What follows belongs to an exercise in optimizing a design on an open flow for small area and a short achievable clock period; a production flow would make more cautious choices. At most, simulation tests tie the RTL to the original design; equivalence was not proved. The series may have gaps, and a smaller design here may also do less where the tests do not look. Only the layout flow was run in runs 1 to 3; the RTL was not checked for function there. Power is estimated from default activity; no workload was simulated.

### M1 wires, run 1

Scale: 3 px per µm.
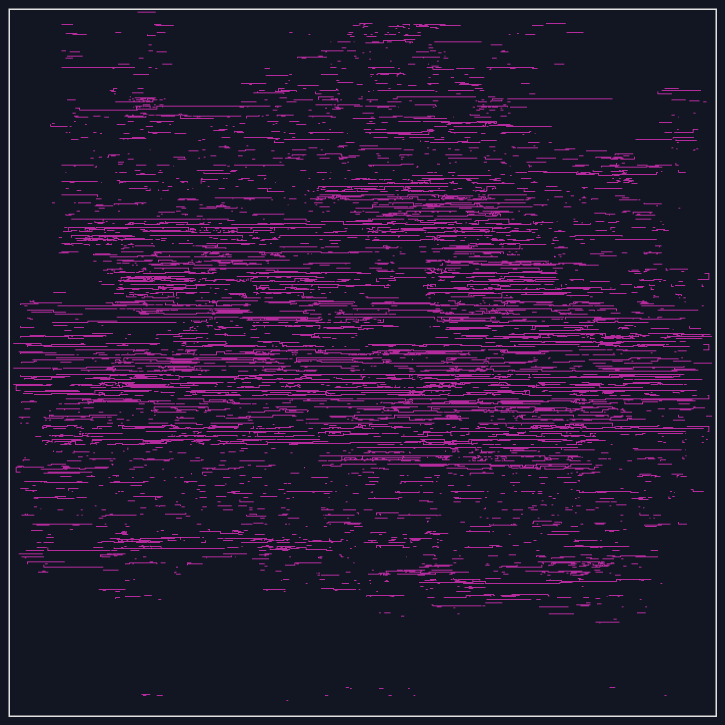
### Metal 3, run 1

Scale: 2 px per µm.
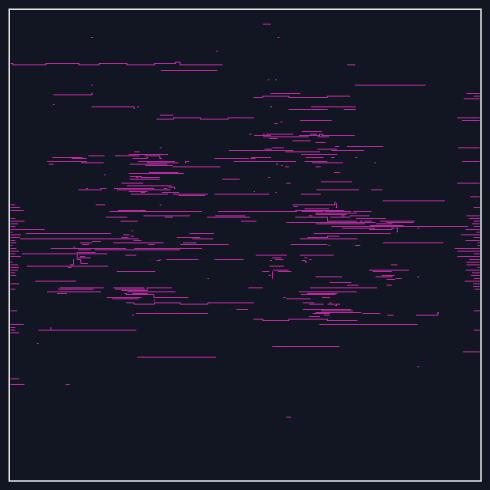
### Close-up of the layout, run 1

Region (161, 44) to (191, 74) µm. Cells in grey, sequential cells in the stronger grey; small squares are vias.
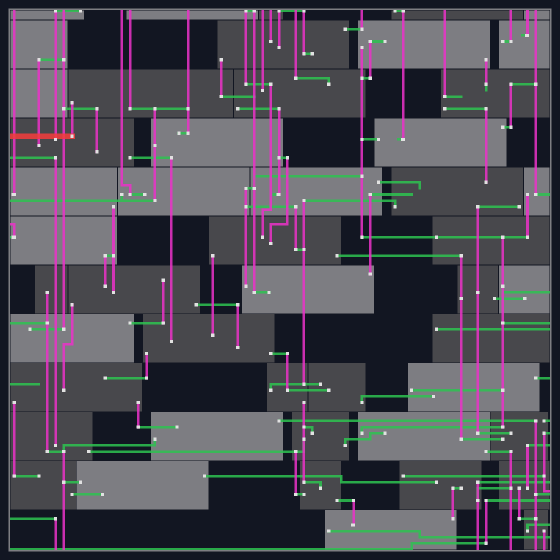
### Cell sizes after repair, run 1

Scale: 3 px per µm.
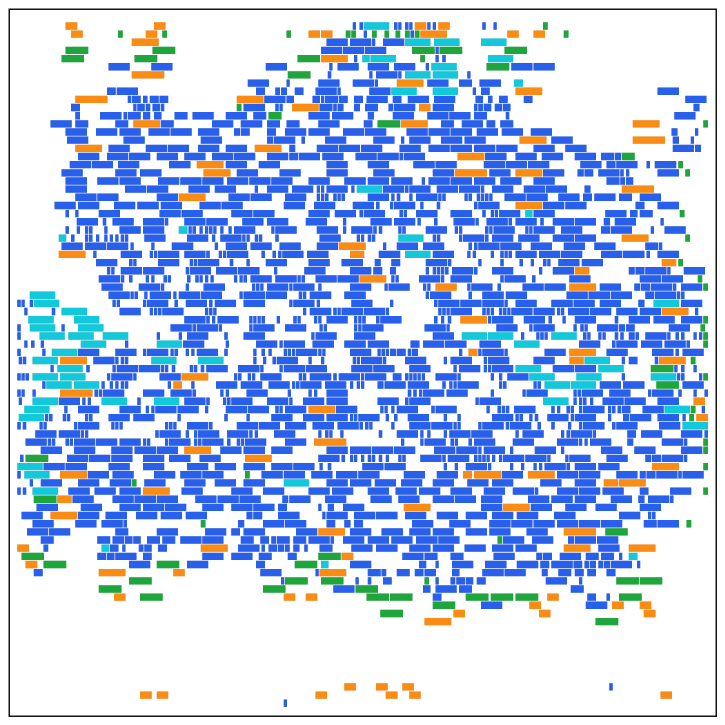
===== flow/config.mk =====
export PLATFORM = sky130hd
export DESIGN_NAME = matrix_multiplier
export DESIGN_NICKNAME = matrix_multiplier
export VERILOG_FILES = /design/flow/design.v
export SDC_FILE = /design/flow/constraint.sdc
export NUM_CORES = 4
export LEC_CHECK = 0
export ABC_CLOCK_PERIOD_IN_PS = 2400
export CAP_MARGIN = 20
export CORE_MARGIN = 2
export CORE_UTILIZATION = 40
export SETUP_SLACK_MARGIN = 4.4
export SLEW_MARGIN = 20
export SYNTH_HIERARCHICAL = 1

===== flow/constraint.sdc =====
create_clock -name core_clock -period 6.8 [get_ports {clk_i}]
set_input_delay 1.3600 -clock core_clock [delete_from_list [all_inputs] [get_ports {clk_i}]]
set_output_delay 1.3600 -clock core_clock [all_outputs]
set_load 0.01 [all_outputs]

===== flow/design.v =====
`timescale 1ns/1ps
module matrix_multiplier #(
  parameter int DATA_WIDTH = 8,
  parameter int A_ROWS = 2,
  parameter int B_COLUMNS = 2,
  parameter int A_COLUMNS_B_ROWS = 2,
  parameter int C_DATA_WIDTH = (2 * DATA_WIDTH) + $clog2(A_COLUMNS_B_ROWS)
) (
  input                           clk_i,
  input                           reset_i,
  input                           valid_i,
  output logic                    valid_o,
  input        [A_ROWS * A_COLUMNS_B_ROWS * DATA_WIDTH-1:0]   a_i,
  input        [A_COLUMNS_B_ROWS * B_COLUMNS * DATA_WIDTH-1:0] b_i,
  output logic [A_ROWS * B_COLUMNS * C_DATA_WIDTH-1:0]         c_o
);
  logic [31:0] a_q, b_q;
  wire pp0_1, pp0_2, pp0_3, pp0_4, pp0_5, pp0_6, pp0_7, pp0_8, pp0_9, pp0_10, pp0_11, pp0_12, pp0_13, pp0_14, pp0_15, pp0_16;
  wire pp0_17, pp0_18, pp0_19, pp0_20, pp0_21, pp0_22, pp0_23, pp0_24, pp0_25, pp0_26, pp0_27, pp0_28, pp0_29, pp0_30, pp0_31, pp0_32;
  wire pp0_33, pp0_34, pp0_35, pp0_36, pp0_37, pp0_38, pp0_39, pp0_40, pp0_41, pp0_42, pp0_43, pp0_44, pp0_45, pp0_46, pp0_47, pp0_48;
  wire pp0_49, pp0_50, pp0_51, pp0_52, pp0_53, pp0_54, pp0_55, pp0_56, pp0_57, pp0_58, pp0_59, pp0_60, pp0_61, pp0_62, pp0_63, pp0_64;
  wire pp0_65, pp0_66, pp0_67, pp0_68, pp0_69, pp0_70, pp0_71, pp0_72, pp0_73, pp0_74, pp0_75, pp0_76, pp0_77, pp0_78, pp0_79, pp0_80;
  wire pp0_81, pp0_82, pp0_83, pp0_84, pp0_85, pp0_86, pp0_87, pp0_88, pp0_89, pp0_90, pp0_91, pp0_92, pp0_93, pp0_94, pp0_95, pp0_96;
  wire pp0_97, pp0_98, pp0_99, pp0_100, pp0_101, pp0_102, pp0_103, pp0_104, pp0_105, pp0_106, pp0_107, pp0_108, pp0_109, pp0_110, pp0_111, pp0_112;
  wire pp0_113, pp0_114, pp0_115, pp0_116, pp0_117, pp0_118, pp0_119, pp0_120, pp0_121, pp0_122, pp0_123, pp0_124, pp0_125, pp0_126, pp0_127, pp0_128;
  wire s0_129, c0_130, s0_131, c0_132, s0_133, c0_134, s0_135, c0_136, s0_137, c0_138, s0_139, c0_140, s0_141, c0_142, s0_143, c0_144;
  wire s0_145, c0_146, s0_147, c0_148, s0_149, c0_150, s0_151, c0_152, s0_153, c0_154, s0_155, c0_156, s0_157, c0_158, s0_159, c0_160;
  wire s0_161, c0_162, s0_163, c0_164, s0_165, c0_166, s0_167, c0_168, s0_169, c0_170, s0_171, c0_172, s0_173, c0_174, s0_175, c0_176;
  wire s0_177, c0_178, s0_179, c0_180, s0_181, c0_182, s0_183, c0_184, s0_185, c0_186, s0_187, c0_188, s0_189, c0_190, s0_191, c0_192;
  wire s0_193, c0_194, s0_195, c0_196, s0_197, c0_198, s0_199, c0_200, s0_201, c0_202, s0_203, c0_204, s0_205, c0_206, s0_207, c0_208;
  wire s0_209, c0_210, s0_211, c0_212, s0_213, c0_214, s0_215, c0_216, s0_217, c0_218, s0_219, c0_220, s0_221, c0_222, s0_223, c0_224;
  wire s0_225, c0_226, s0_227, c0_228, s0_229, c0_230, s0_231, c0_232, s0_233, c0_234, s0_235, c0_236, s0_237, c0_238, s0_239, c0_240;
  wire s0_241, c0_242, s0_243, c0_244, s0_245, c0_246, s0_247, c0_248, s0_249, c0_250, s0_251, c0_252, s0_253, c0_254, s0_255, c0_256;
  wire s0_257, c0_258, s0_259, c0_260, s0_261, c0_262, s0_263, c0_264, s0_265, c0_266, s0_267, c0_268, s0_269, c0_270, s0_271, c0_272;
  wire s0_273, c0_274, s0_275, c0_276, s0_277, c0_278, s0_279, c0_280, s0_281, c0_282, s0_283, c0_284, s0_285, c0_286, s0_287, c0_288;
  wire s0_289, c0_290, s0_340, c0_341, s0_342, c0_343, s0_344, c0_345, s0_346, c0_347, s0_348, c0_349, s0_350, c0_351, s0_352, c0_353;
  wire s0_354, c0_355, s0_356, c0_357, s0_358, c0_359, s0_360, c0_361, s0_362, c0_363, s0_364, c0_365, s0_366, c0_367, s0_368, c0_369;
  wire s0_370, c0_371, s0_372, c0_373, s0_374, c0_375, s0_376, c0_377, s0_378, c0_379, s0_380, c0_381, s0_382, c0_383, s0_384, c0_385;
  wire s0_386, c0_387, s0_388, c0_389, s0_390, c0_391, s0_392, c0_393, s0_394, c0_395, s0_396, c0_397, pp1_424, pp1_425, pp1_426, pp1_427;
  wire pp1_428, pp1_429, pp1_430, pp1_431, pp1_432, pp1_433, pp1_434, pp1_435, pp1_436, pp1_437, pp1_438, pp1_439, pp1_440, pp1_441, pp1_442, pp1_443;
  wire pp1_444, pp1_445, pp1_446, pp1_447, pp1_448, pp1_449, pp1_450, pp1_451, pp1_452, pp1_453, pp1_454, pp1_455, pp1_456, pp1_457, pp1_458, pp1_459;
  wire pp1_460, pp1_461, pp1_462, pp1_463, pp1_464, pp1_465, pp1_466, pp1_467, pp1_468, pp1_469, pp1_470, pp1_471, pp1_472, pp1_473, pp1_474, pp1_475;
  wire pp1_476, pp1_477, pp1_478, pp1_479, pp1_480, pp1_481, pp1_482, pp1_483, pp1_484, pp1_485, pp1_486, pp1_487, pp1_488, pp1_489, pp1_490, pp1_491;
  wire pp1_492, pp1_493, pp1_494, pp1_495, pp1_496, pp1_497, pp1_498, pp1_499, pp1_500, pp1_501, pp1_502, pp1_503, pp1_504, pp1_505, pp1_506, pp1_507;
  wire pp1_508, pp1_509, pp1_510, pp1_511, pp1_512, pp1_513, pp1_514, pp1_515, pp1_516, pp1_517, pp1_518, pp1_519, pp1_520, pp1_521, pp1_522, pp1_523;
  wire pp1_524, pp1_525, pp1_526, pp1_527, pp1_528, pp1_529, pp1_530, pp1_531, pp1_532, pp1_533, pp1_534, pp1_535, pp1_536, pp1_537, pp1_538, pp1_539;
  wire pp1_540, pp1_541, pp1_542, pp1_543, pp1_544, pp1_545, pp1_546, pp1_547, pp1_548, pp1_549, pp1_550, pp1_551, s1_552, c1_553, s1_554, c1_555;
  wire s1_556, c1_557, s1_558, c1_559, s1_560, c1_561, s1_562, c1_563, s1_564, c1_565, s1_566, c1_567, s1_568, c1_569, s1_570, c1_571;
  wire s1_572, c1_573, s1_574, c1_575, s1_576, c1_577, s1_578, c1_579, s1_580, c1_581, s1_582, c1_583, s1_584, c1_585, s1_586, c1_587;
  wire s1_588, c1_589, s1_590, c1_591, s1_592, c1_593, s1_594, c1_595, s1_596, c1_597, s1_598, c1_599, s1_600, c1_601, s1_602, c1_603;
  wire s1_604, c1_605, s1_606, c1_607, s1_608, c1_609, s1_610, c1_611, s1_612, c1_613, s1_614, c1_615, s1_616, c1_617, s1_618, c1_619;
  wire s1_620, c1_621, s1_622, c1_623, s1_624, c1_625, s1_626, c1_627, s1_628, c1_629, s1_630, c1_631, s1_632, c1_633, s1_634, c1_635;
  wire s1_636, c1_637, s1_638, c1_639, s1_640, c1_641, s1_642, c1_643, s1_644, c1_645, s1_646, c1_647, s1_648, c1_649, s1_650, c1_651;
  wire s1_652, c1_653, s1_654, c1_655, s1_656, c1_657, s1_658, c1_659, s1_660, c1_661, s1_662, c1_663, s1_664, c1_665, s1_666, c1_667;
  wire s1_668, c1_669, s1_670, c1_671, s1_672, c1_673, s1_674, c1_675, s1_676, c1_677, s1_678, c1_679, s1_680, c1_681, s1_682, c1_683;
  wire s1_684, c1_685, s1_686, c1_687, s1_688, c1_689, s1_690, c1_691, s1_692, c1_693, s1_694, c1_695, s1_696, c1_697, s1_698, c1_699;
  wire s1_700, c1_701, s1_702, c1_703, s1_704, c1_705, s1_706, c1_707, s1_708, c1_709, s1_710, c1_711, s1_712, c1_713, s1_763, c1_764;
  wire s1_765, c1_766, s1_767, c1_768, s1_769, c1_770, s1_771, c1_772, s1_773, c1_774, s1_775, c1_776, s1_777, c1_778, s1_779, c1_780;
  wire s1_781, c1_782, s1_783, c1_784, s1_785, c1_786, s1_787, c1_788, s1_789, c1_790, s1_791, c1_792, s1_793, c1_794, s1_795, c1_796;
  wire s1_797, c1_798, s1_799, c1_800, s1_801, c1_802, s1_803, c1_804, s1_805, c1_806, s1_807, c1_808, s1_809, c1_810, s1_811, c1_812;
  wire s1_813, c1_814, s1_815, c1_816, s1_817, c1_818, s1_819, c1_820, pp2_847, pp2_848, pp2_849, pp2_850, pp2_851, pp2_852, pp2_853, pp2_854;
  wire pp2_855, pp2_856, pp2_857, pp2_858, pp2_859, pp2_860, pp2_861, pp2_862, pp2_863, pp2_864, pp2_865, pp2_866, pp2_867, pp2_868, pp2_869, pp2_870;
  wire pp2_871, pp2_872, pp2_873, pp2_874, pp2_875, pp2_876, pp2_877, pp2_878, pp2_879, pp2_880, pp2_881, pp2_882, pp2_883, pp2_884, pp2_885, pp2_886;
  wire pp2_887, pp2_888, pp2_889, pp2_890, pp2_891, pp2_892, pp2_893, pp2_894, pp2_895, pp2_896, pp2_897, pp2_898, pp2_899, pp2_900, pp2_901, pp2_902;
  wire pp2_903, pp2_904, pp2_905, pp2_906, pp2_907, pp2_908, pp2_909, pp2_910, pp2_911, pp2_912, pp2_913, pp2_914, pp2_915, pp2_916, pp2_917, pp2_918;
  wire pp2_919, pp2_920, pp2_921, pp2_922, pp2_923, pp2_924, pp2_925, pp2_926, pp2_927, pp2_928, pp2_929, pp2_930, pp2_931, pp2_932, pp2_933, pp2_934;
  wire pp2_935, pp2_936, pp2_937, pp2_938, pp2_939, pp2_940, pp2_941, pp2_942, pp2_943, pp2_944, pp2_945, pp2_946, pp2_947, pp2_948, pp2_949, pp2_950;
  wire pp2_951, pp2_952, pp2_953, pp2_954, pp2_955, pp2_956, pp2_957, pp2_958, pp2_959, pp2_960, pp2_961, pp2_962, pp2_963, pp2_964, pp2_965, pp2_966;
  wire pp2_967, pp2_968, pp2_969, pp2_970, pp2_971, pp2_972, pp2_973, pp2_974, s2_975, c2_976, s2_977, c2_978, s2_979, c2_980, s2_981, c2_982;
  wire s2_983, c2_984, s2_985, c2_986, s2_987, c2_988, s2_989, c2_990, s2_991, c2_992, s2_993, c2_994, s2_995, c2_996, s2_997, c2_998;
  wire s2_999, c2_1000, s2_1001, c2_1002, s2_1003, c2_1004, s2_1005, c2_1006, s2_1007, c2_1008, s2_1009, c2_1010, s2_1011, c2_1012, s2_1013, c2_1014;
  wire s2_1015, c2_1016, s2_1017, c2_1018, s2_1019, c2_1020, s2_1021, c2_1022, s2_1023, c2_1024, s2_1025, c2_1026, s2_1027, c2_1028, s2_1029, c2_1030;
  wire s2_1031, c2_1032, s2_1033, c2_1034, s2_1035, c2_1036, s2_1037, c2_1038, s2_1039, c2_1040, s2_1041, c2_1042, s2_1043, c2_1044, s2_1045, c2_1046;
  wire s2_1047, c2_1048, s2_1049, c2_1050, s2_1051, c2_1052, s2_1053, c2_1054, s2_1055, c2_1056, s2_1057, c2_1058, s2_1059, c2_1060, s2_1061, c2_1062;
  wire s2_1063, c2_1064, s2_1065, c2_1066, s2_1067, c2_1068, s2_1069, c2_1070, s2_1071, c2_1072, s2_1073, c2_1074, s2_1075, c2_1076, s2_1077, c2_1078;
  wire s2_1079, c2_1080, s2_1081, c2_1082, s2_1083, c2_1084, s2_1085, c2_1086, s2_1087, c2_1088, s2_1089, c2_1090, s2_1091, c2_1092, s2_1093, c2_1094;
  wire s2_1095, c2_1096, s2_1097, c2_1098, s2_1099, c2_1100, s2_1101, c2_1102, s2_1103, c2_1104, s2_1105, c2_1106, s2_1107, c2_1108, s2_1109, c2_1110;
  wire s2_1111, c2_1112, s2_1113, c2_1114, s2_1115, c2_1116, s2_1117, c2_1118, s2_1119, c2_1120, s2_1121, c2_1122, s2_1123, c2_1124, s2_1125, c2_1126;
  wire s2_1127, c2_1128, s2_1129, c2_1130, s2_1131, c2_1132, s2_1133, c2_1134, s2_1135, c2_1136, s2_1186, c2_1187, s2_1188, c2_1189, s2_1190, c2_1191;
  wire s2_1192, c2_1193, s2_1194, c2_1195, s2_1196, c2_1197, s2_1198, c2_1199, s2_1200, c2_1201, s2_1202, c2_1203, s2_1204, c2_1205, s2_1206, c2_1207;
  wire s2_1208, c2_1209, s2_1210, c2_1211, s2_1212, c2_1213, s2_1214, c2_1215, s2_1216, c2_1217, s2_1218, c2_1219, s2_1220, c2_1221, s2_1222, c2_1223;
  wire s2_1224, c2_1225, s2_1226, c2_1227, s2_1228, c2_1229, s2_1230, c2_1231, s2_1232, c2_1233, s2_1234, c2_1235, s2_1236, c2_1237, s2_1238, c2_1239;
  wire s2_1240, c2_1241, s2_1242, c2_1243, pp3_1270, pp3_1271, pp3_1272, pp3_1273, pp3_1274, pp3_1275, pp3_1276, pp3_1277, pp3_1278, pp3_1279, pp3_1280, pp3_1281;
  wire pp3_1282, pp3_1283, pp3_1284, pp3_1285, pp3_1286, pp3_1287, pp3_1288, pp3_1289, pp3_1290, pp3_1291, pp3_1292, pp3_1293, pp3_1294, pp3_1295, pp3_1296, pp3_1297;
  wire pp3_1298, pp3_1299, pp3_1300, pp3_1301, pp3_1302, pp3_1303, pp3_1304, pp3_1305, pp3_1306, pp3_1307, pp3_1308, pp3_1309, pp3_1310, pp3_1311, pp3_1312, pp3_1313;
  wire pp3_1314, pp3_1315, pp3_1316, pp3_1317, pp3_1318, pp3_1319, pp3_1320, pp3_1321, pp3_1322, pp3_1323, pp3_1324, pp3_1325, pp3_1326, pp3_1327, pp3_1328, pp3_1329;
  wire pp3_1330, pp3_1331, pp3_1332, pp3_1333, pp3_1334, pp3_1335, pp3_1336, pp3_1337, pp3_1338, pp3_1339, pp3_1340, pp3_1341, pp3_1342, pp3_1343, pp3_1344, pp3_1345;
  wire pp3_1346, pp3_1347, pp3_1348, pp3_1349, pp3_1350, pp3_1351, pp3_1352, pp3_1353, pp3_1354, pp3_1355, pp3_1356, pp3_1357, pp3_1358, pp3_1359, pp3_1360, pp3_1361;
  wire pp3_1362, pp3_1363, pp3_1364, pp3_1365, pp3_1366, pp3_1367, pp3_1368, pp3_1369, pp3_1370, pp3_1371, pp3_1372, pp3_1373, pp3_1374, pp3_1375, pp3_1376, pp3_1377;
  wire pp3_1378, pp3_1379, pp3_1380, pp3_1381, pp3_1382, pp3_1383, pp3_1384, pp3_1385, pp3_1386, pp3_1387, pp3_1388, pp3_1389, pp3_1390, pp3_1391, pp3_1392, pp3_1393;
  wire pp3_1394, pp3_1395, pp3_1396, pp3_1397, s3_1398, c3_1399, s3_1400, c3_1401, s3_1402, c3_1403, s3_1404, c3_1405, s3_1406, c3_1407, s3_1408, c3_1409;
  wire s3_1410, c3_1411, s3_1412, c3_1413, s3_1414, c3_1415, s3_1416, c3_1417, s3_1418, c3_1419, s3_1420, c3_1421, s3_1422, c3_1423, s3_1424, c3_1425;
  wire s3_1426, c3_1427, s3_1428, c3_1429, s3_1430, c3_1431, s3_1432, c3_1433, s3_1434, c3_1435, s3_1436, c3_1437, s3_1438, c3_1439, s3_1440, c3_1441;
  wire s3_1442, c3_1443, s3_1444, c3_1445, s3_1446, c3_1447, s3_1448, c3_1449, s3_1450, c3_1451, s3_1452, c3_1453, s3_1454, c3_1455, s3_1456, c3_1457;
  wire s3_1458, c3_1459, s3_1460, c3_1461, s3_1462, c3_1463, s3_1464, c3_1465, s3_1466, c3_1467, s3_1468, c3_1469, s3_1470, c3_1471, s3_1472, c3_1473;
  wire s3_1474, c3_1475, s3_1476, c3_1477, s3_1478, c3_1479, s3_1480, c3_1481, s3_1482, c3_1483, s3_1484, c3_1485, s3_1486, c3_1487, s3_1488, c3_1489;
  wire s3_1490, c3_1491, s3_1492, c3_1493, s3_1494, c3_1495, s3_1496, c3_1497, s3_1498, c3_1499, s3_1500, c3_1501, s3_1502, c3_1503, s3_1504, c3_1505;
  wire s3_1506, c3_1507, s3_1508, c3_1509, s3_1510, c3_1511, s3_1512, c3_1513, s3_1514, c3_1515, s3_1516, c3_1517, s3_1518, c3_1519, s3_1520, c3_1521;
  wire s3_1522, c3_1523, s3_1524, c3_1525, s3_1526, c3_1527, s3_1528, c3_1529, s3_1530, c3_1531, s3_1532, c3_1533, s3_1534, c3_1535, s3_1536, c3_1537;
  wire s3_1538, c3_1539, s3_1540, c3_1541, s3_1542, c3_1543, s3_1544, c3_1545, s3_1546, c3_1547, s3_1548, c3_1549, s3_1550, c3_1551, s3_1552, c3_1553;
  wire s3_1554, c3_1555, s3_1556, c3_1557, s3_1558, c3_1559, s3_1609, c3_1610, s3_1611, c3_1612, s3_1613, c3_1614, s3_1615, c3_1616, s3_1617, c3_1618;
  wire s3_1619, c3_1620, s3_1621, c3_1622, s3_1623, c3_1624, s3_1625, c3_1626, s3_1627, c3_1628, s3_1629, c3_1630, s3_1631, c3_1632, s3_1633, c3_1634;
  wire s3_1635, c3_1636, s3_1637, c3_1638, s3_1639, c3_1640, s3_1641, c3_1642, s3_1643, c3_1644, s3_1645, c3_1646, s3_1647, c3_1648, s3_1649, c3_1650;
  wire s3_1651, c3_1652, s3_1653, c3_1654, s3_1655, c3_1656, s3_1657, c3_1658, s3_1659, c3_1660, s3_1661, c3_1662, s3_1663, c3_1664, s3_1665, c3_1666;
  logic r3e0_291, r3e0_292, r3e0_293, r3e0_294, r3e0_295, r3e0_296, r3e0_297, r3e0_298, r3e0_299, r3e0_300, r3e0_301, r3e0_302, r3e0_303, r3e0_304, r3e0_305, r3e0_306;
  logic r3e0_307, r3e0_308, r3e0_309, r3e0_310, r3e0_311, r3e0_312, r3e0_313, r3e0_314, r3e0_315, r3e0_316, r3e0_317, r3e0_318, r3e0_319, r3e0_320, r3e0_321, r3e0_322;
  logic r3e0_323, r3e0_324, r3e0_325, r3e0_326, r3e0_327, r3e0_328, r3e0_329, r3e0_330, r3e0_331, r3e0_332, r3e0_333, r3e0_334, r3e0_335, r3e0_336, r3e0_337, r3e0_338;
  logic r3e0_339, cse0_398, cse0_399, cse0_400, cse0_401, cse0_402, cse0_403, cse0_404, cse0_405, cse0_406, cse0_407, cse0_408, cse0_409, cse0_410, cse0_411, cse0_412;
  logic cse0_413, cse0_414, cse0_415, cse0_416, cse0_417, cse0_418, cse0_419, cse0_420, cse0_421, cse0_422, cse0_423, r3e1_714, r3e1_715, r3e1_716, r3e1_717, r3e1_718;
  logic r3e1_719, r3e1_720, r3e1_721, r3e1_722, r3e1_723, r3e1_724, r3e1_725, r3e1_726, r3e1_727, r3e1_728, r3e1_729, r3e1_730, r3e1_731, r3e1_732, r3e1_733, r3e1_734;
  logic r3e1_735, r3e1_736, r3e1_737, r3e1_738, r3e1_739, r3e1_740, r3e1_741, r3e1_742, r3e1_743, r3e1_744, r3e1_745, r3e1_746, r3e1_747, r3e1_748, r3e1_749, r3e1_750;
  logic r3e1_751, r3e1_752, r3e1_753, r3e1_754, r3e1_755, r3e1_756, r3e1_757, r3e1_758, r3e1_759, r3e1_760, r3e1_761, r3e1_762, cse1_821, cse1_822, cse1_823, cse1_824;
  logic cse1_825, cse1_826, cse1_827, cse1_828, cse1_829, cse1_830, cse1_831, cse1_832, cse1_833, cse1_834, cse1_835, cse1_836, cse1_837, cse1_838, cse1_839, cse1_840;
  logic cse1_841, cse1_842, cse1_843, cse1_844, cse1_845, cse1_846, r3e2_1137, r3e2_1138, r3e2_1139, r3e2_1140, r3e2_1141, r3e2_1142, r3e2_1143, r3e2_1144, r3e2_1145, r3e2_1146;
  logic r3e2_1147, r3e2_1148, r3e2_1149, r3e2_1150, r3e2_1151, r3e2_1152, r3e2_1153, r3e2_1154, r3e2_1155, r3e2_1156, r3e2_1157, r3e2_1158, r3e2_1159, r3e2_1160, r3e2_1161, r3e2_1162;
  logic r3e2_1163, r3e2_1164, r3e2_1165, r3e2_1166, r3e2_1167, r3e2_1168, r3e2_1169, r3e2_1170, r3e2_1171, r3e2_1172, r3e2_1173, r3e2_1174, r3e2_1175, r3e2_1176, r3e2_1177, r3e2_1178;
  logic r3e2_1179, r3e2_1180, r3e2_1181, r3e2_1182, r3e2_1183, r3e2_1184, r3e2_1185, cse2_1244, cse2_1245, cse2_1246, cse2_1247, cse2_1248, cse2_1249, cse2_1250, cse2_1251, cse2_1252;
  logic cse2_1253, cse2_1254, cse2_1255, cse2_1256, cse2_1257, cse2_1258, cse2_1259, cse2_1260, cse2_1261, cse2_1262, cse2_1263, cse2_1264, cse2_1265, cse2_1266, cse2_1267, cse2_1268;
  logic cse2_1269, r3e3_1560, r3e3_1561, r3e3_1562, r3e3_1563, r3e3_1564, r3e3_1565, r3e3_1566, r3e3_1567, r3e3_1568, r3e3_1569, r3e3_1570, r3e3_1571, r3e3_1572, r3e3_1573, r3e3_1574;
  logic r3e3_1575, r3e3_1576, r3e3_1577, r3e3_1578, r3e3_1579, r3e3_1580, r3e3_1581, r3e3_1582, r3e3_1583, r3e3_1584, r3e3_1585, r3e3_1586, r3e3_1587, r3e3_1588, r3e3_1589, r3e3_1590;
  logic r3e3_1591, r3e3_1592, r3e3_1593, r3e3_1594, r3e3_1595, r3e3_1596, r3e3_1597, r3e3_1598, r3e3_1599, r3e3_1600, r3e3_1601, r3e3_1602, r3e3_1603, r3e3_1604, r3e3_1605, r3e3_1606;
  logic r3e3_1607, r3e3_1608, cse3_1667, cse3_1668, cse3_1669, cse3_1670, cse3_1671, cse3_1672, cse3_1673, cse3_1674, cse3_1675, cse3_1676, cse3_1677, cse3_1678, cse3_1679, cse3_1680;
  logic cse3_1681, cse3_1682, cse3_1683, cse3_1684, cse3_1685, cse3_1686, cse3_1687, cse3_1688, cse3_1689, cse3_1690, cse3_1691, cse3_1692;
  assign pp0_1 = ~(a_q[0] & b_q[0]);
  assign pp0_2 = ~(a_q[0] & b_q[1]);
  assign pp0_3 = ~(a_q[0] & b_q[2]);
  assign pp0_4 = ~(a_q[0] & b_q[3]);
  assign pp0_5 = ~(a_q[0] & b_q[4]);
  assign pp0_6 = ~(a_q[0] & b_q[5]);
  assign pp0_7 = ~(a_q[0] & b_q[6]);
  assign pp0_8 = ~(a_q[0] & b_q[7]);
  assign pp0_9 = ~(a_q[1] & b_q[0]);
  assign pp0_10 = ~(a_q[1] & b_q[1]);
  assign pp0_11 = ~(a_q[1] & b_q[2]);
  assign pp0_12 = ~(a_q[1] & b_q[3]);
  assign pp0_13 = ~(a_q[1] & b_q[4]);
  assign pp0_14 = ~(a_q[1] & b_q[5]);
  assign pp0_15 = ~(a_q[1] & b_q[6]);
  assign pp0_16 = ~(a_q[1] & b_q[7]);
  assign pp0_17 = ~(a_q[2] & b_q[0]);
  assign pp0_18 = ~(a_q[2] & b_q[1]);
  assign pp0_19 = ~(a_q[2] & b_q[2]);
  assign pp0_20 = ~(a_q[2] & b_q[3]);
  assign pp0_21 = ~(a_q[2] & b_q[4]);
  assign pp0_22 = ~(a_q[2] & b_q[5]);
  assign pp0_23 = ~(a_q[2] & b_q[6]);
  assign pp0_24 = ~(a_q[2] & b_q[7]);
  assign pp0_25 = ~(a_q[3] & b_q[0]);
  assign pp0_26 = ~(a_q[3] & b_q[1]);
  assign pp0_27 = ~(a_q[3] & b_q[2]);
  assign pp0_28 = ~(a_q[3] & b_q[3]);
  assign pp0_29 = ~(a_q[3] & b_q[4]);
  assign pp0_30 = ~(a_q[3] & b_q[5]);
  assign pp0_31 = ~(a_q[3] & b_q[6]);
  assign pp0_32 = ~(a_q[3] & b_q[7]);
  assign pp0_33 = ~(a_q[4] & b_q[0]);
  assign pp0_34 = ~(a_q[4] & b_q[1]);
  assign pp0_35 = ~(a_q[4] & b_q[2]);
  assign pp0_36 = ~(a_q[4] & b_q[3]);
  assign pp0_37 = ~(a_q[4] & b_q[4]);
  assign pp0_38 = ~(a_q[4] & b_q[5]);
  assign pp0_39 = ~(a_q[4] & b_q[6]);
  assign pp0_40 = ~(a_q[4] & b_q[7]);
  assign pp0_41 = ~(a_q[5] & b_q[0]);
  assign pp0_42 = ~(a_q[5] & b_q[1]);
  assign pp0_43 = ~(a_q[5] & b_q[2]);
  assign pp0_44 = ~(a_q[5] & b_q[3]);
  assign pp0_45 = ~(a_q[5] & b_q[4]);
  assign pp0_46 = ~(a_q[5] & b_q[5]);
  assign pp0_47 = ~(a_q[5] & b_q[6]);
  assign pp0_48 = ~(a_q[5] & b_q[7]);
  assign pp0_49 = ~(a_q[6] & b_q[0]);
  assign pp0_50 = ~(a_q[6] & b_q[1]);
  assign pp0_51 = ~(a_q[6] & b_q[2]);
  assign pp0_52 = ~(a_q[6] & b_q[3]);
  assign pp0_53 = ~(a_q[6] & b_q[4]);
  assign pp0_54 = ~(a_q[6] & b_q[5]);
  assign pp0_55 = ~(a_q[6] & b_q[6]);
  assign pp0_56 = ~(a_q[6] & b_q[7]);
  assign pp0_57 = ~(a_q[7] & b_q[0]);
  assign pp0_58 = ~(a_q[7] & b_q[1]);
  assign pp0_59 = ~(a_q[7] & b_q[2]);
  assign pp0_60 = ~(a_q[7] & b_q[3]);
  assign pp0_61 = ~(a_q[7] & b_q[4]);
  assign pp0_62 = ~(a_q[7] & b_q[5]);
  assign pp0_63 = ~(a_q[7] & b_q[6]);
  assign pp0_64 = ~(a_q[7] & b_q[7]);
  assign pp0_65 = ~(a_q[8] & b_q[16]);
  assign pp0_66 = ~(a_q[8] & b_q[17]);
  assign pp0_67 = ~(a_q[8] & b_q[18]);
  assign pp0_68 = ~(a_q[8] & b_q[19]);
  assign pp0_69 = ~(a_q[8] & b_q[20]);
  assign pp0_70 = ~(a_q[8] & b_q[21]);
  assign pp0_71 = ~(a_q[8] & b_q[22]);
  assign pp0_72 = ~(a_q[8] & b_q[23]);
  assign pp0_73 = ~(a_q[9] & b_q[16]);
  assign pp0_74 = ~(a_q[9] & b_q[17]);
  assign pp0_75 = ~(a_q[9] & b_q[18]);
  assign pp0_76 = ~(a_q[9] & b_q[19]);
  assign pp0_77 = ~(a_q[9] & b_q[20]);
  assign pp0_78 = ~(a_q[9] & b_q[21]);
  assign pp0_79 = ~(a_q[9] & b_q[22]);
  assign pp0_80 = ~(a_q[9] & b_q[23]);
  assign pp0_81 = ~(a_q[10] & b_q[16]);
  assign pp0_82 = ~(a_q[10] & b_q[17]);
  assign pp0_83 = ~(a_q[10] & b_q[18]);
  assign pp0_84 = ~(a_q[10] & b_q[19]);
  assign pp0_85 = ~(a_q[10] & b_q[20]);
  assign pp0_86 = ~(a_q[10] & b_q[21]);
  assign pp0_87 = ~(a_q[10] & b_q[22]);
  assign pp0_88 = ~(a_q[10] & b_q[23]);
  assign pp0_89 = ~(a_q[11] & b_q[16]);
  assign pp0_90 = ~(a_q[11] & b_q[17]);
  assign pp0_91 = ~(a_q[11] & b_q[18]);
  assign pp0_92 = ~(a_q[11] & b_q[19]);
  assign pp0_93 = ~(a_q[11] & b_q[20]);
  assign pp0_94 = ~(a_q[11] & b_q[21]);
  assign pp0_95 = ~(a_q[11] & b_q[22]);
  assign pp0_96 = ~(a_q[11] & b_q[23]);
  assign pp0_97 = ~(a_q[12] & b_q[16]);
  assign pp0_98 = ~(a_q[12] & b_q[17]);
  assign pp0_99 = ~(a_q[12] & b_q[18]);
  assign pp0_100 = ~(a_q[12] & b_q[19]);
  assign pp0_101 = ~(a_q[12] & b_q[20]);
  assign pp0_102 = ~(a_q[12] & b_q[21]);
  assign pp0_103 = ~(a_q[12] & b_q[22]);
  assign pp0_104 = ~(a_q[12] & b_q[23]);
  assign pp0_105 = ~(a_q[13] & b_q[16]);
  assign pp0_106 = ~(a_q[13] & b_q[17]);
  assign pp0_107 = ~(a_q[13] & b_q[18]);
  assign pp0_108 = ~(a_q[13] & b_q[19]);
  assign pp0_109 = ~(a_q[13] & b_q[20]);
  assign pp0_110 = ~(a_q[13] & b_q[21]);
  assign pp0_111 = ~(a_q[13] & b_q[22]);
  assign pp0_112 = ~(a_q[13] & b_q[23]);
  assign pp0_113 = ~(a_q[14] & b_q[16]);
  assign pp0_114 = ~(a_q[14] & b_q[17]);
  assign pp0_115 = ~(a_q[14] & b_q[18]);
  assign pp0_116 = ~(a_q[14] & b_q[19]);
  assign pp0_117 = ~(a_q[14] & b_q[20]);
  assign pp0_118 = ~(a_q[14] & b_q[21]);
  assign pp0_119 = ~(a_q[14] & b_q[22]);
  assign pp0_120 = ~(a_q[14] & b_q[23]);
  assign pp0_121 = ~(a_q[15] & b_q[16]);
  assign pp0_122 = ~(a_q[15] & b_q[17]);
  assign pp0_123 = ~(a_q[15] & b_q[18]);
  assign pp0_124 = ~(a_q[15] & b_q[19]);
  assign pp0_125 = ~(a_q[15] & b_q[20]);
  assign pp0_126 = ~(a_q[15] & b_q[21]);
  assign pp0_127 = ~(a_q[15] & b_q[22]);
  assign pp0_128 = ~(a_q[15] & b_q[23]);
  mm_xn u_s0_129 (.a(pp0_1), .b(pp0_65), .y(s0_129));
  mm_or u_c0_130 (.a(pp0_1), .b(pp0_65), .y(c0_130));
  mm_fa u_s0_131 (.a(pp0_2), .b(pp0_9), .c(pp0_66), .s(s0_131), .co(c0_132));
  mm_fa u_s0_133 (.a(pp0_3), .b(pp0_10), .c(pp0_17), .s(s0_133), .co(c0_134));
  mm_fa u_s0_135 (.a(pp0_67), .b(pp0_74), .c(pp0_81), .s(s0_135), .co(c0_136));
  mm_fa u_s0_137 (.a(pp0_4), .b(pp0_11), .c(pp0_18), .s(s0_137), .co(c0_138));
  mm_fa u_s0_139 (.a(pp0_25), .b(pp0_68), .c(pp0_75), .s(s0_139), .co(c0_140));
  mm_fa u_s0_141 (.a(pp0_5), .b(pp0_12), .c(pp0_19), .s(s0_141), .co(c0_142));
  mm_fa u_s0_143 (.a(pp0_26), .b(pp0_33), .c(pp0_69), .s(s0_143), .co(c0_144));
  mm_fa u_s0_145 (.a(pp0_76), .b(pp0_83), .c(pp0_90), .s(s0_145), .co(c0_146));
  mm_fa u_s0_147 (.a(pp0_6), .b(pp0_13), .c(pp0_20), .s(s0_147), .co(c0_148));
  mm_fa u_s0_149 (.a(pp0_27), .b(pp0_34), .c(pp0_41), .s(s0_149), .co(c0_150));
  mm_fa u_s0_151 (.a(pp0_70), .b(pp0_77), .c(pp0_84), .s(s0_151), .co(c0_152));
  mm_fa u_s0_153 (.a(pp0_91), .b(pp0_98), .c(pp0_105), .s(s0_153), .co(c0_154));
  mm_fa u_s0_155 (.a(pp0_7), .b(pp0_14), .c(pp0_21), .s(s0_155), .co(c0_156));
  mm_fa u_s0_157 (.a(pp0_28), .b(pp0_35), .c(pp0_42), .s(s0_157), .co(c0_158));
  mm_fa u_s0_159 (.a(pp0_49), .b(pp0_71), .c(pp0_78), .s(s0_159), .co(c0_160));
  mm_fa u_s0_161 (.a(pp0_85), .b(pp0_92), .c(pp0_99), .s(s0_161), .co(c0_162));
  mm_fa u_s0_163 (.a(pp0_8), .b(pp0_15), .c(pp0_22), .s(s0_163), .co(c0_164));
  mm_fa u_s0_165 (.a(pp0_29), .b(pp0_36), .c(pp0_43), .s(s0_165), .co(c0_166));
  mm_fa u_s0_167 (.a(pp0_50), .b(pp0_57), .c(pp0_72), .s(s0_167), .co(c0_168));
  mm_fa u_s0_169 (.a(pp0_79), .b(pp0_86), .c(pp0_93), .s(s0_169), .co(c0_170));
  mm_fa u_s0_171 (.a(pp0_100), .b(pp0_107), .c(pp0_114), .s(s0_171), .co(c0_172));
  mm_fa u_s0_173 (.a(pp0_16), .b(pp0_23), .c(pp0_30), .s(s0_173), .co(c0_174));
  mm_fa u_s0_175 (.a(pp0_37), .b(pp0_44), .c(pp0_51), .s(s0_175), .co(c0_176));
  mm_fa u_s0_177 (.a(pp0_58), .b(pp0_80), .c(pp0_87), .s(s0_177), .co(c0_178));
  mm_fa u_s0_179 (.a(pp0_94), .b(pp0_101), .c(pp0_108), .s(s0_179), .co(c0_180));
  mm_fa u_s0_181 (.a(pp0_24), .b(pp0_31), .c(pp0_38), .s(s0_181), .co(c0_182));
  mm_fa u_s0_183 (.a(pp0_45), .b(pp0_52), .c(pp0_59), .s(s0_183), .co(c0_184));
  mm_fa u_s0_185 (.a(pp0_88), .b(pp0_95), .c(pp0_102), .s(s0_185), .co(c0_186));
  mm_fa u_s0_187 (.a(pp0_109), .b(pp0_116), .c(pp0_123), .s(s0_187), .co(c0_188));
  mm_fa u_s0_189 (.a(pp0_32), .b(pp0_39), .c(pp0_46), .s(s0_189), .co(c0_190));
  mm_fa u_s0_191 (.a(pp0_53), .b(pp0_60), .c(pp0_96), .s(s0_191), .co(c0_192));
  mm_fa u_s0_193 (.a(pp0_103), .b(pp0_110), .c(pp0_117), .s(s0_193), .co(c0_194));
  mm_fa u_s0_195 (.a(pp0_40), .b(pp0_47), .c(pp0_54), .s(s0_195), .co(c0_196));
  mm_fa u_s0_197 (.a(pp0_61), .b(pp0_104), .c(pp0_111), .s(s0_197), .co(c0_198));
  mm_fa u_s0_199 (.a(pp0_48), .b(pp0_55), .c(pp0_62), .s(s0_199), .co(c0_200));
  mm_fa u_s0_201 (.a(pp0_112), .b(pp0_119), .c(pp0_126), .s(s0_201), .co(c0_202));
  mm_fa u_s0_203 (.a(pp0_56), .b(pp0_63), .c(pp0_120), .s(s0_203), .co(c0_204));
  mm_fa u_s0_205 (.a(s0_131), .b(pp0_73), .c(c0_130), .s(s0_205), .co(c0_206));
  mm_fa u_s0_207 (.a(s0_133), .b(s0_135), .c(c0_132), .s(s0_207), .co(c0_208));
  mm_fa u_s0_209 (.a(s0_137), .b(s0_139), .c(pp0_82), .s(s0_209), .co(c0_210));
  mm_fa u_s0_211 (.a(pp0_89), .b(c0_134), .c(c0_136), .s(s0_211), .co(c0_212));
  mm_fa u_s0_213 (.a(s0_141), .b(s0_143), .c(s0_145), .s(s0_213), .co(c0_214));
  mm_fa u_s0_215 (.a(pp0_97), .b(c0_138), .c(c0_140), .s(s0_215), .co(c0_216));
  mm_fa u_s0_217 (.a(s0_147), .b(s0_149), .c(s0_151), .s(s0_217), .co(c0_218));
  mm_fa u_s0_219 (.a(s0_153), .b(c0_142), .c(c0_144), .s(s0_219), .co(c0_220));
  mm_fa u_s0_221 (.a(s0_155), .b(s0_157), .c(s0_159), .s(s0_221), .co(c0_222));
  mm_fa u_s0_223 (.a(s0_161), .b(pp0_106), .c(pp0_113), .s(s0_223), .co(c0_224));
  mm_fa u_s0_225 (.a(c0_148), .b(c0_150), .c(c0_152), .s(s0_225), .co(c0_226));
  mm_fa u_s0_227 (.a(s0_163), .b(s0_165), .c(s0_167), .s(s0_227), .co(c0_228));
  mm_fa u_s0_229 (.a(s0_169), .b(s0_171), .c(pp0_121), .s(s0_229), .co(c0_230));
  mm_fa u_s0_231 (.a(c0_156), .b(c0_158), .c(c0_160), .s(s0_231), .co(c0_232));
  mm_fa u_s0_233 (.a(s0_173), .b(s0_175), .c(s0_177), .s(s0_233), .co(c0_234));
  mm_fa u_s0_235 (.a(s0_179), .b(pp0_115), .c(pp0_122), .s(s0_235), .co(c0_236));
  mm_fa u_s0_237 (.a(c0_164), .b(c0_166), .c(c0_168), .s(s0_237), .co(c0_238));
  mm_fa u_s0_239 (.a(s0_181), .b(s0_183), .c(s0_185), .s(s0_239), .co(c0_240));
  mm_fa u_s0_241 (.a(s0_187), .b(c0_174), .c(c0_176), .s(s0_241), .co(c0_242));
  mm_fa u_s0_243 (.a(s0_189), .b(s0_191), .c(s0_193), .s(s0_243), .co(c0_244));
  mm_fa u_s0_245 (.a(pp0_124), .b(c0_182), .c(c0_184), .s(s0_245), .co(c0_246));
  mm_fa u_s0_247 (.a(s0_195), .b(s0_197), .c(pp0_118), .s(s0_247), .co(c0_248));
  mm_fa u_s0_249 (.a(pp0_125), .b(c0_190), .c(c0_192), .s(s0_249), .co(c0_250));
  mm_fa u_s0_251 (.a(s0_199), .b(s0_201), .c(c0_196), .s(s0_251), .co(c0_252));
  mm_fa u_s0_253 (.a(s0_203), .b(pp0_127), .c(c0_200), .s(s0_253), .co(c0_254));
  mm_fa u_s0_255 (.a(pp0_64), .b(pp0_128), .c(c0_204), .s(s0_255), .co(c0_256));
  mm_xn u_s0_257 (.a(s0_207), .b(c0_206), .y(s0_257));
  mm_or u_c0_258 (.a(s0_207), .b(c0_206), .y(c0_258));
  mm_fa u_s0_259 (.a(s0_209), .b(s0_211), .c(c0_208), .s(s0_259), .co(c0_260));
  mm_fa u_s0_261 (.a(s0_213), .b(s0_215), .c(c0_210), .s(s0_261), .co(c0_262));
  mm_fa u_s0_263 (.a(s0_217), .b(s0_219), .c(c0_146), .s(s0_263), .co(c0_264));
  mm_fa u_s0_265 (.a(s0_221), .b(s0_223), .c(s0_225), .s(s0_265), .co(c0_266));
  mm_fa u_s0_267 (.a(c0_154), .b(c0_218), .c(c0_220), .s(s0_267), .co(c0_268));
  mm_fa u_s0_269 (.a(s0_227), .b(s0_229), .c(s0_231), .s(s0_269), .co(c0_270));
  mm_fa u_s0_271 (.a(c0_162), .b(c0_222), .c(c0_224), .s(s0_271), .co(c0_272));
  mm_fa u_s0_273 (.a(s0_233), .b(s0_235), .c(s0_237), .s(s0_273), .co(c0_274));
  mm_fa u_s0_275 (.a(c0_170), .b(c0_172), .c(c0_228), .s(s0_275), .co(c0_276));
  mm_fa u_s0_277 (.a(s0_239), .b(s0_241), .c(c0_178), .s(s0_277), .co(c0_278));
  mm_fa u_s0_279 (.a(c0_180), .b(c0_234), .c(c0_236), .s(s0_279), .co(c0_280));
  mm_fa u_s0_281 (.a(s0_243), .b(s0_245), .c(c0_186), .s(s0_281), .co(c0_282));
  mm_fa u_s0_283 (.a(c0_188), .b(c0_240), .c(c0_242), .s(s0_283), .co(c0_284));
  mm_fa u_s0_285 (.a(s0_247), .b(s0_249), .c(c0_194), .s(s0_285), .co(c0_286));
  mm_fa u_s0_287 (.a(s0_251), .b(c0_198), .c(c0_248), .s(s0_287), .co(c0_288));
  mm_fa u_s0_289 (.a(s0_253), .b(c0_202), .c(c0_252), .s(s0_289), .co(c0_290));
  mm_xn u_s0_340 (.a(r3e0_294), .b(r3e0_295), .y(s0_340));
  mm_or u_c0_341 (.a(r3e0_294), .b(r3e0_295), .y(c0_341));
  mm_fa u_s0_342 (.a(r3e0_296), .b(r3e0_297), .c(r3e0_298), .s(s0_342), .co(c0_343));
  mm_xn u_s0_344 (.a(c0_341), .b(s0_342), .y(s0_344));
  mm_or u_c0_345 (.a(c0_341), .b(s0_342), .y(c0_345));
  mm_fa u_s0_346 (.a(r3e0_299), .b(r3e0_300), .c(r3e0_301), .s(s0_346), .co(c0_347));
  mm_fa u_s0_348 (.a(r3e0_302), .b(c0_343), .c(s0_346), .s(s0_348), .co(c0_349));
  mm_xn u_s0_350 (.a(c0_345), .b(s0_348), .y(s0_350));
  mm_or u_c0_351 (.a(c0_345), .b(s0_348), .y(c0_351));
  mm_fa u_s0_352 (.a(r3e0_303), .b(r3e0_304), .c(r3e0_305), .s(s0_352), .co(c0_353));
  mm_fa u_s0_354 (.a(c0_347), .b(s0_352), .c(c0_349), .s(s0_354), .co(c0_355));
  mm_fa u_s0_356 (.a(r3e0_306), .b(r3e0_307), .c(r3e0_308), .s(s0_356), .co(c0_357));
  mm_fa u_s0_358 (.a(r3e0_309), .b(r3e0_310), .c(c0_353), .s(s0_358), .co(c0_359));
  mm_xn u_s0_360 (.a(s0_356), .b(s0_358), .y(s0_360));
  mm_or u_c0_361 (.a(s0_356), .b(s0_358), .y(c0_361));
  mm_fa u_s0_362 (.a(r3e0_311), .b(r3e0_312), .c(r3e0_313), .s(s0_362), .co(c0_363));
  mm_fa u_s0_364 (.a(r3e0_314), .b(r3e0_315), .c(r3e0_316), .s(s0_364), .co(c0_365));
  mm_fa u_s0_366 (.a(c0_357), .b(s0_362), .c(s0_364), .s(s0_366), .co(c0_367));
  mm_xn u_s0_368 (.a(c0_359), .b(s0_366), .y(s0_368));
  mm_or u_c0_369 (.a(c0_359), .b(s0_366), .y(c0_369));
  mm_fa u_s0_370 (.a(r3e0_317), .b(r3e0_318), .c(r3e0_319), .s(s0_370), .co(c0_371));
  mm_fa u_s0_372 (.a(r3e0_320), .b(r3e0_321), .c(c0_363), .s(s0_372), .co(c0_373));
  mm_fa u_s0_374 (.a(c0_365), .b(s0_370), .c(c0_367), .s(s0_374), .co(c0_375));
  mm_xn u_s0_376 (.a(s0_372), .b(c0_369), .y(s0_376));
  mm_or u_c0_377 (.a(s0_372), .b(c0_369), .y(c0_377));
  mm_fa u_s0_378 (.a(r3e0_322), .b(r3e0_323), .c(r3e0_324), .s(s0_378), .co(c0_379));
  mm_fa u_s0_380 (.a(r3e0_325), .b(c0_371), .c(s0_378), .s(s0_380), .co(c0_381));
  mm_fa u_s0_382 (.a(c0_373), .b(s0_380), .c(c0_375), .s(s0_382), .co(c0_383));
  mm_fa u_s0_384 (.a(r3e0_326), .b(r3e0_327), .c(r3e0_328), .s(s0_384), .co(c0_385));
  mm_fa u_s0_386 (.a(r3e0_329), .b(r3e0_330), .c(c0_379), .s(s0_386), .co(c0_387));
  mm_fa u_s0_388 (.a(s0_384), .b(c0_381), .c(s0_386), .s(s0_388), .co(c0_389));
  mm_fa u_s0_390 (.a(r3e0_331), .b(r3e0_332), .c(r3e0_333), .s(s0_390), .co(c0_391));
  mm_fa u_s0_392 (.a(c0_385), .b(s0_390), .c(c0_387), .s(s0_392), .co(c0_393));
  mm_fa u_s0_394 (.a(r3e0_334), .b(r3e0_335), .c(c0_391), .s(s0_394), .co(c0_395));
  mm_fa u_s0_396 (.a(r3e0_336), .b(r3e0_337), .c(r3e0_338), .s(s0_396), .co(c0_397));
  assign pp1_424 = ~(a_q[0] & b_q[8]);
  assign pp1_425 = ~(a_q[0] & b_q[9]);
  assign pp1_426 = ~(a_q[0] & b_q[10]);
  assign pp1_427 = ~(a_q[0] & b_q[11]);
  assign pp1_428 = ~(a_q[0] & b_q[12]);
  assign pp1_429 = ~(a_q[0] & b_q[13]);
  assign pp1_430 = ~(a_q[0] & b_q[14]);
  assign pp1_431 = ~(a_q[0] & b_q[15]);
  assign pp1_432 = ~(a_q[1] & b_q[8]);
  assign pp1_433 = ~(a_q[1] & b_q[9]);
  assign pp1_434 = ~(a_q[1] & b_q[10]);
  assign pp1_435 = ~(a_q[1] & b_q[11]);
  assign pp1_436 = ~(a_q[1] & b_q[12]);
  assign pp1_437 = ~(a_q[1] & b_q[13]);
  assign pp1_438 = ~(a_q[1] & b_q[14]);
  assign pp1_439 = ~(a_q[1] & b_q[15]);
  assign pp1_440 = ~(a_q[2] & b_q[8]);
  assign pp1_441 = ~(a_q[2] & b_q[9]);
  assign pp1_442 = ~(a_q[2] & b_q[10]);
  assign pp1_443 = ~(a_q[2] & b_q[11]);
  assign pp1_444 = ~(a_q[2] & b_q[12]);
  assign pp1_445 = ~(a_q[2] & b_q[13]);
  assign pp1_446 = ~(a_q[2] & b_q[14]);
  assign pp1_447 = ~(a_q[2] & b_q[15]);
  assign pp1_448 = ~(a_q[3] & b_q[8]);
  assign pp1_449 = ~(a_q[3] & b_q[9]);
  assign pp1_450 = ~(a_q[3] & b_q[10]);
  assign pp1_451 = ~(a_q[3] & b_q[11]);
  assign pp1_452 = ~(a_q[3] & b_q[12]);
  assign pp1_453 = ~(a_q[3] & b_q[13]);
  assign pp1_454 = ~(a_q[3] & b_q[14]);
  assign pp1_455 = ~(a_q[3] & b_q[15]);
  assign pp1_456 = ~(a_q[4] & b_q[8]);
  assign pp1_457 = ~(a_q[4] & b_q[9]);
  assign pp1_458 = ~(a_q[4] & b_q[10]);
  assign pp1_459 = ~(a_q[4] & b_q[11]);
  assign pp1_460 = ~(a_q[4] & b_q[12]);
  assign pp1_461 = ~(a_q[4] & b_q[13]);
  assign pp1_462 = ~(a_q[4] & b_q[14]);
  assign pp1_463 = ~(a_q[4] & b_q[15]);
  assign pp1_464 = ~(a_q[5] & b_q[8]);
  assign pp1_465 = ~(a_q[5] & b_q[9]);
  assign pp1_466 = ~(a_q[5] & b_q[10]);
  assign pp1_467 = ~(a_q[5] & b_q[11]);
  assign pp1_468 = ~(a_q[5] & b_q[12]);
  assign pp1_469 = ~(a_q[5] & b_q[13]);
  assign pp1_470 = ~(a_q[5] & b_q[14]);
  assign pp1_471 = ~(a_q[5] & b_q[15]);
  assign pp1_472 = ~(a_q[6] & b_q[8]);
  assign pp1_473 = ~(a_q[6] & b_q[9]);
  assign pp1_474 = ~(a_q[6] & b_q[10]);
  assign pp1_475 = ~(a_q[6] & b_q[11]);
  assign pp1_476 = ~(a_q[6] & b_q[12]);
  assign pp1_477 = ~(a_q[6] & b_q[13]);
  assign pp1_478 = ~(a_q[6] & b_q[14]);
  assign pp1_479 = ~(a_q[6] & b_q[15]);
  assign pp1_480 = ~(a_q[7] & b_q[8]);
  assign pp1_481 = ~(a_q[7] & b_q[9]);
  assign pp1_482 = ~(a_q[7] & b_q[10]);
  assign pp1_483 = ~(a_q[7] & b_q[11]);
  assign pp1_484 = ~(a_q[7] & b_q[12]);
  assign pp1_485 = ~(a_q[7] & b_q[13]);
  assign pp1_486 = ~(a_q[7] & b_q[14]);
  assign pp1_487 = ~(a_q[7] & b_q[15]);
  assign pp1_488 = ~(a_q[8] & b_q[24]);
  assign pp1_489 = ~(a_q[8] & b_q[25]);
  assign pp1_490 = ~(a_q[8] & b_q[26]);
  assign pp1_491 = ~(a_q[8] & b_q[27]);
  assign pp1_492 = ~(a_q[8] & b_q[28]);
  assign pp1_493 = ~(a_q[8] & b_q[29]);
  assign pp1_494 = ~(a_q[8] & b_q[30]);
  assign pp1_495 = ~(a_q[8] & b_q[31]);
  assign pp1_496 = ~(a_q[9] & b_q[24]);
  assign pp1_497 = ~(a_q[9] & b_q[25]);
  assign pp1_498 = ~(a_q[9] & b_q[26]);
  assign pp1_499 = ~(a_q[9] & b_q[27]);
  assign pp1_500 = ~(a_q[9] & b_q[28]);
  assign pp1_501 = ~(a_q[9] & b_q[29]);
  assign pp1_502 = ~(a_q[9] & b_q[30]);
  assign pp1_503 = ~(a_q[9] & b_q[31]);
  assign pp1_504 = ~(a_q[10] & b_q[24]);
  assign pp1_505 = ~(a_q[10] & b_q[25]);
  assign pp1_506 = ~(a_q[10] & b_q[26]);
  assign pp1_507 = ~(a_q[10] & b_q[27]);
  assign pp1_508 = ~(a_q[10] & b_q[28]);
  assign pp1_509 = ~(a_q[10] & b_q[29]);
  assign pp1_510 = ~(a_q[10] & b_q[30]);
  assign pp1_511 = ~(a_q[10] & b_q[31]);
  assign pp1_512 = ~(a_q[11] & b_q[24]);
  assign pp1_513 = ~(a_q[11] & b_q[25]);
  assign pp1_514 = ~(a_q[11] & b_q[26]);
  assign pp1_515 = ~(a_q[11] & b_q[27]);
  assign pp1_516 = ~(a_q[11] & b_q[28]);
  assign pp1_517 = ~(a_q[11] & b_q[29]);
  assign pp1_518 = ~(a_q[11] & b_q[30]);
  assign pp1_519 = ~(a_q[11] & b_q[31]);
  assign pp1_520 = ~(a_q[12] & b_q[24]);
  assign pp1_521 = ~(a_q[12] & b_q[25]);
  assign pp1_522 = ~(a_q[12] & b_q[26]);
  assign pp1_523 = ~(a_q[12] & b_q[27]);
  assign pp1_524 = ~(a_q[12] & b_q[28]);
  assign pp1_525 = ~(a_q[12] & b_q[29]);
  assign pp1_526 = ~(a_q[12] & b_q[30]);
  assign pp1_527 = ~(a_q[12] & b_q[31]);
  assign pp1_528 = ~(a_q[13] & b_q[24]);
  assign pp1_529 = ~(a_q[13] & b_q[25]);
  assign pp1_530 = ~(a_q[13] & b_q[26]);
  assign pp1_531 = ~(a_q[13] & b_q[27]);
  assign pp1_532 = ~(a_q[13] & b_q[28]);
  assign pp1_533 = ~(a_q[13] & b_q[29]);
  assign pp1_534 = ~(a_q[13] & b_q[30]);
  assign pp1_535 = ~(a_q[13] & b_q[31]);
  assign pp1_536 = ~(a_q[14] & b_q[24]);
  assign pp1_537 = ~(a_q[14] & b_q[25]);
  assign pp1_538 = ~(a_q[14] & b_q[26]);
  assign pp1_539 = ~(a_q[14] & b_q[27]);
  assign pp1_540 = ~(a_q[14] & b_q[28]);
  assign pp1_541 = ~(a_q[14] & b_q[29]);
  assign pp1_542 = ~(a_q[14] & b_q[30]);
  assign pp1_543 = ~(a_q[14] & b_q[31]);
  assign pp1_544 = ~(a_q[15] & b_q[24]);
  assign pp1_545 = ~(a_q[15] & b_q[25]);
  assign pp1_546 = ~(a_q[15] & b_q[26]);
  assign pp1_547 = ~(a_q[15] & b_q[27]);
  assign pp1_548 = ~(a_q[15] & b_q[28]);
  assign pp1_549 = ~(a_q[15] & b_q[29]);
  assign pp1_550 = ~(a_q[15] & b_q[30]);
  assign pp1_551 = ~(a_q[15] & b_q[31]);
  mm_xn u_s1_552 (.a(pp1_424), .b(pp1_488), .y(s1_552));
  mm_or u_c1_553 (.a(pp1_424), .b(pp1_488), .y(c1_553));
  mm_fa u_s1_554 (.a(pp1_425), .b(pp1_432), .c(pp1_489), .s(s1_554), .co(c1_555));
  mm_fa u_s1_556 (.a(pp1_426), .b(pp1_433), .c(pp1_440), .s(s1_556), .co(c1_557));
  mm_fa u_s1_558 (.a(pp1_490), .b(pp1_497), .c(pp1_504), .s(s1_558), .co(c1_559));
  mm_fa u_s1_560 (.a(pp1_427), .b(pp1_434), .c(pp1_441), .s(s1_560), .co(c1_561));
  mm_fa u_s1_562 (.a(pp1_448), .b(pp1_491), .c(pp1_498), .s(s1_562), .co(c1_563));
  mm_fa u_s1_564 (.a(pp1_428), .b(pp1_435), .c(pp1_442), .s(s1_564), .co(c1_565));
  mm_fa u_s1_566 (.a(pp1_449), .b(pp1_456), .c(pp1_492), .s(s1_566), .co(c1_567));
  mm_fa u_s1_568 (.a(pp1_499), .b(pp1_506), .c(pp1_513), .s(s1_568), .co(c1_569));
  mm_fa u_s1_570 (.a(pp1_429), .b(pp1_436), .c(pp1_443), .s(s1_570), .co(c1_571));
  mm_fa u_s1_572 (.a(pp1_450), .b(pp1_457), .c(pp1_464), .s(s1_572), .co(c1_573));
  mm_fa u_s1_574 (.a(pp1_493), .b(pp1_500), .c(pp1_507), .s(s1_574), .co(c1_575));
  mm_fa u_s1_576 (.a(pp1_514), .b(pp1_521), .c(pp1_528), .s(s1_576), .co(c1_577));
  mm_fa u_s1_578 (.a(pp1_430), .b(pp1_437), .c(pp1_444), .s(s1_578), .co(c1_579));
  mm_fa u_s1_580 (.a(pp1_451), .b(pp1_458), .c(pp1_465), .s(s1_580), .co(c1_581));
  mm_fa u_s1_582 (.a(pp1_472), .b(pp1_494), .c(pp1_501), .s(s1_582), .co(c1_583));
  mm_fa u_s1_584 (.a(pp1_508), .b(pp1_515), .c(pp1_522), .s(s1_584), .co(c1_585));
  mm_fa u_s1_586 (.a(pp1_431), .b(pp1_438), .c(pp1_445), .s(s1_586), .co(c1_587));
  mm_fa u_s1_588 (.a(pp1_452), .b(pp1_459), .c(pp1_466), .s(s1_588), .co(c1_589));
  mm_fa u_s1_590 (.a(pp1_473), .b(pp1_480), .c(pp1_495), .s(s1_590), .co(c1_591));
  mm_fa u_s1_592 (.a(pp1_502), .b(pp1_509), .c(pp1_516), .s(s1_592), .co(c1_593));
  mm_fa u_s1_594 (.a(pp1_523), .b(pp1_530), .c(pp1_537), .s(s1_594), .co(c1_595));
  mm_fa u_s1_596 (.a(pp1_439), .b(pp1_446), .c(pp1_453), .s(s1_596), .co(c1_597));
  mm_fa u_s1_598 (.a(pp1_460), .b(pp1_467), .c(pp1_474), .s(s1_598), .co(c1_599));
  mm_fa u_s1_600 (.a(pp1_481), .b(pp1_503), .c(pp1_510), .s(s1_600), .co(c1_601));
  mm_fa u_s1_602 (.a(pp1_517), .b(pp1_524), .c(pp1_531), .s(s1_602), .co(c1_603));
  mm_fa u_s1_604 (.a(pp1_447), .b(pp1_454), .c(pp1_461), .s(s1_604), .co(c1_605));
  mm_fa u_s1_606 (.a(pp1_468), .b(pp1_475), .c(pp1_482), .s(s1_606), .co(c1_607));
  mm_fa u_s1_608 (.a(pp1_511), .b(pp1_518), .c(pp1_525), .s(s1_608), .co(c1_609));
  mm_fa u_s1_610 (.a(pp1_532), .b(pp1_539), .c(pp1_546), .s(s1_610), .co(c1_611));
  mm_fa u_s1_612 (.a(pp1_455), .b(pp1_462), .c(pp1_469), .s(s1_612), .co(c1_613));
  mm_fa u_s1_614 (.a(pp1_476), .b(pp1_483), .c(pp1_519), .s(s1_614), .co(c1_615));
  mm_fa u_s1_616 (.a(pp1_526), .b(pp1_533), .c(pp1_540), .s(s1_616), .co(c1_617));
  mm_fa u_s1_618 (.a(pp1_463), .b(pp1_470), .c(pp1_477), .s(s1_618), .co(c1_619));
  mm_fa u_s1_620 (.a(pp1_484), .b(pp1_527), .c(pp1_534), .s(s1_620), .co(c1_621));
  mm_fa u_s1_622 (.a(pp1_471), .b(pp1_478), .c(pp1_485), .s(s1_622), .co(c1_623));
  mm_fa u_s1_624 (.a(pp1_535), .b(pp1_542), .c(pp1_549), .s(s1_624), .co(c1_625));
  mm_fa u_s1_626 (.a(pp1_479), .b(pp1_486), .c(pp1_543), .s(s1_626), .co(c1_627));
  mm_fa u_s1_628 (.a(s1_554), .b(pp1_496), .c(c1_553), .s(s1_628), .co(c1_629));
  mm_fa u_s1_630 (.a(s1_556), .b(s1_558), .c(c1_555), .s(s1_630), .co(c1_631));
  mm_fa u_s1_632 (.a(s1_560), .b(s1_562), .c(pp1_505), .s(s1_632), .co(c1_633));
  mm_fa u_s1_634 (.a(pp1_512), .b(c1_557), .c(c1_559), .s(s1_634), .co(c1_635));
  mm_fa u_s1_636 (.a(s1_564), .b(s1_566), .c(s1_568), .s(s1_636), .co(c1_637));
  mm_fa u_s1_638 (.a(pp1_520), .b(c1_561), .c(c1_563), .s(s1_638), .co(c1_639));
  mm_fa u_s1_640 (.a(s1_570), .b(s1_572), .c(s1_574), .s(s1_640), .co(c1_641));
  mm_fa u_s1_642 (.a(s1_576), .b(c1_565), .c(c1_567), .s(s1_642), .co(c1_643));
  mm_fa u_s1_644 (.a(s1_578), .b(s1_580), .c(s1_582), .s(s1_644), .co(c1_645));
  mm_fa u_s1_646 (.a(s1_584), .b(pp1_529), .c(pp1_536), .s(s1_646), .co(c1_647));
  mm_fa u_s1_648 (.a(c1_571), .b(c1_573), .c(c1_575), .s(s1_648), .co(c1_649));
  mm_fa u_s1_650 (.a(s1_586), .b(s1_588), .c(s1_590), .s(s1_650), .co(c1_651));
  mm_fa u_s1_652 (.a(s1_592), .b(s1_594), .c(pp1_544), .s(s1_652), .co(c1_653));
  mm_fa u_s1_654 (.a(c1_579), .b(c1_581), .c(c1_583), .s(s1_654), .co(c1_655));
  mm_fa u_s1_656 (.a(s1_596), .b(s1_598), .c(s1_600), .s(s1_656), .co(c1_657));
  mm_fa u_s1_658 (.a(s1_602), .b(pp1_538), .c(pp1_545), .s(s1_658), .co(c1_659));
  mm_fa u_s1_660 (.a(c1_587), .b(c1_589), .c(c1_591), .s(s1_660), .co(c1_661));
  mm_fa u_s1_662 (.a(s1_604), .b(s1_606), .c(s1_608), .s(s1_662), .co(c1_663));
  mm_fa u_s1_664 (.a(s1_610), .b(c1_597), .c(c1_599), .s(s1_664), .co(c1_665));
  mm_fa u_s1_666 (.a(s1_612), .b(s1_614), .c(s1_616), .s(s1_666), .co(c1_667));
  mm_fa u_s1_668 (.a(pp1_547), .b(c1_605), .c(c1_607), .s(s1_668), .co(c1_669));
  mm_fa u_s1_670 (.a(s1_618), .b(s1_620), .c(pp1_541), .s(s1_670), .co(c1_671));
  mm_fa u_s1_672 (.a(pp1_548), .b(c1_613), .c(c1_615), .s(s1_672), .co(c1_673));
  mm_fa u_s1_674 (.a(s1_622), .b(s1_624), .c(c1_619), .s(s1_674), .co(c1_675));
  mm_fa u_s1_676 (.a(s1_626), .b(pp1_550), .c(c1_623), .s(s1_676), .co(c1_677));
  mm_fa u_s1_678 (.a(pp1_487), .b(pp1_551), .c(c1_627), .s(s1_678), .co(c1_679));
  mm_xn u_s1_680 (.a(s1_630), .b(c1_629), .y(s1_680));
  mm_or u_c1_681 (.a(s1_630), .b(c1_629), .y(c1_681));
  mm_fa u_s1_682 (.a(s1_632), .b(s1_634), .c(c1_631), .s(s1_682), .co(c1_683));
  mm_fa u_s1_684 (.a(s1_636), .b(s1_638), .c(c1_633), .s(s1_684), .co(c1_685));
  mm_fa u_s1_686 (.a(s1_640), .b(s1_642), .c(c1_569), .s(s1_686), .co(c1_687));
  mm_fa u_s1_688 (.a(s1_644), .b(s1_646), .c(s1_648), .s(s1_688), .co(c1_689));
  mm_fa u_s1_690 (.a(c1_577), .b(c1_641), .c(c1_643), .s(s1_690), .co(c1_691));
  mm_fa u_s1_692 (.a(s1_650), .b(s1_652), .c(s1_654), .s(s1_692), .co(c1_693));
  mm_fa u_s1_694 (.a(c1_585), .b(c1_645), .c(c1_647), .s(s1_694), .co(c1_695));
  mm_fa u_s1_696 (.a(s1_656), .b(s1_658), .c(s1_660), .s(s1_696), .co(c1_697));
  mm_fa u_s1_698 (.a(c1_593), .b(c1_595), .c(c1_651), .s(s1_698), .co(c1_699));
  mm_fa u_s1_700 (.a(s1_662), .b(s1_664), .c(c1_601), .s(s1_700), .co(c1_701));
  mm_fa u_s1_702 (.a(c1_603), .b(c1_657), .c(c1_659), .s(s1_702), .co(c1_703));
  mm_fa u_s1_704 (.a(s1_666), .b(s1_668), .c(c1_609), .s(s1_704), .co(c1_705));
  mm_fa u_s1_706 (.a(c1_611), .b(c1_663), .c(c1_665), .s(s1_706), .co(c1_707));
  mm_fa u_s1_708 (.a(s1_670), .b(s1_672), .c(c1_617), .s(s1_708), .co(c1_709));
  mm_fa u_s1_710 (.a(s1_674), .b(c1_621), .c(c1_671), .s(s1_710), .co(c1_711));
  mm_fa u_s1_712 (.a(s1_676), .b(c1_625), .c(c1_675), .s(s1_712), .co(c1_713));
  mm_xn u_s1_763 (.a(r3e1_717), .b(r3e1_718), .y(s1_763));
  mm_or u_c1_764 (.a(r3e1_717), .b(r3e1_718), .y(c1_764));
  mm_fa u_s1_765 (.a(r3e1_719), .b(r3e1_720), .c(r3e1_721), .s(s1_765), .co(c1_766));
  mm_xn u_s1_767 (.a(c1_764), .b(s1_765), .y(s1_767));
  mm_or u_c1_768 (.a(c1_764), .b(s1_765), .y(c1_768));
  mm_fa u_s1_769 (.a(r3e1_722), .b(r3e1_723), .c(r3e1_724), .s(s1_769), .co(c1_770));
  mm_fa u_s1_771 (.a(r3e1_725), .b(c1_766), .c(s1_769), .s(s1_771), .co(c1_772));
  mm_xn u_s1_773 (.a(c1_768), .b(s1_771), .y(s1_773));
  mm_or u_c1_774 (.a(c1_768), .b(s1_771), .y(c1_774));
  mm_fa u_s1_775 (.a(r3e1_726), .b(r3e1_727), .c(r3e1_728), .s(s1_775), .co(c1_776));
  mm_fa u_s1_777 (.a(c1_770), .b(s1_775), .c(c1_772), .s(s1_777), .co(c1_778));
  mm_fa u_s1_779 (.a(r3e1_729), .b(r3e1_730), .c(r3e1_731), .s(s1_779), .co(c1_780));
  mm_fa u_s1_781 (.a(r3e1_732), .b(r3e1_733), .c(c1_776), .s(s1_781), .co(c1_782));
  mm_xn u_s1_783 (.a(s1_779), .b(s1_781), .y(s1_783));
  mm_or u_c1_784 (.a(s1_779), .b(s1_781), .y(c1_784));
  mm_fa u_s1_785 (.a(r3e1_734), .b(r3e1_735), .c(r3e1_736), .s(s1_785), .co(c1_786));
  mm_fa u_s1_787 (.a(r3e1_737), .b(r3e1_738), .c(r3e1_739), .s(s1_787), .co(c1_788));
  mm_fa u_s1_789 (.a(c1_780), .b(s1_785), .c(s1_787), .s(s1_789), .co(c1_790));
  mm_xn u_s1_791 (.a(c1_782), .b(s1_789), .y(s1_791));
  mm_or u_c1_792 (.a(c1_782), .b(s1_789), .y(c1_792));
  mm_fa u_s1_793 (.a(r3e1_740), .b(r3e1_741), .c(r3e1_742), .s(s1_793), .co(c1_794));
  mm_fa u_s1_795 (.a(r3e1_743), .b(r3e1_744), .c(c1_786), .s(s1_795), .co(c1_796));
  mm_fa u_s1_797 (.a(c1_788), .b(s1_793), .c(c1_790), .s(s1_797), .co(c1_798));
  mm_xn u_s1_799 (.a(s1_795), .b(c1_792), .y(s1_799));
  mm_or u_c1_800 (.a(s1_795), .b(c1_792), .y(c1_800));
  mm_fa u_s1_801 (.a(r3e1_745), .b(r3e1_746), .c(r3e1_747), .s(s1_801), .co(c1_802));
  mm_fa u_s1_803 (.a(r3e1_748), .b(c1_794), .c(s1_801), .s(s1_803), .co(c1_804));
  mm_fa u_s1_805 (.a(c1_796), .b(s1_803), .c(c1_798), .s(s1_805), .co(c1_806));
  mm_fa u_s1_807 (.a(r3e1_749), .b(r3e1_750), .c(r3e1_751), .s(s1_807), .co(c1_808));
  mm_fa u_s1_809 (.a(r3e1_752), .b(r3e1_753), .c(c1_802), .s(s1_809), .co(c1_810));
  mm_fa u_s1_811 (.a(s1_807), .b(c1_804), .c(s1_809), .s(s1_811), .co(c1_812));
  mm_fa u_s1_813 (.a(r3e1_754), .b(r3e1_755), .c(r3e1_756), .s(s1_813), .co(c1_814));
  mm_fa u_s1_815 (.a(c1_808), .b(s1_813), .c(c1_810), .s(s1_815), .co(c1_816));
  mm_fa u_s1_817 (.a(r3e1_757), .b(r3e1_758), .c(c1_814), .s(s1_817), .co(c1_818));
  mm_fa u_s1_819 (.a(r3e1_759), .b(r3e1_760), .c(r3e1_761), .s(s1_819), .co(c1_820));
  assign pp2_847 = ~(a_q[16] & b_q[0]);
  assign pp2_848 = ~(a_q[16] & b_q[1]);
  assign pp2_849 = ~(a_q[16] & b_q[2]);
  assign pp2_850 = ~(a_q[16] & b_q[3]);
  assign pp2_851 = ~(a_q[16] & b_q[4]);
  assign pp2_852 = ~(a_q[16] & b_q[5]);
  assign pp2_853 = ~(a_q[16] & b_q[6]);
  assign pp2_854 = ~(a_q[16] & b_q[7]);
  assign pp2_855 = ~(a_q[17] & b_q[0]);
  assign pp2_856 = ~(a_q[17] & b_q[1]);
  assign pp2_857 = ~(a_q[17] & b_q[2]);
  assign pp2_858 = ~(a_q[17] & b_q[3]);
  assign pp2_859 = ~(a_q[17] & b_q[4]);
  assign pp2_860 = ~(a_q[17] & b_q[5]);
  assign pp2_861 = ~(a_q[17] & b_q[6]);
  assign pp2_862 = ~(a_q[17] & b_q[7]);
  assign pp2_863 = ~(a_q[18] & b_q[0]);
  assign pp2_864 = ~(a_q[18] & b_q[1]);
  assign pp2_865 = ~(a_q[18] & b_q[2]);
  assign pp2_866 = ~(a_q[18] & b_q[3]);
  assign pp2_867 = ~(a_q[18] & b_q[4]);
  assign pp2_868 = ~(a_q[18] & b_q[5]);
  assign pp2_869 = ~(a_q[18] & b_q[6]);
  assign pp2_870 = ~(a_q[18] & b_q[7]);
  assign pp2_871 = ~(a_q[19] & b_q[0]);
  assign pp2_872 = ~(a_q[19] & b_q[1]);
  assign pp2_873 = ~(a_q[19] & b_q[2]);
  assign pp2_874 = ~(a_q[19] & b_q[3]);
  assign pp2_875 = ~(a_q[19] & b_q[4]);
  assign pp2_876 = ~(a_q[19] & b_q[5]);
  assign pp2_877 = ~(a_q[19] & b_q[6]);
  assign pp2_878 = ~(a_q[19] & b_q[7]);
  assign pp2_879 = ~(a_q[20] & b_q[0]);
  assign pp2_880 = ~(a_q[20] & b_q[1]);
  assign pp2_881 = ~(a_q[20] & b_q[2]);
  assign pp2_882 = ~(a_q[20] & b_q[3]);
  assign pp2_883 = ~(a_q[20] & b_q[4]);
  assign pp2_884 = ~(a_q[20] & b_q[5]);
  assign pp2_885 = ~(a_q[20] & b_q[6]);
  assign pp2_886 = ~(a_q[20] & b_q[7]);
  assign pp2_887 = ~(a_q[21] & b_q[0]);
  assign pp2_888 = ~(a_q[21] & b_q[1]);
  assign pp2_889 = ~(a_q[21] & b_q[2]);
  assign pp2_890 = ~(a_q[21] & b_q[3]);
  assign pp2_891 = ~(a_q[21] & b_q[4]);
  assign pp2_892 = ~(a_q[21] & b_q[5]);
  assign pp2_893 = ~(a_q[21] & b_q[6]);
  assign pp2_894 = ~(a_q[21] & b_q[7]);
  assign pp2_895 = ~(a_q[22] & b_q[0]);
  assign pp2_896 = ~(a_q[22] & b_q[1]);
  assign pp2_897 = ~(a_q[22] & b_q[2]);
  assign pp2_898 = ~(a_q[22] & b_q[3]);
  assign pp2_899 = ~(a_q[22] & b_q[4]);
  assign pp2_900 = ~(a_q[22] & b_q[5]);
  assign pp2_901 = ~(a_q[22] & b_q[6]);
  assign pp2_902 = ~(a_q[22] & b_q[7]);
  assign pp2_903 = ~(a_q[23] & b_q[0]);
  assign pp2_904 = ~(a_q[23] & b_q[1]);
  assign pp2_905 = ~(a_q[23] & b_q[2]);
  assign pp2_906 = ~(a_q[23] & b_q[3]);
  assign pp2_907 = ~(a_q[23] & b_q[4]);
  assign pp2_908 = ~(a_q[23] & b_q[5]);
  assign pp2_909 = ~(a_q[23] & b_q[6]);
  assign pp2_910 = ~(a_q[23] & b_q[7]);
  assign pp2_911 = ~(a_q[24] & b_q[16]);
  assign pp2_912 = ~(a_q[24] & b_q[17]);
  assign pp2_913 = ~(a_q[24] & b_q[18]);
  assign pp2_914 = ~(a_q[24] & b_q[19]);
  assign pp2_915 = ~(a_q[24] & b_q[20]);
  assign pp2_916 = ~(a_q[24] & b_q[21]);
  assign pp2_917 = ~(a_q[24] & b_q[22]);
  assign pp2_918 = ~(a_q[24] & b_q[23]);
  assign pp2_919 = ~(a_q[25] & b_q[16]);
  assign pp2_920 = ~(a_q[25] & b_q[17]);
  assign pp2_921 = ~(a_q[25] & b_q[18]);
  assign pp2_922 = ~(a_q[25] & b_q[19]);
  assign pp2_923 = ~(a_q[25] & b_q[20]);
  assign pp2_924 = ~(a_q[25] & b_q[21]);
  assign pp2_925 = ~(a_q[25] & b_q[22]);
  assign pp2_926 = ~(a_q[25] & b_q[23]);
  assign pp2_927 = ~(a_q[26] & b_q[16]);
  assign pp2_928 = ~(a_q[26] & b_q[17]);
  assign pp2_929 = ~(a_q[26] & b_q[18]);
  assign pp2_930 = ~(a_q[26] & b_q[19]);
  assign pp2_931 = ~(a_q[26] & b_q[20]);
  assign pp2_932 = ~(a_q[26] & b_q[21]);
  assign pp2_933 = ~(a_q[26] & b_q[22]);
  assign pp2_934 = ~(a_q[26] & b_q[23]);
  assign pp2_935 = ~(a_q[27] & b_q[16]);
  assign pp2_936 = ~(a_q[27] & b_q[17]);
  assign pp2_937 = ~(a_q[27] & b_q[18]);
  assign pp2_938 = ~(a_q[27] & b_q[19]);
  assign pp2_939 = ~(a_q[27] & b_q[20]);
  assign pp2_940 = ~(a_q[27] & b_q[21]);
  assign pp2_941 = ~(a_q[27] & b_q[22]);
  assign pp2_942 = ~(a_q[27] & b_q[23]);
  assign pp2_943 = ~(a_q[28] & b_q[16]);
  assign pp2_944 = ~(a_q[28] & b_q[17]);
  assign pp2_945 = ~(a_q[28] & b_q[18]);
  assign pp2_946 = ~(a_q[28] & b_q[19]);
  assign pp2_947 = ~(a_q[28] & b_q[20]);
  assign pp2_948 = ~(a_q[28] & b_q[21]);
  assign pp2_949 = ~(a_q[28] & b_q[22]);
  assign pp2_950 = ~(a_q[28] & b_q[23]);
  assign pp2_951 = ~(a_q[29] & b_q[16]);
  assign pp2_952 = ~(a_q[29] & b_q[17]);
  assign pp2_953 = ~(a_q[29] & b_q[18]);
  assign pp2_954 = ~(a_q[29] & b_q[19]);
  assign pp2_955 = ~(a_q[29] & b_q[20]);
  assign pp2_956 = ~(a_q[29] & b_q[21]);
  assign pp2_957 = ~(a_q[29] & b_q[22]);
  assign pp2_958 = ~(a_q[29] & b_q[23]);
  assign pp2_959 = ~(a_q[30] & b_q[16]);
  assign pp2_960 = ~(a_q[30] & b_q[17]);
  assign pp2_961 = ~(a_q[30] & b_q[18]);
  assign pp2_962 = ~(a_q[30] & b_q[19]);
  assign pp2_963 = ~(a_q[30] & b_q[20]);
  assign pp2_964 = ~(a_q[30] & b_q[21]);
  assign pp2_965 = ~(a_q[30] & b_q[22]);
  assign pp2_966 = ~(a_q[30] & b_q[23]);
  assign pp2_967 = ~(a_q[31] & b_q[16]);
  assign pp2_968 = ~(a_q[31] & b_q[17]);
  assign pp2_969 = ~(a_q[31] & b_q[18]);
  assign pp2_970 = ~(a_q[31] & b_q[19]);
  assign pp2_971 = ~(a_q[31] & b_q[20]);
  assign pp2_972 = ~(a_q[31] & b_q[21]);
  assign pp2_973 = ~(a_q[31] & b_q[22]);
  assign pp2_974 = ~(a_q[31] & b_q[23]);
  mm_xn u_s2_975 (.a(pp2_847), .b(pp2_911), .y(s2_975));
  mm_or u_c2_976 (.a(pp2_847), .b(pp2_911), .y(c2_976));
  mm_fa u_s2_977 (.a(pp2_848), .b(pp2_855), .c(pp2_912), .s(s2_977), .co(c2_978));
  mm_fa u_s2_979 (.a(pp2_849), .b(pp2_856), .c(pp2_863), .s(s2_979), .co(c2_980));
  mm_fa u_s2_981 (.a(pp2_913), .b(pp2_920), .c(pp2_927), .s(s2_981), .co(c2_982));
  mm_fa u_s2_983 (.a(pp2_850), .b(pp2_857), .c(pp2_864), .s(s2_983), .co(c2_984));
  mm_fa u_s2_985 (.a(pp2_871), .b(pp2_914), .c(pp2_921), .s(s2_985), .co(c2_986));
  mm_fa u_s2_987 (.a(pp2_851), .b(pp2_858), .c(pp2_865), .s(s2_987), .co(c2_988));
  mm_fa u_s2_989 (.a(pp2_872), .b(pp2_879), .c(pp2_915), .s(s2_989), .co(c2_990));
  mm_fa u_s2_991 (.a(pp2_922), .b(pp2_929), .c(pp2_936), .s(s2_991), .co(c2_992));
  mm_fa u_s2_993 (.a(pp2_852), .b(pp2_859), .c(pp2_866), .s(s2_993), .co(c2_994));
  mm_fa u_s2_995 (.a(pp2_873), .b(pp2_880), .c(pp2_887), .s(s2_995), .co(c2_996));
  mm_fa u_s2_997 (.a(pp2_916), .b(pp2_923), .c(pp2_930), .s(s2_997), .co(c2_998));
  mm_fa u_s2_999 (.a(pp2_937), .b(pp2_944), .c(pp2_951), .s(s2_999), .co(c2_1000));
  mm_fa u_s2_1001 (.a(pp2_853), .b(pp2_860), .c(pp2_867), .s(s2_1001), .co(c2_1002));
  mm_fa u_s2_1003 (.a(pp2_874), .b(pp2_881), .c(pp2_888), .s(s2_1003), .co(c2_1004));
  mm_fa u_s2_1005 (.a(pp2_895), .b(pp2_917), .c(pp2_924), .s(s2_1005), .co(c2_1006));
  mm_fa u_s2_1007 (.a(pp2_931), .b(pp2_938), .c(pp2_945), .s(s2_1007), .co(c2_1008));
  mm_fa u_s2_1009 (.a(pp2_854), .b(pp2_861), .c(pp2_868), .s(s2_1009), .co(c2_1010));
  mm_fa u_s2_1011 (.a(pp2_875), .b(pp2_882), .c(pp2_889), .s(s2_1011), .co(c2_1012));
  mm_fa u_s2_1013 (.a(pp2_896), .b(pp2_903), .c(pp2_918), .s(s2_1013), .co(c2_1014));
  mm_fa u_s2_1015 (.a(pp2_925), .b(pp2_932), .c(pp2_939), .s(s2_1015), .co(c2_1016));
  mm_fa u_s2_1017 (.a(pp2_946), .b(pp2_953), .c(pp2_960), .s(s2_1017), .co(c2_1018));
  mm_fa u_s2_1019 (.a(pp2_862), .b(pp2_869), .c(pp2_876), .s(s2_1019), .co(c2_1020));
  mm_fa u_s2_1021 (.a(pp2_883), .b(pp2_890), .c(pp2_897), .s(s2_1021), .co(c2_1022));
  mm_fa u_s2_1023 (.a(pp2_904), .b(pp2_926), .c(pp2_933), .s(s2_1023), .co(c2_1024));
  mm_fa u_s2_1025 (.a(pp2_940), .b(pp2_947), .c(pp2_954), .s(s2_1025), .co(c2_1026));
  mm_fa u_s2_1027 (.a(pp2_870), .b(pp2_877), .c(pp2_884), .s(s2_1027), .co(c2_1028));
  mm_fa u_s2_1029 (.a(pp2_891), .b(pp2_898), .c(pp2_905), .s(s2_1029), .co(c2_1030));
  mm_fa u_s2_1031 (.a(pp2_934), .b(pp2_941), .c(pp2_948), .s(s2_1031), .co(c2_1032));
  mm_fa u_s2_1033 (.a(pp2_955), .b(pp2_962), .c(pp2_969), .s(s2_1033), .co(c2_1034));
  mm_fa u_s2_1035 (.a(pp2_878), .b(pp2_885), .c(pp2_892), .s(s2_1035), .co(c2_1036));
  mm_fa u_s2_1037 (.a(pp2_899), .b(pp2_906), .c(pp2_942), .s(s2_1037), .co(c2_1038));
  mm_fa u_s2_1039 (.a(pp2_949), .b(pp2_956), .c(pp2_963), .s(s2_1039), .co(c2_1040));
  mm_fa u_s2_1041 (.a(pp2_886), .b(pp2_893), .c(pp2_900), .s(s2_1041), .co(c2_1042));
  mm_fa u_s2_1043 (.a(pp2_907), .b(pp2_950), .c(pp2_957), .s(s2_1043), .co(c2_1044));
  mm_fa u_s2_1045 (.a(pp2_894), .b(pp2_901), .c(pp2_908), .s(s2_1045), .co(c2_1046));
  mm_fa u_s2_1047 (.a(pp2_958), .b(pp2_965), .c(pp2_972), .s(s2_1047), .co(c2_1048));
  mm_fa u_s2_1049 (.a(pp2_902), .b(pp2_909), .c(pp2_966), .s(s2_1049), .co(c2_1050));
  mm_fa u_s2_1051 (.a(s2_977), .b(pp2_919), .c(c2_976), .s(s2_1051), .co(c2_1052));
  mm_fa u_s2_1053 (.a(s2_979), .b(s2_981), .c(c2_978), .s(s2_1053), .co(c2_1054));
  mm_fa u_s2_1055 (.a(s2_983), .b(s2_985), .c(pp2_928), .s(s2_1055), .co(c2_1056));
  mm_fa u_s2_1057 (.a(pp2_935), .b(c2_980), .c(c2_982), .s(s2_1057), .co(c2_1058));
  mm_fa u_s2_1059 (.a(s2_987), .b(s2_989), .c(s2_991), .s(s2_1059), .co(c2_1060));
  mm_fa u_s2_1061 (.a(pp2_943), .b(c2_984), .c(c2_986), .s(s2_1061), .co(c2_1062));
  mm_fa u_s2_1063 (.a(s2_993), .b(s2_995), .c(s2_997), .s(s2_1063), .co(c2_1064));
  mm_fa u_s2_1065 (.a(s2_999), .b(c2_988), .c(c2_990), .s(s2_1065), .co(c2_1066));
  mm_fa u_s2_1067 (.a(s2_1001), .b(s2_1003), .c(s2_1005), .s(s2_1067), .co(c2_1068));
  mm_fa u_s2_1069 (.a(s2_1007), .b(pp2_952), .c(pp2_959), .s(s2_1069), .co(c2_1070));
  mm_fa u_s2_1071 (.a(c2_994), .b(c2_996), .c(c2_998), .s(s2_1071), .co(c2_1072));
  mm_fa u_s2_1073 (.a(s2_1009), .b(s2_1011), .c(s2_1013), .s(s2_1073), .co(c2_1074));
  mm_fa u_s2_1075 (.a(s2_1015), .b(s2_1017), .c(pp2_967), .s(s2_1075), .co(c2_1076));
  mm_fa u_s2_1077 (.a(c2_1002), .b(c2_1004), .c(c2_1006), .s(s2_1077), .co(c2_1078));
  mm_fa u_s2_1079 (.a(s2_1019), .b(s2_1021), .c(s2_1023), .s(s2_1079), .co(c2_1080));
  mm_fa u_s2_1081 (.a(s2_1025), .b(pp2_961), .c(pp2_968), .s(s2_1081), .co(c2_1082));
  mm_fa u_s2_1083 (.a(c2_1010), .b(c2_1012), .c(c2_1014), .s(s2_1083), .co(c2_1084));
  mm_fa u_s2_1085 (.a(s2_1027), .b(s2_1029), .c(s2_1031), .s(s2_1085), .co(c2_1086));
  mm_fa u_s2_1087 (.a(s2_1033), .b(c2_1020), .c(c2_1022), .s(s2_1087), .co(c2_1088));
  mm_fa u_s2_1089 (.a(s2_1035), .b(s2_1037), .c(s2_1039), .s(s2_1089), .co(c2_1090));
  mm_fa u_s2_1091 (.a(pp2_970), .b(c2_1028), .c(c2_1030), .s(s2_1091), .co(c2_1092));
  mm_fa u_s2_1093 (.a(s2_1041), .b(s2_1043), .c(pp2_964), .s(s2_1093), .co(c2_1094));
  mm_fa u_s2_1095 (.a(pp2_971), .b(c2_1036), .c(c2_1038), .s(s2_1095), .co(c2_1096));
  mm_fa u_s2_1097 (.a(s2_1045), .b(s2_1047), .c(c2_1042), .s(s2_1097), .co(c2_1098));
  mm_fa u_s2_1099 (.a(s2_1049), .b(pp2_973), .c(c2_1046), .s(s2_1099), .co(c2_1100));
  mm_fa u_s2_1101 (.a(pp2_910), .b(pp2_974), .c(c2_1050), .s(s2_1101), .co(c2_1102));
  mm_xn u_s2_1103 (.a(s2_1053), .b(c2_1052), .y(s2_1103));
  mm_or u_c2_1104 (.a(s2_1053), .b(c2_1052), .y(c2_1104));
  mm_fa u_s2_1105 (.a(s2_1055), .b(s2_1057), .c(c2_1054), .s(s2_1105), .co(c2_1106));
  mm_fa u_s2_1107 (.a(s2_1059), .b(s2_1061), .c(c2_1056), .s(s2_1107), .co(c2_1108));
  mm_fa u_s2_1109 (.a(s2_1063), .b(s2_1065), .c(c2_992), .s(s2_1109), .co(c2_1110));
  mm_fa u_s2_1111 (.a(s2_1067), .b(s2_1069), .c(s2_1071), .s(s2_1111), .co(c2_1112));
  mm_fa u_s2_1113 (.a(c2_1000), .b(c2_1064), .c(c2_1066), .s(s2_1113), .co(c2_1114));
  mm_fa u_s2_1115 (.a(s2_1073), .b(s2_1075), .c(s2_1077), .s(s2_1115), .co(c2_1116));
  mm_fa u_s2_1117 (.a(c2_1008), .b(c2_1068), .c(c2_1070), .s(s2_1117), .co(c2_1118));
  mm_fa u_s2_1119 (.a(s2_1079), .b(s2_1081), .c(s2_1083), .s(s2_1119), .co(c2_1120));
  mm_fa u_s2_1121 (.a(c2_1016), .b(c2_1018), .c(c2_1074), .s(s2_1121), .co(c2_1122));
  mm_fa u_s2_1123 (.a(s2_1085), .b(s2_1087), .c(c2_1024), .s(s2_1123), .co(c2_1124));
  mm_fa u_s2_1125 (.a(c2_1026), .b(c2_1080), .c(c2_1082), .s(s2_1125), .co(c2_1126));
  mm_fa u_s2_1127 (.a(s2_1089), .b(s2_1091), .c(c2_1032), .s(s2_1127), .co(c2_1128));
  mm_fa u_s2_1129 (.a(c2_1034), .b(c2_1086), .c(c2_1088), .s(s2_1129), .co(c2_1130));
  mm_fa u_s2_1131 (.a(s2_1093), .b(s2_1095), .c(c2_1040), .s(s2_1131), .co(c2_1132));
  mm_fa u_s2_1133 (.a(s2_1097), .b(c2_1044), .c(c2_1094), .s(s2_1133), .co(c2_1134));
  mm_fa u_s2_1135 (.a(s2_1099), .b(c2_1048), .c(c2_1098), .s(s2_1135), .co(c2_1136));
  mm_xn u_s2_1186 (.a(r3e2_1140), .b(r3e2_1141), .y(s2_1186));
  mm_or u_c2_1187 (.a(r3e2_1140), .b(r3e2_1141), .y(c2_1187));
  mm_fa u_s2_1188 (.a(r3e2_1142), .b(r3e2_1143), .c(r3e2_1144), .s(s2_1188), .co(c2_1189));
  mm_xn u_s2_1190 (.a(c2_1187), .b(s2_1188), .y(s2_1190));
  mm_or u_c2_1191 (.a(c2_1187), .b(s2_1188), .y(c2_1191));
  mm_fa u_s2_1192 (.a(r3e2_1145), .b(r3e2_1146), .c(r3e2_1147), .s(s2_1192), .co(c2_1193));
  mm_fa u_s2_1194 (.a(r3e2_1148), .b(c2_1189), .c(s2_1192), .s(s2_1194), .co(c2_1195));
  mm_xn u_s2_1196 (.a(c2_1191), .b(s2_1194), .y(s2_1196));
  mm_or u_c2_1197 (.a(c2_1191), .b(s2_1194), .y(c2_1197));
  mm_fa u_s2_1198 (.a(r3e2_1149), .b(r3e2_1150), .c(r3e2_1151), .s(s2_1198), .co(c2_1199));
  mm_fa u_s2_1200 (.a(c2_1193), .b(s2_1198), .c(c2_1195), .s(s2_1200), .co(c2_1201));
  mm_fa u_s2_1202 (.a(r3e2_1152), .b(r3e2_1153), .c(r3e2_1154), .s(s2_1202), .co(c2_1203));
  mm_fa u_s2_1204 (.a(r3e2_1155), .b(r3e2_1156), .c(c2_1199), .s(s2_1204), .co(c2_1205));
  mm_xn u_s2_1206 (.a(s2_1202), .b(s2_1204), .y(s2_1206));
  mm_or u_c2_1207 (.a(s2_1202), .b(s2_1204), .y(c2_1207));
  mm_fa u_s2_1208 (.a(r3e2_1157), .b(r3e2_1158), .c(r3e2_1159), .s(s2_1208), .co(c2_1209));
  mm_fa u_s2_1210 (.a(r3e2_1160), .b(r3e2_1161), .c(r3e2_1162), .s(s2_1210), .co(c2_1211));
  mm_fa u_s2_1212 (.a(c2_1203), .b(s2_1208), .c(s2_1210), .s(s2_1212), .co(c2_1213));
  mm_xn u_s2_1214 (.a(c2_1205), .b(s2_1212), .y(s2_1214));
  mm_or u_c2_1215 (.a(c2_1205), .b(s2_1212), .y(c2_1215));
  mm_fa u_s2_1216 (.a(r3e2_1163), .b(r3e2_1164), .c(r3e2_1165), .s(s2_1216), .co(c2_1217));
  mm_fa u_s2_1218 (.a(r3e2_1166), .b(r3e2_1167), .c(c2_1209), .s(s2_1218), .co(c2_1219));
  mm_fa u_s2_1220 (.a(c2_1211), .b(s2_1216), .c(c2_1213), .s(s2_1220), .co(c2_1221));
  mm_xn u_s2_1222 (.a(s2_1218), .b(c2_1215), .y(s2_1222));
  mm_or u_c2_1223 (.a(s2_1218), .b(c2_1215), .y(c2_1223));
  mm_fa u_s2_1224 (.a(r3e2_1168), .b(r3e2_1169), .c(r3e2_1170), .s(s2_1224), .co(c2_1225));
  mm_fa u_s2_1226 (.a(r3e2_1171), .b(c2_1217), .c(s2_1224), .s(s2_1226), .co(c2_1227));
  mm_fa u_s2_1228 (.a(c2_1219), .b(s2_1226), .c(c2_1221), .s(s2_1228), .co(c2_1229));
  mm_fa u_s2_1230 (.a(r3e2_1172), .b(r3e2_1173), .c(r3e2_1174), .s(s2_1230), .co(c2_1231));
  mm_fa u_s2_1232 (.a(r3e2_1175), .b(r3e2_1176), .c(c2_1225), .s(s2_1232), .co(c2_1233));
  mm_fa u_s2_1234 (.a(s2_1230), .b(c2_1227), .c(s2_1232), .s(s2_1234), .co(c2_1235));
  mm_fa u_s2_1236 (.a(r3e2_1177), .b(r3e2_1178), .c(r3e2_1179), .s(s2_1236), .co(c2_1237));
  mm_fa u_s2_1238 (.a(c2_1231), .b(s2_1236), .c(c2_1233), .s(s2_1238), .co(c2_1239));
  mm_fa u_s2_1240 (.a(r3e2_1180), .b(r3e2_1181), .c(c2_1237), .s(s2_1240), .co(c2_1241));
  mm_fa u_s2_1242 (.a(r3e2_1182), .b(r3e2_1183), .c(r3e2_1184), .s(s2_1242), .co(c2_1243));
  assign pp3_1270 = ~(a_q[16] & b_q[8]);
  assign pp3_1271 = ~(a_q[16] & b_q[9]);
  assign pp3_1272 = ~(a_q[16] & b_q[10]);
  assign pp3_1273 = ~(a_q[16] & b_q[11]);
  assign pp3_1274 = ~(a_q[16] & b_q[12]);
  assign pp3_1275 = ~(a_q[16] & b_q[13]);
  assign pp3_1276 = ~(a_q[16] & b_q[14]);
  assign pp3_1277 = ~(a_q[16] & b_q[15]);
  assign pp3_1278 = ~(a_q[17] & b_q[8]);
  assign pp3_1279 = ~(a_q[17] & b_q[9]);
  assign pp3_1280 = ~(a_q[17] & b_q[10]);
  assign pp3_1281 = ~(a_q[17] & b_q[11]);
  assign pp3_1282 = ~(a_q[17] & b_q[12]);
  assign pp3_1283 = ~(a_q[17] & b_q[13]);
  assign pp3_1284 = ~(a_q[17] & b_q[14]);
  assign pp3_1285 = ~(a_q[17] & b_q[15]);
  assign pp3_1286 = ~(a_q[18] & b_q[8]);
  assign pp3_1287 = ~(a_q[18] & b_q[9]);
  assign pp3_1288 = ~(a_q[18] & b_q[10]);
  assign pp3_1289 = ~(a_q[18] & b_q[11]);
  assign pp3_1290 = ~(a_q[18] & b_q[12]);
  assign pp3_1291 = ~(a_q[18] & b_q[13]);
  assign pp3_1292 = ~(a_q[18] & b_q[14]);
  assign pp3_1293 = ~(a_q[18] & b_q[15]);
  assign pp3_1294 = ~(a_q[19] & b_q[8]);
  assign pp3_1295 = ~(a_q[19] & b_q[9]);
  assign pp3_1296 = ~(a_q[19] & b_q[10]);
  assign pp3_1297 = ~(a_q[19] & b_q[11]);
  assign pp3_1298 = ~(a_q[19] & b_q[12]);
  assign pp3_1299 = ~(a_q[19] & b_q[13]);
  assign pp3_1300 = ~(a_q[19] & b_q[14]);
  assign pp3_1301 = ~(a_q[19] & b_q[15]);
  assign pp3_1302 = ~(a_q[20] & b_q[8]);
  assign pp3_1303 = ~(a_q[20] & b_q[9]);
  assign pp3_1304 = ~(a_q[20] & b_q[10]);
  assign pp3_1305 = ~(a_q[20] & b_q[11]);
  assign pp3_1306 = ~(a_q[20] & b_q[12]);
  assign pp3_1307 = ~(a_q[20] & b_q[13]);
  assign pp3_1308 = ~(a_q[20] & b_q[14]);
  assign pp3_1309 = ~(a_q[20] & b_q[15]);
  assign pp3_1310 = ~(a_q[21] & b_q[8]);
  assign pp3_1311 = ~(a_q[21] & b_q[9]);
  assign pp3_1312 = ~(a_q[21] & b_q[10]);
  assign pp3_1313 = ~(a_q[21] & b_q[11]);
  assign pp3_1314 = ~(a_q[21] & b_q[12]);
  assign pp3_1315 = ~(a_q[21] & b_q[13]);
  assign pp3_1316 = ~(a_q[21] & b_q[14]);
  assign pp3_1317 = ~(a_q[21] & b_q[15]);
  assign pp3_1318 = ~(a_q[22] & b_q[8]);
  assign pp3_1319 = ~(a_q[22] & b_q[9]);
  assign pp3_1320 = ~(a_q[22] & b_q[10]);
  assign pp3_1321 = ~(a_q[22] & b_q[11]);
  assign pp3_1322 = ~(a_q[22] & b_q[12]);
  assign pp3_1323 = ~(a_q[22] & b_q[13]);
  assign pp3_1324 = ~(a_q[22] & b_q[14]);
  assign pp3_1325 = ~(a_q[22] & b_q[15]);
  assign pp3_1326 = ~(a_q[23] & b_q[8]);
  assign pp3_1327 = ~(a_q[23] & b_q[9]);
  assign pp3_1328 = ~(a_q[23] & b_q[10]);
  assign pp3_1329 = ~(a_q[23] & b_q[11]);
  assign pp3_1330 = ~(a_q[23] & b_q[12]);
  assign pp3_1331 = ~(a_q[23] & b_q[13]);
  assign pp3_1332 = ~(a_q[23] & b_q[14]);
  assign pp3_1333 = ~(a_q[23] & b_q[15]);
  assign pp3_1334 = ~(a_q[24] & b_q[24]);
  assign pp3_1335 = ~(a_q[24] & b_q[25]);
  assign pp3_1336 = ~(a_q[24] & b_q[26]);
  assign pp3_1337 = ~(a_q[24] & b_q[27]);
  assign pp3_1338 = ~(a_q[24] & b_q[28]);
  assign pp3_1339 = ~(a_q[24] & b_q[29]);
  assign pp3_1340 = ~(a_q[24] & b_q[30]);
  assign pp3_1341 = ~(a_q[24] & b_q[31]);
  assign pp3_1342 = ~(a_q[25] & b_q[24]);
  assign pp3_1343 = ~(a_q[25] & b_q[25]);
  assign pp3_1344 = ~(a_q[25] & b_q[26]);
  assign pp3_1345 = ~(a_q[25] & b_q[27]);
  assign pp3_1346 = ~(a_q[25] & b_q[28]);
  assign pp3_1347 = ~(a_q[25] & b_q[29]);
  assign pp3_1348 = ~(a_q[25] & b_q[30]);
  assign pp3_1349 = ~(a_q[25] & b_q[31]);
  assign pp3_1350 = ~(a_q[26] & b_q[24]);
  assign pp3_1351 = ~(a_q[26] & b_q[25]);
  assign pp3_1352 = ~(a_q[26] & b_q[26]);
  assign pp3_1353 = ~(a_q[26] & b_q[27]);
  assign pp3_1354 = ~(a_q[26] & b_q[28]);
  assign pp3_1355 = ~(a_q[26] & b_q[29]);
  assign pp3_1356 = ~(a_q[26] & b_q[30]);
  assign pp3_1357 = ~(a_q[26] & b_q[31]);
  assign pp3_1358 = ~(a_q[27] & b_q[24]);
  assign pp3_1359 = ~(a_q[27] & b_q[25]);
  assign pp3_1360 = ~(a_q[27] & b_q[26]);
  assign pp3_1361 = ~(a_q[27] & b_q[27]);
  assign pp3_1362 = ~(a_q[27] & b_q[28]);
  assign pp3_1363 = ~(a_q[27] & b_q[29]);
  assign pp3_1364 = ~(a_q[27] & b_q[30]);
  assign pp3_1365 = ~(a_q[27] & b_q[31]);
  assign pp3_1366 = ~(a_q[28] & b_q[24]);
  assign pp3_1367 = ~(a_q[28] & b_q[25]);
  assign pp3_1368 = ~(a_q[28] & b_q[26]);
  assign pp3_1369 = ~(a_q[28] & b_q[27]);
  assign pp3_1370 = ~(a_q[28] & b_q[28]);
  assign pp3_1371 = ~(a_q[28] & b_q[29]);
  assign pp3_1372 = ~(a_q[28] & b_q[30]);
  assign pp3_1373 = ~(a_q[28] & b_q[31]);
  assign pp3_1374 = ~(a_q[29] & b_q[24]);
  assign pp3_1375 = ~(a_q[29] & b_q[25]);
  assign pp3_1376 = ~(a_q[29] & b_q[26]);
  assign pp3_1377 = ~(a_q[29] & b_q[27]);
  assign pp3_1378 = ~(a_q[29] & b_q[28]);
  assign pp3_1379 = ~(a_q[29] & b_q[29]);
  assign pp3_1380 = ~(a_q[29] & b_q[30]);
  assign pp3_1381 = ~(a_q[29] & b_q[31]);
  assign pp3_1382 = ~(a_q[30] & b_q[24]);
  assign pp3_1383 = ~(a_q[30] & b_q[25]);
  assign pp3_1384 = ~(a_q[30] & b_q[26]);
  assign pp3_1385 = ~(a_q[30] & b_q[27]);
  assign pp3_1386 = ~(a_q[30] & b_q[28]);
  assign pp3_1387 = ~(a_q[30] & b_q[29]);
  assign pp3_1388 = ~(a_q[30] & b_q[30]);
  assign pp3_1389 = ~(a_q[30] & b_q[31]);
  assign pp3_1390 = ~(a_q[31] & b_q[24]);
  assign pp3_1391 = ~(a_q[31] & b_q[25]);
  assign pp3_1392 = ~(a_q[31] & b_q[26]);
  assign pp3_1393 = ~(a_q[31] & b_q[27]);
  assign pp3_1394 = ~(a_q[31] & b_q[28]);
  assign pp3_1395 = ~(a_q[31] & b_q[29]);
  assign pp3_1396 = ~(a_q[31] & b_q[30]);
  assign pp3_1397 = ~(a_q[31] & b_q[31]);
  mm_xn u_s3_1398 (.a(pp3_1270), .b(pp3_1334), .y(s3_1398));
  mm_or u_c3_1399 (.a(pp3_1270), .b(pp3_1334), .y(c3_1399));
  mm_fa u_s3_1400 (.a(pp3_1271), .b(pp3_1278), .c(pp3_1335), .s(s3_1400), .co(c3_1401));
  mm_fa u_s3_1402 (.a(pp3_1272), .b(pp3_1279), .c(pp3_1286), .s(s3_1402), .co(c3_1403));
  mm_fa u_s3_1404 (.a(pp3_1336), .b(pp3_1343), .c(pp3_1350), .s(s3_1404), .co(c3_1405));
  mm_fa u_s3_1406 (.a(pp3_1273), .b(pp3_1280), .c(pp3_1287), .s(s3_1406), .co(c3_1407));
  mm_fa u_s3_1408 (.a(pp3_1294), .b(pp3_1337), .c(pp3_1344), .s(s3_1408), .co(c3_1409));
  mm_fa u_s3_1410 (.a(pp3_1274), .b(pp3_1281), .c(pp3_1288), .s(s3_1410), .co(c3_1411));
  mm_fa u_s3_1412 (.a(pp3_1295), .b(pp3_1302), .c(pp3_1338), .s(s3_1412), .co(c3_1413));
  mm_fa u_s3_1414 (.a(pp3_1345), .b(pp3_1352), .c(pp3_1359), .s(s3_1414), .co(c3_1415));
  mm_fa u_s3_1416 (.a(pp3_1275), .b(pp3_1282), .c(pp3_1289), .s(s3_1416), .co(c3_1417));
  mm_fa u_s3_1418 (.a(pp3_1296), .b(pp3_1303), .c(pp3_1310), .s(s3_1418), .co(c3_1419));
  mm_fa u_s3_1420 (.a(pp3_1339), .b(pp3_1346), .c(pp3_1353), .s(s3_1420), .co(c3_1421));
  mm_fa u_s3_1422 (.a(pp3_1360), .b(pp3_1367), .c(pp3_1374), .s(s3_1422), .co(c3_1423));
  mm_fa u_s3_1424 (.a(pp3_1276), .b(pp3_1283), .c(pp3_1290), .s(s3_1424), .co(c3_1425));
  mm_fa u_s3_1426 (.a(pp3_1297), .b(pp3_1304), .c(pp3_1311), .s(s3_1426), .co(c3_1427));
  mm_fa u_s3_1428 (.a(pp3_1318), .b(pp3_1340), .c(pp3_1347), .s(s3_1428), .co(c3_1429));
  mm_fa u_s3_1430 (.a(pp3_1354), .b(pp3_1361), .c(pp3_1368), .s(s3_1430), .co(c3_1431));
  mm_fa u_s3_1432 (.a(pp3_1277), .b(pp3_1284), .c(pp3_1291), .s(s3_1432), .co(c3_1433));
  mm_fa u_s3_1434 (.a(pp3_1298), .b(pp3_1305), .c(pp3_1312), .s(s3_1434), .co(c3_1435));
  mm_fa u_s3_1436 (.a(pp3_1319), .b(pp3_1326), .c(pp3_1341), .s(s3_1436), .co(c3_1437));
  mm_fa u_s3_1438 (.a(pp3_1348), .b(pp3_1355), .c(pp3_1362), .s(s3_1438), .co(c3_1439));
  mm_fa u_s3_1440 (.a(pp3_1369), .b(pp3_1376), .c(pp3_1383), .s(s3_1440), .co(c3_1441));
  mm_fa u_s3_1442 (.a(pp3_1285), .b(pp3_1292), .c(pp3_1299), .s(s3_1442), .co(c3_1443));
  mm_fa u_s3_1444 (.a(pp3_1306), .b(pp3_1313), .c(pp3_1320), .s(s3_1444), .co(c3_1445));
  mm_fa u_s3_1446 (.a(pp3_1327), .b(pp3_1349), .c(pp3_1356), .s(s3_1446), .co(c3_1447));
  mm_fa u_s3_1448 (.a(pp3_1363), .b(pp3_1370), .c(pp3_1377), .s(s3_1448), .co(c3_1449));
  mm_fa u_s3_1450 (.a(pp3_1293), .b(pp3_1300), .c(pp3_1307), .s(s3_1450), .co(c3_1451));
  mm_fa u_s3_1452 (.a(pp3_1314), .b(pp3_1321), .c(pp3_1328), .s(s3_1452), .co(c3_1453));
  mm_fa u_s3_1454 (.a(pp3_1357), .b(pp3_1364), .c(pp3_1371), .s(s3_1454), .co(c3_1455));
  mm_fa u_s3_1456 (.a(pp3_1378), .b(pp3_1385), .c(pp3_1392), .s(s3_1456), .co(c3_1457));
  mm_fa u_s3_1458 (.a(pp3_1301), .b(pp3_1308), .c(pp3_1315), .s(s3_1458), .co(c3_1459));
  mm_fa u_s3_1460 (.a(pp3_1322), .b(pp3_1329), .c(pp3_1365), .s(s3_1460), .co(c3_1461));
  mm_fa u_s3_1462 (.a(pp3_1372), .b(pp3_1379), .c(pp3_1386), .s(s3_1462), .co(c3_1463));
  mm_fa u_s3_1464 (.a(pp3_1309), .b(pp3_1316), .c(pp3_1323), .s(s3_1464), .co(c3_1465));
  mm_fa u_s3_1466 (.a(pp3_1330), .b(pp3_1373), .c(pp3_1380), .s(s3_1466), .co(c3_1467));
  mm_fa u_s3_1468 (.a(pp3_1317), .b(pp3_1324), .c(pp3_1331), .s(s3_1468), .co(c3_1469));
  mm_fa u_s3_1470 (.a(pp3_1381), .b(pp3_1388), .c(pp3_1395), .s(s3_1470), .co(c3_1471));
  mm_fa u_s3_1472 (.a(pp3_1325), .b(pp3_1332), .c(pp3_1389), .s(s3_1472), .co(c3_1473));
  mm_fa u_s3_1474 (.a(s3_1400), .b(pp3_1342), .c(c3_1399), .s(s3_1474), .co(c3_1475));
  mm_fa u_s3_1476 (.a(s3_1402), .b(s3_1404), .c(c3_1401), .s(s3_1476), .co(c3_1477));
  mm_fa u_s3_1478 (.a(s3_1406), .b(s3_1408), .c(pp3_1351), .s(s3_1478), .co(c3_1479));
  mm_fa u_s3_1480 (.a(pp3_1358), .b(c3_1403), .c(c3_1405), .s(s3_1480), .co(c3_1481));
  mm_fa u_s3_1482 (.a(s3_1410), .b(s3_1412), .c(s3_1414), .s(s3_1482), .co(c3_1483));
  mm_fa u_s3_1484 (.a(pp3_1366), .b(c3_1407), .c(c3_1409), .s(s3_1484), .co(c3_1485));
  mm_fa u_s3_1486 (.a(s3_1416), .b(s3_1418), .c(s3_1420), .s(s3_1486), .co(c3_1487));
  mm_fa u_s3_1488 (.a(s3_1422), .b(c3_1411), .c(c3_1413), .s(s3_1488), .co(c3_1489));
  mm_fa u_s3_1490 (.a(s3_1424), .b(s3_1426), .c(s3_1428), .s(s3_1490), .co(c3_1491));
  mm_fa u_s3_1492 (.a(s3_1430), .b(pp3_1375), .c(pp3_1382), .s(s3_1492), .co(c3_1493));
  mm_fa u_s3_1494 (.a(c3_1417), .b(c3_1419), .c(c3_1421), .s(s3_1494), .co(c3_1495));
  mm_fa u_s3_1496 (.a(s3_1432), .b(s3_1434), .c(s3_1436), .s(s3_1496), .co(c3_1497));
  mm_fa u_s3_1498 (.a(s3_1438), .b(s3_1440), .c(pp3_1390), .s(s3_1498), .co(c3_1499));
  mm_fa u_s3_1500 (.a(c3_1425), .b(c3_1427), .c(c3_1429), .s(s3_1500), .co(c3_1501));
  mm_fa u_s3_1502 (.a(s3_1442), .b(s3_1444), .c(s3_1446), .s(s3_1502), .co(c3_1503));
  mm_fa u_s3_1504 (.a(s3_1448), .b(pp3_1384), .c(pp3_1391), .s(s3_1504), .co(c3_1505));
  mm_fa u_s3_1506 (.a(c3_1433), .b(c3_1435), .c(c3_1437), .s(s3_1506), .co(c3_1507));
  mm_fa u_s3_1508 (.a(s3_1450), .b(s3_1452), .c(s3_1454), .s(s3_1508), .co(c3_1509));
  mm_fa u_s3_1510 (.a(s3_1456), .b(c3_1443), .c(c3_1445), .s(s3_1510), .co(c3_1511));
  mm_fa u_s3_1512 (.a(s3_1458), .b(s3_1460), .c(s3_1462), .s(s3_1512), .co(c3_1513));
  mm_fa u_s3_1514 (.a(pp3_1393), .b(c3_1451), .c(c3_1453), .s(s3_1514), .co(c3_1515));
  mm_fa u_s3_1516 (.a(s3_1464), .b(s3_1466), .c(pp3_1387), .s(s3_1516), .co(c3_1517));
  mm_fa u_s3_1518 (.a(pp3_1394), .b(c3_1459), .c(c3_1461), .s(s3_1518), .co(c3_1519));
  mm_fa u_s3_1520 (.a(s3_1468), .b(s3_1470), .c(c3_1465), .s(s3_1520), .co(c3_1521));
  mm_fa u_s3_1522 (.a(s3_1472), .b(pp3_1396), .c(c3_1469), .s(s3_1522), .co(c3_1523));
  mm_fa u_s3_1524 (.a(pp3_1333), .b(pp3_1397), .c(c3_1473), .s(s3_1524), .co(c3_1525));
  mm_xn u_s3_1526 (.a(s3_1476), .b(c3_1475), .y(s3_1526));
  mm_or u_c3_1527 (.a(s3_1476), .b(c3_1475), .y(c3_1527));
  mm_fa u_s3_1528 (.a(s3_1478), .b(s3_1480), .c(c3_1477), .s(s3_1528), .co(c3_1529));
  mm_fa u_s3_1530 (.a(s3_1482), .b(s3_1484), .c(c3_1479), .s(s3_1530), .co(c3_1531));
  mm_fa u_s3_1532 (.a(s3_1486), .b(s3_1488), .c(c3_1415), .s(s3_1532), .co(c3_1533));
  mm_fa u_s3_1534 (.a(s3_1490), .b(s3_1492), .c(s3_1494), .s(s3_1534), .co(c3_1535));
  mm_fa u_s3_1536 (.a(c3_1423), .b(c3_1487), .c(c3_1489), .s(s3_1536), .co(c3_1537));
  mm_fa u_s3_1538 (.a(s3_1496), .b(s3_1498), .c(s3_1500), .s(s3_1538), .co(c3_1539));
  mm_fa u_s3_1540 (.a(c3_1431), .b(c3_1491), .c(c3_1493), .s(s3_1540), .co(c3_1541));
  mm_fa u_s3_1542 (.a(s3_1502), .b(s3_1504), .c(s3_1506), .s(s3_1542), .co(c3_1543));
  mm_fa u_s3_1544 (.a(c3_1439), .b(c3_1441), .c(c3_1497), .s(s3_1544), .co(c3_1545));
  mm_fa u_s3_1546 (.a(s3_1508), .b(s3_1510), .c(c3_1447), .s(s3_1546), .co(c3_1547));
  mm_fa u_s3_1548 (.a(c3_1449), .b(c3_1503), .c(c3_1505), .s(s3_1548), .co(c3_1549));
  mm_fa u_s3_1550 (.a(s3_1512), .b(s3_1514), .c(c3_1455), .s(s3_1550), .co(c3_1551));
  mm_fa u_s3_1552 (.a(c3_1457), .b(c3_1509), .c(c3_1511), .s(s3_1552), .co(c3_1553));
  mm_fa u_s3_1554 (.a(s3_1516), .b(s3_1518), .c(c3_1463), .s(s3_1554), .co(c3_1555));
  mm_fa u_s3_1556 (.a(s3_1520), .b(c3_1467), .c(c3_1517), .s(s3_1556), .co(c3_1557));
  mm_fa u_s3_1558 (.a(s3_1522), .b(c3_1471), .c(c3_1521), .s(s3_1558), .co(c3_1559));
  mm_xn u_s3_1609 (.a(r3e3_1563), .b(r3e3_1564), .y(s3_1609));
  mm_or u_c3_1610 (.a(r3e3_1563), .b(r3e3_1564), .y(c3_1610));
  mm_fa u_s3_1611 (.a(r3e3_1565), .b(r3e3_1566), .c(r3e3_1567), .s(s3_1611), .co(c3_1612));
  mm_xn u_s3_1613 (.a(c3_1610), .b(s3_1611), .y(s3_1613));
  mm_or u_c3_1614 (.a(c3_1610), .b(s3_1611), .y(c3_1614));
  mm_fa u_s3_1615 (.a(r3e3_1568), .b(r3e3_1569), .c(r3e3_1570), .s(s3_1615), .co(c3_1616));
  mm_fa u_s3_1617 (.a(r3e3_1571), .b(c3_1612), .c(s3_1615), .s(s3_1617), .co(c3_1618));
  mm_xn u_s3_1619 (.a(c3_1614), .b(s3_1617), .y(s3_1619));
  mm_or u_c3_1620 (.a(c3_1614), .b(s3_1617), .y(c3_1620));
  mm_fa u_s3_1621 (.a(r3e3_1572), .b(r3e3_1573), .c(r3e3_1574), .s(s3_1621), .co(c3_1622));
  mm_fa u_s3_1623 (.a(c3_1616), .b(s3_1621), .c(c3_1618), .s(s3_1623), .co(c3_1624));
  mm_fa u_s3_1625 (.a(r3e3_1575), .b(r3e3_1576), .c(r3e3_1577), .s(s3_1625), .co(c3_1626));
  mm_fa u_s3_1627 (.a(r3e3_1578), .b(r3e3_1579), .c(c3_1622), .s(s3_1627), .co(c3_1628));
  mm_xn u_s3_1629 (.a(s3_1625), .b(s3_1627), .y(s3_1629));
  mm_or u_c3_1630 (.a(s3_1625), .b(s3_1627), .y(c3_1630));
  mm_fa u_s3_1631 (.a(r3e3_1580), .b(r3e3_1581), .c(r3e3_1582), .s(s3_1631), .co(c3_1632));
  mm_fa u_s3_1633 (.a(r3e3_1583), .b(r3e3_1584), .c(r3e3_1585), .s(s3_1633), .co(c3_1634));
  mm_fa u_s3_1635 (.a(c3_1626), .b(s3_1631), .c(s3_1633), .s(s3_1635), .co(c3_1636));
  mm_xn u_s3_1637 (.a(c3_1628), .b(s3_1635), .y(s3_1637));
  mm_or u_c3_1638 (.a(c3_1628), .b(s3_1635), .y(c3_1638));
  mm_fa u_s3_1639 (.a(r3e3_1586), .b(r3e3_1587), .c(r3e3_1588), .s(s3_1639), .co(c3_1640));
  mm_fa u_s3_1641 (.a(r3e3_1589), .b(r3e3_1590), .c(c3_1632), .s(s3_1641), .co(c3_1642));
  mm_fa u_s3_1643 (.a(c3_1634), .b(s3_1639), .c(c3_1636), .s(s3_1643), .co(c3_1644));
  mm_xn u_s3_1645 (.a(s3_1641), .b(c3_1638), .y(s3_1645));
  mm_or u_c3_1646 (.a(s3_1641), .b(c3_1638), .y(c3_1646));
  mm_fa u_s3_1647 (.a(r3e3_1591), .b(r3e3_1592), .c(r3e3_1593), .s(s3_1647), .co(c3_1648));
  mm_fa u_s3_1649 (.a(r3e3_1594), .b(c3_1640), .c(s3_1647), .s(s3_1649), .co(c3_1650));
  mm_fa u_s3_1651 (.a(c3_1642), .b(s3_1649), .c(c3_1644), .s(s3_1651), .co(c3_1652));
  mm_fa u_s3_1653 (.a(r3e3_1595), .b(r3e3_1596), .c(r3e3_1597), .s(s3_1653), .co(c3_1654));
  mm_fa u_s3_1655 (.a(r3e3_1598), .b(r3e3_1599), .c(c3_1648), .s(s3_1655), .co(c3_1656));
  mm_fa u_s3_1657 (.a(s3_1653), .b(c3_1650), .c(s3_1655), .s(s3_1657), .co(c3_1658));
  mm_fa u_s3_1659 (.a(r3e3_1600), .b(r3e3_1601), .c(r3e3_1602), .s(s3_1659), .co(c3_1660));
  mm_fa u_s3_1661 (.a(c3_1654), .b(s3_1659), .c(c3_1656), .s(s3_1661), .co(c3_1662));
  mm_fa u_s3_1663 (.a(r3e3_1603), .b(r3e3_1604), .c(c3_1660), .s(s3_1663), .co(c3_1664));
  mm_fa u_s3_1665 (.a(r3e3_1605), .b(r3e3_1606), .c(r3e3_1607), .s(s3_1665), .co(c3_1666));
  wire a0_g0 = 1'b1 & 1'b1;
  wire a0_p0 = 1'b1 ^ 1'b1;
  wire a0_g1 = cse0_404 & cse0_405;
  wire a0_p1 = cse0_404 ^ cse0_405;
  wire a0_g2 = cse0_406 & cse0_407;
  wire a0_p2 = cse0_406 ^ cse0_407;
  wire a0_g3 = cse0_408 & cse0_409;
  wire a0_p3 = cse0_408 ^ cse0_409;
  wire a0_g4 = cse0_410 & cse0_411;
  wire a0_p4 = cse0_410 ^ cse0_411;
  wire a0_g5 = cse0_412 & cse0_413;
  wire a0_p5 = cse0_412 ^ cse0_413;
  wire a0_g6 = cse0_414 & cse0_415;
  wire a0_p6 = cse0_414 ^ cse0_415;
  wire a0_g7 = cse0_416 & cse0_417;
  wire a0_p7 = cse0_416 ^ cse0_417;
  wire a0_g8 = cse0_418 & cse0_419;
  wire a0_p8 = cse0_418 ^ cse0_419;
  wire a0_g9 = cse0_420 & cse0_421;
  wire a0_p9 = cse0_420 ^ cse0_421;
  wire a0_g10 = cse0_422 & cse0_423;
  wire a0_p10 = cse0_422 ^ cse0_423;
  wire a0_g11 = 1'b1 & 1'b1;
  wire a0_p11 = 1'b1 ^ 1'b1;
  wire a0_G1 = a0_g1 | (a0_p1 & a0_g0);
  wire a0_P1 = a0_p1 & a0_p0;
  wire a0_G2 = a0_g3 | (a0_p3 & a0_g2);
  wire a0_P2 = a0_p3 & a0_p2;
  wire a0_G3 = a0_g5 | (a0_p5 & a0_g4);
  wire a0_P3 = a0_p5 & a0_p4;
  wire a0_G4 = a0_g7 | (a0_p7 & a0_g6);
  wire a0_P4 = a0_p7 & a0_p6;
  wire a0_G5 = a0_g9 | (a0_p9 & a0_g8);
  wire a0_P5 = a0_p9 & a0_p8;
  wire a0_G6 = a0_g11 | (a0_p11 & a0_g10);
  wire a0_P6 = a0_p11 & a0_p10;
  wire a0_G7 = a0_g2 | (a0_p2 & a0_G1);
  wire a0_P7 = a0_p2 & a0_P1;
  wire a0_G8 = a0_G2 | (a0_P2 & a0_G1);
  wire a0_P8 = a0_P2 & a0_P1;
  wire a0_G9 = a0_g6 | (a0_p6 & a0_G3);
  wire a0_P9 = a0_p6 & a0_P3;
  wire a0_G10 = a0_G4 | (a0_P4 & a0_G3);
  wire a0_P10 = a0_P4 & a0_P3;
  wire a0_G11 = a0_g10 | (a0_p10 & a0_G5);
  wire a0_P11 = a0_p10 & a0_P5;
  wire a0_G12 = a0_G6 | (a0_P6 & a0_G5);
  wire a0_P12 = a0_P6 & a0_P5;
  wire a0_G13 = a0_g4 | (a0_p4 & a0_G8);
  wire a0_P13 = a0_p4 & a0_P8;
  wire a0_G14 = a0_G3 | (a0_P3 & a0_G8);
  wire a0_P14 = a0_P3 & a0_P8;
  wire a0_G15 = a0_G9 | (a0_P9 & a0_G8);
  wire a0_P15 = a0_P9 & a0_P8;
  wire a0_G16 = a0_G10 | (a0_P10 & a0_G8);
  wire a0_P16 = a0_P10 & a0_P8;
  wire a0_G17 = a0_g8 | (a0_p8 & a0_G16);
  wire a0_P17 = a0_p8 & a0_P16;
  wire a0_G18 = a0_G5 | (a0_P5 & a0_G16);
  wire a0_P18 = a0_P5 & a0_P16;
  wire a0_G19 = a0_G11 | (a0_P11 & a0_G16);
  wire a0_P19 = a0_P11 & a0_P16;
  wire a0_G20 = a0_G12 | (a0_P12 & a0_G16);
  wire a0_P20 = a0_P12 & a0_P16;
  wire [16:0] sum0 = {~(a0_p11 ^ a0_G19), ~(a0_p10 ^ a0_G18), ~(a0_p9 ^ a0_G17), ~(a0_p8 ^ a0_G16), ~(a0_p7 ^ a0_G15), ~(a0_p6 ^ a0_G14), ~(a0_p5 ^ a0_G13), ~(a0_p4 ^ a0_G8), ~(a0_p3 ^ a0_G7), ~(a0_p2 ^ a0_G1), ~(a0_p1 ^ a0_g0), ~cse0_403, ~cse0_402, ~cse0_401, ~cse0_400, ~cse0_399, ~cse0_398};
  wire a1_g0 = 1'b1 & 1'b1;
  wire a1_p0 = 1'b1 ^ 1'b1;
  wire a1_g1 = cse1_827 & cse1_828;
  wire a1_p1 = cse1_827 ^ cse1_828;
  wire a1_g2 = cse1_829 & cse1_830;
  wire a1_p2 = cse1_829 ^ cse1_830;
  wire a1_g3 = cse1_831 & cse1_832;
  wire a1_p3 = cse1_831 ^ cse1_832;
  wire a1_g4 = cse1_833 & cse1_834;
  wire a1_p4 = cse1_833 ^ cse1_834;
  wire a1_g5 = cse1_835 & cse1_836;
  wire a1_p5 = cse1_835 ^ cse1_836;
  wire a1_g6 = cse1_837 & cse1_838;
  wire a1_p6 = cse1_837 ^ cse1_838;
  wire a1_g7 = cse1_839 & cse1_840;
  wire a1_p7 = cse1_839 ^ cse1_840;
  wire a1_g8 = cse1_841 & cse1_842;
  wire a1_p8 = cse1_841 ^ cse1_842;
  wire a1_g9 = cse1_843 & cse1_844;
  wire a1_p9 = cse1_843 ^ cse1_844;
  wire a1_g10 = cse1_845 & cse1_846;
  wire a1_p10 = cse1_845 ^ cse1_846;
  wire a1_g11 = 1'b1 & 1'b1;
  wire a1_p11 = 1'b1 ^ 1'b1;
  wire a1_G1 = a1_g1 | (a1_p1 & a1_g0);
  wire a1_P1 = a1_p1 & a1_p0;
  wire a1_G2 = a1_g3 | (a1_p3 & a1_g2);
  wire a1_P2 = a1_p3 & a1_p2;
  wire a1_G3 = a1_g5 | (a1_p5 & a1_g4);
  wire a1_P3 = a1_p5 & a1_p4;
  wire a1_G4 = a1_g7 | (a1_p7 & a1_g6);
  wire a1_P4 = a1_p7 & a1_p6;
  wire a1_G5 = a1_g9 | (a1_p9 & a1_g8);
  wire a1_P5 = a1_p9 & a1_p8;
  wire a1_G6 = a1_g11 | (a1_p11 & a1_g10);
  wire a1_P6 = a1_p11 & a1_p10;
  wire a1_G7 = a1_g2 | (a1_p2 & a1_G1);
  wire a1_P7 = a1_p2 & a1_P1;
  wire a1_G8 = a1_G2 | (a1_P2 & a1_G1);
  wire a1_P8 = a1_P2 & a1_P1;
  wire a1_G9 = a1_g6 | (a1_p6 & a1_G3);
  wire a1_P9 = a1_p6 & a1_P3;
  wire a1_G10 = a1_G4 | (a1_P4 & a1_G3);
  wire a1_P10 = a1_P4 & a1_P3;
  wire a1_G11 = a1_g10 | (a1_p10 & a1_G5);
  wire a1_P11 = a1_p10 & a1_P5;
  wire a1_G12 = a1_G6 | (a1_P6 & a1_G5);
  wire a1_P12 = a1_P6 & a1_P5;
  wire a1_G13 = a1_g4 | (a1_p4 & a1_G8);
  wire a1_P13 = a1_p4 & a1_P8;
  wire a1_G14 = a1_G3 | (a1_P3 & a1_G8);
  wire a1_P14 = a1_P3 & a1_P8;
  wire a1_G15 = a1_G9 | (a1_P9 & a1_G8);
  wire a1_P15 = a1_P9 & a1_P8;
  wire a1_G16 = a1_G10 | (a1_P10 & a1_G8);
  wire a1_P16 = a1_P10 & a1_P8;
  wire a1_G17 = a1_g8 | (a1_p8 & a1_G16);
  wire a1_P17 = a1_p8 & a1_P16;
  wire a1_G18 = a1_G5 | (a1_P5 & a1_G16);
  wire a1_P18 = a1_P5 & a1_P16;
  wire a1_G19 = a1_G11 | (a1_P11 & a1_G16);
  wire a1_P19 = a1_P11 & a1_P16;
  wire a1_G20 = a1_G12 | (a1_P12 & a1_G16);
  wire a1_P20 = a1_P12 & a1_P16;
  wire [16:0] sum1 = {~(a1_p11 ^ a1_G19), ~(a1_p10 ^ a1_G18), ~(a1_p9 ^ a1_G17), ~(a1_p8 ^ a1_G16), ~(a1_p7 ^ a1_G15), ~(a1_p6 ^ a1_G14), ~(a1_p5 ^ a1_G13), ~(a1_p4 ^ a1_G8), ~(a1_p3 ^ a1_G7), ~(a1_p2 ^ a1_G1), ~(a1_p1 ^ a1_g0), ~cse1_826, ~cse1_825, ~cse1_824, ~cse1_823, ~cse1_822, ~cse1_821};
  wire a2_g0 = 1'b1 & 1'b1;
  wire a2_p0 = 1'b1 ^ 1'b1;
  wire a2_g1 = cse2_1250 & cse2_1251;
  wire a2_p1 = cse2_1250 ^ cse2_1251;
  wire a2_g2 = cse2_1252 & cse2_1253;
  wire a2_p2 = cse2_1252 ^ cse2_1253;
  wire a2_g3 = cse2_1254 & cse2_1255;
  wire a2_p3 = cse2_1254 ^ cse2_1255;
  wire a2_g4 = cse2_1256 & cse2_1257;
  wire a2_p4 = cse2_1256 ^ cse2_1257;
  wire a2_g5 = cse2_1258 & cse2_1259;
  wire a2_p5 = cse2_1258 ^ cse2_1259;
  wire a2_g6 = cse2_1260 & cse2_1261;
  wire a2_p6 = cse2_1260 ^ cse2_1261;
  wire a2_g7 = cse2_1262 & cse2_1263;
  wire a2_p7 = cse2_1262 ^ cse2_1263;
  wire a2_g8 = cse2_1264 & cse2_1265;
  wire a2_p8 = cse2_1264 ^ cse2_1265;
  wire a2_g9 = cse2_1266 & cse2_1267;
  wire a2_p9 = cse2_1266 ^ cse2_1267;
  wire a2_g10 = cse2_1268 & cse2_1269;
  wire a2_p10 = cse2_1268 ^ cse2_1269;
  wire a2_g11 = 1'b1 & 1'b1;
  wire a2_p11 = 1'b1 ^ 1'b1;
  wire a2_G1 = a2_g1 | (a2_p1 & a2_g0);
  wire a2_P1 = a2_p1 & a2_p0;
  wire a2_G2 = a2_g3 | (a2_p3 & a2_g2);
  wire a2_P2 = a2_p3 & a2_p2;
  wire a2_G3 = a2_g5 | (a2_p5 & a2_g4);
  wire a2_P3 = a2_p5 & a2_p4;
  wire a2_G4 = a2_g7 | (a2_p7 & a2_g6);
  wire a2_P4 = a2_p7 & a2_p6;
  wire a2_G5 = a2_g9 | (a2_p9 & a2_g8);
  wire a2_P5 = a2_p9 & a2_p8;
  wire a2_G6 = a2_g11 | (a2_p11 & a2_g10);
  wire a2_P6 = a2_p11 & a2_p10;
  wire a2_G7 = a2_g2 | (a2_p2 & a2_G1);
  wire a2_P7 = a2_p2 & a2_P1;
  wire a2_G8 = a2_G2 | (a2_P2 & a2_G1);
  wire a2_P8 = a2_P2 & a2_P1;
  wire a2_G9 = a2_g6 | (a2_p6 & a2_G3);
  wire a2_P9 = a2_p6 & a2_P3;
  wire a2_G10 = a2_G4 | (a2_P4 & a2_G3);
  wire a2_P10 = a2_P4 & a2_P3;
  wire a2_G11 = a2_g10 | (a2_p10 & a2_G5);
  wire a2_P11 = a2_p10 & a2_P5;
  wire a2_G12 = a2_G6 | (a2_P6 & a2_G5);
  wire a2_P12 = a2_P6 & a2_P5;
  wire a2_G13 = a2_g4 | (a2_p4 & a2_G8);
  wire a2_P13 = a2_p4 & a2_P8;
  wire a2_G14 = a2_G3 | (a2_P3 & a2_G8);
  wire a2_P14 = a2_P3 & a2_P8;
  wire a2_G15 = a2_G9 | (a2_P9 & a2_G8);
  wire a2_P15 = a2_P9 & a2_P8;
  wire a2_G16 = a2_G10 | (a2_P10 & a2_G8);
  wire a2_P16 = a2_P10 & a2_P8;
  wire a2_G17 = a2_g8 | (a2_p8 & a2_G16);
  wire a2_P17 = a2_p8 & a2_P16;
  wire a2_G18 = a2_G5 | (a2_P5 & a2_G16);
  wire a2_P18 = a2_P5 & a2_P16;
  wire a2_G19 = a2_G11 | (a2_P11 & a2_G16);
  wire a2_P19 = a2_P11 & a2_P16;
  wire a2_G20 = a2_G12 | (a2_P12 & a2_G16);
  wire a2_P20 = a2_P12 & a2_P16;
  wire [16:0] sum2 = {~(a2_p11 ^ a2_G19), ~(a2_p10 ^ a2_G18), ~(a2_p9 ^ a2_G17), ~(a2_p8 ^ a2_G16), ~(a2_p7 ^ a2_G15), ~(a2_p6 ^ a2_G14), ~(a2_p5 ^ a2_G13), ~(a2_p4 ^ a2_G8), ~(a2_p3 ^ a2_G7), ~(a2_p2 ^ a2_G1), ~(a2_p1 ^ a2_g0), ~cse2_1249, ~cse2_1248, ~cse2_1247, ~cse2_1246, ~cse2_1245, ~cse2_1244};
  wire a3_g0 = 1'b1 & 1'b1;
  wire a3_p0 = 1'b1 ^ 1'b1;
  wire a3_g1 = cse3_1673 & cse3_1674;
  wire a3_p1 = cse3_1673 ^ cse3_1674;
  wire a3_g2 = cse3_1675 & cse3_1676;
  wire a3_p2 = cse3_1675 ^ cse3_1676;
  wire a3_g3 = cse3_1677 & cse3_1678;
  wire a3_p3 = cse3_1677 ^ cse3_1678;
  wire a3_g4 = cse3_1679 & cse3_1680;
  wire a3_p4 = cse3_1679 ^ cse3_1680;
  wire a3_g5 = cse3_1681 & cse3_1682;
  wire a3_p5 = cse3_1681 ^ cse3_1682;
  wire a3_g6 = cse3_1683 & cse3_1684;
  wire a3_p6 = cse3_1683 ^ cse3_1684;
  wire a3_g7 = cse3_1685 & cse3_1686;
  wire a3_p7 = cse3_1685 ^ cse3_1686;
  wire a3_g8 = cse3_1687 & cse3_1688;
  wire a3_p8 = cse3_1687 ^ cse3_1688;
  wire a3_g9 = cse3_1689 & cse3_1690;
  wire a3_p9 = cse3_1689 ^ cse3_1690;
  wire a3_g10 = cse3_1691 & cse3_1692;
  wire a3_p10 = cse3_1691 ^ cse3_1692;
  wire a3_g11 = 1'b1 & 1'b1;
  wire a3_p11 = 1'b1 ^ 1'b1;
  wire a3_G1 = a3_g1 | (a3_p1 & a3_g0);
  wire a3_P1 = a3_p1 & a3_p0;
  wire a3_G2 = a3_g3 | (a3_p3 & a3_g2);
  wire a3_P2 = a3_p3 & a3_p2;
  wire a3_G3 = a3_g5 | (a3_p5 & a3_g4);
  wire a3_P3 = a3_p5 & a3_p4;
  wire a3_G4 = a3_g7 | (a3_p7 & a3_g6);
  wire a3_P4 = a3_p7 & a3_p6;
  wire a3_G5 = a3_g9 | (a3_p9 & a3_g8);
  wire a3_P5 = a3_p9 & a3_p8;
  wire a3_G6 = a3_g11 | (a3_p11 & a3_g10);
  wire a3_P6 = a3_p11 & a3_p10;
  wire a3_G7 = a3_g2 | (a3_p2 & a3_G1);
  wire a3_P7 = a3_p2 & a3_P1;
  wire a3_G8 = a3_G2 | (a3_P2 & a3_G1);
  wire a3_P8 = a3_P2 & a3_P1;
  wire a3_G9 = a3_g6 | (a3_p6 & a3_G3);
  wire a3_P9 = a3_p6 & a3_P3;
  wire a3_G10 = a3_G4 | (a3_P4 & a3_G3);
  wire a3_P10 = a3_P4 & a3_P3;
  wire a3_G11 = a3_g10 | (a3_p10 & a3_G5);
  wire a3_P11 = a3_p10 & a3_P5;
  wire a3_G12 = a3_G6 | (a3_P6 & a3_G5);
  wire a3_P12 = a3_P6 & a3_P5;
  wire a3_G13 = a3_g4 | (a3_p4 & a3_G8);
  wire a3_P13 = a3_p4 & a3_P8;
  wire a3_G14 = a3_G3 | (a3_P3 & a3_G8);
  wire a3_P14 = a3_P3 & a3_P8;
  wire a3_G15 = a3_G9 | (a3_P9 & a3_G8);
  wire a3_P15 = a3_P9 & a3_P8;
  wire a3_G16 = a3_G10 | (a3_P10 & a3_G8);
  wire a3_P16 = a3_P10 & a3_P8;
  wire a3_G17 = a3_g8 | (a3_p8 & a3_G16);
  wire a3_P17 = a3_p8 & a3_P16;
  wire a3_G18 = a3_G5 | (a3_P5 & a3_G16);
  wire a3_P18 = a3_P5 & a3_P16;
  wire a3_G19 = a3_G11 | (a3_P11 & a3_G16);
  wire a3_P19 = a3_P11 & a3_P16;
  wire a3_G20 = a3_G12 | (a3_P12 & a3_G16);
  wire a3_P20 = a3_P12 & a3_P16;
  wire [16:0] sum3 = {~(a3_p11 ^ a3_G19), ~(a3_p10 ^ a3_G18), ~(a3_p9 ^ a3_G17), ~(a3_p8 ^ a3_G16), ~(a3_p7 ^ a3_G15), ~(a3_p6 ^ a3_G14), ~(a3_p5 ^ a3_G13), ~(a3_p4 ^ a3_G8), ~(a3_p3 ^ a3_G7), ~(a3_p2 ^ a3_G1), ~(a3_p1 ^ a3_g0), ~cse3_1672, ~cse3_1671, ~cse3_1670, ~cse3_1669, ~cse3_1668, ~cse3_1667};
  logic [3:0] v_q;
  always_ff @(posedge clk_i) begin
    if (reset_i) v_q <= '0;
    else v_q <= {v_q[2:0], valid_i};
  end
  assign valid_o = v_q[3];
  always_ff @(posedge clk_i) begin
    a_q <= a_i;
    b_q <= b_i;
    r3e0_291 <= s0_129;
    r3e0_292 <= s0_205;
    r3e0_293 <= s0_257;
    r3e0_294 <= s0_259;
    r3e0_295 <= c0_258;
    r3e0_296 <= s0_261;
    r3e0_297 <= c0_212;
    r3e0_298 <= c0_260;
    r3e0_299 <= s0_263;
    r3e0_300 <= c0_214;
    r3e0_301 <= c0_216;
    r3e0_302 <= c0_262;
    r3e0_303 <= s0_265;
    r3e0_304 <= s0_267;
    r3e0_305 <= c0_264;
    r3e0_306 <= s0_269;
    r3e0_307 <= s0_271;
    r3e0_308 <= c0_226;
    r3e0_309 <= c0_266;
    r3e0_310 <= c0_268;
    r3e0_311 <= s0_273;
    r3e0_312 <= s0_275;
    r3e0_313 <= c0_230;
    r3e0_314 <= c0_232;
    r3e0_315 <= c0_270;
    r3e0_316 <= c0_272;
    r3e0_317 <= s0_277;
    r3e0_318 <= s0_279;
    r3e0_319 <= c0_238;
    r3e0_320 <= c0_274;
    r3e0_321 <= c0_276;
    r3e0_322 <= s0_281;
    r3e0_323 <= s0_283;
    r3e0_324 <= c0_278;
    r3e0_325 <= c0_280;
    r3e0_326 <= s0_285;
    r3e0_327 <= c0_244;
    r3e0_328 <= c0_246;
    r3e0_329 <= c0_282;
    r3e0_330 <= c0_284;
    r3e0_331 <= s0_287;
    r3e0_332 <= c0_250;
    r3e0_333 <= c0_286;
    r3e0_334 <= s0_289;
    r3e0_335 <= c0_288;
    r3e0_336 <= s0_255;
    r3e0_337 <= c0_254;
    r3e0_338 <= c0_290;
    r3e0_339 <= c0_256;
    cse0_398 <= r3e0_291;
    cse0_399 <= r3e0_292;
    cse0_400 <= r3e0_293;
    cse0_401 <= s0_340;
    cse0_402 <= s0_344;
    cse0_403 <= s0_350;
    cse0_404 <= c0_351;
    cse0_405 <= s0_354;
    cse0_406 <= s0_360;
    cse0_407 <= c0_355;
    cse0_408 <= c0_361;
    cse0_409 <= s0_368;
    cse0_410 <= s0_374;
    cse0_411 <= s0_376;
    cse0_412 <= c0_377;
    cse0_413 <= s0_382;
    cse0_414 <= s0_388;
    cse0_415 <= c0_383;
    cse0_416 <= c0_389;
    cse0_417 <= s0_392;
    cse0_418 <= s0_394;
    cse0_419 <= c0_393;
    cse0_420 <= s0_396;
    cse0_421 <= c0_395;
    cse0_422 <= r3e0_339;
    cse0_423 <= c0_397;
    r3e1_714 <= s1_552;
    r3e1_715 <= s1_628;
    r3e1_716 <= s1_680;
    r3e1_717 <= s1_682;
    r3e1_718 <= c1_681;
    r3e1_719 <= s1_684;
    r3e1_720 <= c1_635;
    r3e1_721 <= c1_683;
    r3e1_722 <= s1_686;
    r3e1_723 <= c1_637;
    r3e1_724 <= c1_639;
    r3e1_725 <= c1_685;
    r3e1_726 <= s1_688;
    r3e1_727 <= s1_690;
    r3e1_728 <= c1_687;
    r3e1_729 <= s1_692;
    r3e1_730 <= s1_694;
    r3e1_731 <= c1_649;
    r3e1_732 <= c1_689;
    r3e1_733 <= c1_691;
    r3e1_734 <= s1_696;
    r3e1_735 <= s1_698;
    r3e1_736 <= c1_653;
    r3e1_737 <= c1_655;
    r3e1_738 <= c1_693;
    r3e1_739 <= c1_695;
    r3e1_740 <= s1_700;
    r3e1_741 <= s1_702;
    r3e1_742 <= c1_661;
    r3e1_743 <= c1_697;
    r3e1_744 <= c1_699;
    r3e1_745 <= s1_704;
    r3e1_746 <= s1_706;
    r3e1_747 <= c1_701;
    r3e1_748 <= c1_703;
    r3e1_749 <= s1_708;
    r3e1_750 <= c1_667;
    r3e1_751 <= c1_669;
    r3e1_752 <= c1_705;
    r3e1_753 <= c1_707;
    r3e1_754 <= s1_710;
    r3e1_755 <= c1_673;
    r3e1_756 <= c1_709;
    r3e1_757 <= s1_712;
    r3e1_758 <= c1_711;
    r3e1_759 <= s1_678;
    r3e1_760 <= c1_677;
    r3e1_761 <= c1_713;
    r3e1_762 <= c1_679;
    cse1_821 <= r3e1_714;
    cse1_822 <= r3e1_715;
    cse1_823 <= r3e1_716;
    cse1_824 <= s1_763;
    cse1_825 <= s1_767;
    cse1_826 <= s1_773;
    cse1_827 <= c1_774;
    cse1_828 <= s1_777;
    cse1_829 <= s1_783;
    cse1_830 <= c1_778;
    cse1_831 <= c1_784;
    cse1_832 <= s1_791;
    cse1_833 <= s1_797;
    cse1_834 <= s1_799;
    cse1_835 <= c1_800;
    cse1_836 <= s1_805;
    cse1_837 <= s1_811;
    cse1_838 <= c1_806;
    cse1_839 <= c1_812;
    cse1_840 <= s1_815;
    cse1_841 <= s1_817;
    cse1_842 <= c1_816;
    cse1_843 <= s1_819;
    cse1_844 <= c1_818;
    cse1_845 <= r3e1_762;
    cse1_846 <= c1_820;
    r3e2_1137 <= s2_975;
    r3e2_1138 <= s2_1051;
    r3e2_1139 <= s2_1103;
    r3e2_1140 <= s2_1105;
    r3e2_1141 <= c2_1104;
    r3e2_1142 <= s2_1107;
    r3e2_1143 <= c2_1058;
    r3e2_1144 <= c2_1106;
    r3e2_1145 <= s2_1109;
    r3e2_1146 <= c2_1060;
    r3e2_1147 <= c2_1062;
    r3e2_1148 <= c2_1108;
    r3e2_1149 <= s2_1111;
    r3e2_1150 <= s2_1113;
    r3e2_1151 <= c2_1110;
    r3e2_1152 <= s2_1115;
    r3e2_1153 <= s2_1117;
    r3e2_1154 <= c2_1072;
    r3e2_1155 <= c2_1112;
    r3e2_1156 <= c2_1114;
    r3e2_1157 <= s2_1119;
    r3e2_1158 <= s2_1121;
    r3e2_1159 <= c2_1076;
    r3e2_1160 <= c2_1078;
    r3e2_1161 <= c2_1116;
    r3e2_1162 <= c2_1118;
    r3e2_1163 <= s2_1123;
    r3e2_1164 <= s2_1125;
    r3e2_1165 <= c2_1084;
    r3e2_1166 <= c2_1120;
    r3e2_1167 <= c2_1122;
    r3e2_1168 <= s2_1127;
    r3e2_1169 <= s2_1129;
    r3e2_1170 <= c2_1124;
    r3e2_1171 <= c2_1126;
    r3e2_1172 <= s2_1131;
    r3e2_1173 <= c2_1090;
    r3e2_1174 <= c2_1092;
    r3e2_1175 <= c2_1128;
    r3e2_1176 <= c2_1130;
    r3e2_1177 <= s2_1133;
    r3e2_1178 <= c2_1096;
    r3e2_1179 <= c2_1132;
    r3e2_1180 <= s2_1135;
    r3e2_1181 <= c2_1134;
    r3e2_1182 <= s2_1101;
    r3e2_1183 <= c2_1100;
    r3e2_1184 <= c2_1136;
    r3e2_1185 <= c2_1102;
    cse2_1244 <= r3e2_1137;
    cse2_1245 <= r3e2_1138;
    cse2_1246 <= r3e2_1139;
    cse2_1247 <= s2_1186;
    cse2_1248 <= s2_1190;
    cse2_1249 <= s2_1196;
    cse2_1250 <= c2_1197;
    cse2_1251 <= s2_1200;
    cse2_1252 <= s2_1206;
    cse2_1253 <= c2_1201;
    cse2_1254 <= c2_1207;
    cse2_1255 <= s2_1214;
    cse2_1256 <= s2_1220;
    cse2_1257 <= s2_1222;
    cse2_1258 <= c2_1223;
    cse2_1259 <= s2_1228;
    cse2_1260 <= s2_1234;
    cse2_1261 <= c2_1229;
    cse2_1262 <= c2_1235;
    cse2_1263 <= s2_1238;
    cse2_1264 <= s2_1240;
    cse2_1265 <= c2_1239;
    cse2_1266 <= s2_1242;
    cse2_1267 <= c2_1241;
    cse2_1268 <= r3e2_1185;
    cse2_1269 <= c2_1243;
    r3e3_1560 <= s3_1398;
    r3e3_1561 <= s3_1474;
    r3e3_1562 <= s3_1526;
    r3e3_1563 <= s3_1528;
    r3e3_1564 <= c3_1527;
    r3e3_1565 <= s3_1530;
    r3e3_1566 <= c3_1481;
    r3e3_1567 <= c3_1529;
    r3e3_1568 <= s3_1532;
    r3e3_1569 <= c3_1483;
    r3e3_1570 <= c3_1485;
    r3e3_1571 <= c3_1531;
    r3e3_1572 <= s3_1534;
    r3e3_1573 <= s3_1536;
    r3e3_1574 <= c3_1533;
    r3e3_1575 <= s3_1538;
    r3e3_1576 <= s3_1540;
    r3e3_1577 <= c3_1495;
    r3e3_1578 <= c3_1535;
    r3e3_1579 <= c3_1537;
    r3e3_1580 <= s3_1542;
    r3e3_1581 <= s3_1544;
    r3e3_1582 <= c3_1499;
    r3e3_1583 <= c3_1501;
    r3e3_1584 <= c3_1539;
    r3e3_1585 <= c3_1541;
    r3e3_1586 <= s3_1546;
    r3e3_1587 <= s3_1548;
    r3e3_1588 <= c3_1507;
    r3e3_1589 <= c3_1543;
    r3e3_1590 <= c3_1545;
    r3e3_1591 <= s3_1550;
    r3e3_1592 <= s3_1552;
    r3e3_1593 <= c3_1547;
    r3e3_1594 <= c3_1549;
    r3e3_1595 <= s3_1554;
    r3e3_1596 <= c3_1513;
    r3e3_1597 <= c3_1515;
    r3e3_1598 <= c3_1551;
    r3e3_1599 <= c3_1553;
    r3e3_1600 <= s3_1556;
    r3e3_1601 <= c3_1519;
    r3e3_1602 <= c3_1555;
    r3e3_1603 <= s3_1558;
    r3e3_1604 <= c3_1557;
    r3e3_1605 <= s3_1524;
    r3e3_1606 <= c3_1523;
    r3e3_1607 <= c3_1559;
    r3e3_1608 <= c3_1525;
    cse3_1667 <= r3e3_1560;
    cse3_1668 <= r3e3_1561;
    cse3_1669 <= r3e3_1562;
    cse3_1670 <= s3_1609;
    cse3_1671 <= s3_1613;
    cse3_1672 <= s3_1619;
    cse3_1673 <= c3_1620;
    cse3_1674 <= s3_1623;
    cse3_1675 <= s3_1629;
    cse3_1676 <= c3_1624;
    cse3_1677 <= c3_1630;
    cse3_1678 <= s3_1637;
    cse3_1679 <= s3_1643;
    cse3_1680 <= s3_1645;
    cse3_1681 <= c3_1646;
    cse3_1682 <= s3_1651;
    cse3_1683 <= s3_1657;
    cse3_1684 <= c3_1652;
    cse3_1685 <= c3_1658;
    cse3_1686 <= s3_1661;
    cse3_1687 <= s3_1663;
    cse3_1688 <= c3_1662;
    cse3_1689 <= s3_1665;
    cse3_1690 <= c3_1664;
    cse3_1691 <= r3e3_1608;
    cse3_1692 <= c3_1666;
    c_o <= {sum3, sum2, sum1, sum0};
  end
endmodule
module mm_fa (input a, input b, input c, output s, output co);
  assign s = a ^ b ^ c;
  assign co = (a & b) | (a & c) | (b & c);
endmodule
module mm_xn (input a, input b, output y);
  assign y = ~(a ^ b);
endmodule
module mm_or (input a, input b, output y);
  assign y = a | b;
endmodule

===== flow/flow/run.sh =====
#!/bin/bash
# Own flow: the standard layout (standard.sh), with the ports buffered by
# plain buf_1 cells instead of the delay-buffer cell buffer_ports picks itself.
# Every input and output port still gets its own buffer.
set -euo pipefail
export BUFFER_PORTS_ARGS="-buffer_cell sky130_fd_sc_hd__buf_1"
bash standard.sh > standard.log 2>&1

===== flow/standard.sh =====
#!/bin/bash
# synth_recipe.tcl (not shown) runs the flow's synth.tcl, then flattens the netlist and writes it again
# the make line also repeats each setting of config.mk as NAME=value (left out here)
make -C /OpenROAD-flow-scripts/flow DESIGN_CONFIG=/design/flow/config.mk WORK_HOME=/design/flow/orfs CLKGATE_MAP_FILE= SYNTH_SCRIPT=/design/flow/synth_recipe.tcl "${@:-finish}"

==> flow_summary.json, run 1 <==
{
  "status": "finished clean",
  "synth_xor_area_share_pct": 2.295,
  "ant_nets": 0,
  "routed.top_layer": "met5",
  "clock.fmax_mhz": 421.6,
  "fin_crit_ns": 2.372,
  "overflow": 0,
  "yosysSeqAreaShare_pct": 40.84,
  "worst_setup_path_start_kind": "register",
  "crit_end": "c_o[47]",
  "ctsResizeCount": 210,
  "n_all_inverters": 56,
  "cp_top_family": "flip-flops",
  "reg2reg_setup_slack_ns": 4.44,
  "clk-power_w": 0.00273,
  "power.density_mw_per_mm2": 415.9,
  "antenna_found_initial": 2,
  "cp.depth": 1,
  "crit-reg2reg-launch": "a_q[30]",
  "internal-power_w": 0.006983,
  "cts_root_buffer": "clkbuf_16",
  "finalMaxSlewViolations": 0,
  "cp.required_ns": 5.44,
  "rows": 84,
  "nMultiInputCombCells": 1124,
  "finalSetupViolCount": 0,
  "fin_skew_ns": 0.02288,
  "r2r_end": "r3e2_1163",
  "dr_wl_met2_um": 23400,
  "cap_violations": 0,
  "synth_warnings": 7,
  "hold_start": "r3e1_762",
  "syn-num-nets": 2271,
  "die_height_um": 235.2,
  "vias_per_cell": 4.927,
  "layout_common_cells": "nand2_1 (518), fa_1 (420), dfxtp_1 (337)",
  "post-place-ws_ns": 4.003,
  "tns_ns": 0,
  "path_buf_inv": 1,
  "p_leak_nw": 9.304,
  "yosysMostFrequentCell": "nand2_1",
  "min_to": "cse1_845",
  "clk_pin_slew_ns": 0.06,
  "path_cells": "buf_6",
  "comb_power_share_pct": 34.2,
  "post-route-util_pct": 46.65,
  "path_class": "reg -> out",
  "portBuffers": 135,
  "synth-adder-area-share_pct": 41.68,
  "drt_iter0_markers": 760,
  "grt.busiest_layer": "met2",
  "synth-seq-cells": 436,
  "grt_max_degree": 17,
  "mostFrequentLayoutCell": "nand2_1",
  "p_seq_share_pct": 39.1,
  "reg_top3": "c_o x68, a_q x32, b_q x32",
  "crit_fanout": 1,
  "synth-main-ff-cell": "dfxtp_1",
  "wl_met3_um": 3901,
  "min_path_type": "reg -> reg",
  "clkCellAreaFrac_pct": 6.877,
  "fin_nets": 2329,
  "final_cell_count_no_fill": 2527,
  "powerComb_w": 0.00349,
  "swShare_pct": 31.64,
  "crit_path_start": "c_o[47]",
  "synth_cell_type_count": 25,
  "clockBufferDepth": 3,
  "cts_setup_buffers": 0,
  "tightest_slew_ns": 0.4671,
  "power_frac_clock_pct": 26.7,
  "seqCellArea_mm2": 0.009002,
  "ys_async_sr_fraction_pct": 0,
  "fin_ws_ns": 4.428,
  "p_total_w": 0.01022,
  "maxPowerGroup": "registers",
  "tap_cells": 688,
  "largest-register": "c_o",
  "globalplace.congestion": 0.8332,
  "synth_area_leaders": "dfxtp_1 (41%), fa_1 (39%), nand2_1 (9.1%), ha_1 (2.3%), clkbuf_1 (2.2%)",
  "dominant_cells": "multi-input gates",
  "cts-htree-levels": 2,
  "worstRegToRegCells": 4,
  "rsz0062_at_grt": "yes",
  "drive_gt1_share_pct": 13.70,
  "synth_compound_area_share_pct": 1.452,
  "met2_usage_pct": 28.95,
  "synthMuxAreaShare_pct": 0,
  "avgSynthCellArea_um2": 12.26,
  "cts_buffers": 47,
  "drt-wirelength-per-cell_um": 18.09,
  "wl_met1_um": 17130
}
Notes on 'M1 wires' above:
wire length on this layer: 17100 µm
longest straight run: 50.6 µm
main direction: horizontal
share of all routed wire: 37%
nets with wire on the layer: 2012
DRT Wirelength: 45720 µm
vias post-DR: 12450
routing usage on met1: 20.39%

Notes on 'Metal 3' above:
longest straight run: 68.1 µm
main direction: horizontal
wire length on this layer: 3900 µm
share of all routed wire: 8.5%

Notes on 'Close-up of the layout' above:
| colour | layer |
|---|---|
| red | met3 |
| magenta | met2 |
| green | met1 |
sequential cells in the window: 14
most frequent: dfxtp_1 (14), fa_1 (11)
cells with their middle in the window: 38

Notes on 'Cell sizes after repair' above:
| colour | size | cells | share | most used |
|---|---|---|---|---|
| cyan | drive 3 to 4 | 68 | 3.7% | dfxtp_4 |
| blue | drive 1 or less | 1587 | 86% | nand2_1 |
| green | drive 2 | 81 | 4.4% | dfxtp_2 |
| orange | drive 6 and up | 103 | 5.6% | clkbuf_16 |
Area Growth Syn to Fin: 14.92%
Post-Layout Inst Area: 0.02456 mm²
Non-clk bufs: 137

--- run 2 (diff from run 1) ---
==> flow/flow/run.sh (replaced) <==
#!/bin/bash
# Own flow: the standard layout (standard.sh), with the ports buffered by
# plain buf_1 cells instead of the delay-buffer cell buffer_ports picks itself
# (every input and output port still gets its own buffer), and a clock tree
# built without dummy loads (same clustering as the standard flow).
set -euo pipefail
export BUFFER_PORTS_ARGS="-buffer_cell sky130_fd_sc_hd__buf_1"
export CTS_ARGS="-sink_clustering_enable -repair_clock_nets -dont_use_dummy_load"
bash standard.sh > standard.log 2>&1
### Clock nets, run 2

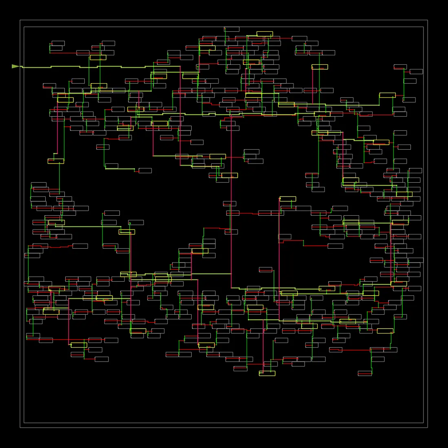
clk pwr: 0.00210 W
clock sinks: 436
clock latency (worst-skew pair): 0.57 ns
Clock Skews: 0.03264 ns
Num CTS Buffers: 47

### Close-up of the layout, run 2

Region (161, 44) to (191, 74) µm. Cells in grey, sequential cells in the stronger grey; small squares are vias.
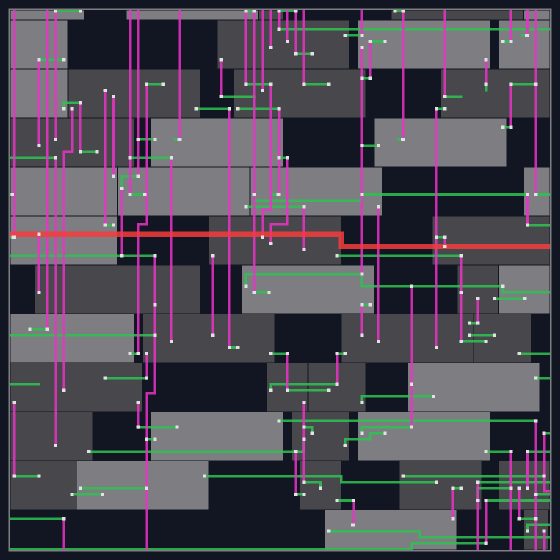
| colour | layer |
|---|---|
| green | met1 |
| red | met3 |
| magenta | met2 |
sequential cells in the window: 14
most frequent: dfxtp_1 (14), fa_1 (11)
cells with their middle in the window: 36

### Cell sizes after repair, run 2

Scale: 3 px per µm.
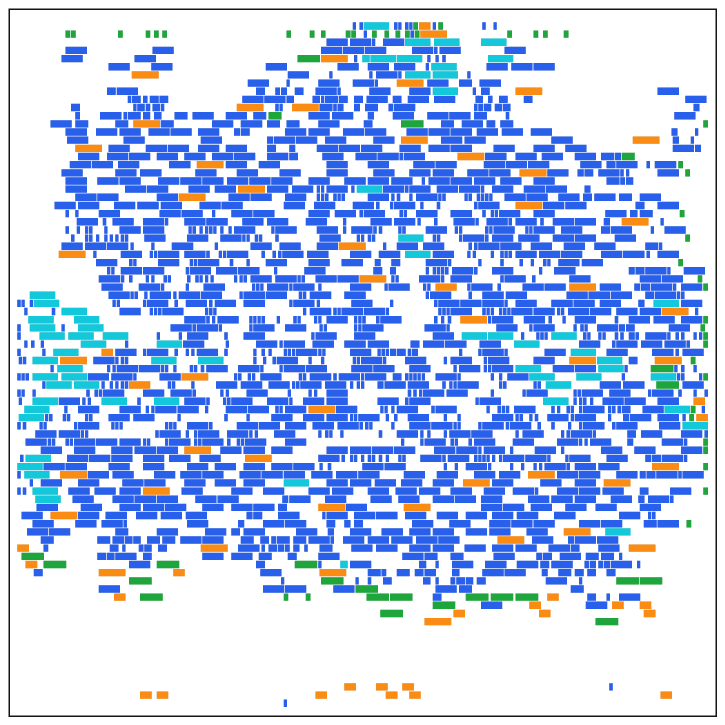
| colour | size | cells | share | most used |
|---|---|---|---|---|
| blue | drive 1 or less | 1595 | 89% | nand2_1 |
| orange | drive 6 and up | 73 | 4.1% | clkbuf_16 |
| green | drive 2 | 69 | 3.8% | buf_2 |
| cyan | drive 3 to 4 | 65 | 3.6% | dfxtp_4 |

### Placement view, run 2

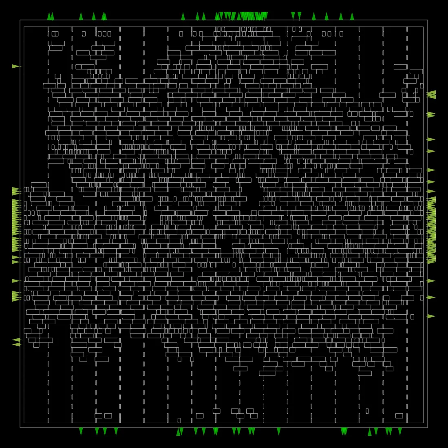
post-layout util: 45.56%
non-filler instance count after layout: 2490
FP Rows: 84
register fraction of the total cell area: 37.48%
fill count: 4697

==> flow_summary.json, run 2 <==
{
  "post-place-ws_ns": 4.003,
  "grt_max_degree": 17,
  "cts_root_buffer": "clkbuf_16",
  "comb_power_share_pct": 36.2,
  "core_mm2": 0.05266,
  "ctsResizeCount": 186,
  "syn-num-nets": 2271,
  "n_all_buffers": 139,
  "fin_crit_sh_pct": 34.76,
  "avgSynthCellArea_um2": 12.26,
  "path_buf_inv": 1,
  "start_util_pct": 40.59,
  "overflow": 0,
  "vias": 12370,
  "fin_crit_ns": 2.364,
  "internal-power_w": 0.006453,
  "design_area_mm2": 0.02399,
  "p_leak_nw": 9.055,
  "min_path_type": "reg -> reg",
  "ys_async_sr_fraction_pct": 0,
  "routed.top_layer": "met4",
  "p_seq_share_pct": 41.8,
  "grt.busiest_layer": "met2",
  "synth-main-ff-cell": "dfxtp_1",
  "cap_violations": 0,
  "seqCellArea_mm2": 0.008992,
  "synth_cell_type_count": 25,
  "fin_ws_ns": 4.436,
  "die_height_um": 235.2,
  "p_total_w": 0.009540,
  "drive_gt1_share_pct": 11.49,
  "mostFrequentLayoutCell": "nand2_1",
  "cts_setup_buffers": 0,
  "layout_common_cells": "nand2_1 (518), fa_1 (420), dfxtp_1 (351)",
  "synthMuxAreaShare_pct": 0,
  "n_all_inverters": 56,
  "tns_ns": 0,
  "crit_end": "c_o[53]",
  "swShare_pct": 32.35,
  "multi_input_area_share_pct": 49.83,
  "hold_start": "r3e1_762",
  "power_frac_clock_pct": 22.1,
  "reg2reg_setup_slack_ns": 4.45,
  "nMultiInputCombCells": 1124,
  "yosysSeqAreaShare_pct": 40.84,
  "wl_met1_um": 17110,
  "clockBufferDepth": 3,
  "synthSimpleGateAreaFrac_pct": 10.50,
  "cp.required_ns": 5.44,
  "finalMaxSlewViolations": 0,
  "reg_top3": "c_o x68, a_q x32, b_q x32",
  "path_cells": "buf_6",
  "drc_errors": 0,
  "largest-register": "c_o",
  "cp.depth": 1,
  "finalSetupViolCount": 0,
  "grt_use_met1_pct": 20.17,
  "ant_nets": 0,
  "area_growth_pct": 12.25,
  "crit_fanout": 1,
  "clock.fmax_mhz": 423.0,
  "synth_warnings": 7,
  "maxPowerGroup": "registers",
  "synth-seq-cells": 436,
  "dr_wl_met2_um": 23120,
  "worstRegToRegCells": 4,
  "drt_iter0_markers": 759,
  "yosysMostFrequentCell": "nand2_1",
  "wl_met3_um": 4014,
  "met2_usage_pct": 28.95,
  "status": "finished clean",
  "portBuffers": 135,
  "globalplace.congestion": 0.8332,
  "met3_usage_pct": 4.714,
  "crit_path_start": "c_o[53]",
  "min_to": "cse1_845",
  "powerComb_w": 0.00345,
  "io_pins": 136,
  "power.density_mw_per_mm2": 397.6,
  "wirelength_um": 45690,
  "vias_per_cell": 4.966,
  "synth_area_leaders": "dfxtp_1 (41%), fa_1 (39%), nand2_1 (9.1%), ha_1 (2.3%), clkbuf_1 (2.2%)",
  "synth_xor_area_share_pct": 2.295,
  "r2r_end": "r3e0_303",
  "clkCellAreaFrac_pct": 4.902,
  "cts-htree-levels": 2,
  "grt_pass1_vias": 13720,
  "synth_compound_area_share_pct": 1.452,
  "tap_cells": 688,
  "crit-reg2reg-launch": "b_q[5]",
  "clk_pin_slew_ns": 0.06,
  "fin_nets": 2331,
  "drt-wirelength-per-cell_um": 18.35,
  "cp_top_family": "flip-flops",
  "grt_pass1_wl_um": 72530,
  "antenna_found_initial": 1,
  "synth-adder-area-share_pct": 41.68,
  "rsz0062_at_grt": "yes",
  "dominant_cells": "multi-input gates",
  "worst_setup_path_start_kind": "register",
  "tightest_slew_ns": 0.4280,
  "path_class": "reg -> out"
}
## Run 3: large edit since run 2, in outline
flow/design.v: 1689 -> 1642 lines; modules unchanged: 3
  matrix_multiplier: edited, 1678 -> 1631 lines
### Placement view, run 3

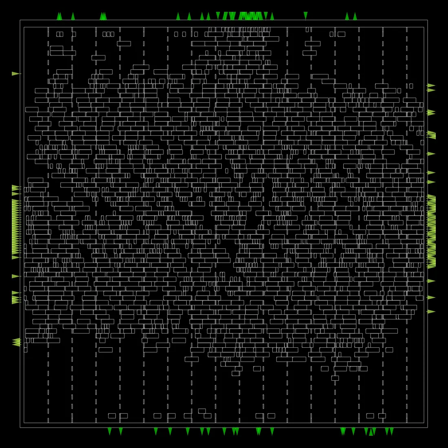
seq_cells: 432
core box area: 0.05276 mm²
post-layout util: 45.48%
Tap Cells: 688

### Cell sizes after repair, run 3

Scale: 3 px per µm.
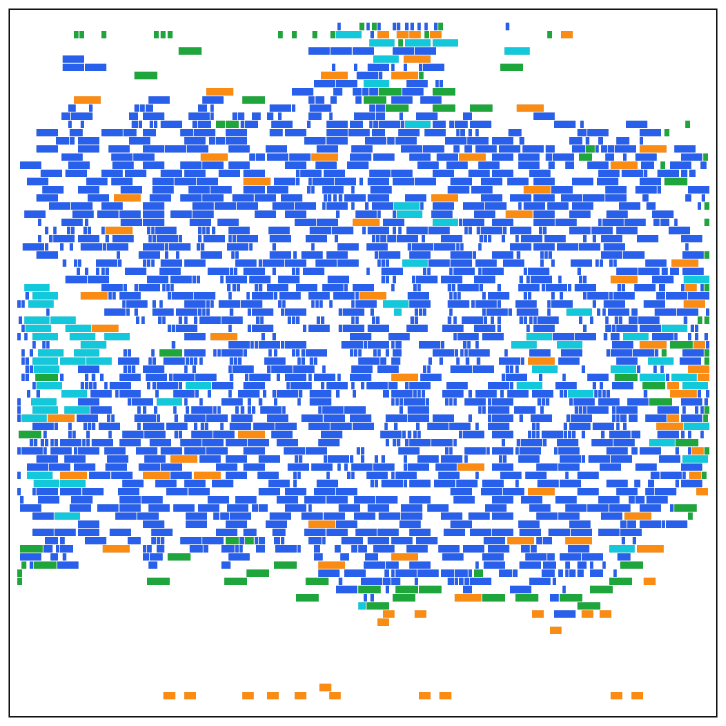
| colour | size | cells | share | most used |
|---|---|---|---|---|
| green | drive 2 | 86 | 4.8% | dfxtp_2 |
| blue | drive 1 or less | 1577 | 87% | nand2_1 |
| orange | drive 6 and up | 80 | 4.4% | clkbuf_16 |
| cyan | drive 3 to 4 | 63 | 3.5% | dfxtp_4 |
Non-clk bufs: 140
Worst Slack Setup Final: 4.416 ns

### M1 wires, run 3

Scale: 3 px per µm.
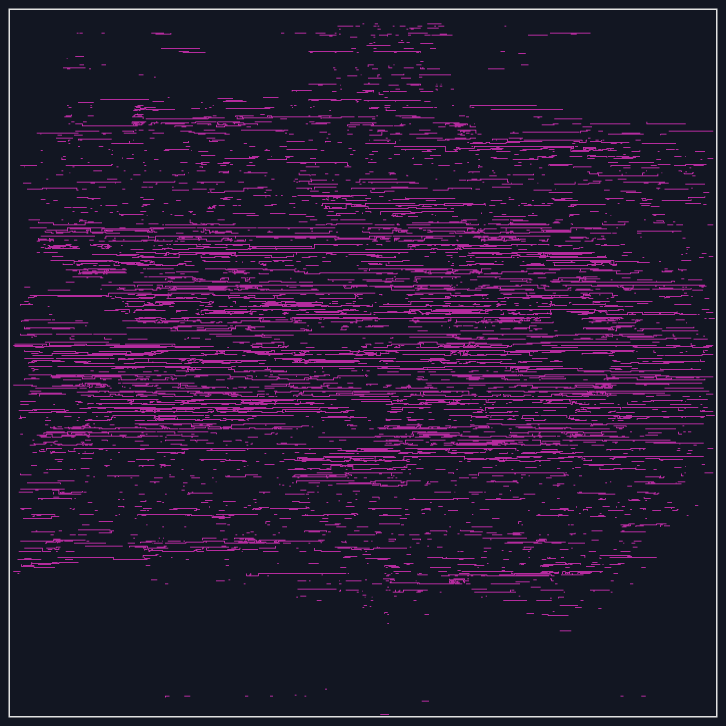
longest straight run: 92.0 µm
nets with wire on the layer: 2055

### Metal 3, run 3

Scale: 2 px per µm.
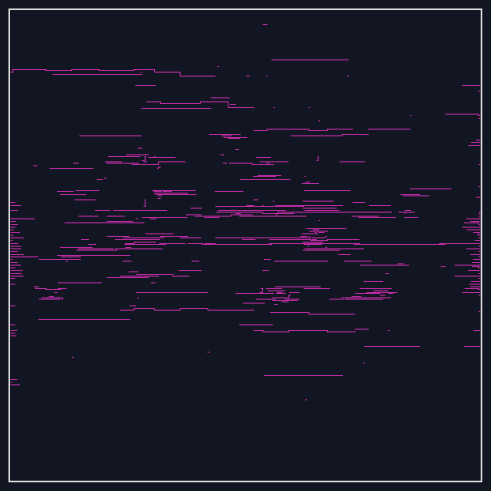
nets with wire on the layer: 186
wire length on this layer: 3340 µm
longest straight run: 57.0 µm
share of all routed wire: 7.4%

==> flow_summary.json, run 3 <==
{
  "clock_latency_ns": 0.59,
  "clk-power_w": 0.00209,
  "path_cells": "buf_2",
  "power_frac_clock_pct": 22.1,
  "cp_top_family": "flip-flops",
  "min_path_type": "reg -> reg",
  "cp.depth": 1,
  "overflow": 0,
  "area_growth_pct": 12.07,
  "clockBufferDepth": 3,
  "crit-reg2reg-launch": "b_q[6]",
  "cts-htree-levels": 2,
  "wirelength_um": 45030,
  "finalMaxSlewViolations": 0,
  "grt_pass1_wl_um": 71420,
  "status": "finished clean",
  "final_cell_count_no_fill": 2494,
  "ys_async_sr_fraction_pct": 0,
  "io_pins": 136,
  "mostFrequentLayoutCell": "nand2_1",
  "seqCellArea_mm2": 0.008929,
  "routed.top_layer": "met4",
  "avgSynthCellArea_um2": 12.25,
  "fin_nets": 2339,
  "grt_max_degree": 17,
  "tns_ns": 0,
  "cap_violations": 0,
  "comb_power_share_pct": 36.0,
  "synth_compound_area_share_pct": 1.081,
  "synth-seq-cells": 432,
  "dominant_cells": "multi-input gates",
  "synth-main-ff-cell": "dfxtp_1",
  "sh_seq_area_pct": 37.21,
  "largest-register": "c_o",
  "drive_gt1_share_pct": 12.68,
  "globalplace.congestion": 0.8149,
  "powerComb_w": 0.00340,
  "vias_per_cell": 4.887,
  "drt-wirelength-per-cell_um": 18.06,
  "synth_warnings": 7,
  "path_buf_inv": 1,
  "ant_nets": 0,
  "drc_errors": 0,
  "p_total_w": 0.009458,
  "power.density_mw_per_mm2": 394.2,
  "vias": 12190,
  "rows": 84,
  "synthMuxAreaShare_pct": 0,
  "p_leak_nw": 9.100,
  "finalSetupViolCount": 0,
  "layout_common_cells": "nand2_1 (520), fa_1 (428), dfxtp_1 (330)",
  "multi_input_area_share_pct": 49.78,
  "worst_setup_path_start_kind": "register",
  "cp.required_ns": 5.44,
  "crit_fanout": 1,
  "fin_crit_sh_pct": 35.05,
  "tightest_slew_ns": 0.4275,
  "clock_sinks": 432,
  "wl_met3_um": 3338,
  "crit_path_start": "c_o[53]",
  "cts_setup_buffers": 0,
  "start_util_pct": 40.58,
  "grt_pass1_vias": 13730,
  "ctsResizeCount": 196,
  "wl_met1_um": 17730,
  "min_to": "cse0_402",
  "synth_xor_area_share_pct": 1.964,
  "maxPowerGroup": "registers",
  "reg2reg_setup_slack_ns": 4.42
}
--- run 4 (diff from run 3) ---
--- a/flow/design.v
+++ b/flow/design.v
@@ -1143,25 +1143,29 @@
   wire a0_G5 = a0_g9 | (a0_p9 & a0_g8);
   wire a0_P5 = a0_p9 & a0_p8;
-  wire a0_G6 = a0_G2 | (a0_P2 & a0_G1);
-  wire a0_P6 = a0_P2 & a0_P1;
-  wire a0_G7 = a0_G4 | (a0_P4 & a0_G3);
-  wire a0_P7 = a0_P4 & a0_P3;
-  wire a0_G8 = a0_G7 | (a0_P7 & a0_G6);
-  wire a0_P8 = a0_P7 & a0_P6;
-  wire a0_G9 = a0_G3 | (a0_P3 & a0_G6);
-  wire a0_P9 = a0_P3 & a0_P6;
-  wire a0_G10 = a0_G5 | (a0_P5 & a0_G8);
-  wire a0_P10 = a0_P5 & a0_P8;
-  wire a0_G11 = a0_g2 | (a0_p2 & a0_G1);
-  wire a0_P11 = a0_p2 & a0_P1;
-  wire a0_G12 = a0_g4 | (a0_p4 & a0_G6);
-  wire a0_P12 = a0_p4 & a0_P6;
-  wire a0_G13 = a0_g6 | (a0_p6 & a0_G9);
-  wire a0_P13 = a0_p6 & a0_P9;
-  wire a0_G14 = a0_g8 | (a0_p8 & a0_G8);
-  wire a0_P14 = a0_p8 & a0_P8;
-  wire a0_G15 = a0_g10 | (a0_p10 & a0_G10);
-  wire a0_P15 = a0_p10 & a0_P10;
-  wire [16:0] sum0 = {~(a0_p10 ^ a0_G10), ~(a0_p9 ^ a0_G14), ~(a0_p8 ^ a0_G8), ~(a0_p7 ^ a0_G13), ~(a0_p6 ^ a0_G9), ~(a0_p5 ^ a0_G12), ~(a0_p4 ^ a0_G6), ~(a0_p3 ^ a0_G11), ~(a0_p2 ^ a0_G1), ~(a0_p1 ^ a0_g0), ~cse0_406, ~cse0_405, ~cse0_404, ~cse0_403, ~cse0_402, ~cse0_401, ~cse0_400};
+  wire a0_G6 = a0_g2 | (a0_p2 & a0_G1);
+  wire a0_P6 = a0_p2 & a0_P1;
+  wire a0_G7 = a0_G2 | (a0_P2 & a0_G1);
+  wire a0_P7 = a0_P2 & a0_P1;
+  wire a0_G8 = a0_g6 | (a0_p6 & a0_G3);
+  wire a0_P8 = a0_p6 & a0_P3;
+  wire a0_G9 = a0_G4 | (a0_P4 & a0_G3);
+  wire a0_P9 = a0_P4 & a0_P3;
+  wire a0_G10 = a0_g10 | (a0_p10 & a0_G5);
+  wire a0_P10 = a0_p10 & a0_P5;
+  wire a0_G11 = a0_g4 | (a0_p4 & a0_G7);
+  wire a0_P11 = a0_p4 & a0_P7;
+  wire a0_G12 = a0_G3 | (a0_P3 & a0_G7);
+  wire a0_P12 = a0_P3 & a0_P7;
+  wire a0_G13 = a0_G8 | (a0_P8 & a0_G7);
+  wire a0_P13 = a0_P8 & a0_P7;
+  wire a0_G14 = a0_G9 | (a0_P9 & a0_G7);
+  wire a0_P14 = a0_P9 & a0_P7;
+  wire a0_G15 = a0_g8 | (a0_p8 & a0_G14);
+  wire a0_P15 = a0_p8 & a0_P14;
+  wire a0_G16 = a0_G5 | (a0_P5 & a0_G14);
+  wire a0_P16 = a0_P5 & a0_P14;
+  wire a0_G17 = a0_G10 | (a0_P10 & a0_G14);
+  wire a0_P17 = a0_P10 & a0_P14;
+  wire [16:0] sum0 = {~(a0_p10 ^ a0_G16), ~(a0_p9 ^ a0_G15), ~(a0_p8 ^ a0_G14), ~(a0_p7 ^ a0_G13), ~(a0_p6 ^ a0_G12), ~(a0_p5 ^ a0_G11), ~(a0_p4 ^ a0_G7), ~(a0_p3 ^ a0_G6), ~(a0_p2 ^ a0_G1), ~(a0_p1 ^ a0_g0), ~cse0_406, ~cse0_405, ~cse0_404, ~cse0_403, ~cse0_402, ~cse0_401, ~cse0_400};
   wire a1_g0 = 1'b1 & 1'b1;
   wire a1_p0 = 1'b1 ^ 1'b1;
@@ -1196,25 +1200,29 @@
   wire a1_G5 = a1_g9 | (a1_p9 & a1_g8);
   wire a1_P5 = a1_p9 & a1_p8;
-  wire a1_G6 = a1_G2 | (a1_P2 & a1_G1);
-  wire a1_P6 = a1_P2 & a1_P1;
-  wire a1_G7 = a1_G4 | (a1_P4 & a1_G3);
-  wire a1_P7 = a1_P4 & a1_P3;
-  wire a1_G8 = a1_G7 | (a1_P7 & a1_G6);
-  wire a1_P8 = a1_P7 & a1_P6;
-  wire a1_G9 = a1_G3 | (a1_P3 & a1_G6);
-  wire a1_P9 = a1_P3 & a1_P6;
-  wire a1_G10 = a1_G5 | (a1_P5 & a1_G8);
-  wire a1_P10 = a1_P5 & a1_P8;
-  wire a1_G11 = a1_g2 | (a1_p2 & a1_G1);
-  wire a1_P11 = a1_p2 & a1_P1;
-  wire a1_G12 = a1_g4 | (a1_p4 & a1_G6);
-  wire a1_P12 = a1_p4 & a1_P6;
-  wire a1_G13 = a1_g6 | (a1_p6 & a1_G9);
-  wire a1_P13 = a1_p6 & a1_P9;
-  wire a1_G14 = a1_g8 | (a1_p8 & a1_G8);
-  wire a1_P14 = a1_p8 & a1_P8;
-  wire a1_G15 = a1_g10 | (a1_p10 & a1_G10);
-  wire a1_P15 = a1_p10 & a1_P10;
-  wire [16:0] sum1 = {~(a1_p10 ^ a1_G10), ~(a1_p9 ^ a1_G14), ~(a1_p8 ^ a1_G8), ~(a1_p7 ^ a1_G13), ~(a1_p6 ^ a1_G9), ~(a1_p5 ^ a1_G12), ~(a1_p4 ^ a1_G6), ~(a1_p3 ^ a1_G11), ~(a1_p2 ^ a1_G1), ~(a1_p1 ^ a1_g0), ~cse1_830, ~cse1_829, ~cse1_828, ~cse1_827, ~cse1_826, ~cse1_825, ~cse1_824};
+  wire a1_G6 = a1_g2 | (a1_p2 & a1_G1);
+  wire a1_P6 = a1_p2 & a1_P1;
+  wire a1_G7 = a1_G2 | (a1_P2 & a1_G1);
+  wire a1_P7 = a1_P2 & a1_P1;
+  wire a1_G8 = a1_g6 | (a1_p6 & a1_G3);
+  wire a1_P8 = a1_p6 & a1_P3;
+  wire a1_G9 = a1_G4 | (a1_P4 & a1_G3);
+  wire a1_P9 = a1_P4 & a1_P3;
+  wire a1_G10 = a1_g10 | (a1_p10 & a1_G5);
+  wire a1_P10 = a1_p10 & a1_P5;
+  wire a1_G11 = a1_g4 | (a1_p4 & a1_G7);
+  wire a1_P11 = a1_p4 & a1_P7;
+  wire a1_G12 = a1_G3 | (a1_P3 & a1_G7);
+  wire a1_P12 = a1_P3 & a1_P7;
+  wire a1_G13 = a1_G8 | (a1_P8 & a1_G7);
+  wire a1_P13 = a1_P8 & a1_P7;
+  wire a1_G14 = a1_G9 | (a1_P9 & a1_G7);
+  wire a1_P14 = a1_P9 & a1_P7;
+  wire a1_G15 = a1_g8 | (a1_p8 & a1_G14);
+  wire a1_P15 = a1_p8 & a1_P14;
+  wire a1_G16 = a1_G5 | (a1_P5 & a1_G14);
+  wire a1_P16 = a1_P5 & a1_P14;
+  wire a1_G17 = a1_G10 | (a1_P10 & a1_G14);
+  wire a1_P17 = a1_P10 & a1_P14;
+  wire [16:0] sum1 = {~(a1_p10 ^ a1_G16), ~(a1_p9 ^ a1_G15), ~(a1_p8 ^ a1_G14), ~(a1_p7 ^ a1_G13), ~(a1_p6 ^ a1_G12), ~(a1_p5 ^ a1_G11), ~(a1_p4 ^ a1_G7), ~(a1_p3 ^ a1_G6), ~(a1_p2 ^ a1_G1), ~(a1_p1 ^ a1_g0), ~cse1_830, ~cse1_829, ~cse1_828, ~cse1_827, ~cse1_826, ~cse1_825, ~cse1_824};
   wire a2_g0 = 1'b1 & 1'b1;
   wire a2_p0 = 1'b1 ^ 1'b1;
@@ -1249,25 +1257,29 @@
   wire a2_G5 = a2_g9 | (a2_p9 & a2_g8);
   wire a2_P5 = a2_p9 & a2_p8;
-  wire a2_G6 = a2_G2 | (a2_P2 & a2_G1);
-  wire a2_P6 = a2_P2 & a2_P1;
-  wire a2_G7 = a2_G4 | (a2_P4 & a2_G3);
-  wire a2_P7 = a2_P4 & a2_P3;
-  wire a2_G8 = a2_G7 | (a2_P7 & a2_G6);
-  wire a2_P8 = a2_P7 & a2_P6;
-  wire a2_G9 = a2_G3 | (a2_P3 & a2_G6);
-  wire a2_P9 = a2_P3 & a2_P6;
-  wire a2_G10 = a2_G5 | (a2_P5 & a2_G8);
-  wire a2_P10 = a2_P5 & a2_P8;
-  wire a2_G11 = a2_g2 | (a2_p2 & a2_G1);
-  wire a2_P11 = a2_p2 & a2_P1;
-  wire a2_G12 = a2_g4 | (a2_p4 & a2_G6);
-  wire a2_P12 = a2_p4 & a2_P6;
-  wire a2_G13 = a2_g6 | (a2_p6 & a2_G9);
-  wire a2_P13 = a2_p6 & a2_P9;
-  wire a2_G14 = a2_g8 | (a2_p8 & a2_G8);
-  wire a2_P14 = a2_p8 & a2_P8;
-  wire a2_G15 = a2_g10 | (a2_p10 & a2_G10);
-  wire a2_P15 = a2_p10 & a2_P10;
-  wire [16:0] sum2 = {~(a2_p10 ^ a2_G10), ~(a2_p9 ^ a2_G14), ~(a2_p8 ^ a2_G8), ~(a2_p7 ^ a2_G13), ~(a2_p6 ^ a2_G9), ~(a2_p5 ^ a2_G12), ~(a2_p4 ^ a2_G6), ~(a2_p3 ^ a2_G11), ~(a2_p2 ^ a2_G1), ~(a2_p1 ^ a2_g0), ~cse2_1254, ~cse2_1253, ~cse2_1252, ~cse2_1251, ~cse2_1250, ~cse2_1249, ~cse2_1248};
+  wire a2_G6 = a2_g2 | (a2_p2 & a2_G1);
+  wire a2_P6 = a2_p2 & a2_P1;
+  wire a2_G7 = a2_G2 | (a2_P2 & a2_G1);
+  wire a2_P7 = a2_P2 & a2_P1;
+  wire a2_G8 = a2_g6 | (a2_p6 & a2_G3);
+  wire a2_P8 = a2_p6 & a2_P3;
+  wire a2_G9 = a2_G4 | (a2_P4 & a2_G3);
+  wire a2_P9 = a2_P4 & a2_P3;
+  wire a2_G10 = a2_g10 | (a2_p10 & a2_G5);
+  wire a2_P10 = a2_p10 & a2_P5;
+  wire a2_G11 = a2_g4 | (a2_p4 & a2_G7);
+  wire a2_P11 = a2_p4 & a2_P7;
+  wire a2_G12 = a2_G3 | (a2_P3 & a2_G7);
+  wire a2_P12 = a2_P3 & a2_P7;
+  wire a2_G13 = a2_G8 | (a2_P8 & a2_G7);
+  wire a2_P13 = a2_P8 & a2_P7;
+  wire a2_G14 = a2_G9 | (a2_P9 & a2_G7);
+  wire a2_P14 = a2_P9 & a2_P7;
+  wire a2_G15 = a2_g8 | (a2_p8 & a2_G14);
+  wire a2_P15 = a2_p8 & a2_P14;
+  wire a2_G16 = a2_G5 | (a2_P5 & a2_G14);
+  wire a2_P16 = a2_P5 & a2_P14;
+  wire a2_G17 = a2_G10 | (a2_P10 & a2_G14);
+  wire a2_P17 = a2_P10 & a2_P14;
+  wire [16:0] sum2 = {~(a2_p10 ^ a2_G16), ~(a2_p9 ^ a2_G15), ~(a2_p8 ^ a2_G14), ~(a2_p7 ^ a2_G13), ~(a2_p6 ^ a2_G12), ~(a2_p5 ^ a2_G11), ~(a2_p4 ^ a2_G7), ~(a2_p3 ^ a2_G6), ~(a2_p2 ^ a2_G1), ~(a2_p1 ^ a2_g0), ~cse2_1254, ~cse2_1253, ~cse2_1252, ~cse2_1251, ~cse2_1250, ~cse2_1249, ~cse2_1248};
   wire a3_g0 = 1'b1 & 1'b1;
   wire a3_p0 = 1'b1 ^ 1'b1;
@@ -1302,25 +1314,29 @@
   wire a3_G5 = a3_g9 | (a3_p9 & a3_g8);
   wire a3_P5 = a3_p9 & a3_p8;
-  wire a3_G6 = a3_G2 | (a3_P2 & a3_G1);
-  wire a3_P6 = a3_P2 & a3_P1;
-  wire a3_G7 = a3_G4 | (a3_P4 & a3_G3);
-  wire a3_P7 = a3_P4 & a3_P3;
-  wire a3_G8 = a3_G7 | (a3_P7 & a3_G6);
-  wire a3_P8 = a3_P7 & a3_P6;
-  wire a3_G9 = a3_G3 | (a3_P3 & a3_G6);
-  wire a3_P9 = a3_P3 & a3_P6;
-  wire a3_G10 = a3_G5 | (a3_P5 & a3_G8);
-  wire a3_P10 = a3_P5 & a3_P8;
-  wire a3_G11 = a3_g2 | (a3_p2 & a3_G1);
-  wire a3_P11 = a3_p2 & a3_P1;
-  wire a3_G12 = a3_g4 | (a3_p4 & a3_G6);
-  wire a3_P12 = a3_p4 & a3_P6;
-  wire a3_G13 = a3_g6 | (a3_p6 & a3_G9);
-  wire a3_P13 = a3_p6 & a3_P9;
-  wire a3_G14 = a3_g8 | (a3_p8 & a3_G8);
-  wire a3_P14 = a3_p8 & a3_P8;
-  wire a3_G15 = a3_g10 | (a3_p10 & a3_G10);
-  wire a3_P15 = a3_p10 & a3_P10;
-  wire [16:0] sum3 = {~(a3_p10 ^ a3_G10), ~(a3_p9 ^ a3_G14), ~(a3_p8 ^ a3_G8), ~(a3_p7 ^ a3_G13), ~(a3_p6 ^ a3_G9), ~(a3_p5 ^ a3_G12), ~(a3_p4 ^ a3_G6), ~(a3_p3 ^ a3_G11), ~(a3_p2 ^ a3_G1), ~(a3_p1 ^ a3_g0), ~cse3_1678, ~cse3_1677, ~cse3_1676, ~cse3_1675, ~cse3_1674, ~cse3_1673, ~cse3_1672};
+  wire a3_G6 = a3_g2 | (a3_p2 & a3_G1);
+  wire a3_P6 = a3_p2 & a3_P1;
+  wire a3_G7 = a3_G2 | (a3_P2 & a3_G1);
+  wire a3_P7 = a3_P2 & a3_P1;
+  wire a3_G8 = a3_g6 | (a3_p6 & a3_G3);
+  wire a3_P8 = a3_p6 & a3_P3;
+  wire a3_G9 = a3_G4 | (a3_P4 & a3_G3);
+  wire a3_P9 = a3_P4 & a3_P3;
+  wire a3_G10 = a3_g10 | (a3_p10 & a3_G5);
+  wire a3_P10 = a3_p10 & a3_P5;
+  wire a3_G11 = a3_g4 | (a3_p4 & a3_G7);
+  wire a3_P11 = a3_p4 & a3_P7;
+  wire a3_G12 = a3_G3 | (a3_P3 & a3_G7);
+  wire a3_P12 = a3_P3 & a3_P7;
+  wire a3_G13 = a3_G8 | (a3_P8 & a3_G7);
+  wire a3_P13 = a3_P8 & a3_P7;
+  wire a3_G14 = a3_G9 | (a3_P9 & a3_G7);
+  wire a3_P14 = a3_P9 & a3_P7;
+  wire a3_G15 = a3_g8 | (a3_p8 & a3_G14);
+  wire a3_P15 = a3_p8 & a3_P14;
+  wire a3_G16 = a3_G5 | (a3_P5 & a3_G14);
+  wire a3_P16 = a3_P5 & a3_P14;
+  wire a3_G17 = a3_G10 | (a3_P10 & a3_G14);
+  wire a3_P17 = a3_P10 & a3_P14;
+  wire [16:0] sum3 = {~(a3_p10 ^ a3_G16), ~(a3_p9 ^ a3_G15), ~(a3_p8 ^ a3_G14), ~(a3_p7 ^ a3_G13), ~(a3_p6 ^ a3_G12), ~(a3_p5 ^ a3_G11), ~(a3_p4 ^ a3_G7), ~(a3_p3 ^ a3_G6), ~(a3_p2 ^ a3_G1), ~(a3_p1 ^ a3_g0), ~cse3_1678, ~cse3_1677, ~cse3_1676, ~cse3_1675, ~cse3_1674, ~cse3_1673, ~cse3_1672};
   logic [3:0] v_q;
   always_ff @(posedge clk_i) begin
==> flow/flow/run.sh (replaced) <==
#!/bin/bash
# Own flow: the standard layout (standard.sh), with the ports buffered by
# plain buf_1 cells instead of the delay-buffer cell buffer_ports picks itself
# (every input and output port still gets its own buffer), and a clock tree
# built without dummy loads and with clkbuf_4 leaf buffers.
set -euo pipefail
export BUFFER_PORTS_ARGS="-buffer_cell sky130_fd_sc_hd__buf_1"
export CTS_ARGS="-sink_clustering_enable -repair_clock_nets -dont_use_dummy_load -sink_clustering_buffer sky130_fd_sc_hd__clkbuf_4"
bash standard.sh > standard.log 2>&1
### Metal 3, run 4

Scale: 2 px per µm.
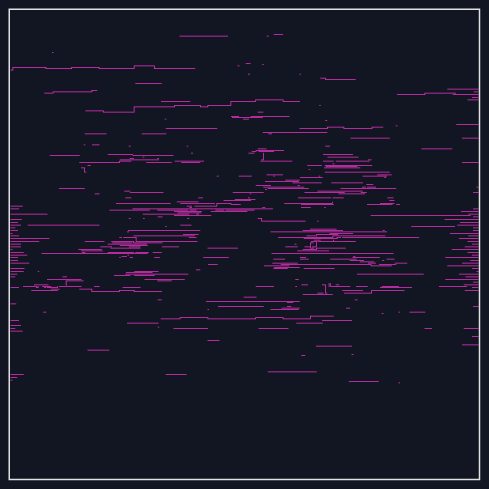
wire length on this layer: 3950 µm
longest straight run: 69.9 µm
nets with wire on the layer: 213
met3 Use GR: 5.411%
DRT Wirelength: 44990 µm
vias post-DR: 12580

### Cell sizes after repair, run 4

Scale: 3 px per µm.
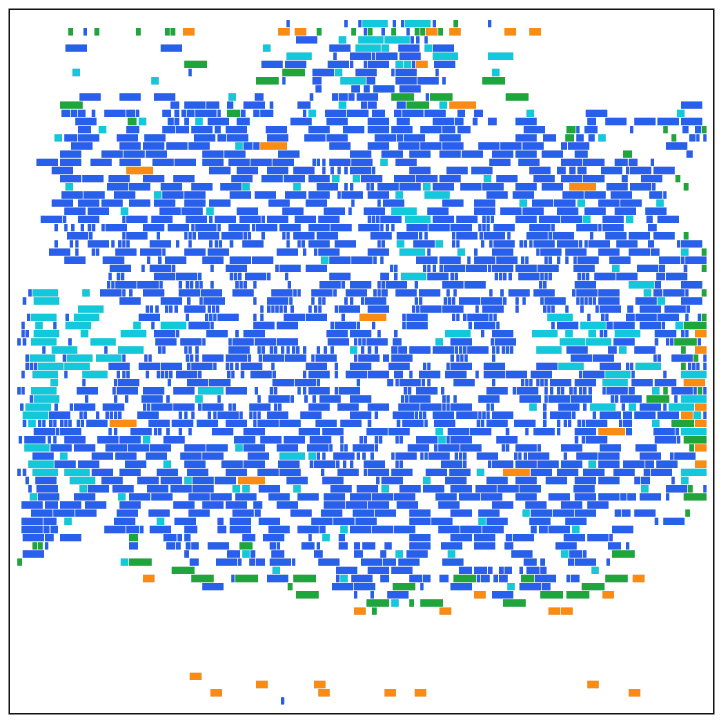
| colour | size | cells | share |
|---|---|---|---|
| blue | drive 1 or less | 1564 | 85% |
| orange | drive 6 and up | 42 | 2.3% |
| cyan | drive 3 to 4 | 166 | 9.0% |
| green | drive 2 | 76 | 4.1% |
Non-clk bufs: 141
Worst Slack Setup Final: 4.433 ns
Area Growth Syn to Fin: 11.62%
Post-Layout Inst Area: 0.02370 mm²

### M1 wires, run 4

Scale: 3 px per µm.
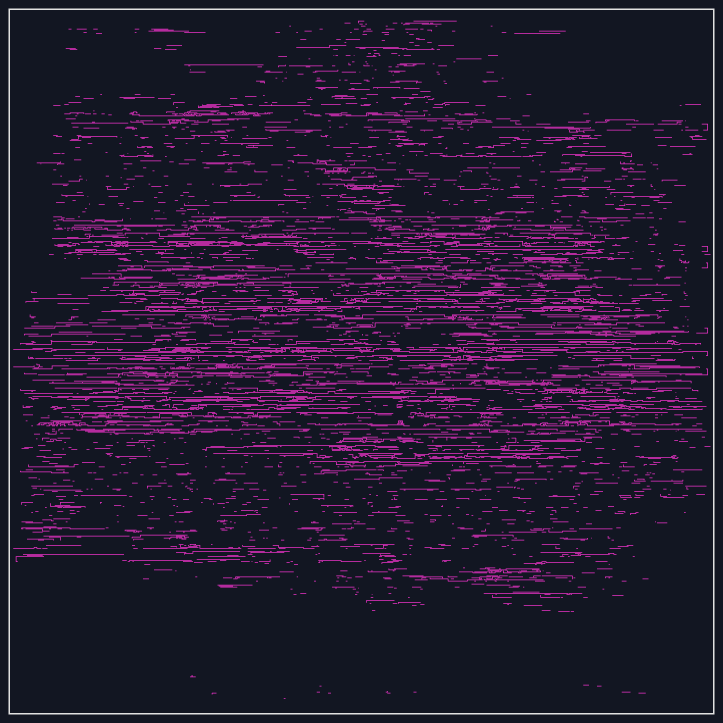
nets with wire on the layer: 2065
share of all routed wire: 37%
longest straight run: 69.9 µm
main direction: horizontal
routing usage on met1: 20.19%

### Clock nets, run 4

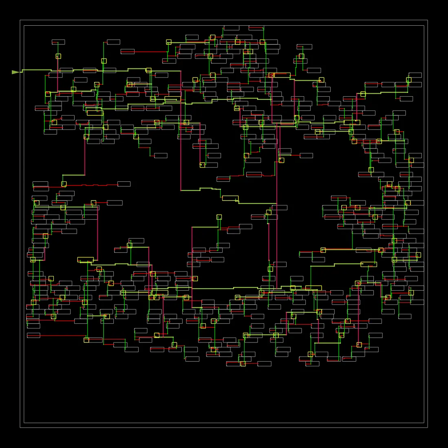
Num CTS Buffers: 107
Clock buffer cells: 107

==> flow_summary.json, run 4 <==
{
  "mostFrequentLayoutCell": "nand2_1",
  "min_to": "cse2_1249",
  "cts_root_buffer": "clkbuf_16",
  "clock.fmax_mhz": 422.4,
  "core_mm2": 0.05255,
  "path_class": "reg -> reg",
  "synthMuxAreaShare_pct": 0,
  "reg2reg_setup_slack_ns": 4.43,
  "cp.required_ns": 7.22,
  "post-place-ws_ns": 3.980,
  "post-route-util_pct": 45.09,
  "dr_wl_met2_um": 22960,
  "min_path_type": "reg -> reg",
  "synthSimpleGateAreaFrac_pct": 10.74,
  "r2r_end": "r3e0_331",
  "powerComb_w": 0.00344,
  "fin_skew_ns": 0.06000,
  "grt_pass1_vias": 14230,
  "crit_end": "r3e0_331",
  "fin_crit_ns": 2.367,
  "reg_top3": "c_o x68, a_q x32, b_q x32",
  "drt-wirelength-per-cell_um": 17.74,
  "p_leak_nw": 8.968,
  "synth-adder-area-share_pct": 42.11,
  "yosysSeqAreaShare_pct": 40.74,
  "nMultiInputCombCells": 1115,
  "synth_cell_type_count": 26,
  "worstRegToRegCells": 4,
  "overflow": 0,
  "hold_start": "r3e2_1140",
  "synth_warnings": 7,
  "wl_met1_um": 16590,
  "clkCellAreaFrac_pct": 4.055,
  "grt_max_degree": 17,
  "antenna_found_initial": 0,
  "drt_iter0_markers": 908,
  "sh_seq_area_pct": 37.68,
  "multi_input_area_share_pct": 50.22,
  "final_cell_count_no_fill": 2536,
  "globalplace.congestion": 0.8428,
  "grt_pass1_wl_um": 72190,
  "internal-power_w": 0.006112,
  "ys_async_sr_fraction_pct": 0,
  "maxPowerGroup": "registers",
  "tightest_slew_ns": 0.3241,
  "seqCellArea_mm2": 0.008927,
  "avgSynthCellArea_um2": 12.28,
  "path_buf_inv": 0,
  "worst_setup_path_start_kind": "register",
  "power_frac_clock_pct": 19.4,
  "cts-htree-levels": 3,
  "cp_top_family": "adder cells",
  "power.density_mw_per_mm2": 387.4,
  "synth-main-ff-cell": "dfxtp_1",
  "layout_common_cells": "nand2_1 (518), fa_1 (424), dfxtp_1 (337)",
  "ant_nets": 0,
  "clk_pin_slew_ns": 0.06,
  "status": "finished clean",
  "routed.top_layer": "met4"
}
--- run 5 (diff from run 4) ---
==> flow/flow/run.sh (replaced) <==
#!/bin/bash
# Own flow: the standard layout (standard.sh), with the ports buffered by
# plain buf_1 cells instead of the delay-buffer cell buffer_ports picks itself
# (every input and output port still gets its own buffer), and a clock tree
# built without dummy loads and with clkbuf_8 leaf buffers.
set -euo pipefail
export BUFFER_PORTS_ARGS="-buffer_cell sky130_fd_sc_hd__buf_1"
export CTS_ARGS="-sink_clustering_enable -repair_clock_nets -dont_use_dummy_load -sink_clustering_buffer sky130_fd_sc_hd__clkbuf_8"
bash standard.sh > standard.log 2>&1
### Clock nets, run 5

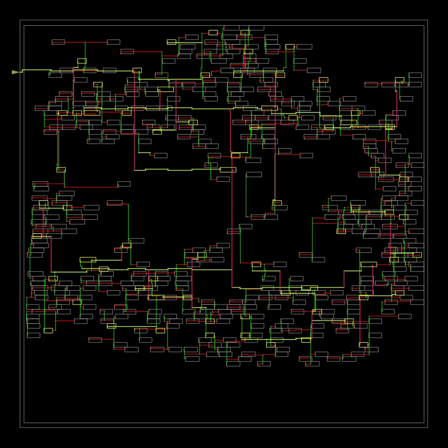
Num CTS Buffers: 70
Clock Skews: 0.04089 ns
clock sinks: 432
Clock buffer cells: 70

### Close-up of the layout, run 5

Region (161, 44) to (191, 74) µm. Cells in grey, sequential cells in the stronger grey; small squares are vias.
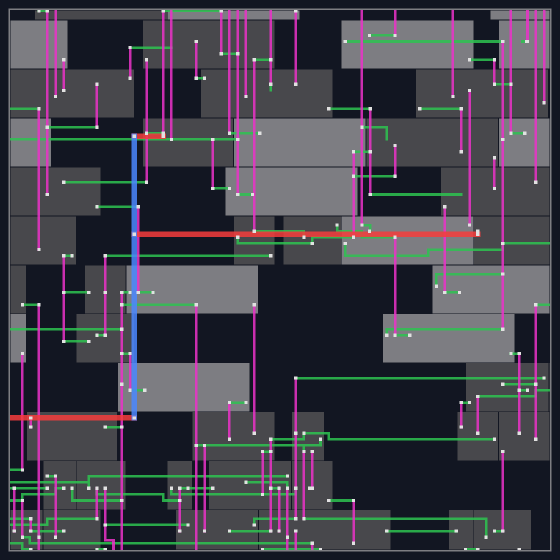
| colour | layer |
|---|---|
| green | met1 |
| magenta | met2 |
| blue | met4 |
| red | met3 |
sequential cells in the window: 8
most frequent: fa_1 (9), dfxtp_1 (8)
cells with their middle in the window: 38

### M1 wires, run 5

Scale: 3 px per µm.
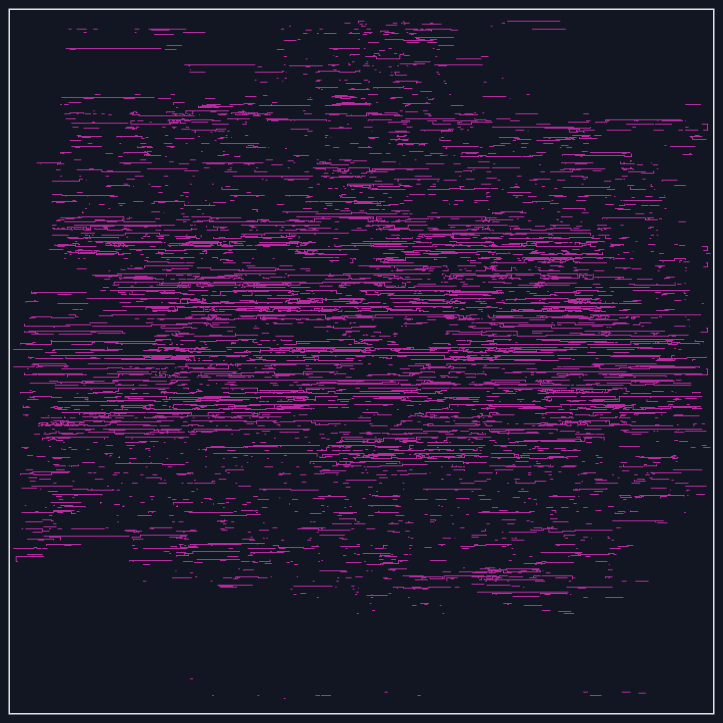
share of all routed wire: 38%
longest straight run: 66.7 µm
wire length on this layer: 17100 µm
vias post-DR: 12370
routing usage on met1: 20.46%
DRT Wirelength: 45300 µm

### Cell sizes after repair, run 5

Scale: 3 px per µm.
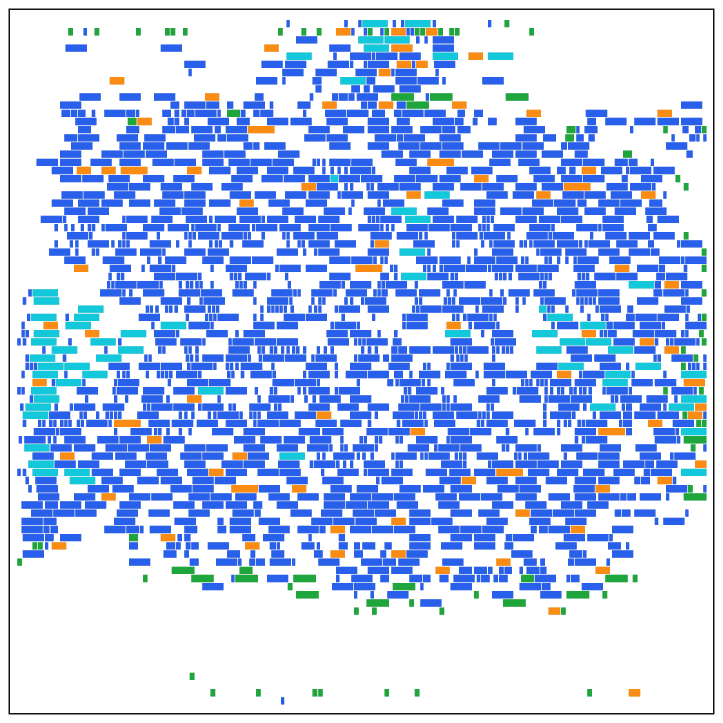
| colour | size | cells | share | most used |
|---|---|---|---|---|
| orange | drive 6 and up | 79 | 4.4% | clkbuf_8 |
| cyan | drive 3 to 4 | 66 | 3.6% | dfxtp_4 |
| green | drive 2 | 84 | 4.6% | buf_2 |
| blue | drive 1 or less | 1582 | 87% | nand2_1 |

==> flow_summary.json, run 5 <==
{
  "status": "finished clean",
  "reg2reg_setup_slack_ns": 4.44,
  "fin_ws_ns": 4.444,
  "dominant_cells": "multi-input gates",
  "design_area_mm2": 0.02363,
  "synth_compound_area_share_pct": 1.067,
  "power_frac_clock_pct": 20.8,
  "start_util_pct": 40.40,
  "layout_common_cells": "nand2_1 (518), fa_1 (424), dfxtp_1 (352)",
  "met2_usage_pct": 29.30,
  "nMultiInputCombCells": 1115,
  "area_growth_pct": 11.32,
  "tightest_slew_ns": 0.3111,
  "tns_ns": 0,
  "crit-reg2reg-launch": "a_q[3]",
  "p_total_w": 0.009216,
  "synthSimpleGateAreaFrac_pct": 10.74,
  "worst_setup_path_start_kind": "register",
  "drive_gt1_share_pct": 12.64,
  "crit_fanout": 16,
  "drc_errors": 0,
  "cts-htree-levels": 3,
  "grt_pass1_vias": 13910,
  "yosysMostFrequentCell": "nand2_1",
  "core_mm2": 0.05255,
  "overflow": 0,
  "path_cells": "nand2_1 > fa_1 > fa_1 > fa_1",
  "synth-seq-cells": 432,
  "fin_crit_ns": 2.356,
  "comb_power_share_pct": 36.6,
  "antenna_found_initial": 0,
  "post-place-ws_ns": 3.980,
  "fin_crit_sh_pct": 34.65,
  "seqCellArea_mm2": 0.008909,
  "finalMaxSlewViolations": 0,
  "yosysSeqAreaShare_pct": 40.74,
  "vias_per_cell": 4.951,
  "portBuffers": 135,
  "wl_met3_um": 3739,
  "clk-power_w": 0.00191,
  "min_to": "cse2_1249"
}
--- run 6 (diff from run 5) ---
==> flow/flow/run.sh (replaced) <==
#!/bin/bash
# Own flow: the standard layout (standard.sh), with the ports buffered by
# plain buf_1 cells instead of the delay-buffer cell buffer_ports picks itself
# (every input and output port still gets its own buffer), and a clock tree
# built without dummy loads (same clustering as the standard flow).
set -euo pipefail
export BUFFER_PORTS_ARGS="-buffer_cell sky130_fd_sc_hd__buf_1"
export CTS_ARGS="-sink_clustering_enable -repair_clock_nets -dont_use_dummy_load"
bash standard.sh > standard.log 2>&1
### Cell sizes after repair, run 6

Scale: 3 px per µm.
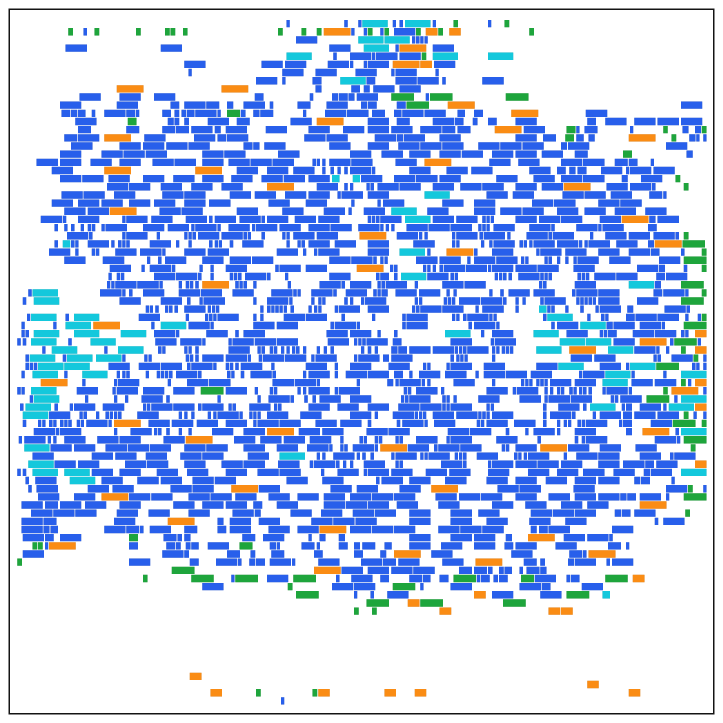
| colour | size | cells | share | most used |
|---|---|---|---|---|
| orange | drive 6 and up | 67 | 3.8% | clkbuf_16 |
| green | drive 2 | 81 | 4.5% | buf_2 |
| blue | drive 1 or less | 1569 | 88% | nand2_1 |
| cyan | drive 3 to 4 | 68 | 3.8% | dfxtp_4 |

### Metal 3, run 6

Scale: 2 px per µm.
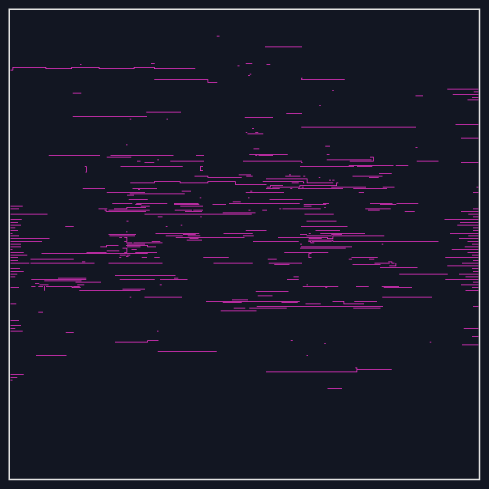
wire length on this layer: 3510 µm
main direction: horizontal
nets with wire on the layer: 198
longest straight run: 62.8 µm
met3 Use GR: 3.733%
vias post-DR: 12250
DRT Wirelength: 44760 µm

### Close-up of the layout, run 6

Region (161, 44) to (191, 74) µm. Cells in grey, sequential cells in the stronger grey; small squares are vias.
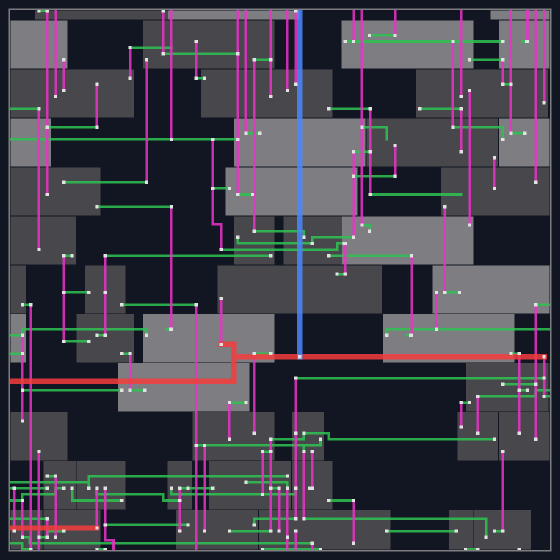
| colour | layer |
|---|---|
| green | met1 |
| red | met3 |
| magenta | met2 |
| blue | met4 |
cells with their middle in the window: 36
sequential cells in the window: 8
most frequent: fa_1 (9), dfxtp_1 (8)

### Placement view, run 6

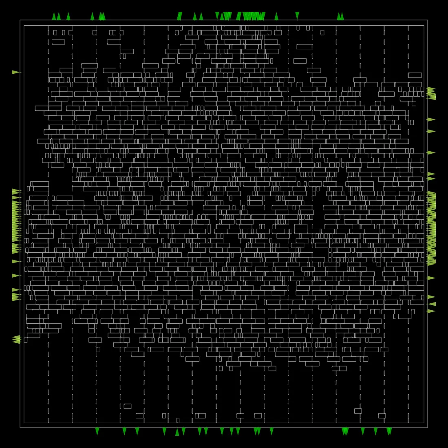
post-layout util: 45.26%
fill count: 4775

==> flow_summary.json, run 6 <==
{
  "grt_pass1_wl_um": 71740,
  "crit-reg2reg-launch": "b_q[3]",
  "cp.required_ns": 5.44,
  "internal-power_w": 0.006368,
  "p_leak_nw": 8.934,
  "wl_met3_um": 3509,
  "power_frac_clock_pct": 22.0,
  "reg2reg_setup_slack_ns": 4.45,
  "drt-wirelength-per-cell_um": 18.10,
  "ctsResizeCount": 189,
  "synth_compound_area_share_pct": 1.067,
  "grt_pass1_vias": 13720,
  "overflow": 0,
  "cp_top_family": "flip-flops",
  "rsz0062_at_grt": "yes",
  "syn-num-nets": 2255,
  "yosysSeqAreaShare_pct": 40.74,
  "path_class": "reg -> out",
  "synth-seq-cells": 432,
  "r2r_end": "r3e0_303",
  "synth_warnings": 7,
  "tap_cells": 688,
  "ys_async_sr_fraction_pct": 0,
  "cts_setup_buffers": 0,
  "ant_nets": 0,
  "portBuffers": 135,
  "final_cell_count_no_fill": 2473,
  "worstRegToRegCells": 4,
  "design_area_mm2": 0.02379,
  "p_total_w": 0.009443,
  "fin_skew_ns": 0.04566,
  "multi_input_area_share_pct": 50.03,
  "seq_cell_count": 432,
  "cts_root_buffer": "clkbuf_16",
  "crit_path_start": "c_o[54]",
  "power.density_mw_per_mm2": 397.0,
  "fin_crit_sh_pct": 34.87,
  "fin_nets": 2314,
  "tightest_slew_ns": 0.3846,
  "yosysMostFrequentCell": "nand2_1",
  "synth_area_leaders": "dfxtp_1 (41%), fa_1 (40%), nand2_1 (9.2%), clkbuf_1 (2.2%), ha_1 (2.1%)",
  "synthMuxAreaShare_pct": 0,
  "area_growth_pct": 12.05,
  "fin_ws_ns": 4.429,
  "status": "finished clean",
  "p_seq_share_pct": 41.8,
  "drt_iter0_markers": 919,
  "reg_top3": "c_o x68, a_q x32, b_q x32",
  "post-place-ws_ns": 3.980,
  "largest-register": "c_o",
  "sh_seq_area_pct": 37.50,
  "avgSynthCellArea_um2": 12.28,
  "synthSimpleGateAreaFrac_pct": 10.74,
  "worst_setup_path_start_kind": "register"
}
--- run 7 (diff from run 6) ---
==> flow/flow/run.sh (replaced) <==
#!/bin/bash
# Own flow: the standard layout (standard.sh), with the ports buffered by
# plain buf_1 cells instead of the delay-buffer cell buffer_ports picks itself
# (every input and output port still gets its own buffer), and a clock tree
# built without dummy loads, with clusters of up to 14 registers within 60 um, each driven by a clkbuf_8.
set -euo pipefail
export BUFFER_PORTS_ARGS="-buffer_cell sky130_fd_sc_hd__buf_1"
export CTS_ARGS="-sink_clustering_enable -repair_clock_nets -dont_use_dummy_load -sink_clustering_buffer sky130_fd_sc_hd__clkbuf_8 -sink_clustering_size 14 -sink_clustering_max_diameter 60"
bash standard.sh > standard.log 2>&1
### Clock nets, run 7

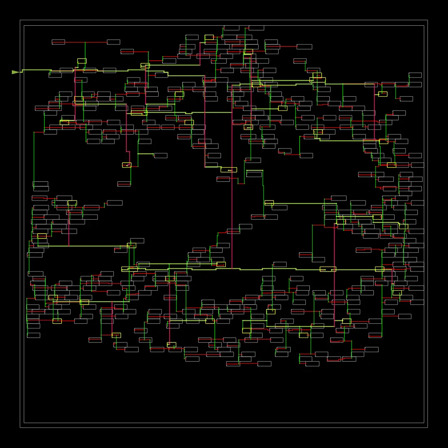
Clock buffer cells: 43
clock latency (worst-skew pair): 0.55 ns
Clock Skews: 0.04357 ns

### Metal 3, run 7

Scale: 2 px per µm.
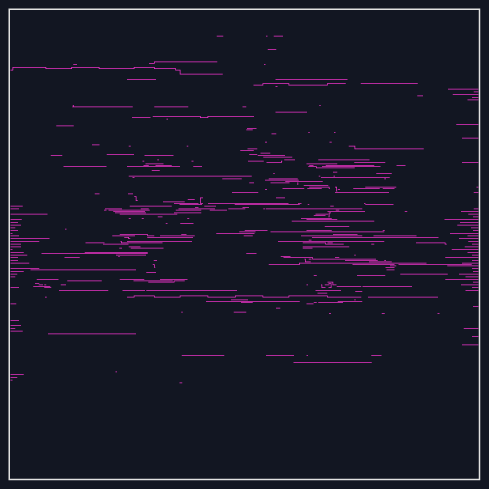
share of all routed wire: 8.3%
main direction: horizontal
wire length on this layer: 3710 µm
DRT Wirelength: 44850 µm
met3 Use GR: 4.304%
vias post-DR: 12230

### M1 wires, run 7

Scale: 3 px per µm.
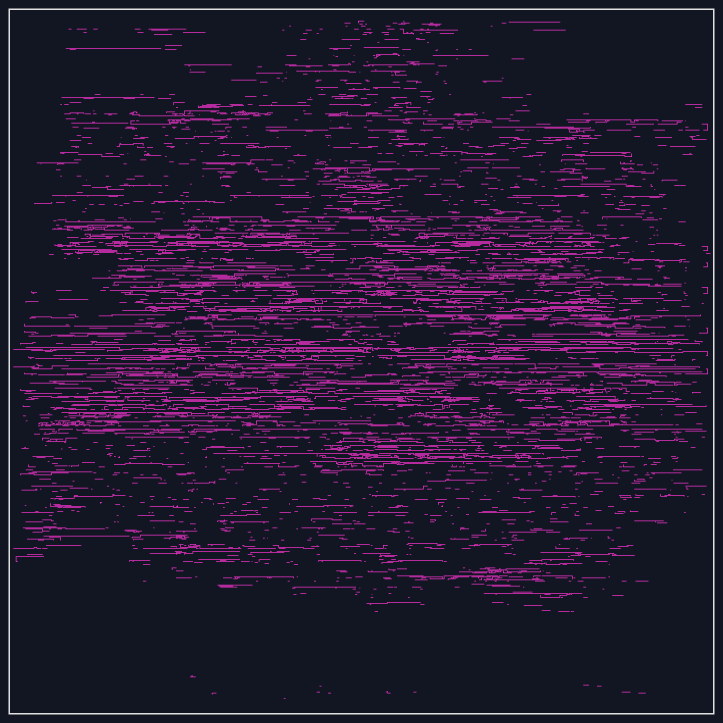
share of all routed wire: 38%
longest straight run: 63.5 µm
routing usage on met1: 20.59%

### Close-up of the layout, run 7

Region (161, 44) to (191, 74) µm. Cells in grey, sequential cells in the stronger grey; small squares are vias.
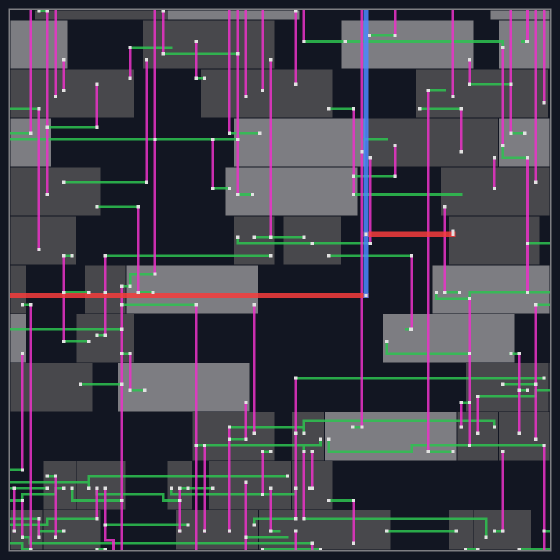
| colour | layer |
|---|---|
| magenta | met2 |
| green | met1 |
| red | met3 |
| blue | met4 |
cells with their middle in the window: 37
sequential cells in the window: 8
most frequent: fa_1 (9), dfxtp_1 (8)

==> flow_summary.json, run 7 <==
{
  "synth_area_leaders": "dfxtp_1 (41%), fa_1 (40%), nand2_1 (9.2%), clkbuf_1 (2.2%), ha_1 (2.1%)",
  "sh_seq_area_pct": 38.19,
  "cts_root_buffer": "clkbuf_16",
  "crit_path_start": "a_q[10]",
  "portBuffers": 135,
  "grt_max_degree": 17,
  "io_pins": 136,
  "num-fill-cells": 4843,
  "clockBufferDepth": 3,
  "drive_gt1_share_pct": 11.35,
  "maxPowerGroup": "registers",
  "min_path_type": "reg -> reg",
  "crit_end": "r3e0_303",
  "tap_cells": 688,
  "synth-adder-area-share_pct": 42.11,
  "synth_compound_area_share_pct": 1.067,
  "antenna_found_initial": 0,
  "post-route-util_pct": 44.41,
  "synth_cell_type_count": 26,
  "clk_pin_slew_ns": 0.08,
  "finalSetupViolCount": 0,
  "globalplace.congestion": 0.8428,
  "p_seq_share_pct": 44.9,
  "clk-power_w": 0.00144,
  "n_all_inverters": 53,
  "syn-num-nets": 2255,
  "synth_xor_area_share_pct": 2.145,
  "worstRegToRegCells": 4,
  "powerComb_w": 0.00340,
  "r2r_end": "r3e0_303",
  "path_buf_inv": 0,
  "status": "finished clean",
  "post-place-ws_ns": 3.980,
  "finalMaxSlewViolations": 0,
  "nMultiInputCombCells": 1115,
  "crit-reg2reg-launch": "a_q[10]",
  "wl_met3_um": 3707,
  "grt.busiest_layer": "met2",
  "overflow": 0,
  "fin_ws_ns": 4.443,
  "vias_per_cell": 4.938,
  "worst_setup_path_start_kind": "register",
  "multi_input_area_share_pct": 50.99,
  "largest-register": "c_o",
  "clkCellAreaFrac_pct": 2.777,
  "rows": 84
}
--- run 8 (diff from run 7) ---
==> flow/flow/run.sh (replaced) <==
#!/bin/bash
# Own flow: the standard layout (standard.sh), with the ports buffered by
# plain buf_1 cells instead of the delay-buffer cell buffer_ports picks itself
# (every input and output port still gets its own buffer), and a clock tree
# built without dummy loads, with clusters of up to 14 registers, each driven by a clkbuf_8.
set -euo pipefail
export BUFFER_PORTS_ARGS="-buffer_cell sky130_fd_sc_hd__buf_1"
export CTS_ARGS="-sink_clustering_enable -repair_clock_nets -dont_use_dummy_load -sink_clustering_buffer sky130_fd_sc_hd__clkbuf_8 -sink_clustering_size 14 -sink_clustering_max_diameter 80"
bash standard.sh > standard.log 2>&1
--- a/flow/config.mk
+++ b/flow/config.mk
@@ -6,9 +6,9 @@
 export NUM_CORES = 4
 export LEC_CHECK = 0
-export ABC_CLOCK_PERIOD_IN_PS = 2400
+export ABC_CLOCK_PERIOD_IN_PS = 2350
 export CAP_MARGIN = 20
 export CORE_MARGIN = 2
 export CORE_UTILIZATION = 40
-export SETUP_SLACK_MARGIN = 4.4
+export SETUP_SLACK_MARGIN = 4.45
 export SLEW_MARGIN = 20
 export SYNTH_HIERARCHICAL = 1
### Metal 3, run 8

Scale: 2 px per µm.
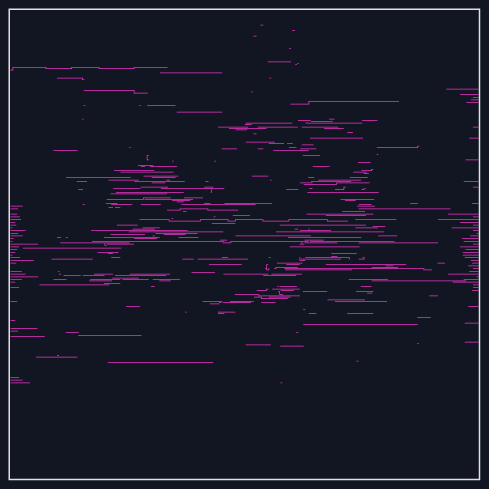
main direction: horizontal
longest straight run: 69.7 µm
wire length on this layer: 3950 µm
share of all routed wire: 8.6%

### M1 wires, run 8

Scale: 3 px per µm.
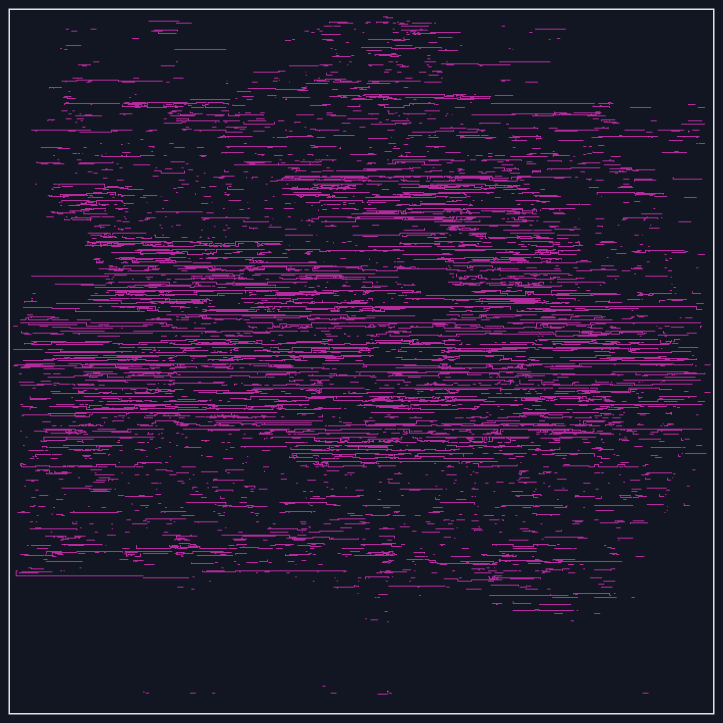
nets with wire on the layer: 2020
longest straight run: 57.0 µm
share of all routed wire: 39%
wire length on this layer: 18100 µm
main direction: horizontal

### Close-up of the layout, run 8

Region (161, 44) to (191, 74) µm. Cells in grey, sequential cells in the stronger grey; small squares are vias.
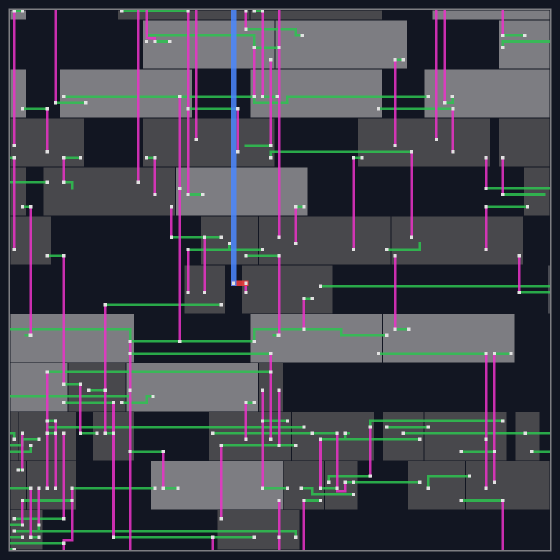
| colour | layer |
|---|---|
| blue | met4 |
| green | met1 |
| red | met3 |
| magenta | met2 |
cells with their middle in the window: 37
sequential cells in the window: 11
most frequent: dfxtp_1 (11), fa_1 (7)

### Cell sizes after repair, run 8

Scale: 3 px per µm.
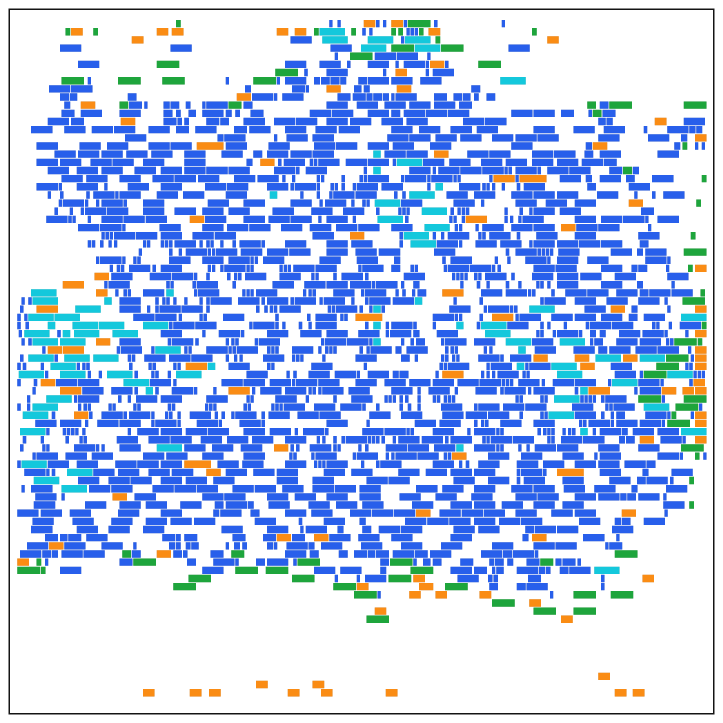
| colour | size | cells | share | most used |
|---|---|---|---|---|
| cyan | drive 3 to 4 | 84 | 4.6% | dfxtp_4 |
| orange | drive 6 and up | 101 | 5.6% | buf_6 |
| blue | drive 1 or less | 1549 | 86% | nand2_1 |
| green | drive 2 | 77 | 4.3% | dfxtp_2 |
Non-clk bufs: 173
Worst Slack Setup Final: 4.457 ns
Post-Layout Inst Area: 0.02383 mm²
Area Growth Syn to Fin: 12.24%

==> flow_summary.json, run 8 <==
{
  "final_cell_count_no_fill": 2499,
  "cap_violations": 0,
  "grt_use_met1_pct": 21.45,
  "grt_pass1_vias": 13660,
  "die_height_um": 234.4,
  "cts_setup_buffers": 3,
  "multi_input_area_share_pct": 49.95,
  "dr_wl_met2_um": 22470,
  "ctsResizeCount": 257,
  "comb_power_share_pct": 39.7,
  "ant_nets": 0,
  "p_leak_nw": 8.951,
  "synth-main-ff-cell": "dfxtp_1",
  "synth_cell_type_count": 26,
  "rows": 84,
  "path_buf_inv": 1,
  "rsz0062_at_grt": "yes",
  "reg2reg_setup_slack_ns": 4.46,
  "clock_buffers": 38,
  "cts_buffers": 38,
  "synthSimpleGateAreaFrac_pct": 10.74,
  "drc_errors": 0,
  "fin_nets": 2340,
  "tightest_slew_ns": 0.4658,
  "wl_met3_um": 3954,
  "routed.top_layer": "met4",
  "synthMuxAreaShare_pct": 0,
  "avgSynthCellArea_um2": 12.28,
  "yosysSeqAreaShare_pct": 40.74,
  "cts_root_buffer": "clkbuf_16",
  "post-place-ws_ns": 4.024,
  "sh_seq_area_pct": 37.54,
  "status": "finished clean",
  "n_all_inverters": 53,
  "fin_crit_sh_pct": 34.46,
  "core_mm2": 0.05255,
  "cp.required_ns": 5.44,
  "largest-register": "c_o",
  "worst_setup_path_start_kind": "register",
  "wirelength_um": 45970,
  "synth-seq-cells": 432,
  "crit_end": "c_o[58]",
  "seqCellArea_mm2": 0.008945,
  "tns_ns": 0,
  "ys_async_sr_fraction_pct": 0
}
--- run 9 (diff from run 8) ---
--- a/flow/config.mk
+++ b/flow/config.mk
@@ -6,9 +6,10 @@
 export NUM_CORES = 4
 export LEC_CHECK = 0
-export ABC_CLOCK_PERIOD_IN_PS = 2350
+export ABC_CLOCK_PERIOD_IN_PS = 2400
 export CAP_MARGIN = 20
 export CORE_MARGIN = 2
-export CORE_UTILIZATION = 40
-export SETUP_SLACK_MARGIN = 4.45
+export CORE_UTILIZATION = 60
+export PLACE_DENSITY = 0.75
+export SETUP_SLACK_MARGIN = 4.4
 export SLEW_MARGIN = 20
 export SYNTH_HIERARCHICAL = 1
### Close-up of the layout, run 9

Region (129, 33) to (159, 63) µm. Cells in grey, sequential cells in the stronger grey; small squares are vias.
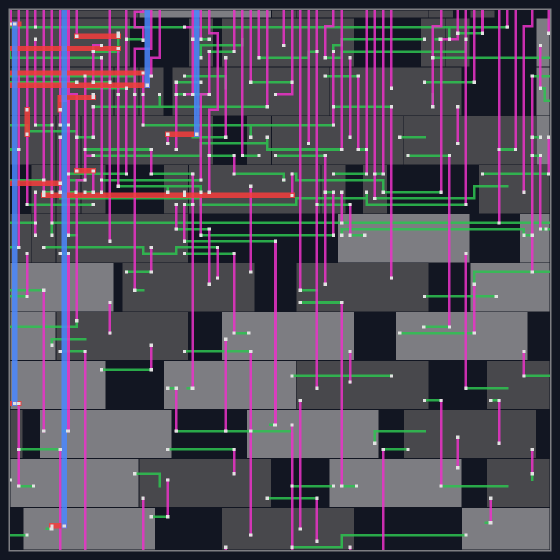
| colour | layer |
|---|---|
| blue | met4 |
| magenta | met2 |
| green | met1 |
| red | met3 |
sequential cells in the window: 13
most frequent: fa_1 (18), nand2_1 (15), dfxtp_1 (13)
cells with their middle in the window: 46

### Clock nets, run 9

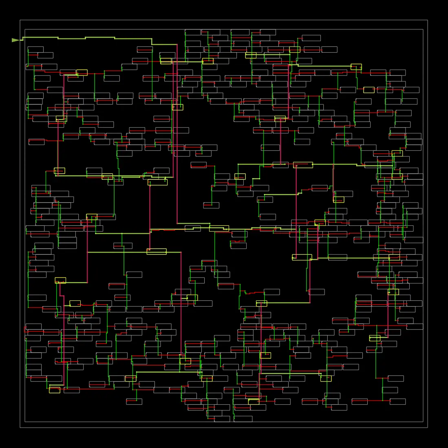
Num CTS Buffers: 37
Clock buffer cells: 37

### Placement view, run 9

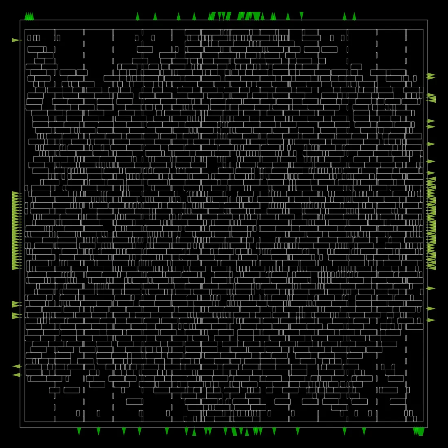
post-layout util: 65.39%
Tap Cells: 455

### M1 wires, run 9

Scale: 3 px per µm.
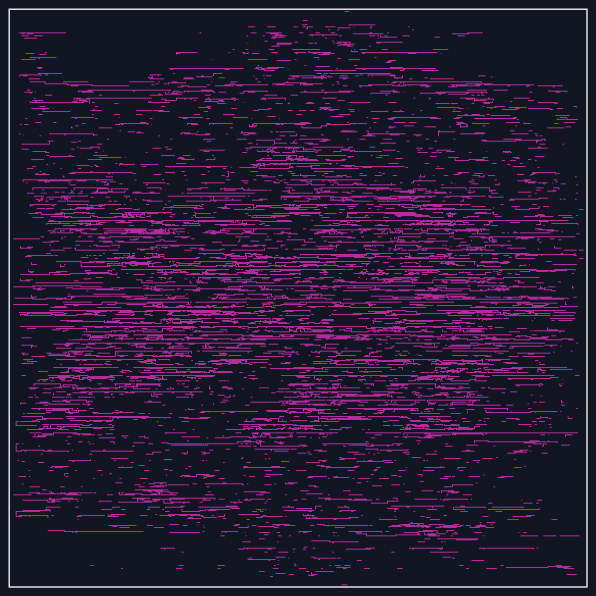
wire length on this layer: 15100 µm
nets with wire on the layer: 2029
main direction: horizontal

==> flow_summary.json, run 9 <==
{
  "clkCellAreaFrac_pct": 2.491,
  "portBuffers": 135,
  "core_mm2": 0.03471,
  "synth_compound_area_share_pct": 1.067,
  "crit_path_start": "c_o[30]",
  "powerComb_w": 0.00332,
  "met3_usage_pct": 6.158,
  "fin_crit_sh_pct": 34.61,
  "seq_cell_count": 432,
  "overflow": 0,
  "p_leak_nw": 8.451,
  "sh_seq_area_pct": 39.14,
  "clockBufferDepth": 3,
  "wl_met3_um": 3694,
  "grt_pass1_wl_um": 68170,
  "seqCellArea_mm2": 0.008886,
  "start_util_pct": 61.15,
  "routed.top_layer": "met4",
  "design_area_mm2": 0.02270,
  "synthSimpleGateAreaFrac_pct": 10.74,
  "met2_usage_pct": 41.46,
  "synth_area_leaders": "dfxtp_1 (41%), fa_1 (40%), nand2_1 (9.2%), clkbuf_1 (2.2%), ha_1 (2.1%)",
  "crit_end": "c_o[30]",
  "tns_ns": 0,
  "synth-main-ff-cell": "dfxtp_1",
  "synthMuxAreaShare_pct": 0,
  "rows": 68,
  "worst_setup_path_start_kind": "register",
  "synth_warnings": 7,
  "dominant_cells": "multi-input gates",
  "maxPowerGroup": "registers",
  "multi_input_area_share_pct": 52.42,
  "layout_common_cells": "nand2_1 (518), fa_1 (424), dfxtp_1 (368)",
  "clock_latency_ns": 0.52,
  "cts_root_buffer": "clkbuf_16",
  "swShare_pct": 34.58,
  "drc_errors": 0,
  "drt_iter0_markers": 944,
  "status": "finished clean",
  "n_all_buffers": 141
}
--- run 10 (diff from run 9) ---
--- a/flow/config.mk
+++ b/flow/config.mk
@@ -9,6 +9,6 @@
 export CAP_MARGIN = 20
 export CORE_MARGIN = 2
-export CORE_UTILIZATION = 60
-export PLACE_DENSITY = 0.75
+export CORE_UTILIZATION = 50
+export PLACE_DENSITY = 0.65
 export SETUP_SLACK_MARGIN = 4.4
 export SLEW_MARGIN = 20
### Cell sizes after repair, run 10

Scale: 3 px per µm.
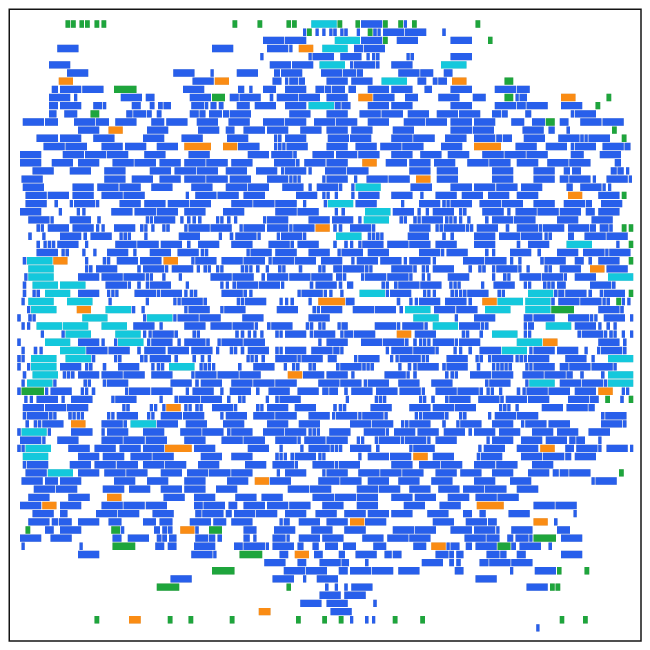
| colour | size | cells | share | most used |
|---|---|---|---|---|
| cyan | drive 3 to 4 | 62 | 3.5% | dfxtp_4 |
| green | drive 2 | 67 | 3.8% | clkbuf_2 |
| orange | drive 6 and up | 40 | 2.3% | clkbuf_8 |
| blue | drive 1 or less | 1604 | 90% | nand2_1 |
Worst Slack Setup Final: 4.453 ns
Post-Layout Inst Area: 0.02283 mm²
Non-clk bufs: 135
Area Growth Syn to Fin: 7.556%

### Clock nets, run 10

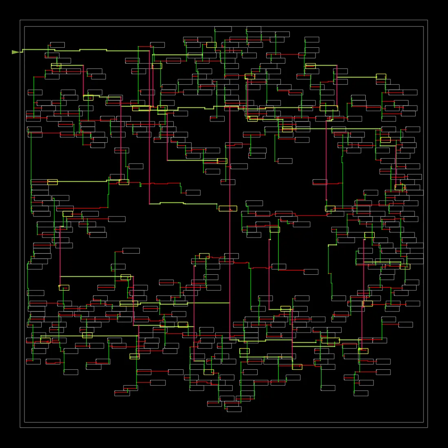
clock latency (worst-skew pair): 0.54 ns
Clock buffer cells: 38
clk pwr: 0.00137 W
Clock Skews: 0.03633 ns

### M1 wires, run 10

Scale: 3 px per µm.
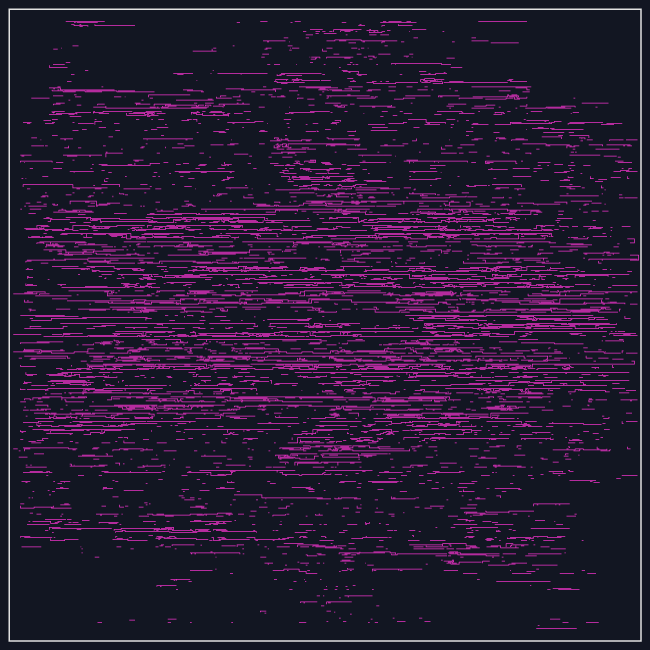
nets with wire on the layer: 1982
longest straight run: 47.8 µm
main direction: horizontal
share of all routed wire: 38%
wire length on this layer: 15900 µm
DRT Wirelength: 42040 µm
routing usage on met1: 24.60%
vias post-DR: 12050

### Placement view, run 10

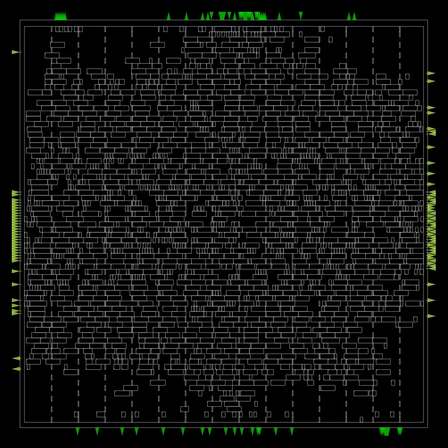
post-layout util: 54.43%
non-filler instance count after layout: 2313
core box area: 0.04195 mm²
register fraction of the total cell area: 38.94%

==> flow_summary.json, run 10 <==
{
  "cts_buffers": 38,
  "drive_gt1_share_pct": 9.532,
  "reg2reg_setup_slack_ns": 4.47,
  "dr_wl_met2_um": 21380,
  "seq_cell_count": 432,
  "synthMuxAreaShare_pct": 0,
  "tap_cells": 539,
  "wl_met3_um": 3191,
  "n_all_inverters": 53,
  "cp.depth": 1,
  "rsz0062_at_grt": "yes",
  "synth-seq-cells": 432,
  "cts_setup_buffers": 0,
  "globalplace.congestion": 0.8305,
  "drc_errors": 0,
  "min_to": "cse1_824",
  "fin_crit_ns": 2.347,
  "grt_pass1_vias": 13670,
  "dominant_cells": "multi-input gates",
  "nMultiInputCombCells": 1115,
  "grt_pass1_wl_um": 68770,
  "tightest_slew_ns": 0.4471,
  "layout_common_cells": "nand2_1 (518), fa_1 (424), dfxtp_1 (362)",
  "power.density_mw_per_mm2": 376.6,
  "largest-register": "c_o",
  "crit_end": "c_o[17]",
  "status": "finished clean",
  "synth_xor_area_share_pct": 2.145,
  "clk_pin_slew_ns": 0.09,
  "synth_cell_type_count": 26,
  "yosysSeqAreaShare_pct": 40.74,
  "post-place-ws_ns": 4.056,
  "clock_sinks": 432,
  "yosysMostFrequentCell": "nand2_1",
  "synthSimpleGateAreaFrac_pct": 10.74,
  "drt_iter0_markers": 767,
  "path_class": "reg -> out",
  "fin_crit_sh_pct": 34.52,
  "die_height_um": 210.0,
  "cts_root_buffer": "clkbuf_16",
  "finalSetupViolCount": 0
}
--- run 11 (diff from run 10) ---
--- a/flow/config.mk
+++ b/flow/config.mk
@@ -9,6 +9,5 @@
 export CAP_MARGIN = 20
 export CORE_MARGIN = 2
-export CORE_UTILIZATION = 50
-export PLACE_DENSITY = 0.65
+export CORE_UTILIZATION = 40
 export SETUP_SLACK_MARGIN = 4.4
 export SLEW_MARGIN = 20
### Close-up of the layout, run 11

Region (161, 44) to (191, 74) µm. Cells in grey, sequential cells in the stronger grey; small squares are vias.
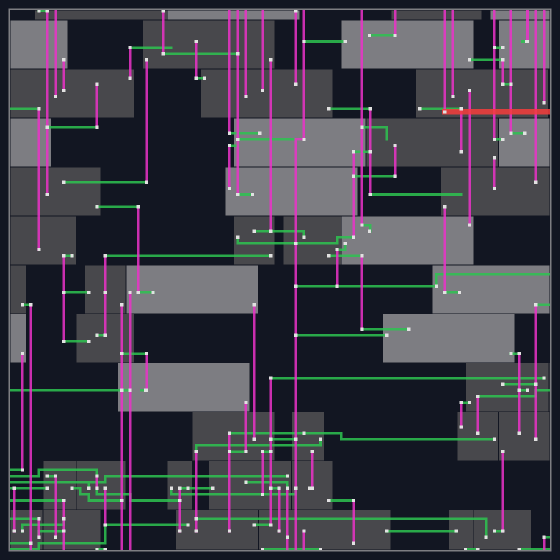
| colour | layer |
|---|---|
| green | met1 |
| red | met3 |
| magenta | met2 |
most frequent: fa_1 (9), dfxtp_1 (8)
sequential cells in the window: 8
cells with their middle in the window: 35

### M1 wires, run 11

Scale: 3 px per µm.
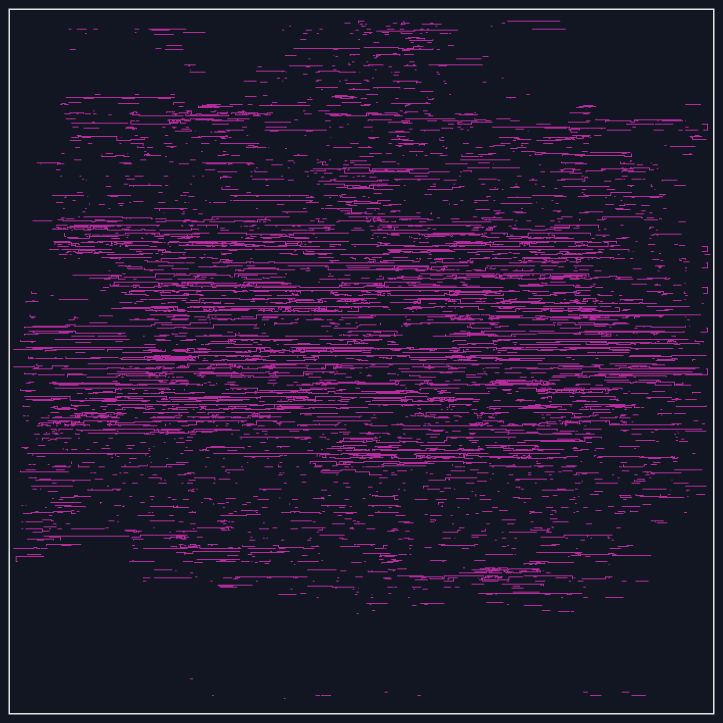
wire length on this layer: 17000 µm
main direction: horizontal
share of all routed wire: 38%
vias post-DR: 12200
DRT Wirelength: 44680 µm
routing usage on met1: 20.48%

### Clock nets, run 11

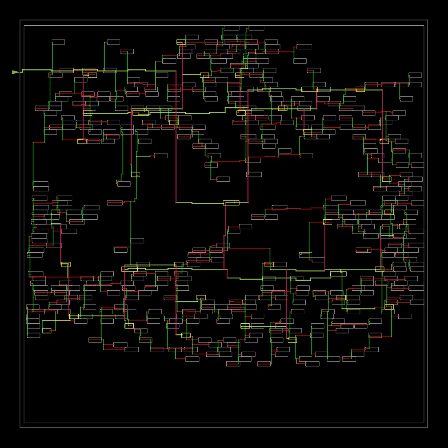
Clock Skews: 0.04474 ns
clock latency (worst-skew pair): 0.55 ns

### Metal 3, run 11

Scale: 2 px per µm.
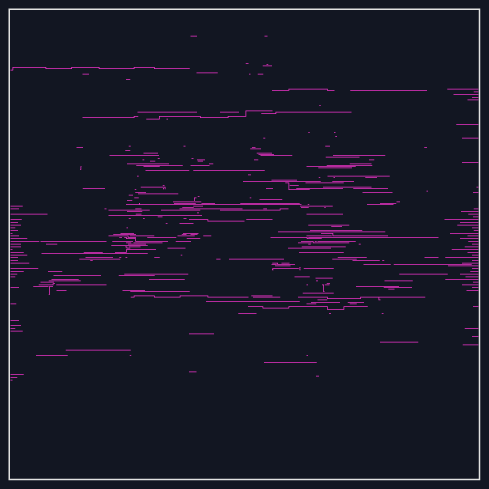
longest straight run: 87.4 µm
nets with wire on the layer: 198
wire length on this layer: 3570 µm
main direction: horizontal
share of all routed wire: 8.0%
met3 Use GR: 4.061%

==> flow_summary.json, run 11 <==
{
  "status": "finished clean",
  "maxPowerGroup": "registers",
  "synthSimpleGateAreaFrac_pct": 10.74,
  "synthMuxAreaShare_pct": 0,
  "fin_crit_ns": 2.365,
  "synth_area_leaders": "dfxtp_1 (41%), fa_1 (40%), nand2_1 (9.2%), clkbuf_1 (2.2%), ha_1 (2.1%)",
  "sh_seq_area_pct": 38.56,
  "tns_ns": 0,
  "synth_xor_area_share_pct": 2.145,
  "crit_fanout": 16,
  "grt.busiest_layer": "met2",
  "path_cells": "nand2_1 > fa_1 > fa_1 > fa_1",
  "globalplace.congestion": 0.8428,
  "worstRegToRegCells": 4,
  "min_to": "cse1_825",
  "power.density_mw_per_mm2": 374.1,
  "dr_wl_met2_um": 22730,
  "clock.fmax_mhz": 422.9,
  "cts_buffers": 37,
  "reg2reg_setup_slack_ns": 4.44,
  "clock_buffers": 37,
  "clk-power_w": 0.00135,
  "swShare_pct": 34.32,
  "clk_pin_slew_ns": 0.08,
  "final_cell_count_no_fill": 2464,
  "wl_met1_um": 17020,
  "synth_cell_type_count": 26,
  "nMultiInputCombCells": 1115,
  "p_leak_nw": 8.633,
  "cts-htree-levels": 2,
  "crit_path_start": "a_q[0]",
  "drt-wirelength-per-cell_um": 18.13,
  "synth_compound_area_share_pct": 1.067,
  "clockBufferDepth": 3,
  "clock_sinks": 432,
  "ctsResizeCount": 137,
  "r2r_end": "r3e1_730",
  "reg_top3": "c_o x68, a_q x32, b_q x32",
  "tap_cells": 688,
  "synth-adder-area-share_pct": 42.11,
  "clkCellAreaFrac_pct": 2.448,
  "path_buf_inv": 0,
  "cap_violations": 0,
  "cts_root_buffer": "clkbuf_16",
  "comb_power_share_pct": 38.9,
  "mostFrequentLayoutCell": "nand2_1",
  "synth-seq-cells": 432,
  "yosysMostFrequentCell": "nand2_1",
  "syn-num-nets": 2255,
  "cts_setup_buffers": 0,
  "crit_end": "r3e1_730",
  "ys_async_sr_fraction_pct": 0,
  "cp_top_family": "adder cells",
  "overflow": 0,
  "die_height_um": 234.4,
  "cp.depth": 4,
  "synth-main-ff-cell": "dfxtp_1",
  "wl_met3_um": 3565,
  "ant_nets": 0,
  "post-place-ws_ns": 3.980,
  "fin_nets": 2305,
  "tightest_slew_ns": 0.3850,
  "fin_crit_sh_pct": 34.77,
  "multi_input_area_share_pct": 51.51,
  "antenna_found_initial": 0,
  "seqCellArea_mm2": 0.008910,
  "rsz0062_at_grt": "yes",
  "p_seq_share_pct": 45.5,
  "crit-reg2reg-launch": "a_q[0]",
  "powerComb_w": 0.00336,
  "dominant_cells": "multi-input gates",
  "cp.required_ns": 7.18,
  "p_total_w": 0.008644,
  "fin_ws_ns": 4.435,
  "min_path_type": "reg -> reg",
  "yosysSeqAreaShare_pct": 40.74
}
--- run 12 (diff from run 11) ---
--- a/flow/config.mk
+++ b/flow/config.mk
@@ -9,5 +9,6 @@
 export CAP_MARGIN = 20
 export CORE_MARGIN = 2
-export CORE_UTILIZATION = 40
+export CORE_UTILIZATION = 55
+export PLACE_DENSITY = 0.7
 export SETUP_SLACK_MARGIN = 4.4
 export SLEW_MARGIN = 20
### Clock nets, run 12

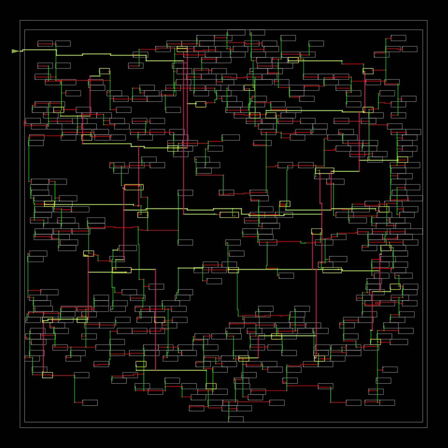
clock latency (worst-skew pair): 0.51 ns
clk pwr: 0.00135 W

### M1 wires, run 12

Scale: 3 px per µm.
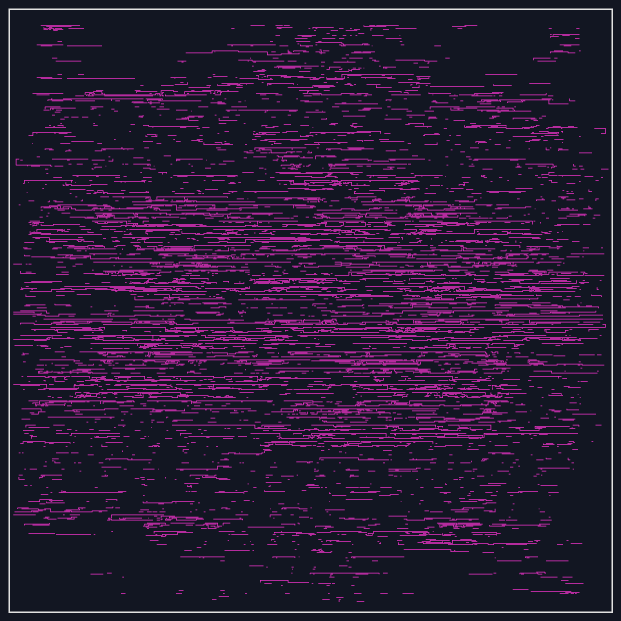
longest straight run: 69.9 µm
nets with wire on the layer: 1981
share of all routed wire: 36%

### Placement view, run 12

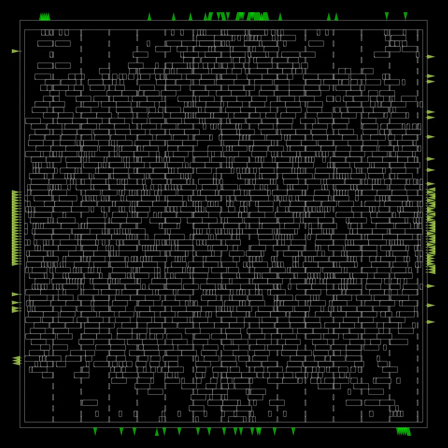
core box area: 0.03784 mm²
FP Rows: 71
fill count: 3080

### Close-up of the layout, run 12

Region (135, 35) to (165, 65) µm. Cells in grey, sequential cells in the stronger grey; small squares are vias.
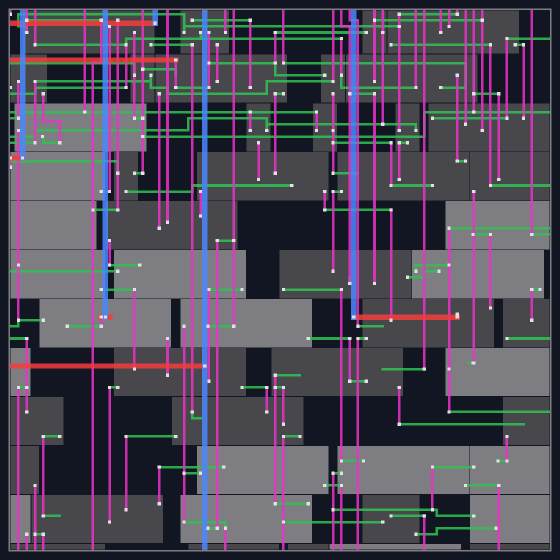
| colour | layer |
|---|---|
| magenta | met2 |
| red | met3 |
| green | met1 |
| blue | met4 |
cells with their middle in the window: 40
sequential cells in the window: 15
most frequent: fa_1 (15), dfxtp_1 (15), nand2_1 (9)

==> flow_summary.json, run 12 <==
{
  "grt_pass1_vias": 14070,
  "drc_errors": 0,
  "clk_pin_slew_ns": 0.08,
  "synth_compound_area_share_pct": 1.067,
  "cts_setup_buffers": 0,
  "fin_skew_ns": 0.04215,
  "drt_iter0_markers": 897,
  "final_cell_count_no_fill": 2283,
  "crit-reg2reg-launch": "a_q[14]",
  "cap_violations": 0,
  "rsz0062_at_grt": "yes",
  "clock_buffers": 37,
  "area_growth_pct": 6.979,
  "syn-num-nets": 2255,
  "synth-seq-cells": 432,
  "wl_met1_um": 15600,
  "path_buf_inv": 1,
  "tightest_slew_ns": 0.4136,
  "post-route-util_pct": 60.01,
  "portBuffers": 135,
  "tns_ns": 0,
  "finalMaxSlewViolations": 0,
  "drive_gt1_share_pct": 6.828,
  "cp_top_family": "flip-flops",
  "multi_input_area_share_pct": 52.40,
  "grt_pass1_wl_um": 70700,
  "p_total_w": 0.008588,
  "crit_fanout": 1,
  "overflow": 0,
  "seq_cell_count": 432,
  "drt-wirelength-per-cell_um": 18.90,
  "yosysSeqAreaShare_pct": 40.74,
  "antenna_found_initial": 0,
  "finalSetupViolCount": 0,
  "synth_xor_area_share_pct": 2.145,
  "powerComb_w": 0.00332,
  "dr_wl_met2_um": 21570,
  "grt.busiest_layer": "met2",
  "synth-main-ff-cell": "dfxtp_1",
  "worst_setup_path_start_kind": "register",
  "ant_nets": 0,
  "vias_per_cell": 5.404,
  "ctsResizeCount": 84,
  "cp.depth": 1,
  "n_all_buffers": 135,
  "nMultiInputCombCells": 1115,
  "dominant_cells": "multi-input gates",
  "fin_ws_ns": 4.451,
  "start_util_pct": 56.09,
  "wirelength_um": 43150,
  "routed.top_layer": "met4",
  "clock.fmax_mhz": 425.7,
  "cts_buffers": 37,
  "post-place-ws_ns": 4.050,
  "fin_crit_sh_pct": 34.55,
  "path_class": "reg -> out",
  "design_area_mm2": 0.02271,
  "synth_warnings": 7,
  "maxPowerGroup": "registers",
  "internal-power_w": 0.005608,
  "layout_common_cells": "nand2_1 (518), fa_1 (424), dfxtp_1 (367)",
  "synth_area_leaders": "dfxtp_1 (41%), fa_1 (40%), nand2_1 (9.2%), clkbuf_1 (2.2%), ha_1 (2.1%)",
  "cts-htree-levels": 2,
  "sh_seq_area_pct": 39.12,
  "clockBufferDepth": 3,
  "path_cells": "buf_1",
  "die_height_um": 200.5,
  "avgSynthCellArea_um2": 12.28,
  "synth-adder-area-share_pct": 42.11,
  "status": "finished clean",
  "synthMuxAreaShare_pct": 0,
  "grt_use_met1_pct": 27.06,
  "globalplace.congestion": 0.8416
}

afterwards: timing with drivers on the ports:
In the flow no input, the clock included, has a driving cell. The finished layouts below were timed again as built, in two steps. Step 1: set_driving_cell puts a clkbuf_16 on clk_i and a buf_2 on each other input, an assumption about the parent block. Step 2 times the ports against the registers' clock, not the clock port: input delays grow and output delays shrink by t, the midpoint of the rising clock arrivals with the driver on. a / b / c = ideal / step 1 / step 2; a / b = the first two.
run | t (ns) | setup WS [ns] | worst setup path at the end | worst slew at a driven data input, ns
run 1 | 0.617 | 4.428 / 4.377 / 4.441 | register to register | 0.04
run 2 | 0.605 | 4.436 / 4.386 / 4.449 | register to register | 0.04
run 3 | 0.617 | 4.416 / 4.363 / 4.423 | register to register | 0.04
run 4 | 0.598 | 4.433 / 4.387 / 4.433 | register to register | 0.05
run 5 | 0.583 | 4.444 / 4.398 / 4.444 | register to register | 0.04
run 6 | 0.609 | 4.429 / 4.380 / 4.445 | register to register | 0.05
run 7 | 0.573 | 4.443 / 4.399 / 4.443 | register to register | 0.04
run 8 | 0.572 | 4.457 / 4.403 / 4.458 | register to register | 0.04
run 9 | 0.551 | 4.447 / 4.394 / 4.449 | register to register | 0.04
run 10 | 0.574 | 4.453 / 4.400 / 4.473 | register to register | 0.05
run 11 | 0.577 | 4.435 / 4.398 / 4.435 | register to register | 0.04
run 12 | 0.551 | 4.451 / 4.400 / 4.454 | register to register | 0.04
After both steps setup and hold are still met in every run listed.
